What follows belongs to an exercise in optimizing a design on an open flow for small area, a short achievable clock period and few clock cycles; a production flow would make more cautious choices.
RTL that was checked went through simulation tests only; none was proved equivalent to the original.
Not every run is shown, and edits may drop behaviour that the tests do not exercise.
Function not checked in run 10: the RTL went through the layout flow alone.

==> flow/design.v <==
`timescale 1ns/100ps
`default_nettype none
module M1 (
	input logic Clock,
	input logic resetn,
	input logic [15:0] SRAM_read_data,
	input logic start,
	output logic [17:0] SRAM_address,
	output logic done,
	output logic [15:0] SRAM_write_data,
	output logic SRAM_we_n
);
localparam logic [1:0] S_IDLE = 2'd0, S_RUN = 2'd1, S_LEAD = 2'd2, S_FIN = 2'd3;
logic [1:0]  state;
logic [4:0]  ph;         
logic [7:0]  m;          
logic [2:0]  lc;         
logic        first;      
logic [15:0] y_cnt;      
logic [17:0] rgb_cnt;    
wire run  = (state == S_RUN);
wire lead = (state == S_LEAD);
wire t0 = run && ph[0];
wire t1 = run && ph[1];
wire t2 = run && ph[2];
wire t3 = run && ph[3];
wire t4 = run && ph[4];
wire last_row = (y_cnt == 16'd38399) || (y_cnt == 16'd38400);
wire wr_ok = (m != 8'd0) && !first;               
wire cr_u = (m[0] && m <= 8'd153) || (m == 8'd158 && !last_row);
wire cr_v = (!m[0] && m <= 8'd154 && !first) || (m == 8'd159 && !last_row);
logic [17:0] cr_base;
logic        cr_cin;
always_comb begin
	cr_cin = 1'b0;
	if (lead) cr_base = (lc == 3'd1) ? 18'd57601 : (lc == 3'd4) ? 18'd38402 : 18'd38401;
	else if (m == 8'd158) begin cr_base = 18'd38400; cr_cin = y_cnt[0]; end
	else if (m == 8'd159) cr_base = 18'd57600;
	else cr_base = cr_u ? 18'd38402 : 18'd57602;
end
wire [17:0] cr_addr = cr_base + {3'd0, y_cnt[15:1]} + {17'd0, cr_cin};
logic [7:0]  win [0:11];
logic [15:0] uw, vw, ybuf;
logic [9:0]  uo;
logic        cr_u_d, cr_v_d;      
logic       ins, ins_u, ins_hi;
wire  [7:0] ins_data = ins_u ? (ins_hi ? uw[15:8] : uw[7:0]) : (ins_hi ? vw[15:8] : vw[7:0]);
wire  [2:0] lc1 = lc + 3'd1;
always_ff @(posedge Clock) begin
	ins <= 1'b0; ins_u <= 1'b0; ins_hi <= 1'b0;
	if (lead) begin
		ins <= 1'b1;
		if (lc == 3'd6) begin
			ins_u <= 1'b1; ins_hi <= 1'b0;                   
		end else begin
			ins_u <= lc1[0];                                 
			ins_hi <= !(lc1 == 3'd3 || lc1 == 3'd4);
		end
	end else if (run) begin
		if (ph[0]) begin
			ins <= 1'b1; ins_u <= 1'b0; ins_hi <= m[0] && m < 8'd157;                  
		end else if (ph[3]) begin
			ins <= 1'b1; ins_u <= 1'b1; ins_hi <= (!m[0] && m < 8'd156) || m == 8'd160;  
		end else if (m == 8'd160 && ph[1]) begin
			ins <= 1'b1; ins_u <= 1'b1; ins_hi <= 1'b1;       
		end else if (m == 8'd160 && ph[2]) begin
			ins <= 1'b1; ins_u <= 1'b0; ins_hi <= 1'b1;       
		end else if (m == 8'd160 && ph[4]) begin
			ins <= 1'b1; ins_u <= 1'b0; ins_hi <= 1'b1;       
		end
	end
end
wire [8:0] s1 = win[0] + win[10];
wire [8:0] s2 = win[2] + win[8];
wire [8:0] s3 = win[4] + win[6];
wire fl_w1 = s1[0] ^ ~s3[0];
wire fl_w2 = s1[0] & ~s3[0];
wire fl_w3 = s1[1] ^ ~s3[1];
wire fl_w4 = s1[1] & ~s3[1];
wire fl_w5 = s1[0] ^ s1[2] ^ ~s2[0];
wire fl_w6 = (s1[0] & s1[2]) | (s1[0] & ~s2[0]) | (s1[2] & ~s2[0]);
wire fl_w7 = ~s3[2] ^ 1'b1 ^ fl_w4;
wire fl_w8 = (~s3[2] & 1'b1) | (~s3[2] & fl_w4) | (1'b1 & fl_w4);
wire fl_w9 = s1[1] ^ s1[3] ^ ~s2[1];
wire fl_w10 = (s1[1] & s1[3]) | (s1[1] & ~s2[1]) | (s1[3] & ~s2[1]);
wire fl_w11 = ~s3[3] ^ fl_w6 ^ fl_w9;
wire fl_w12 = (~s3[3] & fl_w6) | (~s3[3] & fl_w9) | (fl_w6 & fl_w9);
wire fl_w13 = s1[0] ^ s1[2] ^ s1[4];
wire fl_w14 = (s1[0] & s1[2]) | (s1[0] & s1[4]) | (s1[2] & s1[4]);
wire fl_w15 = s2[0] ^ ~s2[2] ^ ~s3[4];
wire fl_w16 = (s2[0] & ~s2[2]) | (s2[0] & ~s3[4]) | (~s2[2] & ~s3[4]);
wire fl_w17 = fl_w10 ^ fl_w13 ^ fl_w15;
wire fl_w18 = (fl_w10 & fl_w13) | (fl_w10 & fl_w15) | (fl_w13 & fl_w15);
wire fl_w19 = s1[1] ^ s1[3] ^ s1[5];
wire fl_w20 = (s1[1] & s1[3]) | (s1[1] & s1[5]) | (s1[3] & s1[5]);
wire fl_w21 = s2[1] ^ ~s2[3] ^ s3[0];
wire fl_w22 = (s2[1] & ~s2[3]) | (s2[1] & s3[0]) | (~s2[3] & s3[0]);
wire fl_w23 = ~s3[5] ^ fl_w14 ^ fl_w16;
wire fl_w24 = (~s3[5] & fl_w14) | (~s3[5] & fl_w16) | (fl_w14 & fl_w16);
wire fl_w25 = fl_w19 ^ fl_w21 ^ fl_w18;
wire fl_w26 = (fl_w19 & fl_w21) | (fl_w19 & fl_w18) | (fl_w21 & fl_w18);
wire fl_w27 = s1[2] ^ s1[4] ^ s1[6];
wire fl_w28 = (s1[2] & s1[4]) | (s1[2] & s1[6]) | (s1[4] & s1[6]);
wire fl_w29 = ~s2[0] ^ s2[2] ^ ~s2[4];
wire fl_w30 = (~s2[0] & s2[2]) | (~s2[0] & ~s2[4]) | (s2[2] & ~s2[4]);
wire fl_w31 = s3[1] ^ ~s3[6] ^ 1'b1;
wire fl_w32 = (s3[1] & ~s3[6]) | (s3[1] & 1'b1) | (~s3[6] & 1'b1);
wire fl_w33 = fl_w20 ^ fl_w22 ^ fl_w27;
wire fl_w34 = (fl_w20 & fl_w22) | (fl_w20 & fl_w27) | (fl_w22 & fl_w27);
wire fl_w35 = fl_w29 ^ fl_w31 ^ fl_w24;
wire fl_w36 = (fl_w29 & fl_w31) | (fl_w29 & fl_w24) | (fl_w31 & fl_w24);
wire fl_w37 = fl_w33 ^ fl_w26;
wire fl_w38 = fl_w33 & fl_w26;
wire fl_w39 = s1[3] ^ s1[5] ^ s1[7];
wire fl_w40 = (s1[3] & s1[5]) | (s1[3] & s1[7]) | (s1[5] & s1[7]);
wire fl_w41 = ~s2[1] ^ s2[3] ^ ~s2[5];
wire fl_w42 = (~s2[1] & s2[3]) | (~s2[1] & ~s2[5]) | (s2[3] & ~s2[5]);
wire fl_w43 = s3[0] ^ s3[2] ^ ~s3[7];
wire fl_w44 = (s3[0] & s3[2]) | (s3[0] & ~s3[7]) | (s3[2] & ~s3[7]);
wire fl_w45 = 1'b1 ^ fl_w28 ^ fl_w30;
wire fl_w46 = (1'b1 & fl_w28) | (1'b1 & fl_w30) | (fl_w28 & fl_w30);
wire fl_w47 = fl_w32 ^ fl_w39 ^ fl_w41;
wire fl_w48 = (fl_w32 & fl_w39) | (fl_w32 & fl_w41) | (fl_w39 & fl_w41);
wire fl_w49 = fl_w43 ^ fl_w34 ^ fl_w45;
wire fl_w50 = (fl_w43 & fl_w34) | (fl_w43 & fl_w45) | (fl_w34 & fl_w45);
wire fl_w51 = fl_w47 ^ fl_w36 ^ fl_w49;
wire fl_w52 = (fl_w47 & fl_w36) | (fl_w47 & fl_w49) | (fl_w36 & fl_w49);
wire fl_w53 = s1[4] ^ s1[6] ^ s1[8];
wire fl_w54 = (s1[4] & s1[6]) | (s1[4] & s1[8]) | (s1[6] & s1[8]);
wire fl_w55 = ~s2[2] ^ s2[4] ^ ~s2[6];
wire fl_w56 = (~s2[2] & s2[4]) | (~s2[2] & ~s2[6]) | (s2[4] & ~s2[6]);
wire fl_w57 = s3[1] ^ s3[3] ^ ~s3[8];
wire fl_w58 = (s3[1] & s3[3]) | (s3[1] & ~s3[8]) | (s3[3] & ~s3[8]);
wire fl_w59 = fl_w40 ^ fl_w42 ^ fl_w44;
wire fl_w60 = (fl_w40 & fl_w42) | (fl_w40 & fl_w44) | (fl_w42 & fl_w44);
wire fl_w61 = fl_w53 ^ fl_w55 ^ fl_w57;
wire fl_w62 = (fl_w53 & fl_w55) | (fl_w53 & fl_w57) | (fl_w55 & fl_w57);
wire fl_w63 = fl_w46 ^ fl_w48 ^ fl_w59;
wire fl_w64 = (fl_w46 & fl_w48) | (fl_w46 & fl_w59) | (fl_w48 & fl_w59);
wire fl_w65 = fl_w61 ^ fl_w50 ^ fl_w63;
wire fl_w66 = (fl_w61 & fl_w50) | (fl_w61 & fl_w63) | (fl_w50 & fl_w63);
wire fl_w67 = s1[5] ^ s1[7] ^ ~s2[3];
wire fl_w68 = (s1[5] & s1[7]) | (s1[5] & ~s2[3]) | (s1[7] & ~s2[3]);
wire fl_w69 = s2[5] ^ ~s2[7] ^ s3[2];
wire fl_w70 = (s2[5] & ~s2[7]) | (s2[5] & s3[2]) | (~s2[7] & s3[2]);
wire fl_w71 = s3[4] ^ 1'b1 ^ fl_w54;
wire fl_w72 = (s3[4] & 1'b1) | (s3[4] & fl_w54) | (1'b1 & fl_w54);
wire fl_w73 = fl_w56 ^ fl_w58 ^ fl_w67;
wire fl_w74 = (fl_w56 & fl_w58) | (fl_w56 & fl_w67) | (fl_w58 & fl_w67);
wire fl_w75 = fl_w69 ^ fl_w60 ^ fl_w62;
wire fl_w76 = (fl_w69 & fl_w60) | (fl_w69 & fl_w62) | (fl_w60 & fl_w62);
wire fl_w77 = fl_w71 ^ fl_w73 ^ fl_w64;
wire fl_w78 = (fl_w71 & fl_w73) | (fl_w71 & fl_w64) | (fl_w73 & fl_w64);
wire fl_w79 = fl_w75 ^ fl_w66;
wire fl_w80 = fl_w75 & fl_w66;
wire fl_w81 = s1[6] ^ s1[8] ^ ~s2[4];
wire fl_w82 = (s1[6] & s1[8]) | (s1[6] & ~s2[4]) | (s1[8] & ~s2[4]);
wire fl_w83 = s2[6] ^ ~s2[8] ^ s3[3];
wire fl_w84 = (s2[6] & ~s2[8]) | (s2[6] & s3[3]) | (~s2[8] & s3[3]);
wire fl_w85 = s3[5] ^ 1'b1 ^ fl_w68;
wire fl_w86 = (s3[5] & 1'b1) | (s3[5] & fl_w68) | (1'b1 & fl_w68);
wire fl_w87 = fl_w70 ^ fl_w81 ^ fl_w83;
wire fl_w88 = (fl_w70 & fl_w81) | (fl_w70 & fl_w83) | (fl_w81 & fl_w83);
wire fl_w89 = fl_w72 ^ fl_w74 ^ fl_w85;
wire fl_w90 = (fl_w72 & fl_w74) | (fl_w72 & fl_w85) | (fl_w74 & fl_w85);
wire fl_w91 = fl_w87 ^ fl_w76 ^ fl_w89;
wire fl_w92 = (fl_w87 & fl_w76) | (fl_w87 & fl_w89) | (fl_w76 & fl_w89);
wire fl_w93 = fl_w78 ^ fl_w91;
wire fl_w94 = fl_w78 & fl_w91;
wire fl_w95 = s1[7] ^ ~s2[5] ^ s2[7];
wire fl_w96 = (s1[7] & ~s2[5]) | (s1[7] & s2[7]) | (~s2[5] & s2[7]);
wire fl_w97 = s3[4] ^ s3[6] ^ fl_w82;
wire fl_w98 = (s3[4] & s3[6]) | (s3[4] & fl_w82) | (s3[6] & fl_w82);
wire fl_w99 = fl_w84 ^ fl_w95 ^ fl_w86;
wire fl_w100 = (fl_w84 & fl_w95) | (fl_w84 & fl_w86) | (fl_w95 & fl_w86);
wire fl_w101 = fl_w88 ^ fl_w97 ^ fl_w90;
wire fl_w102 = (fl_w88 & fl_w97) | (fl_w88 & fl_w90) | (fl_w97 & fl_w90);
wire fl_w103 = fl_w99 ^ fl_w92 ^ fl_w101;
wire fl_w104 = (fl_w99 & fl_w92) | (fl_w99 & fl_w101) | (fl_w92 & fl_w101);
wire fl_w105 = s1[8] ^ ~s2[6] ^ s2[8];
wire fl_w106 = (s1[8] & ~s2[6]) | (s1[8] & s2[8]) | (~s2[6] & s2[8]);
wire fl_w107 = s3[5] ^ s3[7] ^ 1'b1;
wire fl_w108 = (s3[5] & s3[7]) | (s3[5] & 1'b1) | (s3[7] & 1'b1);
wire fl_w109 = fl_w96 ^ fl_w105 ^ fl_w107;
wire fl_w110 = (fl_w96 & fl_w105) | (fl_w96 & fl_w107) | (fl_w105 & fl_w107);
wire fl_w111 = fl_w98 ^ fl_w109 ^ fl_w100;
wire fl_w112 = (fl_w98 & fl_w109) | (fl_w98 & fl_w100) | (fl_w109 & fl_w100);
wire fl_w113 = fl_w102 ^ fl_w111;
wire fl_w114 = fl_w102 & fl_w111;
wire fl_w115 = ~s2[7] ^ s3[6] ^ s3[8];
wire fl_w116 = (~s2[7] & s3[6]) | (~s2[7] & s3[8]) | (s3[6] & s3[8]);
wire fl_w117 = 1'b1 ^ fl_w106 ^ fl_w108;
wire fl_w118 = (1'b1 & fl_w106) | (1'b1 & fl_w108) | (fl_w106 & fl_w108);
wire fl_w119 = fl_w115 ^ fl_w110 ^ fl_w117;
wire fl_w120 = (fl_w115 & fl_w110) | (fl_w115 & fl_w117) | (fl_w110 & fl_w117);
wire fl_w121 = fl_w119 ^ fl_w112;
wire fl_w122 = fl_w119 & fl_w112;
wire fl_w123 = ~s2[8] ^ s3[7] ^ 1'b1;
wire fl_w124 = (~s2[8] & s3[7]) | (~s2[8] & 1'b1) | (s3[7] & 1'b1);
wire fl_w125 = fl_w116 ^ fl_w123 ^ fl_w118;
wire fl_w126 = (fl_w116 & fl_w123) | (fl_w116 & fl_w118) | (fl_w123 & fl_w118);
wire fl_w127 = fl_w120 ^ fl_w125;
wire fl_w128 = fl_w120 & fl_w125;
wire fl_w129 = s3[8] ^ fl_w124 ^ fl_w126;
wire fl_w130 = (s3[8] & fl_w124) | (s3[8] & fl_w126) | (fl_w124 & fl_w126);
wire [17:0] fl_a = {1'b1, 1'b1, fl_w128, fl_w122, fl_w114, fl_w104, fl_w94, fl_w80, fl_w77, fl_w52, fl_w38, fl_w35, fl_w23, fl_w12, fl_w8, fl_w5, fl_w2, 1'b1};
wire [17:0] fl_b = {1'b0, fl_w130, fl_w129, fl_w127, fl_w121, fl_w113, fl_w103, fl_w93, fl_w79, fl_w65, fl_w51, fl_w37, fl_w25, fl_w17, fl_w11, fl_w7, fl_w3, fl_w1};
wire [8:0] fl_lo = {1'b0, fl_a[7:0]} + {1'b0, fl_b[7:0]};
logic [9:0] fla_r, flb_r;
logic       flc_r;
wire  [9:0] filt = fla_r + flb_r + {9'd0, flc_r};
logic [7:0] opy;
logic [9:0] opu, opv;
logic sel_x, sel_a, sel_m, sel_r;
wire [9:0] up = {~opu[9], opu[8:0]};
wire [9:0] vp = {~opv[9], opv[8:0]};
wire [9:0] xp = sel_x ? up : vp;
wire rb_w1 = ~opy[0] ^ ~xp[2] ^ (xp[0] ^ sel_a);
wire rb_w2 = (~opy[0] & ~xp[2]) | (~opy[0] & (xp[0] ^ sel_a)) | (~xp[2] & (xp[0] ^ sel_a));
wire rb_w3 = ~opy[1] ^ ~xp[3] ^ (xp[1] ^ sel_a);
wire rb_w4 = (~opy[1] & ~xp[3]) | (~opy[1] & (xp[1] ^ sel_a)) | (~xp[3] & (xp[1] ^ sel_a));
wire rb_w5 = sel_a ^ rb_w2;
wire rb_w6 = sel_a & rb_w2;
wire rb_w7 = ~opy[2] ^ ~xp[4] ^ (xp[2] ^ sel_a);
wire rb_w8 = (~opy[2] & ~xp[4]) | (~opy[2] & (xp[2] ^ sel_a)) | (~xp[4] & (xp[2] ^ sel_a));
wire rb_w9 = (sel_m ? 1'b0 : xp[0]) ^ rb_w4 ^ rb_w7;
wire rb_w10 = ((sel_m ? 1'b0 : xp[0]) & rb_w4) | ((sel_m ? 1'b0 : xp[0]) & rb_w7) | (rb_w4 & rb_w7);
wire rb_w11 = ~opy[3] ^ ~xp[5] ^ (xp[3] ^ sel_a);
wire rb_w12 = (~opy[3] & ~xp[5]) | (~opy[3] & (xp[3] ^ sel_a)) | (~xp[5] & (xp[3] ^ sel_a));
wire rb_w13 = (sel_m ? xp[0] : xp[1]) ^ rb_w8 ^ rb_w11;
wire rb_w14 = ((sel_m ? xp[0] : xp[1]) & rb_w8) | ((sel_m ? xp[0] : xp[1]) & rb_w11) | (rb_w8 & rb_w11);
wire rb_w15 = ~opy[4] ^ ~xp[6] ^ 1'b1;
wire rb_w16 = (~opy[4] & ~xp[6]) | (~opy[4] & 1'b1) | (~xp[6] & 1'b1);
wire rb_w17 = (xp[4] ^ sel_a) ^ (sel_m ? xp[1] : xp[2]) ^ rb_w12;
wire rb_w18 = ((xp[4] ^ sel_a) & (sel_m ? xp[1] : xp[2])) | ((xp[4] ^ sel_a) & rb_w12) | ((sel_m ? xp[1] : xp[2]) & rb_w12);
wire rb_w19 = rb_w15 ^ rb_w14;
wire rb_w20 = rb_w15 & rb_w14;
wire rb_w21 = ~opy[5] ^ ~xp[7] ^ xp[0];
wire rb_w22 = (~opy[5] & ~xp[7]) | (~opy[5] & xp[0]) | (~xp[7] & xp[0]);
wire rb_w23 = 1'b1 ^ (xp[5] ^ sel_a) ^ (sel_m ? xp[2] : xp[3]);
wire rb_w24 = (1'b1 & (xp[5] ^ sel_a)) | (1'b1 & (sel_m ? xp[2] : xp[3])) | ((xp[5] ^ sel_a) & (sel_m ? xp[2] : xp[3]));
wire rb_w25 = rb_w16 ^ rb_w21 ^ rb_w23;
wire rb_w26 = (rb_w16 & rb_w21) | (rb_w16 & rb_w23) | (rb_w21 & rb_w23);
wire rb_w27 = rb_w18 ^ rb_w25;
wire rb_w28 = rb_w18 & rb_w25;
wire rb_w29 = ~opy[6] ^ ~xp[8] ^ xp[1];
wire rb_w30 = (~opy[6] & ~xp[8]) | (~opy[6] & xp[1]) | (~xp[8] & xp[1]);
wire rb_w31 = (xp[6] ^ sel_a) ^ (sel_m ? xp[3] : xp[4]) ^ rb_w22;
wire rb_w32 = ((xp[6] ^ sel_a) & (sel_m ? xp[3] : xp[4])) | ((xp[6] ^ sel_a) & rb_w22) | ((sel_m ? xp[3] : xp[4]) & rb_w22);
wire rb_w33 = rb_w24 ^ rb_w29 ^ rb_w31;
wire rb_w34 = (rb_w24 & rb_w29) | (rb_w24 & rb_w31) | (rb_w29 & rb_w31);
wire rb_w35 = rb_w26 ^ rb_w28;
wire rb_w36 = rb_w26 & rb_w28;
wire rb_w37 = opy[0] ^ ~opy[7] ^ ~xp[9];
wire rb_w38 = (opy[0] & ~opy[7]) | (opy[0] & ~xp[9]) | (~opy[7] & ~xp[9]);
wire rb_w39 = xp[2] ^ (xp[7] ^ sel_a) ^ (sel_m ? xp[4] : xp[5]);
wire rb_w40 = (xp[2] & (xp[7] ^ sel_a)) | (xp[2] & (sel_m ? xp[4] : xp[5])) | ((xp[7] ^ sel_a) & (sel_m ? xp[4] : xp[5]));
wire rb_w41 = rb_w30 ^ rb_w37 ^ rb_w39;
wire rb_w42 = (rb_w30 & rb_w37) | (rb_w30 & rb_w39) | (rb_w37 & rb_w39);
wire rb_w43 = rb_w32 ^ rb_w41 ^ rb_w34;
wire rb_w44 = (rb_w32 & rb_w41) | (rb_w32 & rb_w34) | (rb_w41 & rb_w34);
wire rb_w45 = opy[1] ^ xp[3] ^ (xp[8] ^ sel_a);
wire rb_w46 = (opy[1] & xp[3]) | (opy[1] & (xp[8] ^ sel_a)) | (xp[3] & (xp[8] ^ sel_a));
wire rb_w47 = (sel_m ? xp[5] : xp[6]) ^ (sel_m ? xp[0] : 1'b0) ^ sel_a;
wire rb_w48 = ((sel_m ? xp[5] : xp[6]) & (sel_m ? xp[0] : 1'b0)) | ((sel_m ? xp[5] : xp[6]) & sel_a) | ((sel_m ? xp[0] : 1'b0) & sel_a);
wire rb_w49 = rb_w38 ^ rb_w40 ^ rb_w45;
wire rb_w50 = (rb_w38 & rb_w40) | (rb_w38 & rb_w45) | (rb_w40 & rb_w45);
wire rb_w51 = rb_w47 ^ rb_w42 ^ rb_w49;
wire rb_w52 = (rb_w47 & rb_w42) | (rb_w47 & rb_w49) | (rb_w42 & rb_w49);
wire rb_w53 = opy[0] ^ opy[2] ^ xp[4];
wire rb_w54 = (opy[0] & opy[2]) | (opy[0] & xp[4]) | (opy[2] & xp[4]);
wire rb_w55 = (xp[9] ^ sel_a) ^ (sel_m ? xp[6] : xp[7]) ^ (sel_m ? xp[1] : ~xp[0]);
wire rb_w56 = ((xp[9] ^ sel_a) & (sel_m ? xp[6] : xp[7])) | ((xp[9] ^ sel_a) & (sel_m ? xp[1] : ~xp[0])) | ((sel_m ? xp[6] : xp[7]) & (sel_m ? xp[1] : ~xp[0]));
wire rb_w57 = rb_w46 ^ rb_w48 ^ rb_w53;
wire rb_w58 = (rb_w46 & rb_w48) | (rb_w46 & rb_w53) | (rb_w48 & rb_w53);
wire rb_w59 = rb_w55 ^ rb_w50 ^ rb_w57;
wire rb_w60 = (rb_w55 & rb_w50) | (rb_w55 & rb_w57) | (rb_w50 & rb_w57);
wire rb_w61 = opy[1] ^ opy[3] ^ xp[5];
wire rb_w62 = (opy[1] & opy[3]) | (opy[1] & xp[5]) | (opy[3] & xp[5]);
wire rb_w63 = (sel_m ? xp[7] : xp[8]) ^ (sel_m ? xp[2] : ~xp[1]) ^ ~sel_a;
wire rb_w64 = ((sel_m ? xp[7] : xp[8]) & (sel_m ? xp[2] : ~xp[1])) | ((sel_m ? xp[7] : xp[8]) & ~sel_a) | ((sel_m ? xp[2] : ~xp[1]) & ~sel_a);
wire rb_w65 = rb_w54 ^ rb_w56 ^ rb_w61;
wire rb_w66 = (rb_w54 & rb_w56) | (rb_w54 & rb_w61) | (rb_w56 & rb_w61);
wire rb_w67 = rb_w63 ^ rb_w58 ^ rb_w65;
wire rb_w68 = (rb_w63 & rb_w58) | (rb_w63 & rb_w65) | (rb_w58 & rb_w65);
wire rb_w69 = opy[0] ^ opy[2] ^ opy[4];
wire rb_w70 = (opy[0] & opy[2]) | (opy[0] & opy[4]) | (opy[2] & opy[4]);
wire rb_w71 = xp[6] ^ (sel_m ? xp[8] : xp[9]) ^ (sel_m ? xp[3] : ~xp[2]);
wire rb_w72 = (xp[6] & (sel_m ? xp[8] : xp[9])) | (xp[6] & (sel_m ? xp[3] : ~xp[2])) | ((sel_m ? xp[8] : xp[9]) & (sel_m ? xp[3] : ~xp[2]));
wire rb_w73 = (xp[0] & sel_r) ^ ~sel_a ^ rb_w62;
wire rb_w74 = ((xp[0] & sel_r) & ~sel_a) | ((xp[0] & sel_r) & rb_w62) | (~sel_a & rb_w62);
wire rb_w75 = rb_w64 ^ rb_w69 ^ rb_w71;
wire rb_w76 = (rb_w64 & rb_w69) | (rb_w64 & rb_w71) | (rb_w69 & rb_w71);
wire rb_w77 = rb_w66 ^ rb_w73 ^ rb_w75;
wire rb_w78 = (rb_w66 & rb_w73) | (rb_w66 & rb_w75) | (rb_w73 & rb_w75);
wire rb_w79 = opy[1] ^ opy[3] ^ opy[5];
wire rb_w80 = (opy[1] & opy[3]) | (opy[1] & opy[5]) | (opy[3] & opy[5]);
wire rb_w81 = xp[7] ^ 1'b1 ^ (sel_m ? xp[9] : 1'b0);
wire rb_w82 = (xp[7] & 1'b1) | (xp[7] & (sel_m ? xp[9] : 1'b0)) | (1'b1 & (sel_m ? xp[9] : 1'b0));
wire rb_w83 = (sel_m ? xp[4] : ~xp[3]) ^ (xp[1] & sel_r) ^ rb_w70;
wire rb_w84 = ((sel_m ? xp[4] : ~xp[3]) & (xp[1] & sel_r)) | ((sel_m ? xp[4] : ~xp[3]) & rb_w70) | ((xp[1] & sel_r) & rb_w70);
wire rb_w85 = rb_w72 ^ rb_w79 ^ rb_w81;
wire rb_w86 = (rb_w72 & rb_w79) | (rb_w72 & rb_w81) | (rb_w79 & rb_w81);
wire rb_w87 = rb_w74 ^ rb_w83 ^ rb_w76;
wire rb_w88 = (rb_w74 & rb_w83) | (rb_w74 & rb_w76) | (rb_w83 & rb_w76);
wire rb_w89 = rb_w85 ^ rb_w78;
wire rb_w90 = rb_w85 & rb_w78;
wire rb_w91 = opy[2] ^ opy[4] ^ opy[6];
wire rb_w92 = (opy[2] & opy[4]) | (opy[2] & opy[6]) | (opy[4] & opy[6]);
wire rb_w93 = xp[8] ^ (sel_m ? xp[5] : ~xp[4]) ^ (xp[2] & sel_r);
wire rb_w94 = (xp[8] & (sel_m ? xp[5] : ~xp[4])) | (xp[8] & (xp[2] & sel_r)) | ((sel_m ? xp[5] : ~xp[4]) & (xp[2] & sel_r));
wire rb_w95 = (~xp[0] & sel_r) ^ sel_a ^ rb_w80;
wire rb_w96 = ((~xp[0] & sel_r) & sel_a) | ((~xp[0] & sel_r) & rb_w80) | (sel_a & rb_w80);
wire rb_w97 = rb_w82 ^ rb_w91 ^ rb_w93;
wire rb_w98 = (rb_w82 & rb_w91) | (rb_w82 & rb_w93) | (rb_w91 & rb_w93);
wire rb_w99 = rb_w84 ^ rb_w95 ^ rb_w86;
wire rb_w100 = (rb_w84 & rb_w95) | (rb_w84 & rb_w86) | (rb_w95 & rb_w86);
wire rb_w101 = rb_w97 ^ rb_w88 ^ rb_w99;
wire rb_w102 = (rb_w97 & rb_w88) | (rb_w97 & rb_w99) | (rb_w88 & rb_w99);
wire rb_w103 = opy[0] ^ opy[3] ^ opy[5];
wire rb_w104 = (opy[0] & opy[3]) | (opy[0] & opy[5]) | (opy[3] & opy[5]);
wire rb_w105 = opy[7] ^ xp[9] ^ (sel_m ? xp[6] : ~xp[5]);
wire rb_w106 = (opy[7] & xp[9]) | (opy[7] & (sel_m ? xp[6] : ~xp[5])) | (xp[9] & (sel_m ? xp[6] : ~xp[5]));
wire rb_w107 = (xp[3] & sel_r) ^ (~xp[1] & sel_r) ^ sel_a;
wire rb_w108 = ((xp[3] & sel_r) & (~xp[1] & sel_r)) | ((xp[3] & sel_r) & sel_a) | ((~xp[1] & sel_r) & sel_a);
wire rb_w109 = rb_w92 ^ rb_w94 ^ rb_w103;
wire rb_w110 = (rb_w92 & rb_w94) | (rb_w92 & rb_w103) | (rb_w94 & rb_w103);
wire rb_w111 = rb_w105 ^ rb_w107 ^ rb_w96;
wire rb_w112 = (rb_w105 & rb_w107) | (rb_w105 & rb_w96) | (rb_w107 & rb_w96);
wire rb_w113 = rb_w98 ^ rb_w109 ^ rb_w111;
wire rb_w114 = (rb_w98 & rb_w109) | (rb_w98 & rb_w111) | (rb_w109 & rb_w111);
wire rb_w115 = rb_w100 ^ rb_w113;
wire rb_w116 = rb_w100 & rb_w113;
wire rb_w117 = opy[1] ^ opy[4] ^ opy[6];
wire rb_w118 = (opy[1] & opy[4]) | (opy[1] & opy[6]) | (opy[4] & opy[6]);
wire rb_w119 = xp[0] ^ (sel_m ? xp[7] : ~xp[6]) ^ (xp[4] & sel_r);
wire rb_w120 = (xp[0] & (sel_m ? xp[7] : ~xp[6])) | (xp[0] & (xp[4] & sel_r)) | ((sel_m ? xp[7] : ~xp[6]) & (xp[4] & sel_r));
wire rb_w121 = (~xp[2] & sel_r) ^ rb_w104 ^ rb_w106;
wire rb_w122 = ((~xp[2] & sel_r) & rb_w104) | ((~xp[2] & sel_r) & rb_w106) | (rb_w104 & rb_w106);
wire rb_w123 = rb_w108 ^ rb_w117 ^ rb_w119;
wire rb_w124 = (rb_w108 & rb_w117) | (rb_w108 & rb_w119) | (rb_w117 & rb_w119);
wire rb_w125 = rb_w110 ^ rb_w121 ^ rb_w112;
wire rb_w126 = (rb_w110 & rb_w121) | (rb_w110 & rb_w112) | (rb_w121 & rb_w112);
wire rb_w127 = rb_w123 ^ rb_w114 ^ rb_w125;
wire rb_w128 = (rb_w123 & rb_w114) | (rb_w123 & rb_w125) | (rb_w114 & rb_w125);
wire rb_w129 = opy[2] ^ opy[5] ^ opy[7];
wire rb_w130 = (opy[2] & opy[5]) | (opy[2] & opy[7]) | (opy[5] & opy[7]);
wire rb_w131 = xp[1] ^ (sel_m ? xp[8] : ~xp[7]) ^ (xp[5] & sel_r);
wire rb_w132 = (xp[1] & (sel_m ? xp[8] : ~xp[7])) | (xp[1] & (xp[5] & sel_r)) | ((sel_m ? xp[8] : ~xp[7]) & (xp[5] & sel_r));
wire rb_w133 = (~xp[3] & sel_r) ^ rb_w118 ^ rb_w120;
wire rb_w134 = ((~xp[3] & sel_r) & rb_w118) | ((~xp[3] & sel_r) & rb_w120) | (rb_w118 & rb_w120);
wire rb_w135 = rb_w129 ^ rb_w131 ^ rb_w122;
wire rb_w136 = (rb_w129 & rb_w131) | (rb_w129 & rb_w122) | (rb_w131 & rb_w122);
wire rb_w137 = rb_w124 ^ rb_w133 ^ rb_w135;
wire rb_w138 = (rb_w124 & rb_w133) | (rb_w124 & rb_w135) | (rb_w133 & rb_w135);
wire rb_w139 = rb_w126 ^ rb_w137;
wire rb_w140 = rb_w126 & rb_w137;
wire rb_w141 = opy[3] ^ opy[6] ^ xp[2];
wire rb_w142 = (opy[3] & opy[6]) | (opy[3] & xp[2]) | (opy[6] & xp[2]);
wire rb_w143 = (sel_m ? xp[9] : ~xp[8]) ^ (xp[6] & sel_r) ^ (~xp[4] & sel_r);
wire rb_w144 = ((sel_m ? xp[9] : ~xp[8]) & (xp[6] & sel_r)) | ((sel_m ? xp[9] : ~xp[8]) & (~xp[4] & sel_r)) | ((xp[6] & sel_r) & (~xp[4] & sel_r));
wire rb_w145 = rb_w130 ^ rb_w132 ^ rb_w141;
wire rb_w146 = (rb_w130 & rb_w132) | (rb_w130 & rb_w141) | (rb_w132 & rb_w141);
wire rb_w147 = rb_w143 ^ rb_w134 ^ rb_w145;
wire rb_w148 = (rb_w143 & rb_w134) | (rb_w143 & rb_w145) | (rb_w134 & rb_w145);
wire rb_w149 = rb_w136 ^ rb_w147 ^ rb_w138;
wire rb_w150 = (rb_w136 & rb_w147) | (rb_w136 & rb_w138) | (rb_w147 & rb_w138);
wire rb_w151 = opy[4] ^ opy[7] ^ xp[3];
wire rb_w152 = (opy[4] & opy[7]) | (opy[4] & xp[3]) | (opy[7] & xp[3]);
wire rb_w153 = (sel_m ? 1'b0 : ~xp[9]) ^ (xp[7] & sel_r) ^ (~xp[5] & sel_r);
wire rb_w154 = ((sel_m ? 1'b0 : ~xp[9]) & (xp[7] & sel_r)) | ((sel_m ? 1'b0 : ~xp[9]) & (~xp[5] & sel_r)) | ((xp[7] & sel_r) & (~xp[5] & sel_r));
wire rb_w155 = ~sel_a ^ rb_w142 ^ rb_w144;
wire rb_w156 = (~sel_a & rb_w142) | (~sel_a & rb_w144) | (rb_w142 & rb_w144);
wire rb_w157 = rb_w151 ^ rb_w153 ^ rb_w146;
wire rb_w158 = (rb_w151 & rb_w153) | (rb_w151 & rb_w146) | (rb_w153 & rb_w146);
wire rb_w159 = rb_w155 ^ rb_w148 ^ rb_w157;
wire rb_w160 = (rb_w155 & rb_w148) | (rb_w155 & rb_w157) | (rb_w148 & rb_w157);
wire rb_w161 = opy[5] ^ xp[4] ^ (xp[8] & sel_r);
wire rb_w162 = (opy[5] & xp[4]) | (opy[5] & (xp[8] & sel_r)) | (xp[4] & (xp[8] & sel_r));
wire rb_w163 = (~xp[6] & sel_r) ^ sel_a ^ rb_w152;
wire rb_w164 = ((~xp[6] & sel_r) & sel_a) | ((~xp[6] & sel_r) & rb_w152) | (sel_a & rb_w152);
wire rb_w165 = rb_w154 ^ rb_w161 ^ rb_w156;
wire rb_w166 = (rb_w154 & rb_w161) | (rb_w154 & rb_w156) | (rb_w161 & rb_w156);
wire rb_w167 = rb_w163 ^ rb_w158 ^ rb_w165;
wire rb_w168 = (rb_w163 & rb_w158) | (rb_w163 & rb_w165) | (rb_w158 & rb_w165);
wire rb_w169 = opy[6] ^ xp[5] ^ 1'b1;
wire rb_w170 = (opy[6] & xp[5]) | (opy[6] & 1'b1) | (xp[5] & 1'b1);
wire rb_w171 = (xp[9] & sel_r) ^ (~xp[7] & sel_r) ^ rb_w162;
wire rb_w172 = ((xp[9] & sel_r) & (~xp[7] & sel_r)) | ((xp[9] & sel_r) & rb_w162) | ((~xp[7] & sel_r) & rb_w162);
wire rb_w173 = rb_w169 ^ rb_w164 ^ rb_w171;
wire rb_w174 = (rb_w169 & rb_w164) | (rb_w169 & rb_w171) | (rb_w164 & rb_w171);
wire rb_w175 = rb_w166 ^ rb_w173;
wire rb_w176 = rb_w166 & rb_w173;
wire rb_w177 = opy[7] ^ xp[6] ^ 1'b1;
wire rb_w178 = (opy[7] & xp[6]) | (opy[7] & 1'b1) | (xp[6] & 1'b1);
wire rb_w179 = (~xp[8] & sel_r) ^ rb_w170 ^ rb_w177;
wire rb_w180 = ((~xp[8] & sel_r) & rb_w170) | ((~xp[8] & sel_r) & rb_w177) | (rb_w170 & rb_w177);
wire rb_w181 = rb_w172 ^ rb_w179 ^ rb_w174;
wire rb_w182 = (rb_w172 & rb_w179) | (rb_w172 & rb_w174) | (rb_w179 & rb_w174);
wire rb_w183 = xp[7] ^ (~xp[9] & sel_r) ^ ~sel_a;
wire rb_w184 = (xp[7] & (~xp[9] & sel_r)) | (xp[7] & ~sel_a) | ((~xp[9] & sel_r) & ~sel_a);
wire rb_w185 = rb_w178 ^ rb_w183 ^ rb_w180;
wire rb_w186 = (rb_w178 & rb_w183) | (rb_w178 & rb_w180) | (rb_w183 & rb_w180);
wire rb_w187 = xp[8] ^ sel_a ^ rb_w184;
wire rb_w188 = (xp[8] & sel_a) | (xp[8] & rb_w184) | (sel_a & rb_w184);
wire [26:0] rb_a = {xp[9], rb_w186, rb_w182, rb_w176, rb_w168, rb_w160, rb_w150, rb_w140, rb_w128, rb_w116, rb_w102, rb_w90, rb_w87, rb_w68, rb_w60, rb_w52, rb_w44, rb_w36, rb_w33, rb_w20, rb_w17, rb_w10, rb_w6, rb_w3, ~sel_a, ~xp[1], ~xp[0]};
wire [26:0] rb_b = {rb_w188, rb_w187, rb_w185, rb_w181, rb_w175, rb_w167, rb_w159, rb_w149, rb_w139, rb_w127, rb_w115, rb_w101, rb_w89, rb_w77, rb_w67, rb_w59, rb_w51, rb_w43, rb_w35, rb_w27, rb_w19, rb_w13, rb_w9, rb_w5, rb_w1, 1'b0, 1'b1};
wire gg_w1 = ~opy[0] ^ ~vp[2];
wire gg_w2 = ~opy[0] & ~vp[2];
wire gg_w3 = ~opy[1] ^ up[0] ^ ~vp[3];
wire gg_w4 = (~opy[1] & up[0]) | (~opy[1] & ~vp[3]) | (up[0] & ~vp[3]);
wire gg_w5 = ~opy[2] ^ up[1] ^ ~vp[4];
wire gg_w6 = (~opy[2] & up[1]) | (~opy[2] & ~vp[4]) | (up[1] & ~vp[4]);
wire gg_w7 = ~opy[3] ^ up[2] ^ ~up[0];
wire gg_w8 = (~opy[3] & up[2]) | (~opy[3] & ~up[0]) | (up[2] & ~up[0]);
wire gg_w9 = ~vp[5] ^ ~vp[0] ^ gg_w6;
wire gg_w10 = (~vp[5] & ~vp[0]) | (~vp[5] & gg_w6) | (~vp[0] & gg_w6);
wire gg_w11 = ~opy[4] ^ up[3] ^ ~up[1];
wire gg_w12 = (~opy[4] & up[3]) | (~opy[4] & ~up[1]) | (up[3] & ~up[1]);
wire gg_w13 = ~vp[6] ^ ~vp[1] ^ gg_w8;
wire gg_w14 = (~vp[6] & ~vp[1]) | (~vp[6] & gg_w8) | (~vp[1] & gg_w8);
wire gg_w15 = gg_w11 ^ gg_w10;
wire gg_w16 = gg_w11 & gg_w10;
wire gg_w17 = ~opy[5] ^ up[4] ^ ~up[2];
wire gg_w18 = (~opy[5] & up[4]) | (~opy[5] & ~up[2]) | (up[4] & ~up[2]);
wire gg_w19 = ~vp[7] ^ ~vp[2] ^ gg_w12;
wire gg_w20 = (~vp[7] & ~vp[2]) | (~vp[7] & gg_w12) | (~vp[2] & gg_w12);
wire gg_w21 = gg_w17 ^ gg_w14 ^ gg_w19;
wire gg_w22 = (gg_w17 & gg_w14) | (gg_w17 & gg_w19) | (gg_w14 & gg_w19);
wire gg_w23 = ~opy[6] ^ up[5] ^ ~up[3];
wire gg_w24 = (~opy[6] & up[5]) | (~opy[6] & ~up[3]) | (up[5] & ~up[3]);
wire gg_w25 = ~vp[8] ^ ~vp[3] ^ 1'b1;
wire gg_w26 = (~vp[8] & ~vp[3]) | (~vp[8] & 1'b1) | (~vp[3] & 1'b1);
wire gg_w27 = gg_w18 ^ gg_w23 ^ gg_w25;
wire gg_w28 = (gg_w18 & gg_w23) | (gg_w18 & gg_w25) | (gg_w23 & gg_w25);
wire gg_w29 = gg_w20 ^ gg_w27;
wire gg_w30 = gg_w20 & gg_w27;
wire gg_w31 = opy[0] ^ ~opy[7] ^ up[6];
wire gg_w32 = (opy[0] & ~opy[7]) | (opy[0] & up[6]) | (~opy[7] & up[6]);
wire gg_w33 = ~up[4] ^ ~vp[9] ^ ~vp[4];
wire gg_w34 = (~up[4] & ~vp[9]) | (~up[4] & ~vp[4]) | (~vp[9] & ~vp[4]);
wire gg_w35 = 1'b1 ^ gg_w24 ^ gg_w26;
wire gg_w36 = (1'b1 & gg_w24) | (1'b1 & gg_w26) | (gg_w24 & gg_w26);
wire gg_w37 = gg_w31 ^ gg_w33 ^ gg_w28;
wire gg_w38 = (gg_w31 & gg_w33) | (gg_w31 & gg_w28) | (gg_w33 & gg_w28);
wire gg_w39 = gg_w35 ^ gg_w30;
wire gg_w40 = gg_w35 & gg_w30;
wire gg_w41 = opy[1] ^ up[7] ^ ~up[5];
wire gg_w42 = (opy[1] & up[7]) | (opy[1] & ~up[5]) | (up[7] & ~up[5]);
wire gg_w43 = ~up[0] ^ ~vp[5] ^ gg_w32;
wire gg_w44 = (~up[0] & ~vp[5]) | (~up[0] & gg_w32) | (~vp[5] & gg_w32);
wire gg_w45 = gg_w34 ^ gg_w41 ^ gg_w36;
wire gg_w46 = (gg_w34 & gg_w41) | (gg_w34 & gg_w36) | (gg_w41 & gg_w36);
wire gg_w47 = gg_w43 ^ gg_w38 ^ gg_w45;
wire gg_w48 = (gg_w43 & gg_w38) | (gg_w43 & gg_w45) | (gg_w38 & gg_w45);
wire gg_w49 = opy[0] ^ opy[2] ^ up[8];
wire gg_w50 = (opy[0] & opy[2]) | (opy[0] & up[8]) | (opy[2] & up[8]);
wire gg_w51 = ~up[6] ^ ~up[1] ^ ~vp[6];
wire gg_w52 = (~up[6] & ~up[1]) | (~up[6] & ~vp[6]) | (~up[1] & ~vp[6]);
wire gg_w53 = 1'b1 ^ gg_w42 ^ gg_w49;
wire gg_w54 = (1'b1 & gg_w42) | (1'b1 & gg_w49) | (gg_w42 & gg_w49);
wire gg_w55 = gg_w51 ^ gg_w44 ^ gg_w53;
wire gg_w56 = (gg_w51 & gg_w44) | (gg_w51 & gg_w53) | (gg_w44 & gg_w53);
wire gg_w57 = gg_w46 ^ gg_w55;
wire gg_w58 = gg_w46 & gg_w55;
wire gg_w59 = opy[1] ^ opy[3] ^ up[9];
wire gg_w60 = (opy[1] & opy[3]) | (opy[1] & up[9]) | (opy[3] & up[9]);
wire gg_w61 = ~up[7] ^ ~up[2] ^ ~vp[7];
wire gg_w62 = (~up[7] & ~up[2]) | (~up[7] & ~vp[7]) | (~up[2] & ~vp[7]);
wire gg_w63 = ~vp[0] ^ 1'b1 ^ gg_w50;
wire gg_w64 = (~vp[0] & 1'b1) | (~vp[0] & gg_w50) | (1'b1 & gg_w50);
wire gg_w65 = gg_w52 ^ gg_w59 ^ gg_w61;
wire gg_w66 = (gg_w52 & gg_w59) | (gg_w52 & gg_w61) | (gg_w59 & gg_w61);
wire gg_w67 = gg_w54 ^ gg_w63 ^ gg_w65;
wire gg_w68 = (gg_w54 & gg_w63) | (gg_w54 & gg_w65) | (gg_w63 & gg_w65);
wire gg_w69 = gg_w56 ^ gg_w67;
wire gg_w70 = gg_w56 & gg_w67;
wire gg_w71 = opy[0] ^ opy[2] ^ opy[4];
wire gg_w72 = (opy[0] & opy[2]) | (opy[0] & opy[4]) | (opy[2] & opy[4]);
wire gg_w73 = ~up[8] ^ ~up[3] ^ up[0];
wire gg_w74 = (~up[8] & ~up[3]) | (~up[8] & up[0]) | (~up[3] & up[0]);
wire gg_w75 = ~vp[8] ^ ~vp[1] ^ 1'b1;
wire gg_w76 = (~vp[8] & ~vp[1]) | (~vp[8] & 1'b1) | (~vp[1] & 1'b1);
wire gg_w77 = gg_w60 ^ gg_w62 ^ gg_w71;
wire gg_w78 = (gg_w60 & gg_w62) | (gg_w60 & gg_w71) | (gg_w62 & gg_w71);
wire gg_w79 = gg_w73 ^ gg_w75 ^ gg_w64;
wire gg_w80 = (gg_w73 & gg_w75) | (gg_w73 & gg_w64) | (gg_w75 & gg_w64);
wire gg_w81 = gg_w66 ^ gg_w77 ^ gg_w79;
wire gg_w82 = (gg_w66 & gg_w77) | (gg_w66 & gg_w79) | (gg_w77 & gg_w79);
wire gg_w83 = gg_w68 ^ gg_w70;
wire gg_w84 = gg_w68 & gg_w70;
wire gg_w85 = opy[1] ^ opy[3] ^ opy[5];
wire gg_w86 = (opy[1] & opy[3]) | (opy[1] & opy[5]) | (opy[3] & opy[5]);
wire gg_w87 = ~up[9] ^ ~up[4] ^ up[1];
wire gg_w88 = (~up[9] & ~up[4]) | (~up[9] & up[1]) | (~up[4] & up[1]);
wire gg_w89 = ~vp[9] ^ ~vp[2] ^ vp[0];
wire gg_w90 = (~vp[9] & ~vp[2]) | (~vp[9] & vp[0]) | (~vp[2] & vp[0]);
wire gg_w91 = 1'b1 ^ gg_w72 ^ gg_w74;
wire gg_w92 = (1'b1 & gg_w72) | (1'b1 & gg_w74) | (gg_w72 & gg_w74);
wire gg_w93 = gg_w76 ^ gg_w85 ^ gg_w87;
wire gg_w94 = (gg_w76 & gg_w85) | (gg_w76 & gg_w87) | (gg_w85 & gg_w87);
wire gg_w95 = gg_w89 ^ gg_w78 ^ gg_w91;
wire gg_w96 = (gg_w89 & gg_w78) | (gg_w89 & gg_w91) | (gg_w78 & gg_w91);
wire gg_w97 = gg_w93 ^ gg_w80 ^ gg_w95;
wire gg_w98 = (gg_w93 & gg_w80) | (gg_w93 & gg_w95) | (gg_w80 & gg_w95);
wire gg_w99 = gg_w82 ^ gg_w84;
wire gg_w100 = gg_w82 & gg_w84;
wire gg_w101 = opy[2] ^ opy[4] ^ opy[6];
wire gg_w102 = (opy[2] & opy[4]) | (opy[2] & opy[6]) | (opy[4] & opy[6]);
wire gg_w103 = ~up[5] ^ up[2] ^ ~up[0];
wire gg_w104 = (~up[5] & up[2]) | (~up[5] & ~up[0]) | (up[2] & ~up[0]);
wire gg_w105 = ~vp[3] ^ vp[1] ^ gg_w86;
wire gg_w106 = (~vp[3] & vp[1]) | (~vp[3] & gg_w86) | (vp[1] & gg_w86);
wire gg_w107 = gg_w88 ^ gg_w90 ^ gg_w101;
wire gg_w108 = (gg_w88 & gg_w90) | (gg_w88 & gg_w101) | (gg_w90 & gg_w101);
wire gg_w109 = gg_w103 ^ gg_w92 ^ gg_w94;
wire gg_w110 = (gg_w103 & gg_w92) | (gg_w103 & gg_w94) | (gg_w92 & gg_w94);
wire gg_w111 = gg_w105 ^ gg_w107 ^ gg_w96;
wire gg_w112 = (gg_w105 & gg_w107) | (gg_w105 & gg_w96) | (gg_w107 & gg_w96);
wire gg_w113 = gg_w109 ^ gg_w98 ^ gg_w111;
wire gg_w114 = (gg_w109 & gg_w98) | (gg_w109 & gg_w111) | (gg_w98 & gg_w111);
wire gg_w115 = opy[0] ^ opy[3] ^ opy[5];
wire gg_w116 = (opy[0] & opy[3]) | (opy[0] & opy[5]) | (opy[3] & opy[5]);
wire gg_w117 = opy[7] ^ ~up[6] ^ up[3];
wire gg_w118 = (opy[7] & ~up[6]) | (opy[7] & up[3]) | (~up[6] & up[3]);
wire gg_w119 = ~up[1] ^ ~vp[4] ^ vp[2];
wire gg_w120 = (~up[1] & ~vp[4]) | (~up[1] & vp[2]) | (~vp[4] & vp[2]);
wire gg_w121 = ~vp[0] ^ gg_w102 ^ gg_w104;
wire gg_w122 = (~vp[0] & gg_w102) | (~vp[0] & gg_w104) | (gg_w102 & gg_w104);
wire gg_w123 = gg_w115 ^ gg_w117 ^ gg_w119;
wire gg_w124 = (gg_w115 & gg_w117) | (gg_w115 & gg_w119) | (gg_w117 & gg_w119);
wire gg_w125 = gg_w106 ^ gg_w108 ^ gg_w121;
wire gg_w126 = (gg_w106 & gg_w108) | (gg_w106 & gg_w121) | (gg_w108 & gg_w121);
wire gg_w127 = gg_w123 ^ gg_w110 ^ gg_w125;
wire gg_w128 = (gg_w123 & gg_w110) | (gg_w123 & gg_w125) | (gg_w110 & gg_w125);
wire gg_w129 = gg_w112 ^ gg_w127;
wire gg_w130 = gg_w112 & gg_w127;
wire gg_w131 = opy[1] ^ opy[4] ^ opy[6];
wire gg_w132 = (opy[1] & opy[4]) | (opy[1] & opy[6]) | (opy[4] & opy[6]);
wire gg_w133 = ~up[7] ^ up[4] ^ ~up[2];
wire gg_w134 = (~up[7] & up[4]) | (~up[7] & ~up[2]) | (up[4] & ~up[2]);
wire gg_w135 = ~vp[5] ^ vp[3] ^ ~vp[1];
wire gg_w136 = (~vp[5] & vp[3]) | (~vp[5] & ~vp[1]) | (vp[3] & ~vp[1]);
wire gg_w137 = gg_w116 ^ gg_w118 ^ gg_w120;
wire gg_w138 = (gg_w116 & gg_w118) | (gg_w116 & gg_w120) | (gg_w118 & gg_w120);
wire gg_w139 = gg_w131 ^ gg_w133 ^ gg_w135;
wire gg_w140 = (gg_w131 & gg_w133) | (gg_w131 & gg_w135) | (gg_w133 & gg_w135);
wire gg_w141 = gg_w122 ^ gg_w124 ^ gg_w137;
wire gg_w142 = (gg_w122 & gg_w124) | (gg_w122 & gg_w137) | (gg_w124 & gg_w137);
wire gg_w143 = gg_w139 ^ gg_w126 ^ gg_w141;
wire gg_w144 = (gg_w139 & gg_w126) | (gg_w139 & gg_w141) | (gg_w126 & gg_w141);
wire gg_w145 = gg_w128 ^ gg_w143;
wire gg_w146 = gg_w128 & gg_w143;
wire gg_w147 = opy[2] ^ opy[5] ^ opy[7];
wire gg_w148 = (opy[2] & opy[5]) | (opy[2] & opy[7]) | (opy[5] & opy[7]);
wire gg_w149 = ~up[8] ^ up[5] ^ ~up[3];
wire gg_w150 = (~up[8] & up[5]) | (~up[8] & ~up[3]) | (up[5] & ~up[3]);
wire gg_w151 = ~vp[6] ^ vp[4] ^ ~vp[2];
wire gg_w152 = (~vp[6] & vp[4]) | (~vp[6] & ~vp[2]) | (vp[4] & ~vp[2]);
wire gg_w153 = gg_w132 ^ gg_w134 ^ gg_w136;
wire gg_w154 = (gg_w132 & gg_w134) | (gg_w132 & gg_w136) | (gg_w134 & gg_w136);
wire gg_w155 = gg_w147 ^ gg_w149 ^ gg_w151;
wire gg_w156 = (gg_w147 & gg_w149) | (gg_w147 & gg_w151) | (gg_w149 & gg_w151);
wire gg_w157 = gg_w138 ^ gg_w140 ^ gg_w153;
wire gg_w158 = (gg_w138 & gg_w140) | (gg_w138 & gg_w153) | (gg_w140 & gg_w153);
wire gg_w159 = gg_w155 ^ gg_w142 ^ gg_w157;
wire gg_w160 = (gg_w155 & gg_w142) | (gg_w155 & gg_w157) | (gg_w142 & gg_w157);
wire gg_w161 = gg_w144 ^ gg_w159;
wire gg_w162 = gg_w144 & gg_w159;
wire gg_w163 = opy[3] ^ opy[6] ^ ~up[9];
wire gg_w164 = (opy[3] & opy[6]) | (opy[3] & ~up[9]) | (opy[6] & ~up[9]);
wire gg_w165 = up[6] ^ ~up[4] ^ ~vp[7];
wire gg_w166 = (up[6] & ~up[4]) | (up[6] & ~vp[7]) | (~up[4] & ~vp[7]);
wire gg_w167 = vp[5] ^ ~vp[3] ^ gg_w148;
wire gg_w168 = (vp[5] & ~vp[3]) | (vp[5] & gg_w148) | (~vp[3] & gg_w148);
wire gg_w169 = gg_w150 ^ gg_w152 ^ gg_w163;
wire gg_w170 = (gg_w150 & gg_w152) | (gg_w150 & gg_w163) | (gg_w152 & gg_w163);
wire gg_w171 = gg_w165 ^ gg_w154 ^ gg_w156;
wire gg_w172 = (gg_w165 & gg_w154) | (gg_w165 & gg_w156) | (gg_w154 & gg_w156);
wire gg_w173 = gg_w167 ^ gg_w169 ^ gg_w158;
wire gg_w174 = (gg_w167 & gg_w169) | (gg_w167 & gg_w158) | (gg_w169 & gg_w158);
wire gg_w175 = gg_w171 ^ gg_w160 ^ gg_w173;
wire gg_w176 = (gg_w171 & gg_w160) | (gg_w171 & gg_w173) | (gg_w160 & gg_w173);
wire gg_w177 = opy[4] ^ opy[7] ^ up[7];
wire gg_w178 = (opy[4] & opy[7]) | (opy[4] & up[7]) | (opy[7] & up[7]);
wire gg_w179 = ~up[5] ^ ~vp[8] ^ vp[6];
wire gg_w180 = (~up[5] & ~vp[8]) | (~up[5] & vp[6]) | (~vp[8] & vp[6]);
wire gg_w181 = ~vp[4] ^ gg_w164 ^ gg_w166;
wire gg_w182 = (~vp[4] & gg_w164) | (~vp[4] & gg_w166) | (gg_w164 & gg_w166);
wire gg_w183 = gg_w177 ^ gg_w179 ^ gg_w168;
wire gg_w184 = (gg_w177 & gg_w179) | (gg_w177 & gg_w168) | (gg_w179 & gg_w168);
wire gg_w185 = gg_w170 ^ gg_w181 ^ gg_w172;
wire gg_w186 = (gg_w170 & gg_w181) | (gg_w170 & gg_w172) | (gg_w181 & gg_w172);
wire gg_w187 = gg_w183 ^ gg_w174 ^ gg_w185;
wire gg_w188 = (gg_w183 & gg_w174) | (gg_w183 & gg_w185) | (gg_w174 & gg_w185);
wire gg_w189 = opy[5] ^ up[8] ^ ~up[6];
wire gg_w190 = (opy[5] & up[8]) | (opy[5] & ~up[6]) | (up[8] & ~up[6]);
wire gg_w191 = ~vp[9] ^ vp[7] ^ ~vp[5];
wire gg_w192 = (~vp[9] & vp[7]) | (~vp[9] & ~vp[5]) | (vp[7] & ~vp[5]);
wire gg_w193 = 1'b1 ^ gg_w178 ^ gg_w180;
wire gg_w194 = (1'b1 & gg_w178) | (1'b1 & gg_w180) | (gg_w178 & gg_w180);
wire gg_w195 = gg_w189 ^ gg_w191 ^ gg_w182;
wire gg_w196 = (gg_w189 & gg_w191) | (gg_w189 & gg_w182) | (gg_w191 & gg_w182);
wire gg_w197 = gg_w193 ^ gg_w184 ^ gg_w195;
wire gg_w198 = (gg_w193 & gg_w184) | (gg_w193 & gg_w195) | (gg_w184 & gg_w195);
wire gg_w199 = gg_w186 ^ gg_w197;
wire gg_w200 = gg_w186 & gg_w197;
wire gg_w201 = opy[6] ^ up[9] ^ ~up[7];
wire gg_w202 = (opy[6] & up[9]) | (opy[6] & ~up[7]) | (up[9] & ~up[7]);
wire gg_w203 = vp[8] ^ ~vp[6] ^ gg_w190;
wire gg_w204 = (vp[8] & ~vp[6]) | (vp[8] & gg_w190) | (~vp[6] & gg_w190);
wire gg_w205 = gg_w192 ^ gg_w201 ^ gg_w194;
wire gg_w206 = (gg_w192 & gg_w201) | (gg_w192 & gg_w194) | (gg_w201 & gg_w194);
wire gg_w207 = gg_w203 ^ gg_w196 ^ gg_w205;
wire gg_w208 = (gg_w203 & gg_w196) | (gg_w203 & gg_w205) | (gg_w196 & gg_w205);
wire gg_w209 = gg_w198 ^ gg_w207;
wire gg_w210 = gg_w198 & gg_w207;
wire gg_w211 = opy[7] ^ ~up[8] ^ vp[9];
wire gg_w212 = (opy[7] & ~up[8]) | (opy[7] & vp[9]) | (~up[8] & vp[9]);
wire gg_w213 = ~vp[7] ^ 1'b1 ^ gg_w202;
wire gg_w214 = (~vp[7] & 1'b1) | (~vp[7] & gg_w202) | (1'b1 & gg_w202);
wire gg_w215 = gg_w211 ^ gg_w204 ^ gg_w213;
wire gg_w216 = (gg_w211 & gg_w204) | (gg_w211 & gg_w213) | (gg_w204 & gg_w213);
wire gg_w217 = gg_w206 ^ gg_w215 ^ gg_w208;
wire gg_w218 = (gg_w206 & gg_w215) | (gg_w206 & gg_w208) | (gg_w215 & gg_w208);
wire gg_w219 = ~up[9] ^ ~vp[8] ^ gg_w212;
wire gg_w220 = (~up[9] & ~vp[8]) | (~up[9] & gg_w212) | (~vp[8] & gg_w212);
wire gg_w221 = gg_w214 ^ gg_w219 ^ gg_w216;
wire gg_w222 = (gg_w214 & gg_w219) | (gg_w214 & gg_w216) | (gg_w219 & gg_w216);
wire gg_w223 = ~vp[9] ^ gg_w220;
wire gg_w224 = ~vp[9] & gg_w220;
wire [26:0] gg_a = {1'b1, gg_w222, gg_w218, gg_w210, gg_w200, gg_w188, gg_w176, gg_w162, gg_w146, gg_w130, gg_w114, gg_w100, gg_w97, gg_w81, gg_w58, gg_w48, gg_w40, gg_w37, gg_w22, gg_w16, gg_w13, gg_w7, gg_w4, gg_w2, 1'b1, ~vp[1], ~vp[0]};
wire [26:0] gg_b = {gg_w224, gg_w223, gg_w221, gg_w217, gg_w209, gg_w199, gg_w187, gg_w175, gg_w161, gg_w145, gg_w129, gg_w113, gg_w99, gg_w83, gg_w69, gg_w57, gg_w47, gg_w39, gg_w29, gg_w21, gg_w15, gg_w9, gg_w5, gg_w3, gg_w1, 1'b0, 1'b1};
wire [16:0] rb_lo = {1'b0, rb_a[15:0]} + {1'b0, rb_b[15:0]};
wire [16:0] gg_lo = {1'b0, gg_a[15:0]} + {1'b0, gg_b[15:0]};
logic [10:0] rba_r, rbb_r, gga_r, ggb_r;
logic        rbc_r, ggc_r;
wire  [10:0] rb_hi = rba_r + rbb_r + {10'd0, rbc_r};
wire  [10:0] gg_hi = gga_r + ggb_r + {10'd0, ggc_r};
function automatic [7:0] clip(input logic [10:0] x);
	clip = x[10] ? 8'd0 : (|x[9:8]) ? 8'd255 : x[7:0];
endfunction
wire [7:0] rb8 = clip(rb_hi);
wire [7:0] g8  = clip(gg_hi);
always_ff @(posedge Clock) begin
	if (ins) begin
		for (int i = 0; i < 11; i++) win[i] <= win[i+1];
		win[11] <= ins_data;
	end
	if (t3) ybuf <= SRAM_read_data;             
	if (t3) opy <= SRAM_read_data[15:8];        
	fla_r <= fl_a[17:8]; flb_r <= fl_b[17:8]; flc_r <= fl_lo[8];
	if (t4) uo <= filt;
	if (t4) begin
		opu <= {2'b00, win[4]};    
		opv <= {2'b00, win[5]};
	end
	if (t1) begin
		opy <= ybuf[7:0];
		opu <= uo;
		opv <= filt;
	end
	if (t2) begin
		cr_u_d <= cr_u;
		cr_v_d <= cr_v;
	end else if (lead && lc == 3'd4) begin
		cr_u_d <= 1'b1;     
		cr_v_d <= 1'b0;
	end
	if ((t0 && cr_u_d) || (lead && lc == 3'd3)) uw <= SRAM_read_data;
	if ((t0 && cr_v_d) || (lead && lc == 3'd4)) vw <= SRAM_read_data;
	rba_r <= rb_a[26:16]; rbb_r <= rb_b[26:16]; rbc_r <= rb_lo[16];
	gga_r <= gg_a[26:16]; ggb_r <= gg_b[26:16]; ggc_r <= gg_lo[16];
	sel_x <= ph[0] || ph[2];
	sel_a <= run && (ph[0] || ph[2]);
	sel_m <= (state != S_IDLE) && (ph[0] || ph[2]);
	sel_r <= !(ph[0] || ph[2]);
	if (t1) SRAM_write_data <= {rb8, g8};
	if (t2) SRAM_write_data[15:8] <= rb8;
	if (t3) SRAM_write_data[7:0] <= rb8;
	if (t4) SRAM_write_data <= {g8, rb8};
end
always_ff @(posedge Clock) begin
	if (state == S_IDLE) begin
		m <= 8'd158;
		first <= 1'b1;
		y_cnt <= 16'd0;
		rgb_cnt <= 18'd146944;
		lc <= 3'd0;
	end else if (run) begin
		if (ph[0] && m <= 8'd159 && !first) begin
			SRAM_address <= {2'b00, y_cnt};
			y_cnt <= y_cnt + 16'd1;
		end
		if ((ph[1] || ph[3] || ph[4]) && wr_ok) begin
			SRAM_address <= rgb_cnt;
			rgb_cnt <= rgb_cnt + 18'd1;
		end
		if (ph[2] && (cr_u || cr_v)) SRAM_address <= cr_addr;
		if (ph[4]) begin
			if (m == 8'd160) begin
				first <= 1'b0;
				lc <= 3'd0;
				m <= 8'd0;
			end else m <= m + 8'd1;
		end
	end else if (lead) begin
		lc <= lc + 3'd1;
		if (lc == 3'd0 || lc == 3'd1 || lc == 3'd4) SRAM_address <= cr_addr;
	end
end
always_ff @(posedge Clock or negedge resetn) begin
	if (!resetn) begin
		state <= S_IDLE;
		ph <= 5'b00001;
		SRAM_we_n <= 1'b1;
		done <= 1'b0;
	end else begin
		case (state)
		S_IDLE: begin
			done <= 1'b0;
			SRAM_we_n <= 1'b1;
			if (start) begin
				state <= S_RUN;
				ph <= 5'b00100;        
			end
		end
		S_RUN: begin
			ph <= {ph[3:0], ph[4]};
			SRAM_we_n <= !((ph[1] || ph[3] || ph[4]) && wr_ok);
			if (ph[4] && m == 8'd160) begin
				if (last_row && !first) state <= S_FIN;
				else state <= S_LEAD;
			end
		end
		S_LEAD: begin
			SRAM_we_n <= 1'b1;
			if (lc == 3'd6) begin
				state <= S_RUN;
				ph <= 5'b00001;
			end
		end
		S_FIN: begin
			SRAM_we_n <= 1'b1;
			done <= 1'b1;
			state <= S_IDLE;
		end
		endcase
	end
end
endmodule
==> flow/flow/run.sh <==
#!/bin/bash
export SETUP_SLACK_MARGIN=10.3
export CTS_CLUSTER_SIZE=25
export CTS_CLUSTER_DIAMETER=300
bash standard.sh > standard.log 2>&1
==> flow/standard.sh <==
#!/bin/bash
# synth_recipe.tcl (not shown) runs the flow's synth.tcl, then flattens the netlist and writes it again
# the make line also repeats each setting of config.mk as NAME=value (left out here)
make -C /OpenROAD-flow-scripts/flow DESIGN_CONFIG=/design/flow/config.mk WORK_HOME=/design/flow/orfs CLKGATE_MAP_FILE= SYNTH_SCRIPT=/design/flow/synth_recipe.tcl "${@:-finish}"
==> flow/config.mk <==
export PLATFORM = sky130hd
export DESIGN_NAME = M1
export DESIGN_NICKNAME = M1
export VERILOG_FILES = /design/flow/design.v
export SDC_FILE = /design/flow/constraint.sdc
export NUM_CORES = 4
export LEC_CHECK = 0
export CAP_MARGIN = 20
export CORE_MARGIN = 2
export CORE_UTILIZATION = 45
export PLACE_DENSITY = 0.6
export SLEW_MARGIN = 20
==> flow/constraint.sdc <==
create_clock -name core_clock -period 14.0 [get_ports {Clock}]
set_input_delay 2.8000 -clock core_clock [delete_from_list [all_inputs] [get_ports {Clock}]]
set_output_delay 2.8000 -clock core_clock [all_outputs]
set_load 0.01 [all_outputs]
==> results.py, run 1 <==
metrics = {
    "yosys": {
        "ys_types": 76,
        "syn_avg_cell_area_um2": 11.7,
        "synth_ff_type": "edfxtp_1",
        "synth_compound_area_frac": 0.0792,
        "synthSimpleGateAreaFrac": 0.0767,
        "async_flop_share": 0.0269,
        "yosysTopAreaCell": "edfxtp_1",
        "yosysTopAreaCellShare": 0.293,
        "mappedNetlistNets": 2245,
        "synth_area_leaders": "edfxtp_1 29%, fa_1 20%, dfxtp_1 11%, ha_1 9.7%, inv_1 5.6%",
        "ys_seq_area_frac": 0.411,
        "synth_most_common_cell": "inv_1",
        "ys_ff_latch": 335,
        "synth_xor_area_frac": 0.0368,
        "ys_top_cells_by_count": "320 x inv_1, 220 x fa_1, 210 x edfxtp_1",
        "synth_mux_area_frac": 0.0308,
        "syn-cell-area_mm2": 0.0216,
        "synth_edf_count": 210,
        "synthCells": 1839,
        "synthAdderAreaFrac": 0.301,
    },
    "worst_setup_path": {
        "worst-path-max-fanout": 4,
        "cp.arrival_ps": 4530,
        "critPathLaunchType": "register",
        "crit_path_end_kind": "register",
        "r2r.worst_path.cells": 14,
        "r2r-start": "win[0][1]",
        "cp.required_ps": 14420,
        "setup.worst_path.end": "flb_r[3]",
        "worstReg2RegEnd": "flb_r[3]",
        "critPathLaunch": "win[0][1]",
        "cp.depth": 14,
        "crit_chain": "ha_1 -> a21o_1 -> a21oi_2 -> o21ai_2 -> a2111oi_4 -> nor3b_2 -> xor2_2 -> fa_1 -> fa_2 -> inv_2 -> fa_1 -> fa_2 -> inv_2 -> fa_1",
        "ff2ff_setup_slack_ps": 9880,
        "critical_path_buf_inv_count": 2,
        "cp_common_cell": "fa_1",
        "cpPeakStageDelay_ps": 470,
        "crit_type": "reg2reg",
        "crit_family": "adder cells",
    },
    "sta": {
        "rsz0062_at_grt": "yes",
        "hold_viol_final": 0,
        "clock_skew_ps": 35.9,
        "setup_viol": 0,
        "slew_viol_final": 0,
        "fin_crit_ps": 4120,
        "slew_headroom": 0.303,
        "tightestPinTransition_ps": 1040,
        "max_freq_ghz": 0.243,
        "setup_tns_ps": 0,
    },
    "final_layout": {
        "final_nets": 2383,
        "fillCellCount": 4152,
        "clkCellAreaFrac": 0.0201,
        "regArea_mm2": 0.00887,
        "seq_area_frac": 0.363,
        "buffers": 161,
        "seq_cells": 335,
        "drive_gt1_frac": 0.172,
        "largest_reg_flops": 96,
        "inverters_excl_clock": 323,
        "top_regs": "win: 96 flops, SRAM_address: 18 flops, rgb_cnt: 18 flops",
        "multi_input_area_mm2": 0.0119,
        "regMostFlops": "win",
        "bufAreaShareNonClock": 0.0492,
        "syn2layout_area_growth_pct": 13.3,
        "final_util": 0.514,
        "dominant_cells": "multi-input combinational cells",
        "num_antenna_cells": 0,
        "multi_input_area_share": 0.486,
        "clock_buffers": 28,
    },
    "worst_hold_path": {
        "hold_end": "win[0][3]",
        "hold_start": "win[1][3]",
        "hold_path.class": "reg2reg",
    },
    "placed_design": {
        "pre_cts_ws_ps": 9440,
        "hpwl_mm": 37.2,
        "gp_routability_congestion": 0.961,
    },
    "drt": {
        "met3_length_mm": 2.36,
        "drt_iter0_drc": 875,
        "ant_nets": 0,
        "wl_per_cell_um": 18.4,
        "wl_met1_mm": 22.2,
        "dr.pass1.iters": 5,
        "wl_met2_mm": 22.3,
        "routed.top_layer": "met4",
        "drc": 0,
        "drt-vias-per-instance": 5.17,
    },
    "floorplanning": {
        "n_tap_cell": 615,
        "coreArea_mm2": 0.0475,
        "initial_core_util": 0.453,
        "die_w_um": 223,
        "die_area_mm2": 0.0497,
        "io_pins": 55,
        "die-height_um": 223,
        "row_count": 80,
    },
    "grt": {
        "grt_pass1_vias": 13927,
        "grt_pass1_wl_mm": 76.0,
        "grt.met2_usage": 0.321,
        "grt_busiest_layer": "met2",
        "use_met3": 0.0304,
        "grt_overflow": 0,
        "grt_max_degree": 63,
        "antenna_found_initial": 5,
        "grt_usage": 0.197,
    },
    "job": {
        "drv_cap": 0,
    },
    "cts": {
        "clk_pin_slew_worst_paths_ps": 110,
        "htreeDepth": 1,
        "cts_tree": "done",
        "clk_latency_ps": 560,
        "clkSinkCount": 335,
        "post_cts_buffers": 39,
        "cts_hold_buf": 0,
        "cts-root-buf": "clkbuf_16",
    },
    "outcome": {
        "status": "finished clean",
    },
}
Testbench counts for the RTL of run 1, summed over its fixed seeds: cycles 779,580.
run 1: layout by cell type (no fill, tap or decap), types with 7 or more instances in the layout:
master             n
ha_4              12
nor2_1            99
dfrtp_1            7
xnor2_1           48
a21oi_1           69
dfxtp_1          110
and2_1             8
o21a_1            10
nand2_1           90
mux4_2             8
nand2b_1           9
buf_6              8
and3_1            18
inv_2             27
mux2i_1           14
ha_1             151
buf_2             33
o21bai_1           9
nand3_1           33
a31oi_1            7
inv_1            290
o22ai_1           12
clkbuf_16         17
buf_4            102
xor2_1            32
a21oi_2           15
nor3_1            21
o21ai_0           48
edfxtp_1         210
nand4_1           13
fa_2              28
clkdlybuf4s50_1   18
mux2_2            25
clkbuf_1          11
nor2b_1           18
fa_1             192
a21o_1            21
run 1: stage by stage:
step	instances	hold slack [ps]	instance area, µm²
6_report	2603	393	24400
5_1_grt	2603	407	24400
4_1_cts	2543	392	23700
3_5_place_dp	2474	405	22900
3_3_place_gp	2474	400	22900
2_1_floorplan	1839	400	21700
### The worst timing path, run 1

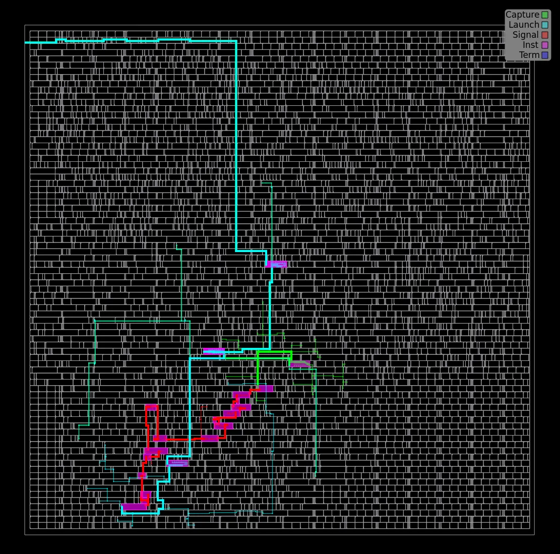
Layout Cells excl Fill: 2,603
slack of the critical path: 9880 ps

### Drive-strength map, run 1

(1.5 px per µm)
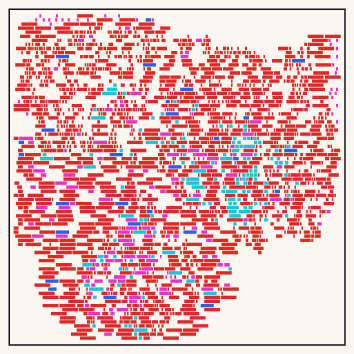
| color | size | cells |
|---|---|---|
| magenta | _2 cells | 176 |
| red | _0 and _1 cells | 1,646 |
| blue | _6 and larger | 27 |
| cyan | _3 and _4 cells | 139 |

### Met1 routing, run 1

(1.5 px per µm) Supply wires on this layer in gray.
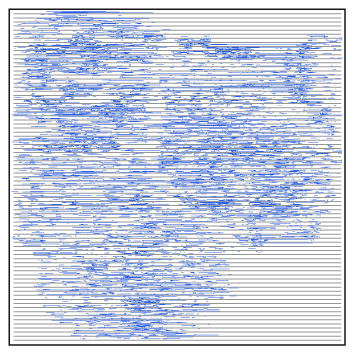
main direction: horizontal
share of all routed wire: 46%
GRT met1 Usage: 0.277
via count: 13,465
WL final: 48.0 mm

## Run 2: what changed since run 1
==> flow/flow/run.sh (replaced) <==
#!/bin/bash
export SETUP_SLACK_MARGIN=10.0
export CTS_CLUSTER_SIZE=25
export CTS_CLUSTER_DIAMETER=300
bash standard.sh > standard.log 2>&1
--- a/flow/config.mk
+++ b/flow/config.mk
@@ -7,6 +7,6 @@
 export LEC_CHECK = 0
 export CAP_MARGIN = 20
 export CORE_MARGIN = 2
-export CORE_UTILIZATION = 45
-export PLACE_DENSITY = 0.6
+export CORE_UTILIZATION = 60
+export PLACE_DENSITY = 0.75
 export SLEW_MARGIN = 20
==> run 2 against run 1 <==
Against the previous run:
- still clean on timing, DRC and antenna
- synthesized area is the same
- setup slack lost 21 ps
- non-clock buffer count shrank 36
- clock-buffer cell count is the same
- clock skew shrank 4.1 ps
- hold slack gained 8.9 ps
- cell area shrank 1.8%
- first-iteration DRC count grew 24%
==> results.py, run 2 <==
metrics = {
    "worst_setup_path": {
        "cp.arrival_ps": 4550,
        "critPathLaunchType": "register",
        "worst-path-max-fanout": 4,
        "cp.required_ps": 14420,
        "critical_path_buf_inv_count": 2,
        "cp.depth": 14,
        "critPathLaunch": "win[0][1]",
        "r2r.worst_path.cells": 14,
        "worstReg2RegEnd": "flb_r[3]",
        "crit_type": "reg2reg",
        "crit_family": "adder cells",
        "crit_path_end_kind": "register",
        "cpPeakStageDelay_ps": 520,
        "crit_chain": "ha_1 -> a21o_1 -> a21oi_2 -> o21ai_2 -> a2111oi_4 -> nor3b_2 -> xor2_2 -> fa_1 -> fa_2 -> inv_2 -> fa_1 -> fa_2 -> inv_2 -> fa_1",
        "ff2ff_setup_slack_ps": 9860,
        "slowest_stage": "fa_1",
        "cp_common_cell": "fa_1",
        "setup.worst_path.end": "flb_r[3]",
        "r2r-start": "win[0][1]",
    },
    "cts": {
        "cts-root-buf": "clkbuf_16",
        "clk_path_buf_depth": 3,
        "clk_latency_ps": 530,
        "cts_tree": "done",
        "numCtsBuffers": 17,
        "clk_pin_slew_worst_paths_ps": 100,
        "htreeDepth": 1,
        "clkSinkCount": 335,
    },
    "final_layout": {
        "num_antenna_cells": 0,
        "drive_gt1_frac": 0.124,
        "final_nets": 2347,
        "top_regs": "win: 96 flops, SRAM_address: 18 flops, rgb_cnt: 18 flops",
        "postLayoutCellArea_mm2": 0.0240,
        "fillCellCount": 2531,
        "final_common_cell": "inv_1",
        "final_cell_mix": "304 x inv_1, 210 x edfxtp_1, 205 x fa_1, 154 x ha_1, 112 x dfxtp_1",
        "regMostFlops": "win",
        "syn2layout_area_growth_pct": 11.3,
        "largest_reg_flops": 96,
    },
    "placed_design": {
        "hpwl_mm": 35.2,
        "dpl-instance-area_mm2": 0.0226,
        "gp_routability_congestion": 0.961,
        "place_inst": 2319,
        "portBuffers": 54,
    },
    "drt": {
        "wl_met1_mm": 20.5,
        "ant_nets": 0,
        "num_vias": 13613,
        "dr.pass1.iters": 5,
        "drc": 0,
        "drt_iter0_drc": 1088,
        "met3_length_mm": 2.80,
        "wl_per_cell_um": 19.4,
        "routed.top_layer": "met4",
        "wl_met2_mm": 22.2,
        "wl_mm": 46.8,
        "drt-vias-per-instance": 5.64,
    },
    "yosys": {
        "yosysWarnings": 2,
        "synth_xor_area_frac": 0.0368,
        "synthCells": 1839,
        "ys_ff_latch": 335,
        "yosysTopAreaCellShare": 0.293,
        "synthSimpleGateAreaFrac": 0.0767,
        "yosysTopAreaCell": "edfxtp_1",
        "synth_ff_type": "edfxtp_1",
        "ys_top_cells_by_count": "320 x inv_1, 220 x fa_1, 210 x edfxtp_1",
        "synth_compound_area_frac": 0.0792,
        "async_flop_share": 0.0269,
        "synth_area_leaders": "edfxtp_1 29%, fa_1 20%, dfxtp_1 11%, ha_1 9.7%, inv_1 5.6%",
        "syn-cell-area_mm2": 0.0216,
        "synthAdderAreaFrac": 0.301,
        "mappedNetlistNets": 2245,
        "synth_top_family_by_area": "adder cells",
        "ys_types": 76,
        "syn_avg_cell_area_um2": 11.7,
        "synth_edf_count": 210,
        "ys_seq_area_frac": 0.411,
        "synth_mux_area_frac": 0.0308,
        "synth_most_common_cell": "inv_1",
    },
    "grt": {
        "grt.met2_usage": 0.407,
        "grt_usage": 0.249,
        "grt_pass1_vias": 13991,
        "globalRouteMet1Util": 0.355,
        "grt_pass1_wl_mm": 74.2,
        "use_met3": 0.0399,
        "grt_max_degree": 63,
        "antenna_found_initial": 0,
        "grt_overflow": 0,
        "grt_busiest_layer": "met2",
    },
    "sta": {
        "clock_skew_ps": 31.8,
        "hold_viol_final": 0,
        "max_freq_ghz": 0.242,
        "slew_headroom": 0.311,
        "finalCritPeriodShare": 0.296,
        "setup_viol": 0,
        "slew_viol_final": 0,
        "tightestPinTransition_ps": 1030,
        "rsz0062_at_grt": "yes",
    },
    "worst_hold_path": {
        "worstHoldPathCells": 0,
        "hold_start": "win[11][1]",
        "hold_path.class": "reg2reg",
        "hold_end": "win[10][1]",
    },
    "floorplanning": {
        "coreArea_mm2": 0.0355,
        "die-height_um": 194,
        "die_w_um": 194,
        "io_pins": 55,
        "initial_core_util": 0.608,
        "row_count": 69,
        "die_area_mm2": 0.0375,
    },
    "job": {
        "drv_cap": 0,
    },
    "outcome": {
        "status": "finished clean",
    },
}
## run 2: cell counts after synthesis
Identical to the previous run, type by type.
## run 2: layout make-up
class	count	area, µm²	area share
Multi-Input combinational cell	1139	11800	0.491
Sequential cell	335	8870	0.370
Inverter	323	1220	0.0509
Timing Repair Buffer	125	1050	0.0438
Tap cell	461	577	0.0240
Clock buffer	28	467	0.0195
Clock inverter	2	25.0	0.00104
## run 2: stage by stage
stage	hold slack, ps	util	setup slack (ps)
2_1_floorplan	400	-	9810
5_1_grt	412	0.676	9660
6_report	402	0.676	9860
4_1_cts	405	0.660	9780
3_5_place_dp	405	0.636	9450
3_3_place_gp	400	0.636	9500
## run 2: what timing repair did
action                     4_1_cts  5_1_grt
hold buffers                     0        0
setup endpoints to repair       50       37
resized for setup              108       84
pin swaps                       17       48
buffers inserted                25       39
### Wire density map, run 2

(2 px per µm) The die is cut into 39 by 39 equal tiles; white is low, dark blue is high, scaled to the fullest tile. Values are wire area over tile area, all layers added.
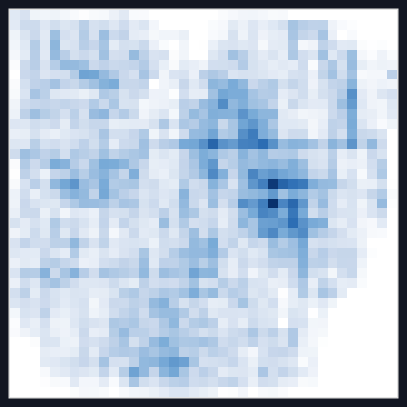
fullest tile: 0.94
mean over tiles: 0.20
densest ninth of the die: middle
nearly empty tiles: 12%
tiles over half the peak: 4.4%
emptiest ninth of the die: bottom right

### Drive-strength map, run 2

(2 px per µm)
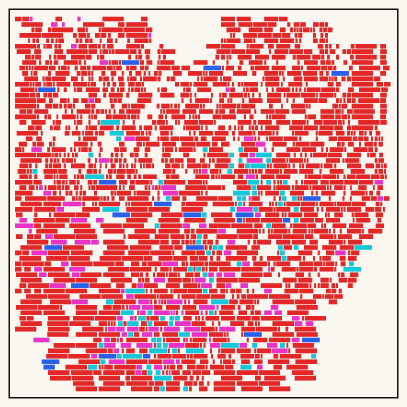
| color | size | cells |
|---|---|---|
| blue | _6 and larger | 21 |
| cyan | _3 and _4 cells | 96 |
| magenta | _2 cells | 126 |
| red | _0 and _1 cells | 1,709 |

### Met1 routing, run 2

(2 px per µm) Supply wires on this layer in gray.
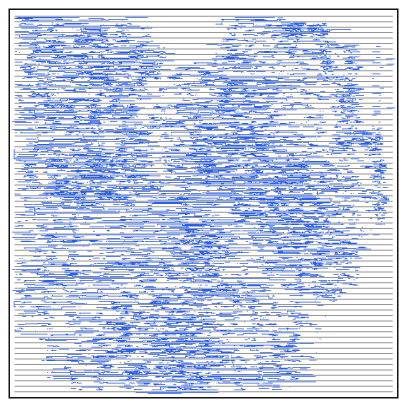
main direction: horizontal
nets with wire on the layer: 2,236
longest straight run: 66.7 µm

### The worst timing path, run 2

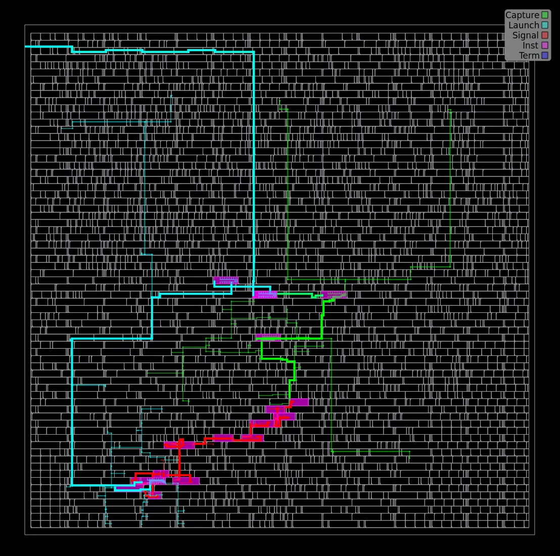
minimum clock period: 4140 ps
Core Util, Final: 0.676
Layout Cells excl Fill: 2,413
Fin Setup TNS: 0 ps

## Run 3: what changed since run 2
==> flow/flow/run.sh (replaced) <==
#!/bin/bash
export SETUP_SLACK_MARGIN=10.0
export CTS_CLUSTER_SIZE=20
export CTS_CLUSTER_DIAMETER=250
bash standard.sh > standard.log 2>&1
--- a/flow/config.mk
+++ b/flow/config.mk
@@ -7,6 +7,6 @@
 export LEC_CHECK = 0
 export CAP_MARGIN = 20
 export CORE_MARGIN = 2
-export CORE_UTILIZATION = 60
-export PLACE_DENSITY = 0.75
+export CORE_UTILIZATION = 45
+export PLACE_DENSITY = 0.6
 export SLEW_MARGIN = 20
==> run 3 against run 2 <==
Against the previous run:
- register-to-register slack better by 40 ps
- cell area is 0.64% higher
- clock-buffer cell count is 7 higher
- via count is 0.90% lower
- clock skew is 0.80 ps lower
- cell count is 7.3% higher
- sequential share of layout area is 0.23 points lower
- synthesized cell count stayed put
==> results.py, run 3 <==
metrics = {
    "worst_setup_path": {
        "crit_chain": "ha_1 -> a21o_1 -> a21oi_2 -> o21ai_2 -> a2111oi_4 -> nor3b_2 -> xor2_2 -> fa_1 -> fa_2 -> inv_2 -> fa_1 -> fa_2 -> inv_2 -> fa_1",
        "worstReg2RegEnd": "flb_r[3]",
        "crit_family": "adder cells",
        "r2r-start": "win[0][1]",
        "r2r.worst_path.cells": 14,
        "critical_path_buf_inv_count": 2,
        "cp.required_ps": 14420,
        "cp.arrival_ps": 4520,
        "crit_path_end_kind": "register",
        "ff2ff_setup_slack_ps": 9900,
        "crit_type": "reg2reg",
    },
    "yosys": {
        "synthCells": 1839,
        "synth_most_common_cell": "inv_1",
        "ys_types": 76,
        "synth_edf_count": 210,
        "yosysTopAreaCell": "edfxtp_1",
        "ys_seq_area_frac": 0.411,
        "synth_ff_type": "edfxtp_1",
        "syn_avg_cell_area_um2": 11.7,
        "synth_area_leaders": "edfxtp_1 29%, fa_1 20%, dfxtp_1 11%, ha_1 9.7%, inv_1 5.6%",
        "yosysTopAreaCellShare": 0.293,
    },
    "final_layout": {
        "multi_input_area_mm2": 0.0117,
        "top_regs": "win: 96 flops, SRAM_address: 18 flops, rgb_cnt: 18 flops",
        "inverters_excl_clock": 323,
        "final_nets": 2365,
        "final_cell_mix": "307 x inv_1, 210 x edfxtp_1, 209 x fa_1, 160 x ha_1, 112 x dfxtp_1",
        "clkCellAreaFrac": 0.0242,
        "dominant_cells": "multi-input combinational cells",
        "postLayoutCellArea_mm2": 0.0241,
        "seq_area_frac": 0.367,
        "buffers": 140,
        "regMostFlops": "win",
        "largest_reg_flops": 96,
        "fillCellCount": 4189,
        "bufAreaShareNonClock": 0.0430,
        "nMultiInputCombCells": 1139,
        "num_antenna_cells": 0,
        "drive_gt1_frac": 0.136,
        "regArea_mm2": 0.00887,
        "multi_input_area_share": 0.483,
    },
    "outcome": {
        "status": "finished clean",
    },
    "placed_design": {
        "gp_routability_congestion": 0.905,
        "portBuffers": 54,
        "place_inst": 2474,
        "dpl-instance-area_mm2": 0.0228,
    },
    "floorplanning": {
        "die_area_mm2": 0.0497,
        "n_tap_cell": 615,
        "row_count": 80,
        "initial_core_util": 0.453,
        "die_w_um": 223,
        "coreArea_mm2": 0.0475,
    },
    "sta": {
        "hold_viol_final": 0,
        "slew_headroom": 0.300,
        "tightestPinTransition_ps": 1050,
        "clock_skew_ps": 31.0,
        "fin_hold_ws_ps": 406,
        "max_freq_ghz": 0.244,
        "setup_viol": 0,
        "rsz0062_at_grt": "yes",
    },
    "worst_hold_path": {
        "hold_path.class": "reg2reg",
        "hold_end": "win[0][3]",
        "hold_start": "win[1][3]",
    },
    "job": {
        "drv_cap": 0,
    },
    "grt": {
        "antenna_found_initial": 1,
        "grt_usage": 0.200,
        "grt_pass1_wl_mm": 77.1,
        "grt_pass1_vias": 13860,
        "use_met3": 0.0324,
        "grt_overflow": 0,
        "grt_busiest_layer": "met2",
        "globalRouteMet1Util": 0.280,
        "grt_max_degree": 64,
    },
    "cts": {
        "post_cts_buffers": 19,
        "cts_tree": "done",
        "clk_path_buf_depth": 3,
        "cts-root-buf": "clkbuf_16",
        "cts_resized": 139,
        "clk_latency_ps": 560,
        "htreeDepth": 1,
        "cts_hold_buf": 0,
    },
    "drt": {
        "routed.top_layer": "met4",
        "met3_length_mm": 2.61,
        "num_vias": 13490,
        "wl_per_cell_um": 19.0,
        "drt_iter0_drc": 883,
        "drt-vias-per-instance": 5.21,
    },
}
-- run 3: cell count changes in the layout (fill, tap and decap cells not counted), moves of 4 or more --
cell             delta
inv_2               -5
clkdlybuf4s15_1    -26
fa_2                -4
clkbuf_16           +4
fa_1                +4
ha_4                -5
xnor2_1             +4
clkbuf_2           +20
ha_1                +6
buf_4              +15
dlygate4sd2_1       -5
buf_2               +9
-- run 3: logic make-up (layout without fill, tap and decap cells) --
group / after synthesis / count (layout) / share of synthesized area
adder cells (fa/ha/maj): 387 / 387 / 0.301
buffers and inverters: 365 / 499 / 0.0645
AND/OR/NAND/NOR: 346 / 346 / 0.0767
flip-flops: 335 / 335 / 0.411
AO/OA/AOI/OAI: 264 / 264 / 0.0792
XOR/XNOR: 89 / 89 / 0.0368
multiplexers: 53 / 53 / 0.0308
-- run 3: how the worst max path moves through the flow --
stage          startpoint       end  slack (ps)  cells after the start
2_1_floorplan  win[10][1]  flb_r[3]        9810                     14
3_5_place_dp       opv[8]     rbc_r        9460                     15
5_1_grt         win[4][1]     flc_r        9710                     15
4_1_cts         win[0][1]  flb_r[3]        9860                     14
6_report        win[0][1]  flb_r[3]        9900                     14
3_3_place_gp       opv[8]     rbc_r        9540                     15
### The worst timing path, run 3

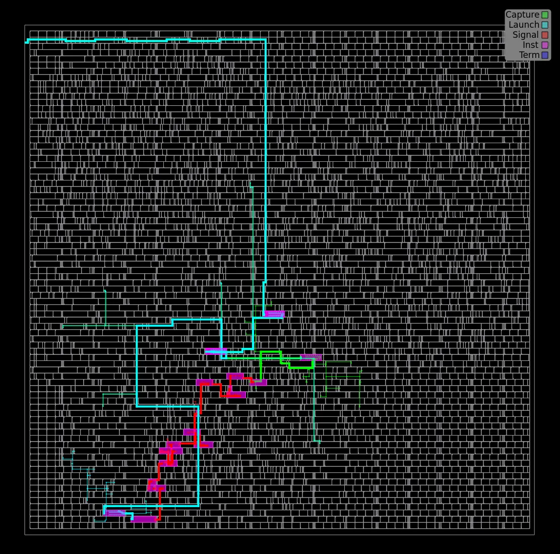
Layout Cells excl Fill: 2,588
minimum clock period: 4100 ps
slack of the critical path: 9900 ps
Core Util, Final: 0.508

### Wire density map, run 3

(1.5 px per µm) The die is cut into 22 by 22 equal tiles; white is low, dark blue is high, scaled to the fullest tile. Values are wire area over tile area, all layers added.
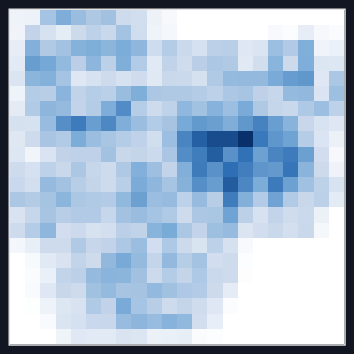
nearly empty tiles: 17%
mean over tiles: 0.16
densest ninth of the die: middle
fullest tile: 0.58
tiles over half the peak: 10%
emptiest ninth of the die: bottom right

### Nets reached from selected ports, run 3

(2 px per µm)
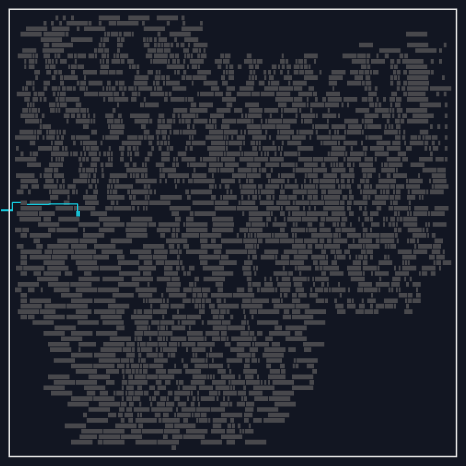
| color | port | direction | end cells | buffers | wire |
|---|---|---|---|---|---|
| cyan | start | input | 1 | 1 | 39.1 µm |

### Drive-strength map, run 3

(1.5 px per µm)
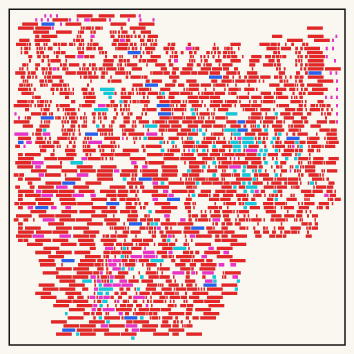
| color | size | cells |
|---|---|---|
| magenta | _2 cells | 133 |
| red | _0 and _1 cells | 1,705 |
| cyan | _3 and _4 cells | 111 |
| blue | _6 and larger | 24 |

## Run 4: what changed since run 3
==> flow/flow/run.sh (replaced) <==
#!/bin/bash
export SETUP_SLACK_MARGIN=10.0
export CTS_CLUSTER_SIZE=25
export CTS_CLUSTER_DIAMETER=300
bash standard.sh > standard.log 2>&1
--- a/flow/config.mk
+++ b/flow/config.mk
@@ -5,8 +5,8 @@
 export SDC_FILE = /design/flow/constraint.sdc
 export NUM_CORES = 4
 export LEC_CHECK = 0
-export CAP_MARGIN = 20
+export CAP_MARGIN = 10
 export CORE_MARGIN = 2
 export CORE_UTILIZATION = 45
 export PLACE_DENSITY = 0.6
-export SLEW_MARGIN = 20
+export SLEW_MARGIN = 10
==> run 4 against run 3 <==
Against the previous run:
- still clean on timing, DRC and antenna
- register-to-register slack about the same
- critical path depth unchanged
- cell count decreased by 0.19%
- highest routed layer unchanged
==> results.py, run 4 <==
metrics = {
    "worst_hold_path": {
        "hold_path.class": "reg2reg",
        "hold_end": "win[0][4]",
        "worstHoldPathCells": 0,
        "hold_start": "win[1][4]",
    },
    "yosys": {
        "synth_ff_type": "edfxtp_1",
        "synth_edf_count": 210,
        "synth_mux_area_frac": 0.0308,
        "mappedNetlistNets": 2245,
        "ys_top_cells_by_count": "320 x inv_1, 220 x fa_1, 210 x edfxtp_1",
        "synthAdderAreaFrac": 0.301,
        "syn_avg_cell_area_um2": 11.7,
        "synth_xor_area_frac": 0.0368,
        "async_flop_share": 0.0269,
        "syn-cell-area_mm2": 0.0216,
        "synth_top_family_by_area": "adder cells",
        "yosysTopAreaCellShare": 0.293,
        "yosysWarnings": 2,
        "synth_compound_area_frac": 0.0792,
        "synthCells": 1839,
        "ys_seq_area_frac": 0.411,
        "ys_types": 76,
        "yosysTopAreaCell": "edfxtp_1",
        "synth_area_leaders": "edfxtp_1 29%, fa_1 20%, dfxtp_1 11%, ha_1 9.7%, inv_1 5.6%",
        "ys_ff_latch": 335,
        "synth_most_common_cell": "inv_1",
        "synthSimpleGateAreaFrac": 0.0767,
    },
    "job": {
        "drv_cap": 0,
    },
    "sta": {
        "fin_hold_ws_ps": 405,
        "tightestPinTransition_ps": 1050,
        "fin_crit_ps": 4110,
        "slew_viol_final": 0,
        "setup_viol": 0,
        "hold_viol_final": 0,
        "max_freq_ghz": 0.244,
        "slew_headroom": 0.300,
        "setup_tns_ps": 0,
        "rsz0062_at_grt": "yes",
        "clock_skew_ps": 30.5,
        "finalWorstSetupSlack_ps": 9890,
        "finalCritPeriodShare": 0.293,
    },
    "floorplanning": {
        "initial_core_util": 0.453,
        "die-height_um": 223,
        "coreArea_mm2": 0.0475,
        "row_count": 80,
        "die_w_um": 223,
        "die_area_mm2": 0.0497,
        "io_pins": 55,
    },
    "cts": {
        "clk_path_buf_depth": 3,
        "cts_hold_buf": 0,
        "cts-root-buf": "clkbuf_16",
        "htreeDepth": 1,
        "clkSinkCount": 335,
        "numCtsBuffers": 17,
        "cts_tree": "done",
        "clk_pin_slew_worst_paths_ps": 110,
        "clk_latency_ps": 550,
    },
    "final_layout": {
        "final_util": 0.507,
        "num_antenna_cells": 0,
        "largest_reg_flops": 96,
        "regArea_mm2": 0.00887,
        "multi_input_area_mm2": 0.0117,
        "fillCellCount": 4190,
        "final_common_cell": "inv_1",
        "regMostFlops": "win",
        "postLayoutCellArea_mm2": 0.0241,
        "top_regs": "win: 96 flops, SRAM_address: 18 flops, rgb_cnt: 18 flops",
        "fin_cells": 2583,
        "syn2layout_area_growth_pct": 11.8,
        "final_nets": 2363,
        "final_cell_mix": "309 x inv_1, 210 x edfxtp_1, 210 x fa_1, 160 x ha_1, 112 x dfxtp_1",
        "drive_gt1_frac": 0.135,
    },
    "drt": {
        "drc": 0,
        "ant_nets": 0,
        "wl_per_cell_um": 18.9,
        "drt-vias-per-instance": 5.20,
        "drt_iter0_drc": 871,
        "num_vias": 13421,
        "dr.pass1.iters": 5,
    },
    "placed_design": {
        "portBuffers": 54,
        "pre_cts_ws_ps": 9460,
        "dpl-instance-area_mm2": 0.0228,
        "gp_routability_congestion": 0.905,
        "hpwl_mm": 37.8,
        "place_inst": 2474,
    },
    "grt": {
        "grt_pass1_wl_mm": 76.7,
        "grt_max_degree": 64,
        "grt_overflow": 0,
        "grt_pass1_vias": 13868,
        "antenna_found_initial": 1,
        "grt_usage": 0.199,
    },
    "worst_setup_path": {
        "critPathLaunch": "win[0][1]",
        "crit_chain": "ha_1 -> a21o_1 -> a21oi_2 -> o21ai_2 -> a2111oi_4 -> nor3b_2 -> xor2_2 -> fa_1 -> fa_2 -> inv_2 -> fa_1 -> fa_2 -> inv_2 -> fa_1",
        "worst-path-max-fanout": 4,
        "cp_common_cell": "fa_1",
        "worstReg2RegEnd": "flb_r[3]",
        "r2r-start": "win[0][1]",
        "setup.worst_path.end": "flb_r[3]",
        "critical_path_buf_inv_count": 2,
        "r2r.worst_path.cells": 14,
        "cpPeakStageDelay_ps": 480,
        "slowest_stage": "fa_1",
        "crit_family": "adder cells",
        "crit_path_end_kind": "register",
        "critPathLaunchType": "register",
        "cp.arrival_ps": 4530,
        "crit_type": "reg2reg",
        "cp.depth": 14,
        "ff2ff_setup_slack_ps": 9890,
        "cp.required_ps": 14420,
    },
    "outcome": {
        "status": "finished clean",
    },
}
run 4: cell counts after synthesis:
No cell type changed its count.
run 4: routing by layer:
layer / part of all wire / wire length, µm / vias up / track usage
li1: - / - / 6373 / -
met1: 0.46 / 22700 / 6758 / 0.281
met2: 0.48 / 23200 / 249 / 0.331
met3: 0.043 / 2120 / 41 / 0.0277
met4: 0.016 / 763 / 0 / 0.0414
met5: 0 / 0 / - / 0
run 4: cell type report:
type,count,share of cell area
Timing Repair Buffer,141,0.0445
Inverter,323,0.0509
Tap cell,615,0.0319
Clock inverter,2,0.00104
Sequential cell,335,0.368
Clock buffer,28,0.0194
Multi-Input combinational cell,1139,0.484
run 4: timing repair:
item | CTS | global route
setup buffers | 24 | 55
endpoints found under the hold margin | 0 | 0
gates resized for setup | 148 | 73
endpoints found under the setup margin | 50 | 42
pin swaps | 15 | 25
run 4: cell families (layout without fill, tap and decap cells):
logic type | Yosys count | count (layout)
AOI/OAI and AO/OA | 264 | 264
xor gates and xnor gates | 89 | 89
adders and majority gates | 387 | 387
buffers and inverters | 365 | 494
DFF | 335 | 335
muxes | 53 | 53
and+or+nand+nor | 346 | 346
### Drive-strength map, run 4

(1.5 px per µm)
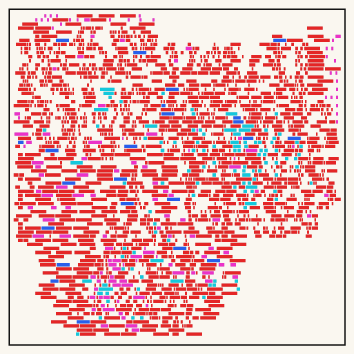
| color | size | cells |
|---|---|---|
| blue | _6 and larger | 23 |
| magenta | _2 cells | 133 |
| cyan | _3 and _4 cells | 110 |
| red | _0 and _1 cells | 1,702 |

### Met1 routing, run 4

(1.5 px per µm) Supply wires on this layer in gray.
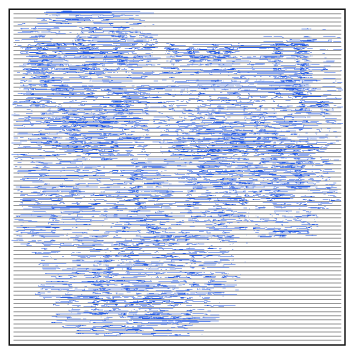
share of all routed wire: 46%
longest straight run: 116 µm
GRT met1 Usage: 0.281
WL final: 48.8 mm

### Nets reached from selected ports, run 4

(2 px per µm)
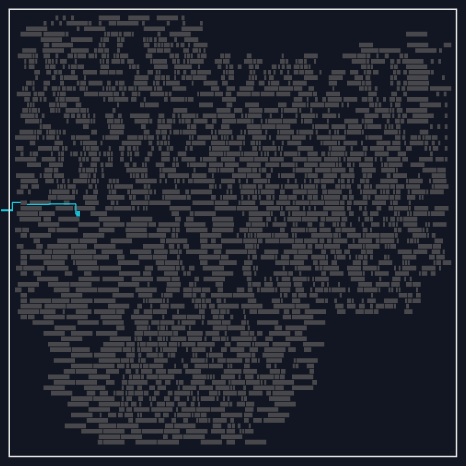
| color | port | direction | end cells | buffers | wire |
|---|---|---|---|---|---|
| cyan | start | input | 1 | 1 | 39.5 µm |

### Wire density map, run 4

(1.5 px per µm) The die is cut into 22 by 22 equal tiles; white is low, dark blue is high, scaled to the fullest tile. Values are wire area over tile area, all layers added.
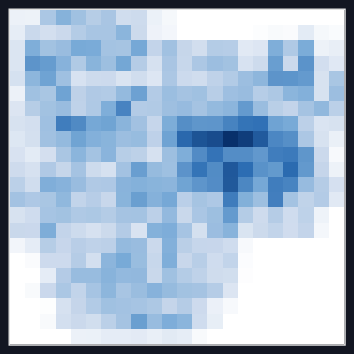
tiles over half the peak: 14%
mean over tiles: 0.15
nearly empty tiles: 17%
fullest tile: 0.53
emptiest ninth of the die: bottom right
densest ninth of the die: middle

## Run 5: what changed since run 4
--- a/flow/config.mk
+++ b/flow/config.mk
@@ -5,8 +5,8 @@
 export SDC_FILE = /design/flow/constraint.sdc
 export NUM_CORES = 4
 export LEC_CHECK = 0
-export CAP_MARGIN = 10
+export CAP_MARGIN = 0
 export CORE_MARGIN = 2
 export CORE_UTILIZATION = 45
 export PLACE_DENSITY = 0.6
-export SLEW_MARGIN = 10
+export SLEW_MARGIN = 0
==> run 5 against run 4 <==
Against the previous run:
- routed wire length unchanged
- via count unchanged
- die area stayed put
- clock skew did not move
- flip-flop and latch count unchanged
- synthesized cell count unchanged
- clock-buffer cell count unchanged
- register-to-register slack is essentially flat
==> results.py, run 5 <==
metrics = {
    "outcome": {
        "status": "finished clean",
    },
    "floorplanning": {
        "coreArea_mm2": 0.0475,
        "initial_core_util": 0.453,
        "io_pins": 55,
        "row_count": 80,
        "die_w_um": 223,
        "die-height_um": 223,
        "die_area_mm2": 0.0497,
    },
    "cts": {
        "clk_latency_ps": 550,
        "clk_path_buf_depth": 3,
        "cts-root-buf": "clkbuf_16",
        "numCtsBuffers": 17,
        "htreeDepth": 1,
        "clk_pin_slew_worst_paths_ps": 110,
        "cts_tree": "done",
        "clkSinkCount": 335,
        "cts_hold_buf": 0,
    },
    "yosys": {
        "synth_area_leaders": "edfxtp_1 29%, fa_1 20%, dfxtp_1 11%, ha_1 9.7%, inv_1 5.6%",
        "syn-cell-area_mm2": 0.0216,
        "synthCells": 1839,
        "async_flop_share": 0.0269,
        "synthSimpleGateAreaFrac": 0.0767,
        "synth_most_common_cell": "inv_1",
        "synth_compound_area_frac": 0.0792,
        "syn_avg_cell_area_um2": 11.7,
        "yosysTopAreaCell": "edfxtp_1",
        "ys_types": 76,
        "yosysTopAreaCellShare": 0.293,
        "synth_ff_type": "edfxtp_1",
        "yosysWarnings": 2,
        "mappedNetlistNets": 2245,
        "synth_edf_count": 210,
        "synth_xor_area_frac": 0.0368,
        "synthAdderAreaFrac": 0.301,
        "synth_top_family_by_area": "adder cells",
        "ys_top_cells_by_count": "320 x inv_1, 220 x fa_1, 210 x edfxtp_1",
        "ys_seq_area_frac": 0.411,
        "synth_mux_area_frac": 0.0308,
    },
    "worst_setup_path": {
        "cp.arrival_ps": 4530,
        "critPathLaunchType": "register",
        "worst-path-max-fanout": 4,
        "critical_path_buf_inv_count": 2,
        "crit_path_end_kind": "register",
        "cp.required_ps": 14420,
        "crit_chain": "ha_1 -> a21o_1 -> a21oi_2 -> o21ai_2 -> a2111oi_4 -> nor3b_2 -> xor2_2 -> fa_1 -> fa_2 -> inv_2 -> fa_1 -> fa_2 -> inv_2 -> fa_1",
        "crit_family": "adder cells",
        "r2r-start": "win[0][1]",
        "crit_type": "reg2reg",
        "slowest_stage": "fa_1",
        "cp_common_cell": "fa_1",
        "critPathLaunch": "win[0][1]",
        "cpPeakStageDelay_ps": 480,
    },
    "drt": {
        "drc": 0,
        "num_vias": 13421,
        "wl_per_cell_um": 18.9,
        "dr.pass1.iters": 5,
        "routed.top_layer": "met4",
        "ant_nets": 0,
        "wl_met2_mm": 23.2,
        "drt_iter0_drc": 871,
        "wl_met1_mm": 22.7,
        "wl_mm": 48.8,
        "drt-vias-per-instance": 5.20,
        "met3_length_mm": 2.12,
    },
    "sta": {
        "finalCritPeriodShare": 0.293,
        "fin_hold_ws_ps": 405,
        "setup_tns_ps": 0,
        "tightestPinTransition_ps": 1050,
        "setup_viol": 0,
        "rsz0062_at_grt": "yes",
        "max_freq_ghz": 0.244,
        "hold_viol_final": 0,
        "clock_skew_ps": 30.5,
        "slew_viol_final": 0,
        "slew_headroom": 0.300,
    },
    "grt": {
        "antenna_found_initial": 1,
        "globalRouteMet1Util": 0.281,
        "grt_usage": 0.199,
        "grt_pass1_wl_mm": 76.7,
        "grt_busiest_layer": "met2",
        "grt_overflow": 0,
        "use_met3": 0.0277,
        "grt.met2_usage": 0.331,
        "grt_pass1_vias": 13868,
        "grt_max_degree": 64,
    },
    "job": {
        "drv_cap": 0,
    },
    "final_layout": {
        "final_cell_mix": "309 x inv_1, 210 x edfxtp_1, 210 x fa_1, 160 x ha_1, 112 x dfxtp_1",
        "final_nets": 2363,
        "top_regs": "win: 96 flops, SRAM_address: 18 flops, rgb_cnt: 18 flops",
        "regMostFlops": "win",
        "drive_gt1_frac": 0.135,
        "final_common_cell": "inv_1",
        "num_antenna_cells": 0,
        "postLayoutCellArea_mm2": 0.0241,
        "largest_reg_flops": 96,
        "syn2layout_area_growth_pct": 11.8,
    },
    "worst_hold_path": {
        "hold_start": "win[1][4]",
        "hold_path.class": "reg2reg",
    },
    "placed_design": {
        "place_inst": 2474,
        "portBuffers": 54,
        "hpwl_mm": 37.8,
        "dpl-instance-area_mm2": 0.0228,
        "gp_routability_congestion": 0.905,
        "pre_cts_ws_ps": 9460,
    },
}
[run 5: cell type report]
class,count,area (µm²)
Clock buffer,28,467
Clock inverter,2,25.0
Fill cell,4190,23500
Inverter,323,1230
Multi-Input combinational cell,1139,11700
Sequential cell,335,8870
Tap cell,615,769
Timing Repair Buffer,141,1070
[run 5: final timing paths]
kind	to	slack [ps]	cells past startpoint
min in group asynchronous	done	2570	1
setup / recovery	flb_r[3]	9890	14
hold reg to reg	win[0][4]	410	0
max in group asynchronous	ph[0]	11090	1
setup reg to reg	flb_r[3]	9890	14
hold / removal	win[0][4]	410	0
[run 5: what timing repair did]
action                                  4_1_cts  5_1_grt
endpoints found under the setup margin       50       42
gates resized for setup                     148       73
pin swaps                                    15       25
setup buffers                                24       55
### The worst timing path, run 5

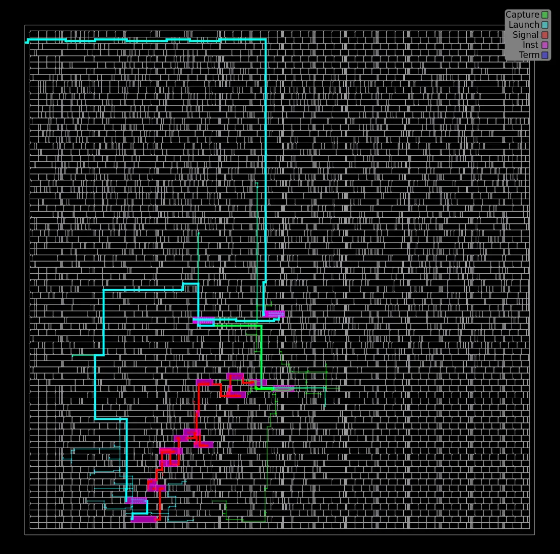
Layout Cells excl Fill: 2,583
Core Util, Final: 0.507
slack of the critical path: 9890 ps
minimum clock period: 4110 ps

## Run 6: what changed since run 5
--- a/flow/config.mk
+++ b/flow/config.mk
@@ -5,8 +5,8 @@
 export SDC_FILE = /design/flow/constraint.sdc
 export NUM_CORES = 4
 export LEC_CHECK = 0
-export CAP_MARGIN = 0
+export CAP_MARGIN = 20
 export CORE_MARGIN = 2
 export CORE_UTILIZATION = 45
 export PLACE_DENSITY = 0.6
-export SLEW_MARGIN = 0
+export SLEW_MARGIN = 20
==> run 6 against run 5 <==
Against the previous run:
- die area is the same
- cell count is the same
- setup slack is the same
- register-to-register slack is essentially flat
- highest routed layer unchanged
==> results.py, run 6 <==
metrics = {
    "drt": {
        "wl_per_cell_um": 18.9,
        "dr.pass1.iters": 5,
        "wl_mm": 48.8,
        "num_vias": 13421,
        "drt_iter0_drc": 871,
        "drc": 0,
        "drt-vias-per-instance": 5.20,
        "ant_nets": 0,
    },
    "yosys": {
        "synthCells": 1839,
        "yosysTopAreaCellShare": 0.293,
        "synth_edf_count": 210,
        "synth_area_leaders": "edfxtp_1 29%, fa_1 20%, dfxtp_1 11%, ha_1 9.7%, inv_1 5.6%",
        "async_flop_share": 0.0269,
        "ys_ff_latch": 335,
        "syn-cell-area_mm2": 0.0216,
        "syn_avg_cell_area_um2": 11.7,
        "synth_ff_type": "edfxtp_1",
        "ys_top_cells_by_count": "320 x inv_1, 220 x fa_1, 210 x edfxtp_1",
        "synth_most_common_cell": "inv_1",
        "yosysTopAreaCell": "edfxtp_1",
        "mappedNetlistNets": 2245,
        "ys_types": 76,
        "yosysWarnings": 2,
        "ys_seq_area_frac": 0.411,
    },
    "worst_setup_path": {
        "crit_type": "reg2reg",
        "worst-path-max-fanout": 4,
        "cpPeakStageDelay_ps": 480,
        "crit_family": "adder cells",
        "crit_path_end_kind": "register",
        "cp_common_cell": "fa_1",
        "cp.required_ps": 14420,
        "slowest_stage": "fa_1",
        "critPathLaunchType": "register",
        "critical_path_buf_inv_count": 2,
        "crit_chain": "ha_1 -> a21o_1 -> a21oi_2 -> o21ai_2 -> a2111oi_4 -> nor3b_2 -> xor2_2 -> fa_1 -> fa_2 -> inv_2 -> fa_1 -> fa_2 -> inv_2 -> fa_1",
        "cp.arrival_ps": 4530,
        "ff2ff_setup_slack_ps": 9890,
    },
    "placed_design": {
        "place_inst": 2474,
        "dpl-instance-area_mm2": 0.0228,
        "pre_cts_ws_ps": 9460,
        "portBuffers": 54,
        "gp_routability_congestion": 0.905,
        "hpwl_mm": 37.8,
    },
    "final_layout": {
        "postLayoutCellArea_mm2": 0.0241,
        "fin_cells": 2583,
        "largest_reg_flops": 96,
        "num_antenna_cells": 0,
        "drive_gt1_frac": 0.135,
        "final_util": 0.507,
        "syn2layout_area_growth_pct": 11.8,
        "final_nets": 2363,
        "regMostFlops": "win",
        "final_cell_mix": "309 x inv_1, 210 x edfxtp_1, 210 x fa_1, 160 x ha_1, 112 x dfxtp_1",
        "final_common_cell": "inv_1",
        "top_regs": "win: 96 flops, SRAM_address: 18 flops, rgb_cnt: 18 flops",
    },
    "cts": {
        "clk_path_buf_depth": 3,
        "numCtsBuffers": 17,
        "htreeDepth": 1,
        "clkSinkCount": 335,
        "cts_tree": "done",
        "post_cts_buffers": 24,
        "clk_pin_slew_worst_paths_ps": 110,
        "cts-root-buf": "clkbuf_16",
        "cts_hold_buf": 0,
        "cts_resized": 148,
        "clk_latency_ps": 550,
    },
    "sta": {
        "max_freq_ghz": 0.244,
        "finalCritPeriodShare": 0.293,
        "setup_tns_ps": 0,
        "slew_headroom": 0.300,
        "finalWorstSetupSlack_ps": 9890,
        "clock_skew_ps": 30.5,
        "fin_crit_ps": 4110,
        "hold_viol_final": 0,
        "setup_viol": 0,
        "rsz0062_at_grt": "yes",
        "slew_viol_final": 0,
        "tightestPinTransition_ps": 1050,
        "fin_hold_ws_ps": 405,
    },
    "grt": {
        "grt_overflow": 0,
        "grt_max_degree": 64,
        "grt_pass1_vias": 13868,
        "grt_usage": 0.199,
        "antenna_found_initial": 1,
        "grt_pass1_wl_mm": 76.7,
    },
    "floorplanning": {
        "coreArea_mm2": 0.0475,
        "row_count": 80,
        "io_pins": 55,
        "die_w_um": 223,
        "die_area_mm2": 0.0497,
        "initial_core_util": 0.453,
        "die-height_um": 223,
    },
    "outcome": {
        "status": "finished clean",
    },
    "job": {
        "drv_cap": 0,
    },
    "worst_hold_path": {
        "hold_path.class": "reg2reg",
    },
}
[run 6: layout make-up]
class / count / area [µm²]
Inverter: 323 / 1230
Timing Repair Buffer: 141 / 1070
Multi-Input combinational cell: 1139 / 11700
Fill cell: 4190 / 23500
Clock buffer: 28 / 467
Clock inverter: 2 / 25.0
Sequential cell: 335 / 8870
Tap cell: 615 / 769
[run 6: cell families after synthesis]
kind of cell,synth area share
muxes,0.0308
xor gates and xnor gates,0.0368
AOI/OAI and AO/OA,0.0792
and+or+nand+nor,0.0767
DFF,0.411
adders and majority gates,0.301
buffers and inverters,0.0645
[run 6: path summary, 6_finish.rpt]
check | startpoint | to | depth (start not counted)
max in group asynchronous | resetn | ph[0] | 1
worst max-delay path | win[0][1] | flb_r[3] | 14
worst min-delay path | win[1][4] | win[0][4] | 0
min in group asynchronous | resetn | done | 1
worst max register to register | win[0][1] | flb_r[3] | 14
worst min register to register | win[1][4] | win[0][4] | 0
[run 6: metal layers]
layer | share of wire | GRT usage
met1 | 0.46 | 0.281
met2 | 0.48 | 0.331
met3 | 0.043 | 0.0277
met4 | 0.016 | 0.0414
met5 | 0 | 0
## Run 7: what changed since run 6
--- a/flow/config.mk
+++ b/flow/config.mk
@@ -8,5 +8,5 @@
 export CAP_MARGIN = 20
 export CORE_MARGIN = 2
 export CORE_UTILIZATION = 45
-export PLACE_DENSITY = 0.6
+export PLACE_DENSITY = 0.8
 export SLEW_MARGIN = 20
==> run 7 against run 6 <==
Against the previous run:
- synthesized area is the same
- first-iteration DRC count grew 17%
- via count grew 2.0%
- cell area grew 0.37%
- die area is the same
- routed wire length shrank 0.22%
- global-route usage shrank 0.47 points
- critical endpoint unchanged
==> results.py, run 7 <==
metrics = {
    "grt": {
        "grt_usage": 0.194,
        "grt_busiest_layer": "met2",
        "use_met3": 0.0288,
        "grt_overflow": 0,
        "grt_pass1_vias": 14304,
        "antenna_found_initial": 4,
        "grt_max_degree": 74,
        "grt_pass1_wl_mm": 75.8,
        "grt.met2_usage": 0.343,
    },
    "cts": {
        "cts_tree": "done",
        "numCtsBuffers": 17,
        "post_cts_buffers": 32,
        "clk_path_buf_depth": 3,
        "cts_resized": 136,
        "htreeDepth": 1,
        "clk_latency_ps": 540,
        "clk_pin_slew_worst_paths_ps": 110,
        "cts_hold_buf": 0,
        "clkSinkCount": 335,
        "cts-root-buf": "clkbuf_16",
    },
    "drt": {
        "drc": 0,
        "ant_nets": 0,
        "wl_met1_mm": 20.0,
        "dr.pass1.iters": 5,
        "met3_length_mm": 2.95,
        "drt_iter0_drc": 1017,
        "routed.top_layer": "met4",
        "wl_per_cell_um": 18.9,
        "drt-vias-per-instance": 5.32,
        "wl_met2_mm": 24.5,
    },
    "placed_design": {
        "dpl-instance-area_mm2": 0.0228,
        "place_inst": 2475,
        "hpwl_mm": 36.7,
        "pre_cts_ws_ps": 9490,
        "gp_routability_congestion": 0.965,
    },
    "worst_setup_path": {
        "cp.required_ps": 14440,
        "cp.arrival_ps": 4640,
        "crit_family": "adder cells",
        "worst-path-max-fanout": 4,
        "critical_path_buf_inv_count": 2,
        "cpPeakStageDelay_ps": 470,
        "crit_type": "reg2reg",
        "crit_path_end_kind": "register",
        "slowest_stage": "fa_1",
        "cp_common_cell": "fa_2",
        "crit_chain": "ha_1 -> a21o_1 -> a21oi_2 -> o21ai_2 -> a2111oi_4 -> nor3b_2 -> xor2_2 -> fa_1 -> fa_2 -> inv_2 -> fa_2 -> fa_2 -> inv_2 -> fa_2",
        "critPathLaunchType": "register",
    },
    "floorplanning": {
        "coreArea_mm2": 0.0475,
        "n_tap_cell": 615,
        "die_area_mm2": 0.0497,
        "initial_core_util": 0.453,
        "die_w_um": 223,
        "row_count": 80,
        "die-height_um": 223,
    },
    "yosys": {
        "ys_seq_area_frac": 0.411,
        "async_flop_share": 0.0269,
        "syn-cell-area_mm2": 0.0216,
        "synthCells": 1839,
        "synth_edf_count": 210,
        "yosysWarnings": 2,
        "synth_area_leaders": "edfxtp_1 29%, fa_1 20%, dfxtp_1 11%, ha_1 9.7%, inv_1 5.6%",
        "yosysTopAreaCellShare": 0.293,
        "ys_ff_latch": 335,
        "mappedNetlistNets": 2245,
        "synth_most_common_cell": "inv_1",
        "ys_top_cells_by_count": "320 x inv_1, 220 x fa_1, 210 x edfxtp_1",
        "synth_ff_type": "edfxtp_1",
        "yosysTopAreaCell": "edfxtp_1",
        "syn_avg_cell_area_um2": 11.7,
        "ys_types": 76,
    },
    "sta": {
        "rsz0062_at_grt": "yes",
        "fin_hold_ws_ps": 407,
        "max_freq_ghz": 0.238,
        "slew_headroom": 0.325,
        "clock_skew_ps": 24.3,
        "hold_viol_final": 0,
        "setup_viol": 0,
        "setup_tns_ps": 0,
        "tightestPinTransition_ps": 1010,
        "slew_viol_final": 0,
        "finalCritPeriodShare": 0.300,
    },
    "final_layout": {
        "inverters_excl_clock": 323,
        "num_antenna_cells": 0,
        "regMostFlops": "win",
        "final_common_cell": "inv_1",
        "bufAreaShareNonClock": 0.0450,
        "multi_input_area_share": 0.486,
        "drive_gt1_frac": 0.127,
        "dominant_cells": "multi-input combinational cells",
        "clock_buffers": 28,
        "final_cell_mix": "307 x inv_1, 210 x edfxtp_1, 205 x fa_1, 158 x ha_1, 112 x dfxtp_1",
        "nMultiInputCombCells": 1139,
        "seq_cells": 335,
        "buffers": 131,
        "fillCellCount": 3944,
        "largest_reg_flops": 96,
        "multi_input_area_mm2": 0.0117,
        "regArea_mm2": 0.00887,
        "final_nets": 2353,
        "clkCellAreaFrac": 0.0203,
        "seq_area_frac": 0.367,
        "top_regs": "win: 96 flops, SRAM_address: 18 flops, rgb_cnt: 18 flops",
    },
    "job": {
        "drv_cap": 0,
    },
    "outcome": {
        "status": "finished clean",
    },
    "worst_hold_path": {
        "hold_path.class": "reg2reg",
    },
}
run 7: cell counts after synthesis:
No cell type changed its count.
run 7: logic make-up after synthesis:
logic type	count (synthesis)	synth area share
buffers and inverters	365	0.0645
flip-flops	335	0.411
adder cells (fa/ha/maj)	387	0.301
AO/OA/AOI/OAI	264	0.0792
AND/OR/NAND/NOR	346	0.0767
XOR/XNOR	89	0.0368
multiplexers	53	0.0308
run 7: final timing paths:
| kind | end | cells after the start | slack [ps] | startpoint |
|---|---|---|---|---|
| setup reg to reg | flb_r[3] | 14 | 9800 | win[10][1] |
| min in group asynchronous | done | 1 | 2560 | resetn |
| hold reg to reg | win[0][3] | 0 | 410 | win[1][3] |
| max in group asynchronous | ph[0] | 1 | 11100 | resetn |
| setup / recovery | flb_r[3] | 14 | 9800 | win[10][1] |
| hold / removal | win[0][3] | 0 | 410 | win[1][3] |
### Nets reached from selected ports, run 7

(2 px per µm)
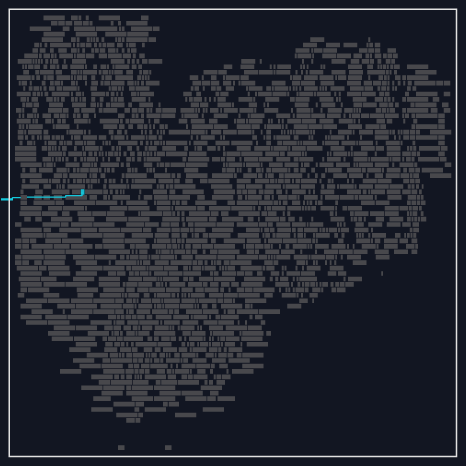
| color | port | direction | end cells | buffers | wire |
|---|---|---|---|---|---|
| cyan | start | input | 1 | 1 | 35.7 µm |
I/O pin total: 55
IO Port Bufs: 54

### Met1 routing, run 7

(1.5 px per µm) Supply wires on this layer in gray.
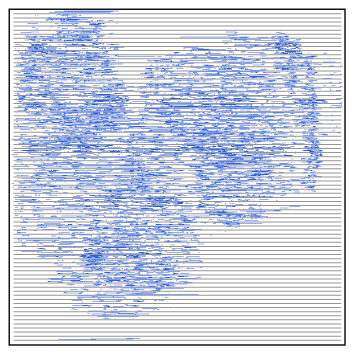
share of all routed wire: 41%
wire length on this layer: 20,000 µm
nets with wire on the layer: 2,262
GRT met1 Usage: 0.250
via count: 13,694
WL final: 48.7 mm

### Drive-strength map, run 7

(1.5 px per µm)
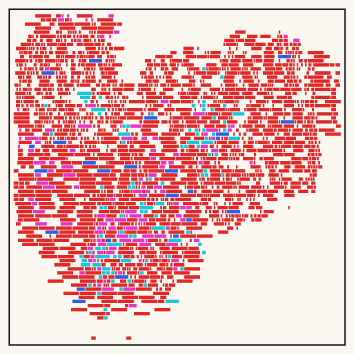
| color | size | cells |
|---|---|---|
| blue | _6 and larger | 24 |
| cyan | _3 and _4 cells | 97 |
| magenta | _2 cells | 127 |
| red | _0 and _1 cells | 1,710 |
Layout area overhead: 12.2%
slack of the critical path: 9800 ps
final instance area: 0.0242 mm²

### The worst timing path, run 7

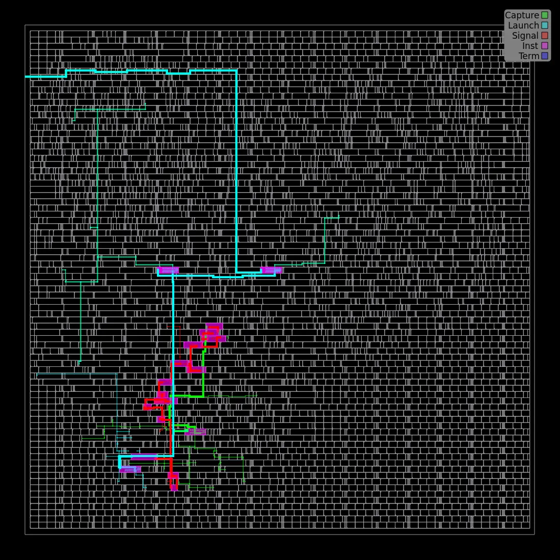
Layout Cells excl Fill: 2,573
minimum clock period: 4200 ps
Core Util, Final: 0.509

## Run 8: what changed since run 7
--- a/flow/config.mk
+++ b/flow/config.mk
@@ -8,5 +8,5 @@
 export CAP_MARGIN = 20
 export CORE_MARGIN = 2
 export CORE_UTILIZATION = 45
-export PLACE_DENSITY = 0.8
+export PLACE_DENSITY = 0.7
 export SLEW_MARGIN = 20
==> run 8 against run 7 <==
Against the previous run:
- critical path depth unchanged
- synthesized cell count unchanged
- cell count up 0.31%
- routed wire length is 1.9% lower
- utilization is 0.21 points lower
- cell area down 0.40%
- synthesized area unchanged
- clock-buffer cell count is 1 lower
- critical endpoint unchanged
- largest cell class unchanged
- highest routed layer is now met5
==> results.py, run 8 <==
metrics = {
    "sta": {
        "max_freq_ghz": 0.247,
        "hold_viol_final": 0,
        "finalCritPeriodShare": 0.289,
        "fin_crit_ps": 4040,
        "clock_skew_ps": 31.7,
        "slew_headroom": 0.307,
        "tightestPinTransition_ps": 1040,
        "setup_tns_ps": 0,
        "rsz0062_at_grt": "yes",
        "fin_hold_ws_ps": 415,
        "setup_viol": 0,
        "slew_viol_final": 0,
    },
    "yosys": {
        "async_flop_share": 0.0269,
        "synth_xor_area_frac": 0.0368,
        "synthAdderAreaFrac": 0.301,
        "ys_types": 76,
        "syn_avg_cell_area_um2": 11.7,
        "synthSimpleGateAreaFrac": 0.0767,
        "syn-cell-area_mm2": 0.0216,
        "yosysWarnings": 2,
        "yosysTopAreaCellShare": 0.293,
        "synth_top_family_by_area": "adder cells",
        "synthCells": 1839,
        "synth_edf_count": 210,
        "synth_most_common_cell": "inv_1",
        "ys_top_cells_by_count": "320 x inv_1, 220 x fa_1, 210 x edfxtp_1",
        "ys_ff_latch": 335,
        "synth_mux_area_frac": 0.0308,
        "synth_ff_type": "edfxtp_1",
        "synth_area_leaders": "edfxtp_1 29%, fa_1 20%, dfxtp_1 11%, ha_1 9.7%, inv_1 5.6%",
        "ys_seq_area_frac": 0.411,
        "mappedNetlistNets": 2245,
        "yosysTopAreaCell": "edfxtp_1",
        "synth_compound_area_frac": 0.0792,
    },
    "final_layout": {
        "inverters_excl_clock": 323,
        "regArea_mm2": 0.00887,
        "largest_reg_flops": 96,
        "seq_area_frac": 0.368,
        "final_cell_mix": "307 x inv_1, 210 x edfxtp_1, 205 x fa_1, 158 x ha_1, 112 x dfxtp_1",
        "dominant_cells": "multi-input combinational cells",
        "top_regs": "win: 96 flops, SRAM_address: 18 flops, rgb_cnt: 18 flops",
        "buffers": 140,
        "num_antenna_cells": 1,
        "fillCellCount": 4089,
        "final_common_cell": "inv_1",
        "final_util": 0.507,
        "fin_cells": 2581,
        "multi_input_area_mm2": 0.0117,
        "nMultiInputCombCells": 1139,
        "clock_buffers": 27,
        "drive_gt1_frac": 0.138,
        "clkCellAreaFrac": 0.0199,
        "regMostFlops": "win",
        "final_nets": 2362,
        "multi_input_area_share": 0.486,
        "seq_cells": 335,
        "bufAreaShareNonClock": 0.0430,
    },
    "worst_setup_path": {
        "cpPeakStageDelay_ps": 470,
        "critPathLaunchType": "register",
        "crit_type": "reg2reg",
        "worst-path-max-fanout": 4,
        "cp.arrival_ps": 4460,
        "cp_common_cell": "fa_1",
        "slowest_stage": "fa_1",
        "cp.required_ps": 14420,
        "crit_path_end_kind": "register",
        "crit_chain": "ha_1 -> a21o_1 -> a21oi_2 -> o21ai_2 -> a2111oi_4 -> nor3b_2 -> xor2_2 -> fa_1 -> fa_2 -> inv_2 -> fa_1 -> fa_2 -> inv_2 -> fa_1",
    },
    "floorplanning": {
        "io_pins": 55,
        "n_tap_cell": 615,
        "row_count": 80,
        "coreArea_mm2": 0.0475,
        "die_area_mm2": 0.0497,
        "die_w_um": 223,
        "initial_core_util": 0.453,
        "die-height_um": 223,
    },
    "placed_design": {
        "dpl-instance-area_mm2": 0.0228,
        "portBuffers": 54,
        "pre_cts_ws_ps": 9330,
        "place_inst": 2473,
        "hpwl_mm": 37.0,
        "gp_routability_congestion": 0.952,
    },
    "drt": {
        "ant_nets": 0,
        "drc": 0,
        "drt_iter0_drc": 878,
        "dr.pass1.iters": 5,
        "drt-vias-per-instance": 5.30,
    },
    "outcome": {
        "status": "finished clean",
    },
    "grt": {
        "grt_overflow": 0,
        "grt_max_degree": 65,
        "antenna_found_initial": 1,
        "grt_pass1_vias": 14132,
        "grt_pass1_wl_mm": 76.3,
    },
    "cts": {
        "htreeDepth": 1,
        "cts_hold_buf": 0,
        "cts-root-buf": "clkbuf_16",
        "cts_tree": "done",
        "clk_latency_ps": 540,
        "clkSinkCount": 335,
        "clk_pin_slew_worst_paths_ps": 110,
        "post_cts_buffers": 29,
        "cts_resized": 160,
        "clk_path_buf_depth": 3,
        "numCtsBuffers": 17,
    },
    "worst_hold_path": {
        "hold_path.class": "reg2reg",
    },
    "job": {
        "drv_cap": 0,
    },
}
[run 8: routing by layer]
metal	global-route usage	up-vias	wire (µm)
li1	-	6369	-
met5	0	-	13
met2	0.324	376	22700
met3	0.0377	78	3130
met4	0.0517	2	1290
met1	0.268	6851	20600
[run 8: final timing paths]
path / startpoint / endpoint / slack [ps] / cells after the start
max in group asynchronous: resetn / SRAM_we_n / 11090 / 1
worst max-delay path: win[0][1] / flb_r[3] / 9960 / 14
worst min-delay path: win[1][4] / win[0][4] / 420 / 0
worst max register to register: win[0][1] / flb_r[3] / 9960 / 14
worst min register to register: win[1][4] / win[0][4] / 420 / 0
min in group asynchronous: resetn / state[0] / 2570 / 1
[run 8: critical path: cells and delay by family, from the launching register on]
kind | cells | cell delay [ps]
buf+inv | 2 | 120
fa+ha+maj | 6 | 2330
compound gates | 4 | 740
simple gates | 1 | 100
xor+xnor | 1 | 270
flops | 1 | 410
### Met1 routing, run 8

(1.5 px per µm) Supply wires on this layer in gray.
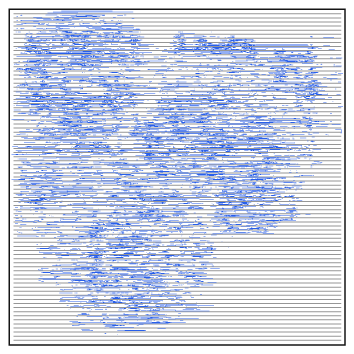
main direction: horizontal
share of all routed wire: 43%
nets with wire on the layer: 2,238
longest straight run: 97.5 µm
wire length on this layer: 20.6 mm

### Wire density map, run 8

(1.5 px per µm) The die is cut into 22 by 22 equal tiles; white is low, dark blue is high, scaled to the fullest tile. Values are wire area over tile area, all layers added.
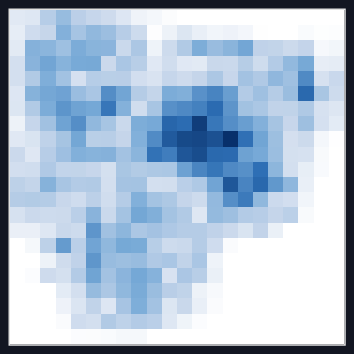
fullest tile: 0.59
densest ninth of the die: middle
mean over tiles: 0.16
tiles over half the peak: 14%
per-cell routed wire length: 18.5 µm
total track usage: 0.197
via count: 13,676
WL final: 47.8 mm

### Drive-strength map, run 8

(1.5 px per µm)
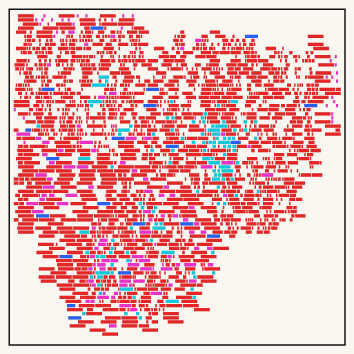
| color | size | cells |
|---|---|---|
| magenta | _2 cells | 140 |
| blue | _6 and larger | 20 |
| cyan | _3 and _4 cells | 111 |
| red | _0 and _1 cells | 1,694 |
final instance area: 0.0241 mm²
slack of the critical path: 9960 ps
Layout area overhead: 11.7%

### Nets reached from selected ports, run 8

(2 px per µm)
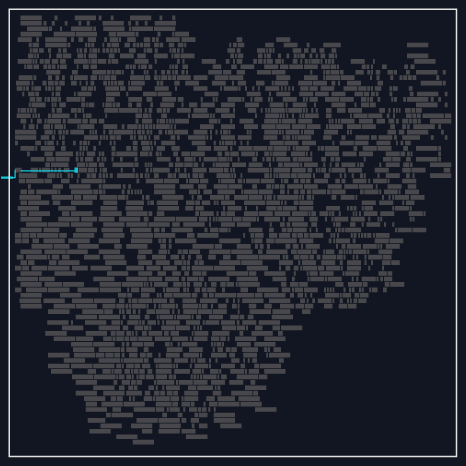
| color | port | direction | end cells | buffers | wire |
|---|---|---|---|---|---|
| cyan | start | input | 1 | 1 | 33.5 µm |

## Run 9: what changed since run 8
==> flow/run.sh (new file) <==
#!/bin/bash
# synth_recipe.tcl (not shown) runs the flow's synth.tcl, then flattens the netlist and writes it again
# the make line also repeats each setting of config.mk as NAME=value (left out here)
make -C /OpenROAD-flow-scripts/flow DESIGN_CONFIG=/design/flow/config.mk WORK_HOME=/design/flow/orfs CLKGATE_MAP_FILE= SYNTH_SCRIPT=/design/flow/synth_recipe.tcl finish
--- a/flow/config.mk
+++ b/flow/config.mk
@@ -8,5 +8,7 @@
 export CAP_MARGIN = 20
 export CORE_MARGIN = 2
 export CORE_UTILIZATION = 45
-export PLACE_DENSITY = 0.7
+export CTS_CLUSTER_DIAMETER = 300
+export CTS_CLUSTER_SIZE = 25
+export PLACE_DENSITY = 0.6
 export SLEW_MARGIN = 20
removed: flow/flow/run.sh
removed: flow/standard.sh
==> run 9 against run 8 <==
Against the previous run:
- hold slack got worse by 11 ps
- critical path type unchanged
- setup slack got worse by 690 ps
- die area unchanged
- synthesized cell count unchanged
- largest cell class unchanged
- utilization decreased by 1.7 points
- clock-buffer cell count increased by 1
==> results.py, run 9 <==
metrics = {
    "worst_hold_path": {
        "hold_path.class": "reg2reg",
    },
    "yosys": {
        "synth_most_common_cell": "inv_1",
        "syn-cell-area_mm2": 0.0216,
        "yosysWarnings": 2,
        "yosysTopAreaCellShare": 0.293,
        "synth_compound_area_frac": 0.0792,
        "synth_ff_type": "edfxtp_1",
        "yosysTopAreaCell": "edfxtp_1",
        "syn_avg_cell_area_um2": 11.7,
        "mappedNetlistNets": 2245,
        "ys_types": 76,
        "async_flop_share": 0.0269,
        "synth_mux_area_frac": 0.0308,
        "ys_ff_latch": 335,
        "synth_area_leaders": "edfxtp_1 29%, fa_1 20%, dfxtp_1 11%, ha_1 9.7%, inv_1 5.6%",
        "synthSimpleGateAreaFrac": 0.0767,
        "synth_top_family_by_area": "adder cells",
        "ys_seq_area_frac": 0.411,
        "synthCells": 1839,
    },
    "final_layout": {
        "seq_cells": 335,
        "regArea_mm2": 0.00886,
        "clock_buffers": 28,
        "dominant_cells": "multi-input combinational cells",
        "drive_gt1_frac": 0.0408,
        "final_cell_mix": "320 x inv_1, 220 x fa_1, 210 x edfxtp_1, 167 x ha_1, 115 x dfxtp_1",
        "fillCellCount": 4213,
        "regMostFlops": "win",
        "buffers": 63,
        "multi_input_area_mm2": 0.0113,
        "final_util": 0.489,
        "final_nets": 2285,
        "postLayoutCellArea_mm2": 0.0233,
        "nMultiInputCombCells": 1139,
        "syn2layout_area_growth_pct": 7.88,
        "inverters_excl_clock": 323,
        "seq_area_frac": 0.381,
        "final_common_cell": "inv_1",
        "largest_reg_flops": 96,
    },
    "floorplanning": {
        "die-height_um": 223,
        "initial_core_util": 0.453,
        "die_area_mm2": 0.0497,
        "n_tap_cell": 615,
        "io_pins": 55,
        "row_count": 80,
    },
    "cts": {
        "numCtsBuffers": 17,
        "htreeDepth": 1,
        "cts_tree": "done",
        "cts_resized": 0,
        "clk_pin_slew_worst_paths_ps": 120,
        "clk_path_buf_depth": 3,
    },
    "worst_setup_path": {
        "ff2ff_setup_slack_ps": 9270,
        "crit_type": "reg2reg",
        "crit_path_end_kind": "register",
        "cp.required_ps": 14440,
    },
    "drt": {
        "drt-vias-per-instance": 5.26,
        "drc": 0,
        "ant_nets": 0,
        "drt_iter0_drc": 939,
        "dr.pass1.iters": 5,
    },
    "placed_design": {
        "portBuffers": 54,
        "place_inst": 2475,
        "pre_cts_ws_ps": 9250,
    },
    "sta": {
        "clock_skew_ps": 22.4,
        "setup_tns_ps": 0,
        "fin_crit_ps": 4730,
        "max_freq_ghz": 0.211,
        "rsz0062_at_grt": "no",
        "setup_viol": 0,
        "finalCritPeriodShare": 0.338,
        "tightestPinTransition_ps": 1050,
        "fin_hold_ws_ps": 404,
    },
    "grt": {
        "grt_usage": 0.196,
        "grt_pass1_vias": 13785,
        "antenna_found_initial": 1,
        "grt_max_degree": 74,
        "grt_overflow": 0,
    },
    "outcome": {
        "status": "finished clean",
    },
    "job": {
        "drv_cap": 0,
    },
}
-- run 9: logic make-up (layout without fill, tap and decap cells) --
family	Yosys count	after routing
fa+ha+maj	387	387
mux	53	53
flops	335	335
buf+inv	365	415
simple gates	346	346
compound gates	264	264
xor+xnor	89	89
-- run 9: worst paths after layout --
check	from	endpoint	cells past startpoint
min	win[7][3]	win[6][3]	0
max reg2reg	sel_a	rbc_r	14
min reg2reg	win[7][3]	win[6][3]	0
min in group asynchronous	resetn	done	1
max in group asynchronous	resetn	ph[0]	1
max	sel_a	rbc_r	14
-- run 9: critical path: stages (launching register included) --
cell,delay (ps)
dfxtp_1,850
clkinv_1,730
ha_1,510
inv_1,50
fa_1,460
fa_1,490
inv_1,50
fa_1,500
inv_1,40
ha_1,300
a21o_1,160
a21o_1,170
a21oi_1,130
nand2_1,60
a2bb2oi_1,120
-- run 9: layer usage --
layer  GRT usage  up-vias  wire (µm)
li1            -     6221          -
met1       0.274     6588      21700
met2       0.320      292      21800
met3      0.0284       75       2220
met4      0.0513        0       1180
met5           0        -          0
### Drive-strength map, run 9

(1.5 px per µm)
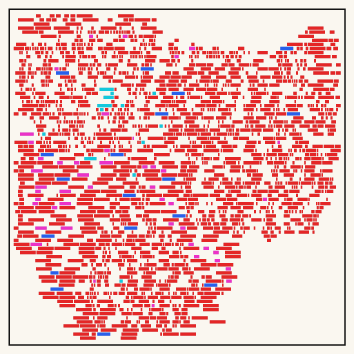
| color | size | cells |
|---|---|---|
| red | _0 and _1 cells | 1,812 |
| cyan | _3 and _4 cells | 13 |
| magenta | _2 cells | 46 |
| blue | _6 and larger | 18 |

### Wire density map, run 9

(1.5 px per µm) The die is cut into 22 by 22 equal tiles; white is low, dark blue is high, scaled to the fullest tile. Values are wire area over tile area, all layers added.
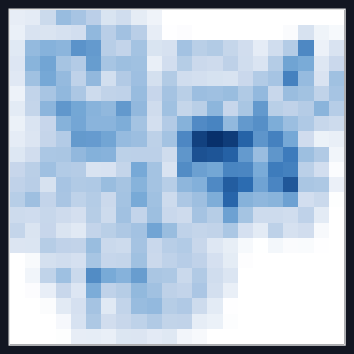
mean over tiles: 0.15
fullest tile: 0.56
emptiest ninth of the die: bottom right
nearly empty tiles: 18%
via count: 13,176
WL final: 46.8 mm
per-cell routed wire length: 18.7 µm

### Nets reached from selected ports, run 9

(2 px per µm)
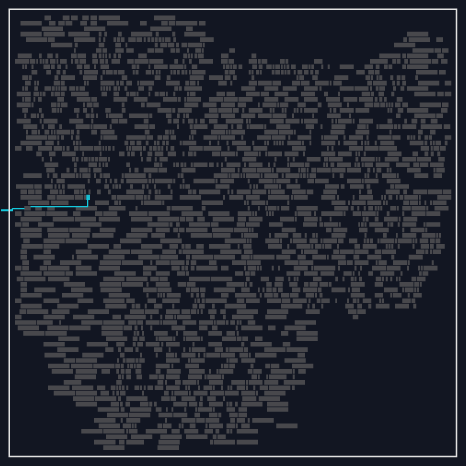
| color | port | direction | end cells | buffers | wire |
|---|---|---|---|---|---|
| cyan | start | input | 1 | 1 | 40.5 µm |

### The worst timing path, run 9

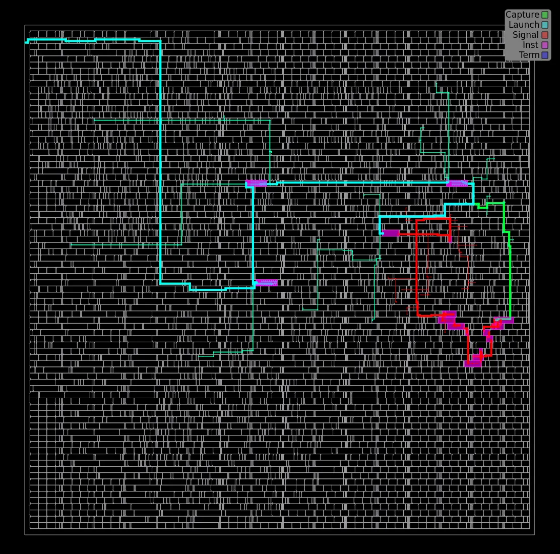
slack of the critical path: 9270 ps
Layout Cells excl Fill: 2,504

## Run 10: what changed since run 9
--- a/flow/design.v
+++ b/flow/design.v
@@ -205,10 +205,9 @@
 wire fl_w130 = (s3[8] & fl_w124) | (s3[8] & fl_w126) | (fl_w124 & fl_w126);
 wire [17:0] fl_a = {1'b1, 1'b1, fl_w128, fl_w122, fl_w114, fl_w104, fl_w94, fl_w80, fl_w77, fl_w52, fl_w38, fl_w35, fl_w23, fl_w12, fl_w8, fl_w5, fl_w2, 1'b1};
 wire [17:0] fl_b = {1'b0, fl_w130, fl_w129, fl_w127, fl_w121, fl_w113, fl_w103, fl_w93, fl_w79, fl_w65, fl_w51, fl_w37, fl_w25, fl_w17, fl_w11, fl_w7, fl_w3, fl_w1};
-wire [8:0] fl_lo = {1'b0, fl_a[7:0]} + {1'b0, fl_b[7:0]};
-logic [9:0] fla_r, flb_r;
-logic       flc_r;
-wire  [9:0] filt = fla_r + flb_r + {9'd0, flc_r};
+logic [17:0] fla_r, flb_r;
+wire  [17:0] fl_sum = fla_r + flb_r;
+wire  [9:0]  filt = fl_sum[17:8];
 logic [7:0] opy;
 logic [9:0] opu, opv;
 logic sel_x, sel_a, sel_m, sel_r;
@@ -649,7 +648,7 @@
 	end
 	if (t3) ybuf <= SRAM_read_data;             
 	if (t3) opy <= SRAM_read_data[15:8];        
-	fla_r <= fl_a[17:8]; flb_r <= fl_b[17:8]; flc_r <= fl_lo[8];
+	fla_r <= fl_a; flb_r <= fl_b;
 	if (t4) uo <= filt;
 	if (t4) begin
 		opu <= {2'b00, win[4]};    
==> flow/flow/run.sh (new file) <==
#!/bin/bash
export SETUP_SLACK_MARGIN=10.0
export CTS_CLUSTER_SIZE=25
export CTS_CLUSTER_DIAMETER=300
bash standard.sh > standard.log 2>&1
==> flow/standard.sh (new file) <==
#!/bin/bash
# synth_recipe.tcl (not shown) runs the flow's synth.tcl, then flattens the netlist and writes it again
# the make line also repeats each setting of config.mk as NAME=value (left out here)
make -C /OpenROAD-flow-scripts/flow DESIGN_CONFIG=/design/flow/config.mk WORK_HOME=/design/flow/orfs CLKGATE_MAP_FILE= SYNTH_SCRIPT=/design/flow/synth_recipe.tcl "${@:-finish}"
--- a/flow/config.mk
+++ b/flow/config.mk
@@ -8,7 +8,5 @@
 export CAP_MARGIN = 20
 export CORE_MARGIN = 2
 export CORE_UTILIZATION = 45
-export CTS_CLUSTER_DIAMETER = 300
-export CTS_CLUSTER_SIZE = 25
 export PLACE_DENSITY = 0.6
 export SLEW_MARGIN = 20
removed: flow/run.sh
==> run 10 against run 9 <==
Against the previous run:
- die area up 1.3%
- synthesized cell count down 0.38%
- global-route usage down 0.25 points
- via count up 0.69%
- routed wire length up 0.90%
==> results.py, run 10 <==
metrics = {
    "job": {
        "drv_cap": 0,
    },
    "final_layout": {
        "postLayoutCellArea_mm2": 0.0244,
        "drive_gt1_frac": 0.129,
        "num_antenna_cells": 0,
        "largest_reg_flops": 96,
        "multi_input_area_mm2": 0.0117,
        "top_regs": "win: 96 flops, SRAM_address: 18 flops, rgb_cnt: 18 flops",
        "multi_input_area_share": 0.481,
        "regMostFlops": "win",
        "inverters_excl_clock": 323,
        "bufAreaShareNonClock": 0.0412,
        "regArea_mm2": 0.00915,
        "clock_buffers": 28,
        "clkCellAreaFrac": 0.0202,
        "fin_cells": 2563,
        "seq_area_frac": 0.376,
        "nMultiInputCombCells": 1122,
        "final_common_cell": "inv_1",
        "final_nets": 2342,
        "dominant_cells": "multi-input combinational cells",
        "seq_cells": 349,
        "syn2layout_area_growth_pct": 11.4,
        "final_cell_mix": "302 x inv_1, 210 x edfxtp_1, 201 x fa_1, 156 x ha_1, 127 x dfxtp_1",
        "buffers": 124,
        "fillCellCount": 4218,
    },
    "placed_design": {
        "dpl-instance-area_mm2": 0.0231,
        "portBuffers": 54,
        "gp_routability_congestion": 0.913,
        "place_inst": 2470,
        "pre_cts_ws_ps": 9450,
        "hpwl_mm": 36.5,
    },
    "outcome": {
        "status": "finished clean",
    },
    "worst_setup_path": {
        "ff2ff_setup_slack_ps": 9870,
        "worstReg2RegEnd": "flb_r[11]",
        "critPathLaunchType": "register",
        "crit_family": "adder cells",
        "r2r.worst_path.cells": 14,
        "worst-path-max-fanout": 4,
        "cp.depth": 14,
        "crit_path_end_kind": "register",
        "slowest_stage": "fa_1",
        "cp.arrival_ps": 4560,
        "critPathLaunch": "win[0][1]",
        "cp.required_ps": 14430,
        "setup.worst_path.end": "flb_r[11]",
        "cp_common_cell": "fa_2",
        "crit_type": "reg2reg",
        "critical_path_buf_inv_count": 2,
        "cpPeakStageDelay_ps": 530,
        "r2r-start": "win[0][1]",
        "crit_chain": "ha_1 -> a21o_1 -> a21oi_2 -> nor2b_1 -> o21a_2 -> o41ai_4 -> xnor2_2 -> fa_1 -> fa_2 -> inv_2 -> fa_2 -> fa_2 -> inv_2 -> fa_2",
    },
    "cts": {
        "clk_pin_slew_worst_paths_ps": 110,
        "clkSinkCount": 349,
        "cts_tree": "done",
        "post_cts_buffers": 32,
        "cts-root-buf": "clkbuf_16",
        "clk_path_buf_depth": 3,
        "htreeDepth": 1,
        "cts_resized": 132,
        "cts_hold_buf": 0,
        "clk_latency_ps": 550,
        "numCtsBuffers": 17,
    },
    "worst_hold_path": {
        "worstHoldPathCells": 0,
        "hold_path.class": "reg2reg",
        "hold_start": "win[3][3]",
        "hold_end": "win[2][3]",
    },
    "sta": {
        "clock_skew_ps": 27.1,
        "fin_hold_ws_ps": 422,
        "rsz0062_at_grt": "yes",
        "tightestPinTransition_ps": 1060,
        "fin_crit_ps": 4130,
        "setup_viol": 0,
        "hold_viol_final": 0,
        "finalCritPeriodShare": 0.295,
        "setup_tns_ps": 0,
        "max_freq_ghz": 0.242,
        "slew_headroom": 0.295,
        "slew_viol_final": 0,
    },
    "yosys": {
        "yosysTopAreaCellShare": 0.289,
        "syn_avg_cell_area_um2": 11.9,
        "syn-cell-area_mm2": 0.0219,
        "ys_seq_area_frac": 0.418,
        "synth_area_leaders": "edfxtp_1 29%, fa_1 20%, dfxtp_1 12%, ha_1 9.4%, inv_1 5.5%",
        "ys_types": 76,
        "synth_edf_count": 210,
        "synth_ff_type": "edfxtp_1",
        "mappedNetlistNets": 2237,
        "synthCells": 1832,
        "yosysTopAreaCell": "edfxtp_1",
        "synth_most_common_cell": "inv_1",
        "ys_top_cells_by_count": "322 x inv_1, 221 x fa_1, 210 x edfxtp_1",
        "async_flop_share": 0.0258,
        "yosysWarnings": 2,
        "ys_ff_latch": 349,
    },
    "drt": {
        "wl_per_cell_um": 18.4,
        "drt-vias-per-instance": 5.18,
        "drc": 0,
        "ant_nets": 0,
        "wl_met2_mm": 22.9,
        "drt_iter0_drc": 791,
        "routed.top_layer": "met4",
        "wl_met1_mm": 21.1,
        "dr.pass1.iters": 5,
        "met3_length_mm": 1.99,
    },
    "grt": {
        "grt_overflow": 0,
        "grt_max_degree": 69,
        "grt_pass1_vias": 13861,
        "grt.met2_usage": 0.329,
        "antenna_found_initial": 1,
        "grt_pass1_wl_mm": 75.7,
        "use_met3": 0.0212,
        "grt_usage": 0.193,
        "grt_busiest_layer": "met2",
    },
    "floorplanning": {
        "n_tap_cell": 615,
        "initial_core_util": 0.457,
        "die-height_um": 224,
        "coreArea_mm2": 0.0478,
        "io_pins": 55,
        "die_w_um": 224,
        "row_count": 80,
        "die_area_mm2": 0.0503,
    },
}
run 10: cell types whose count changed in the layout (fill, tap and decap cells not counted), moves of 10 or more:
cell / before / now
a21oi_1: 84 / 56
buf_2: 0 / 10
buf_4: 9 / 67
clkdlybuf4s15_1: 0 / 17
clkdlybuf4s50_1: 54 / 18
dfxtp_1: 115 / 127
fa_1: 220 / 201
fa_2: 0 / 20
ha_1: 167 / 156
inv_1: 320 / 302
inv_2: 1 / 18
mux2i_1: 19 / 34
o21ai_0: 58 / 42
run 10: cells by family after synthesis:
logic type / after synthesis / synth area share
buffers and inverters: 361 / 0.0636
XOR/XNOR: 89 / 0.0357
AO/OA/AOI/OAI: 238 / 0.0716
flip-flops: 349 / 0.418
adder cells (fa/ha/maj): 386 / 0.297
AND/OR/NAND/NOR: 337 / 0.0752
multiplexers: 72 / 0.0390
### The worst timing path, run 10

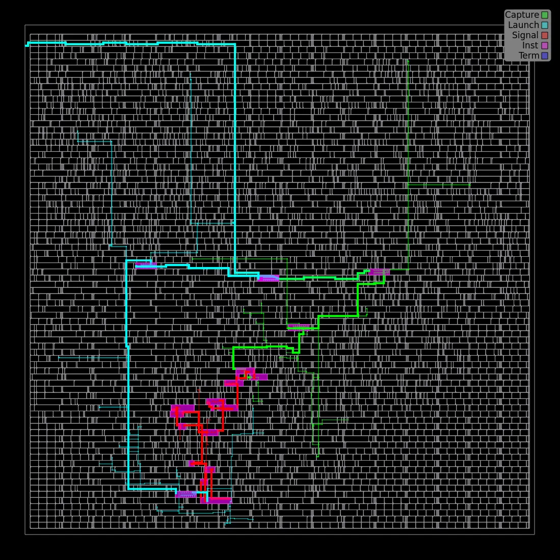
Core Util, Final: 0.509
slack of the critical path: 9870 ps

### Nets reached from selected ports, run 10

(2 px per µm)
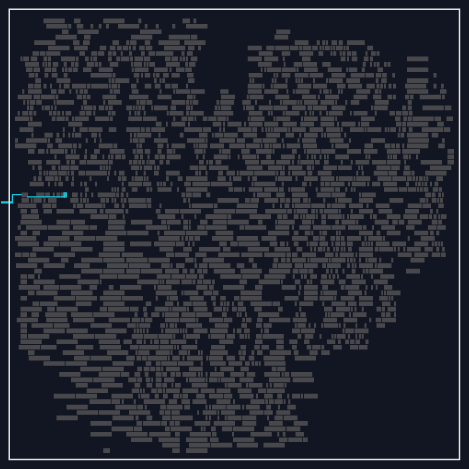
| color | port | direction | end cells | buffers | wire |
|---|---|---|---|---|---|
| cyan | start | input | 1 | 1 | 27.9 µm |

### Met1 routing, run 10

(1.5 px per µm) Supply wires on this layer in gray.
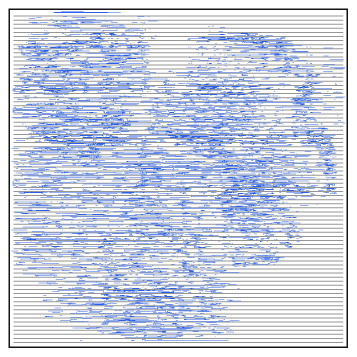
main direction: horizontal
wire length on this layer: 21.1 mm
nets with wire on the layer: 2,227
via count: 13,267
GRT met1 Usage: 0.265
WL final: 47.3 mm

### Drive-strength map, run 10

(1.5 px per µm)
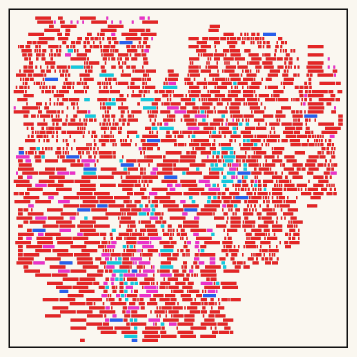
| color | size | cells |
|---|---|---|
| red | _0 and _1 cells | 1,697 |
| blue | _6 and larger | 23 |
| magenta | _2 cells | 133 |
| cyan | _3 and _4 cells | 95 |

## static timing again, ports no longer ideal
The results above use ideal ports. As a check the final layouts listed here were re-extracted and re-timed, cells and wires unchanged. Step 1: set_driving_cell puts a clkbuf_16 on Clock and a buf_2 on each other input, an assumption about the parent block. Step 2 adds t to the input delays and takes it off the output delays; t is the mean of the earliest and latest rising clock arrival at the registers after step 1. Input paths then give back, and output paths get back, about the clock's delay inside the block. a / b / c = ideal / step 1 / step 2; a / b = the first two.
run	shift t [ns]	slack for setup (ns)	worst setup path after step 2	latest minus earliest clock arrival (ns)	worst data-port slew with drivers (ns)
run 1	0.591	9.884 / 9.884 / 9.846	input to register	0.049 / 0.048	0.04
run 2	0.569	9.863 / 9.863 / 9.721	input to register	0.038 / 0.038	0.04
run 3	0.601	9.900 / 9.900 / 9.548	input to register	0.038 / 0.037	0.04
run 4	0.585	9.893 / 9.893 / 9.534	input to register	0.041 / 0.042	0.04
run 5	0.585	9.893 / 9.893 / 9.534	input to register	0.041 / 0.042	0.04
run 6	0.585	9.893 / 9.893 / 9.534	input to register	0.041 / 0.042	0.04
run 7	0.589	9.797 / 9.797 / 9.585	input to register	0.029 / 0.029	0.04
run 8	0.569	9.956 / 9.956 / 9.615	input to register	0.040 / 0.039	0.04
run 9	0.580	9.265 / 9.265 / 9.265	register to register	0.041 / 0.041	0.04
run 10	0.595	9.869 / 9.869 / 9.598	input to register	0.028 / 0.029	0.04
After both steps setup and hold are still met in every run listed.
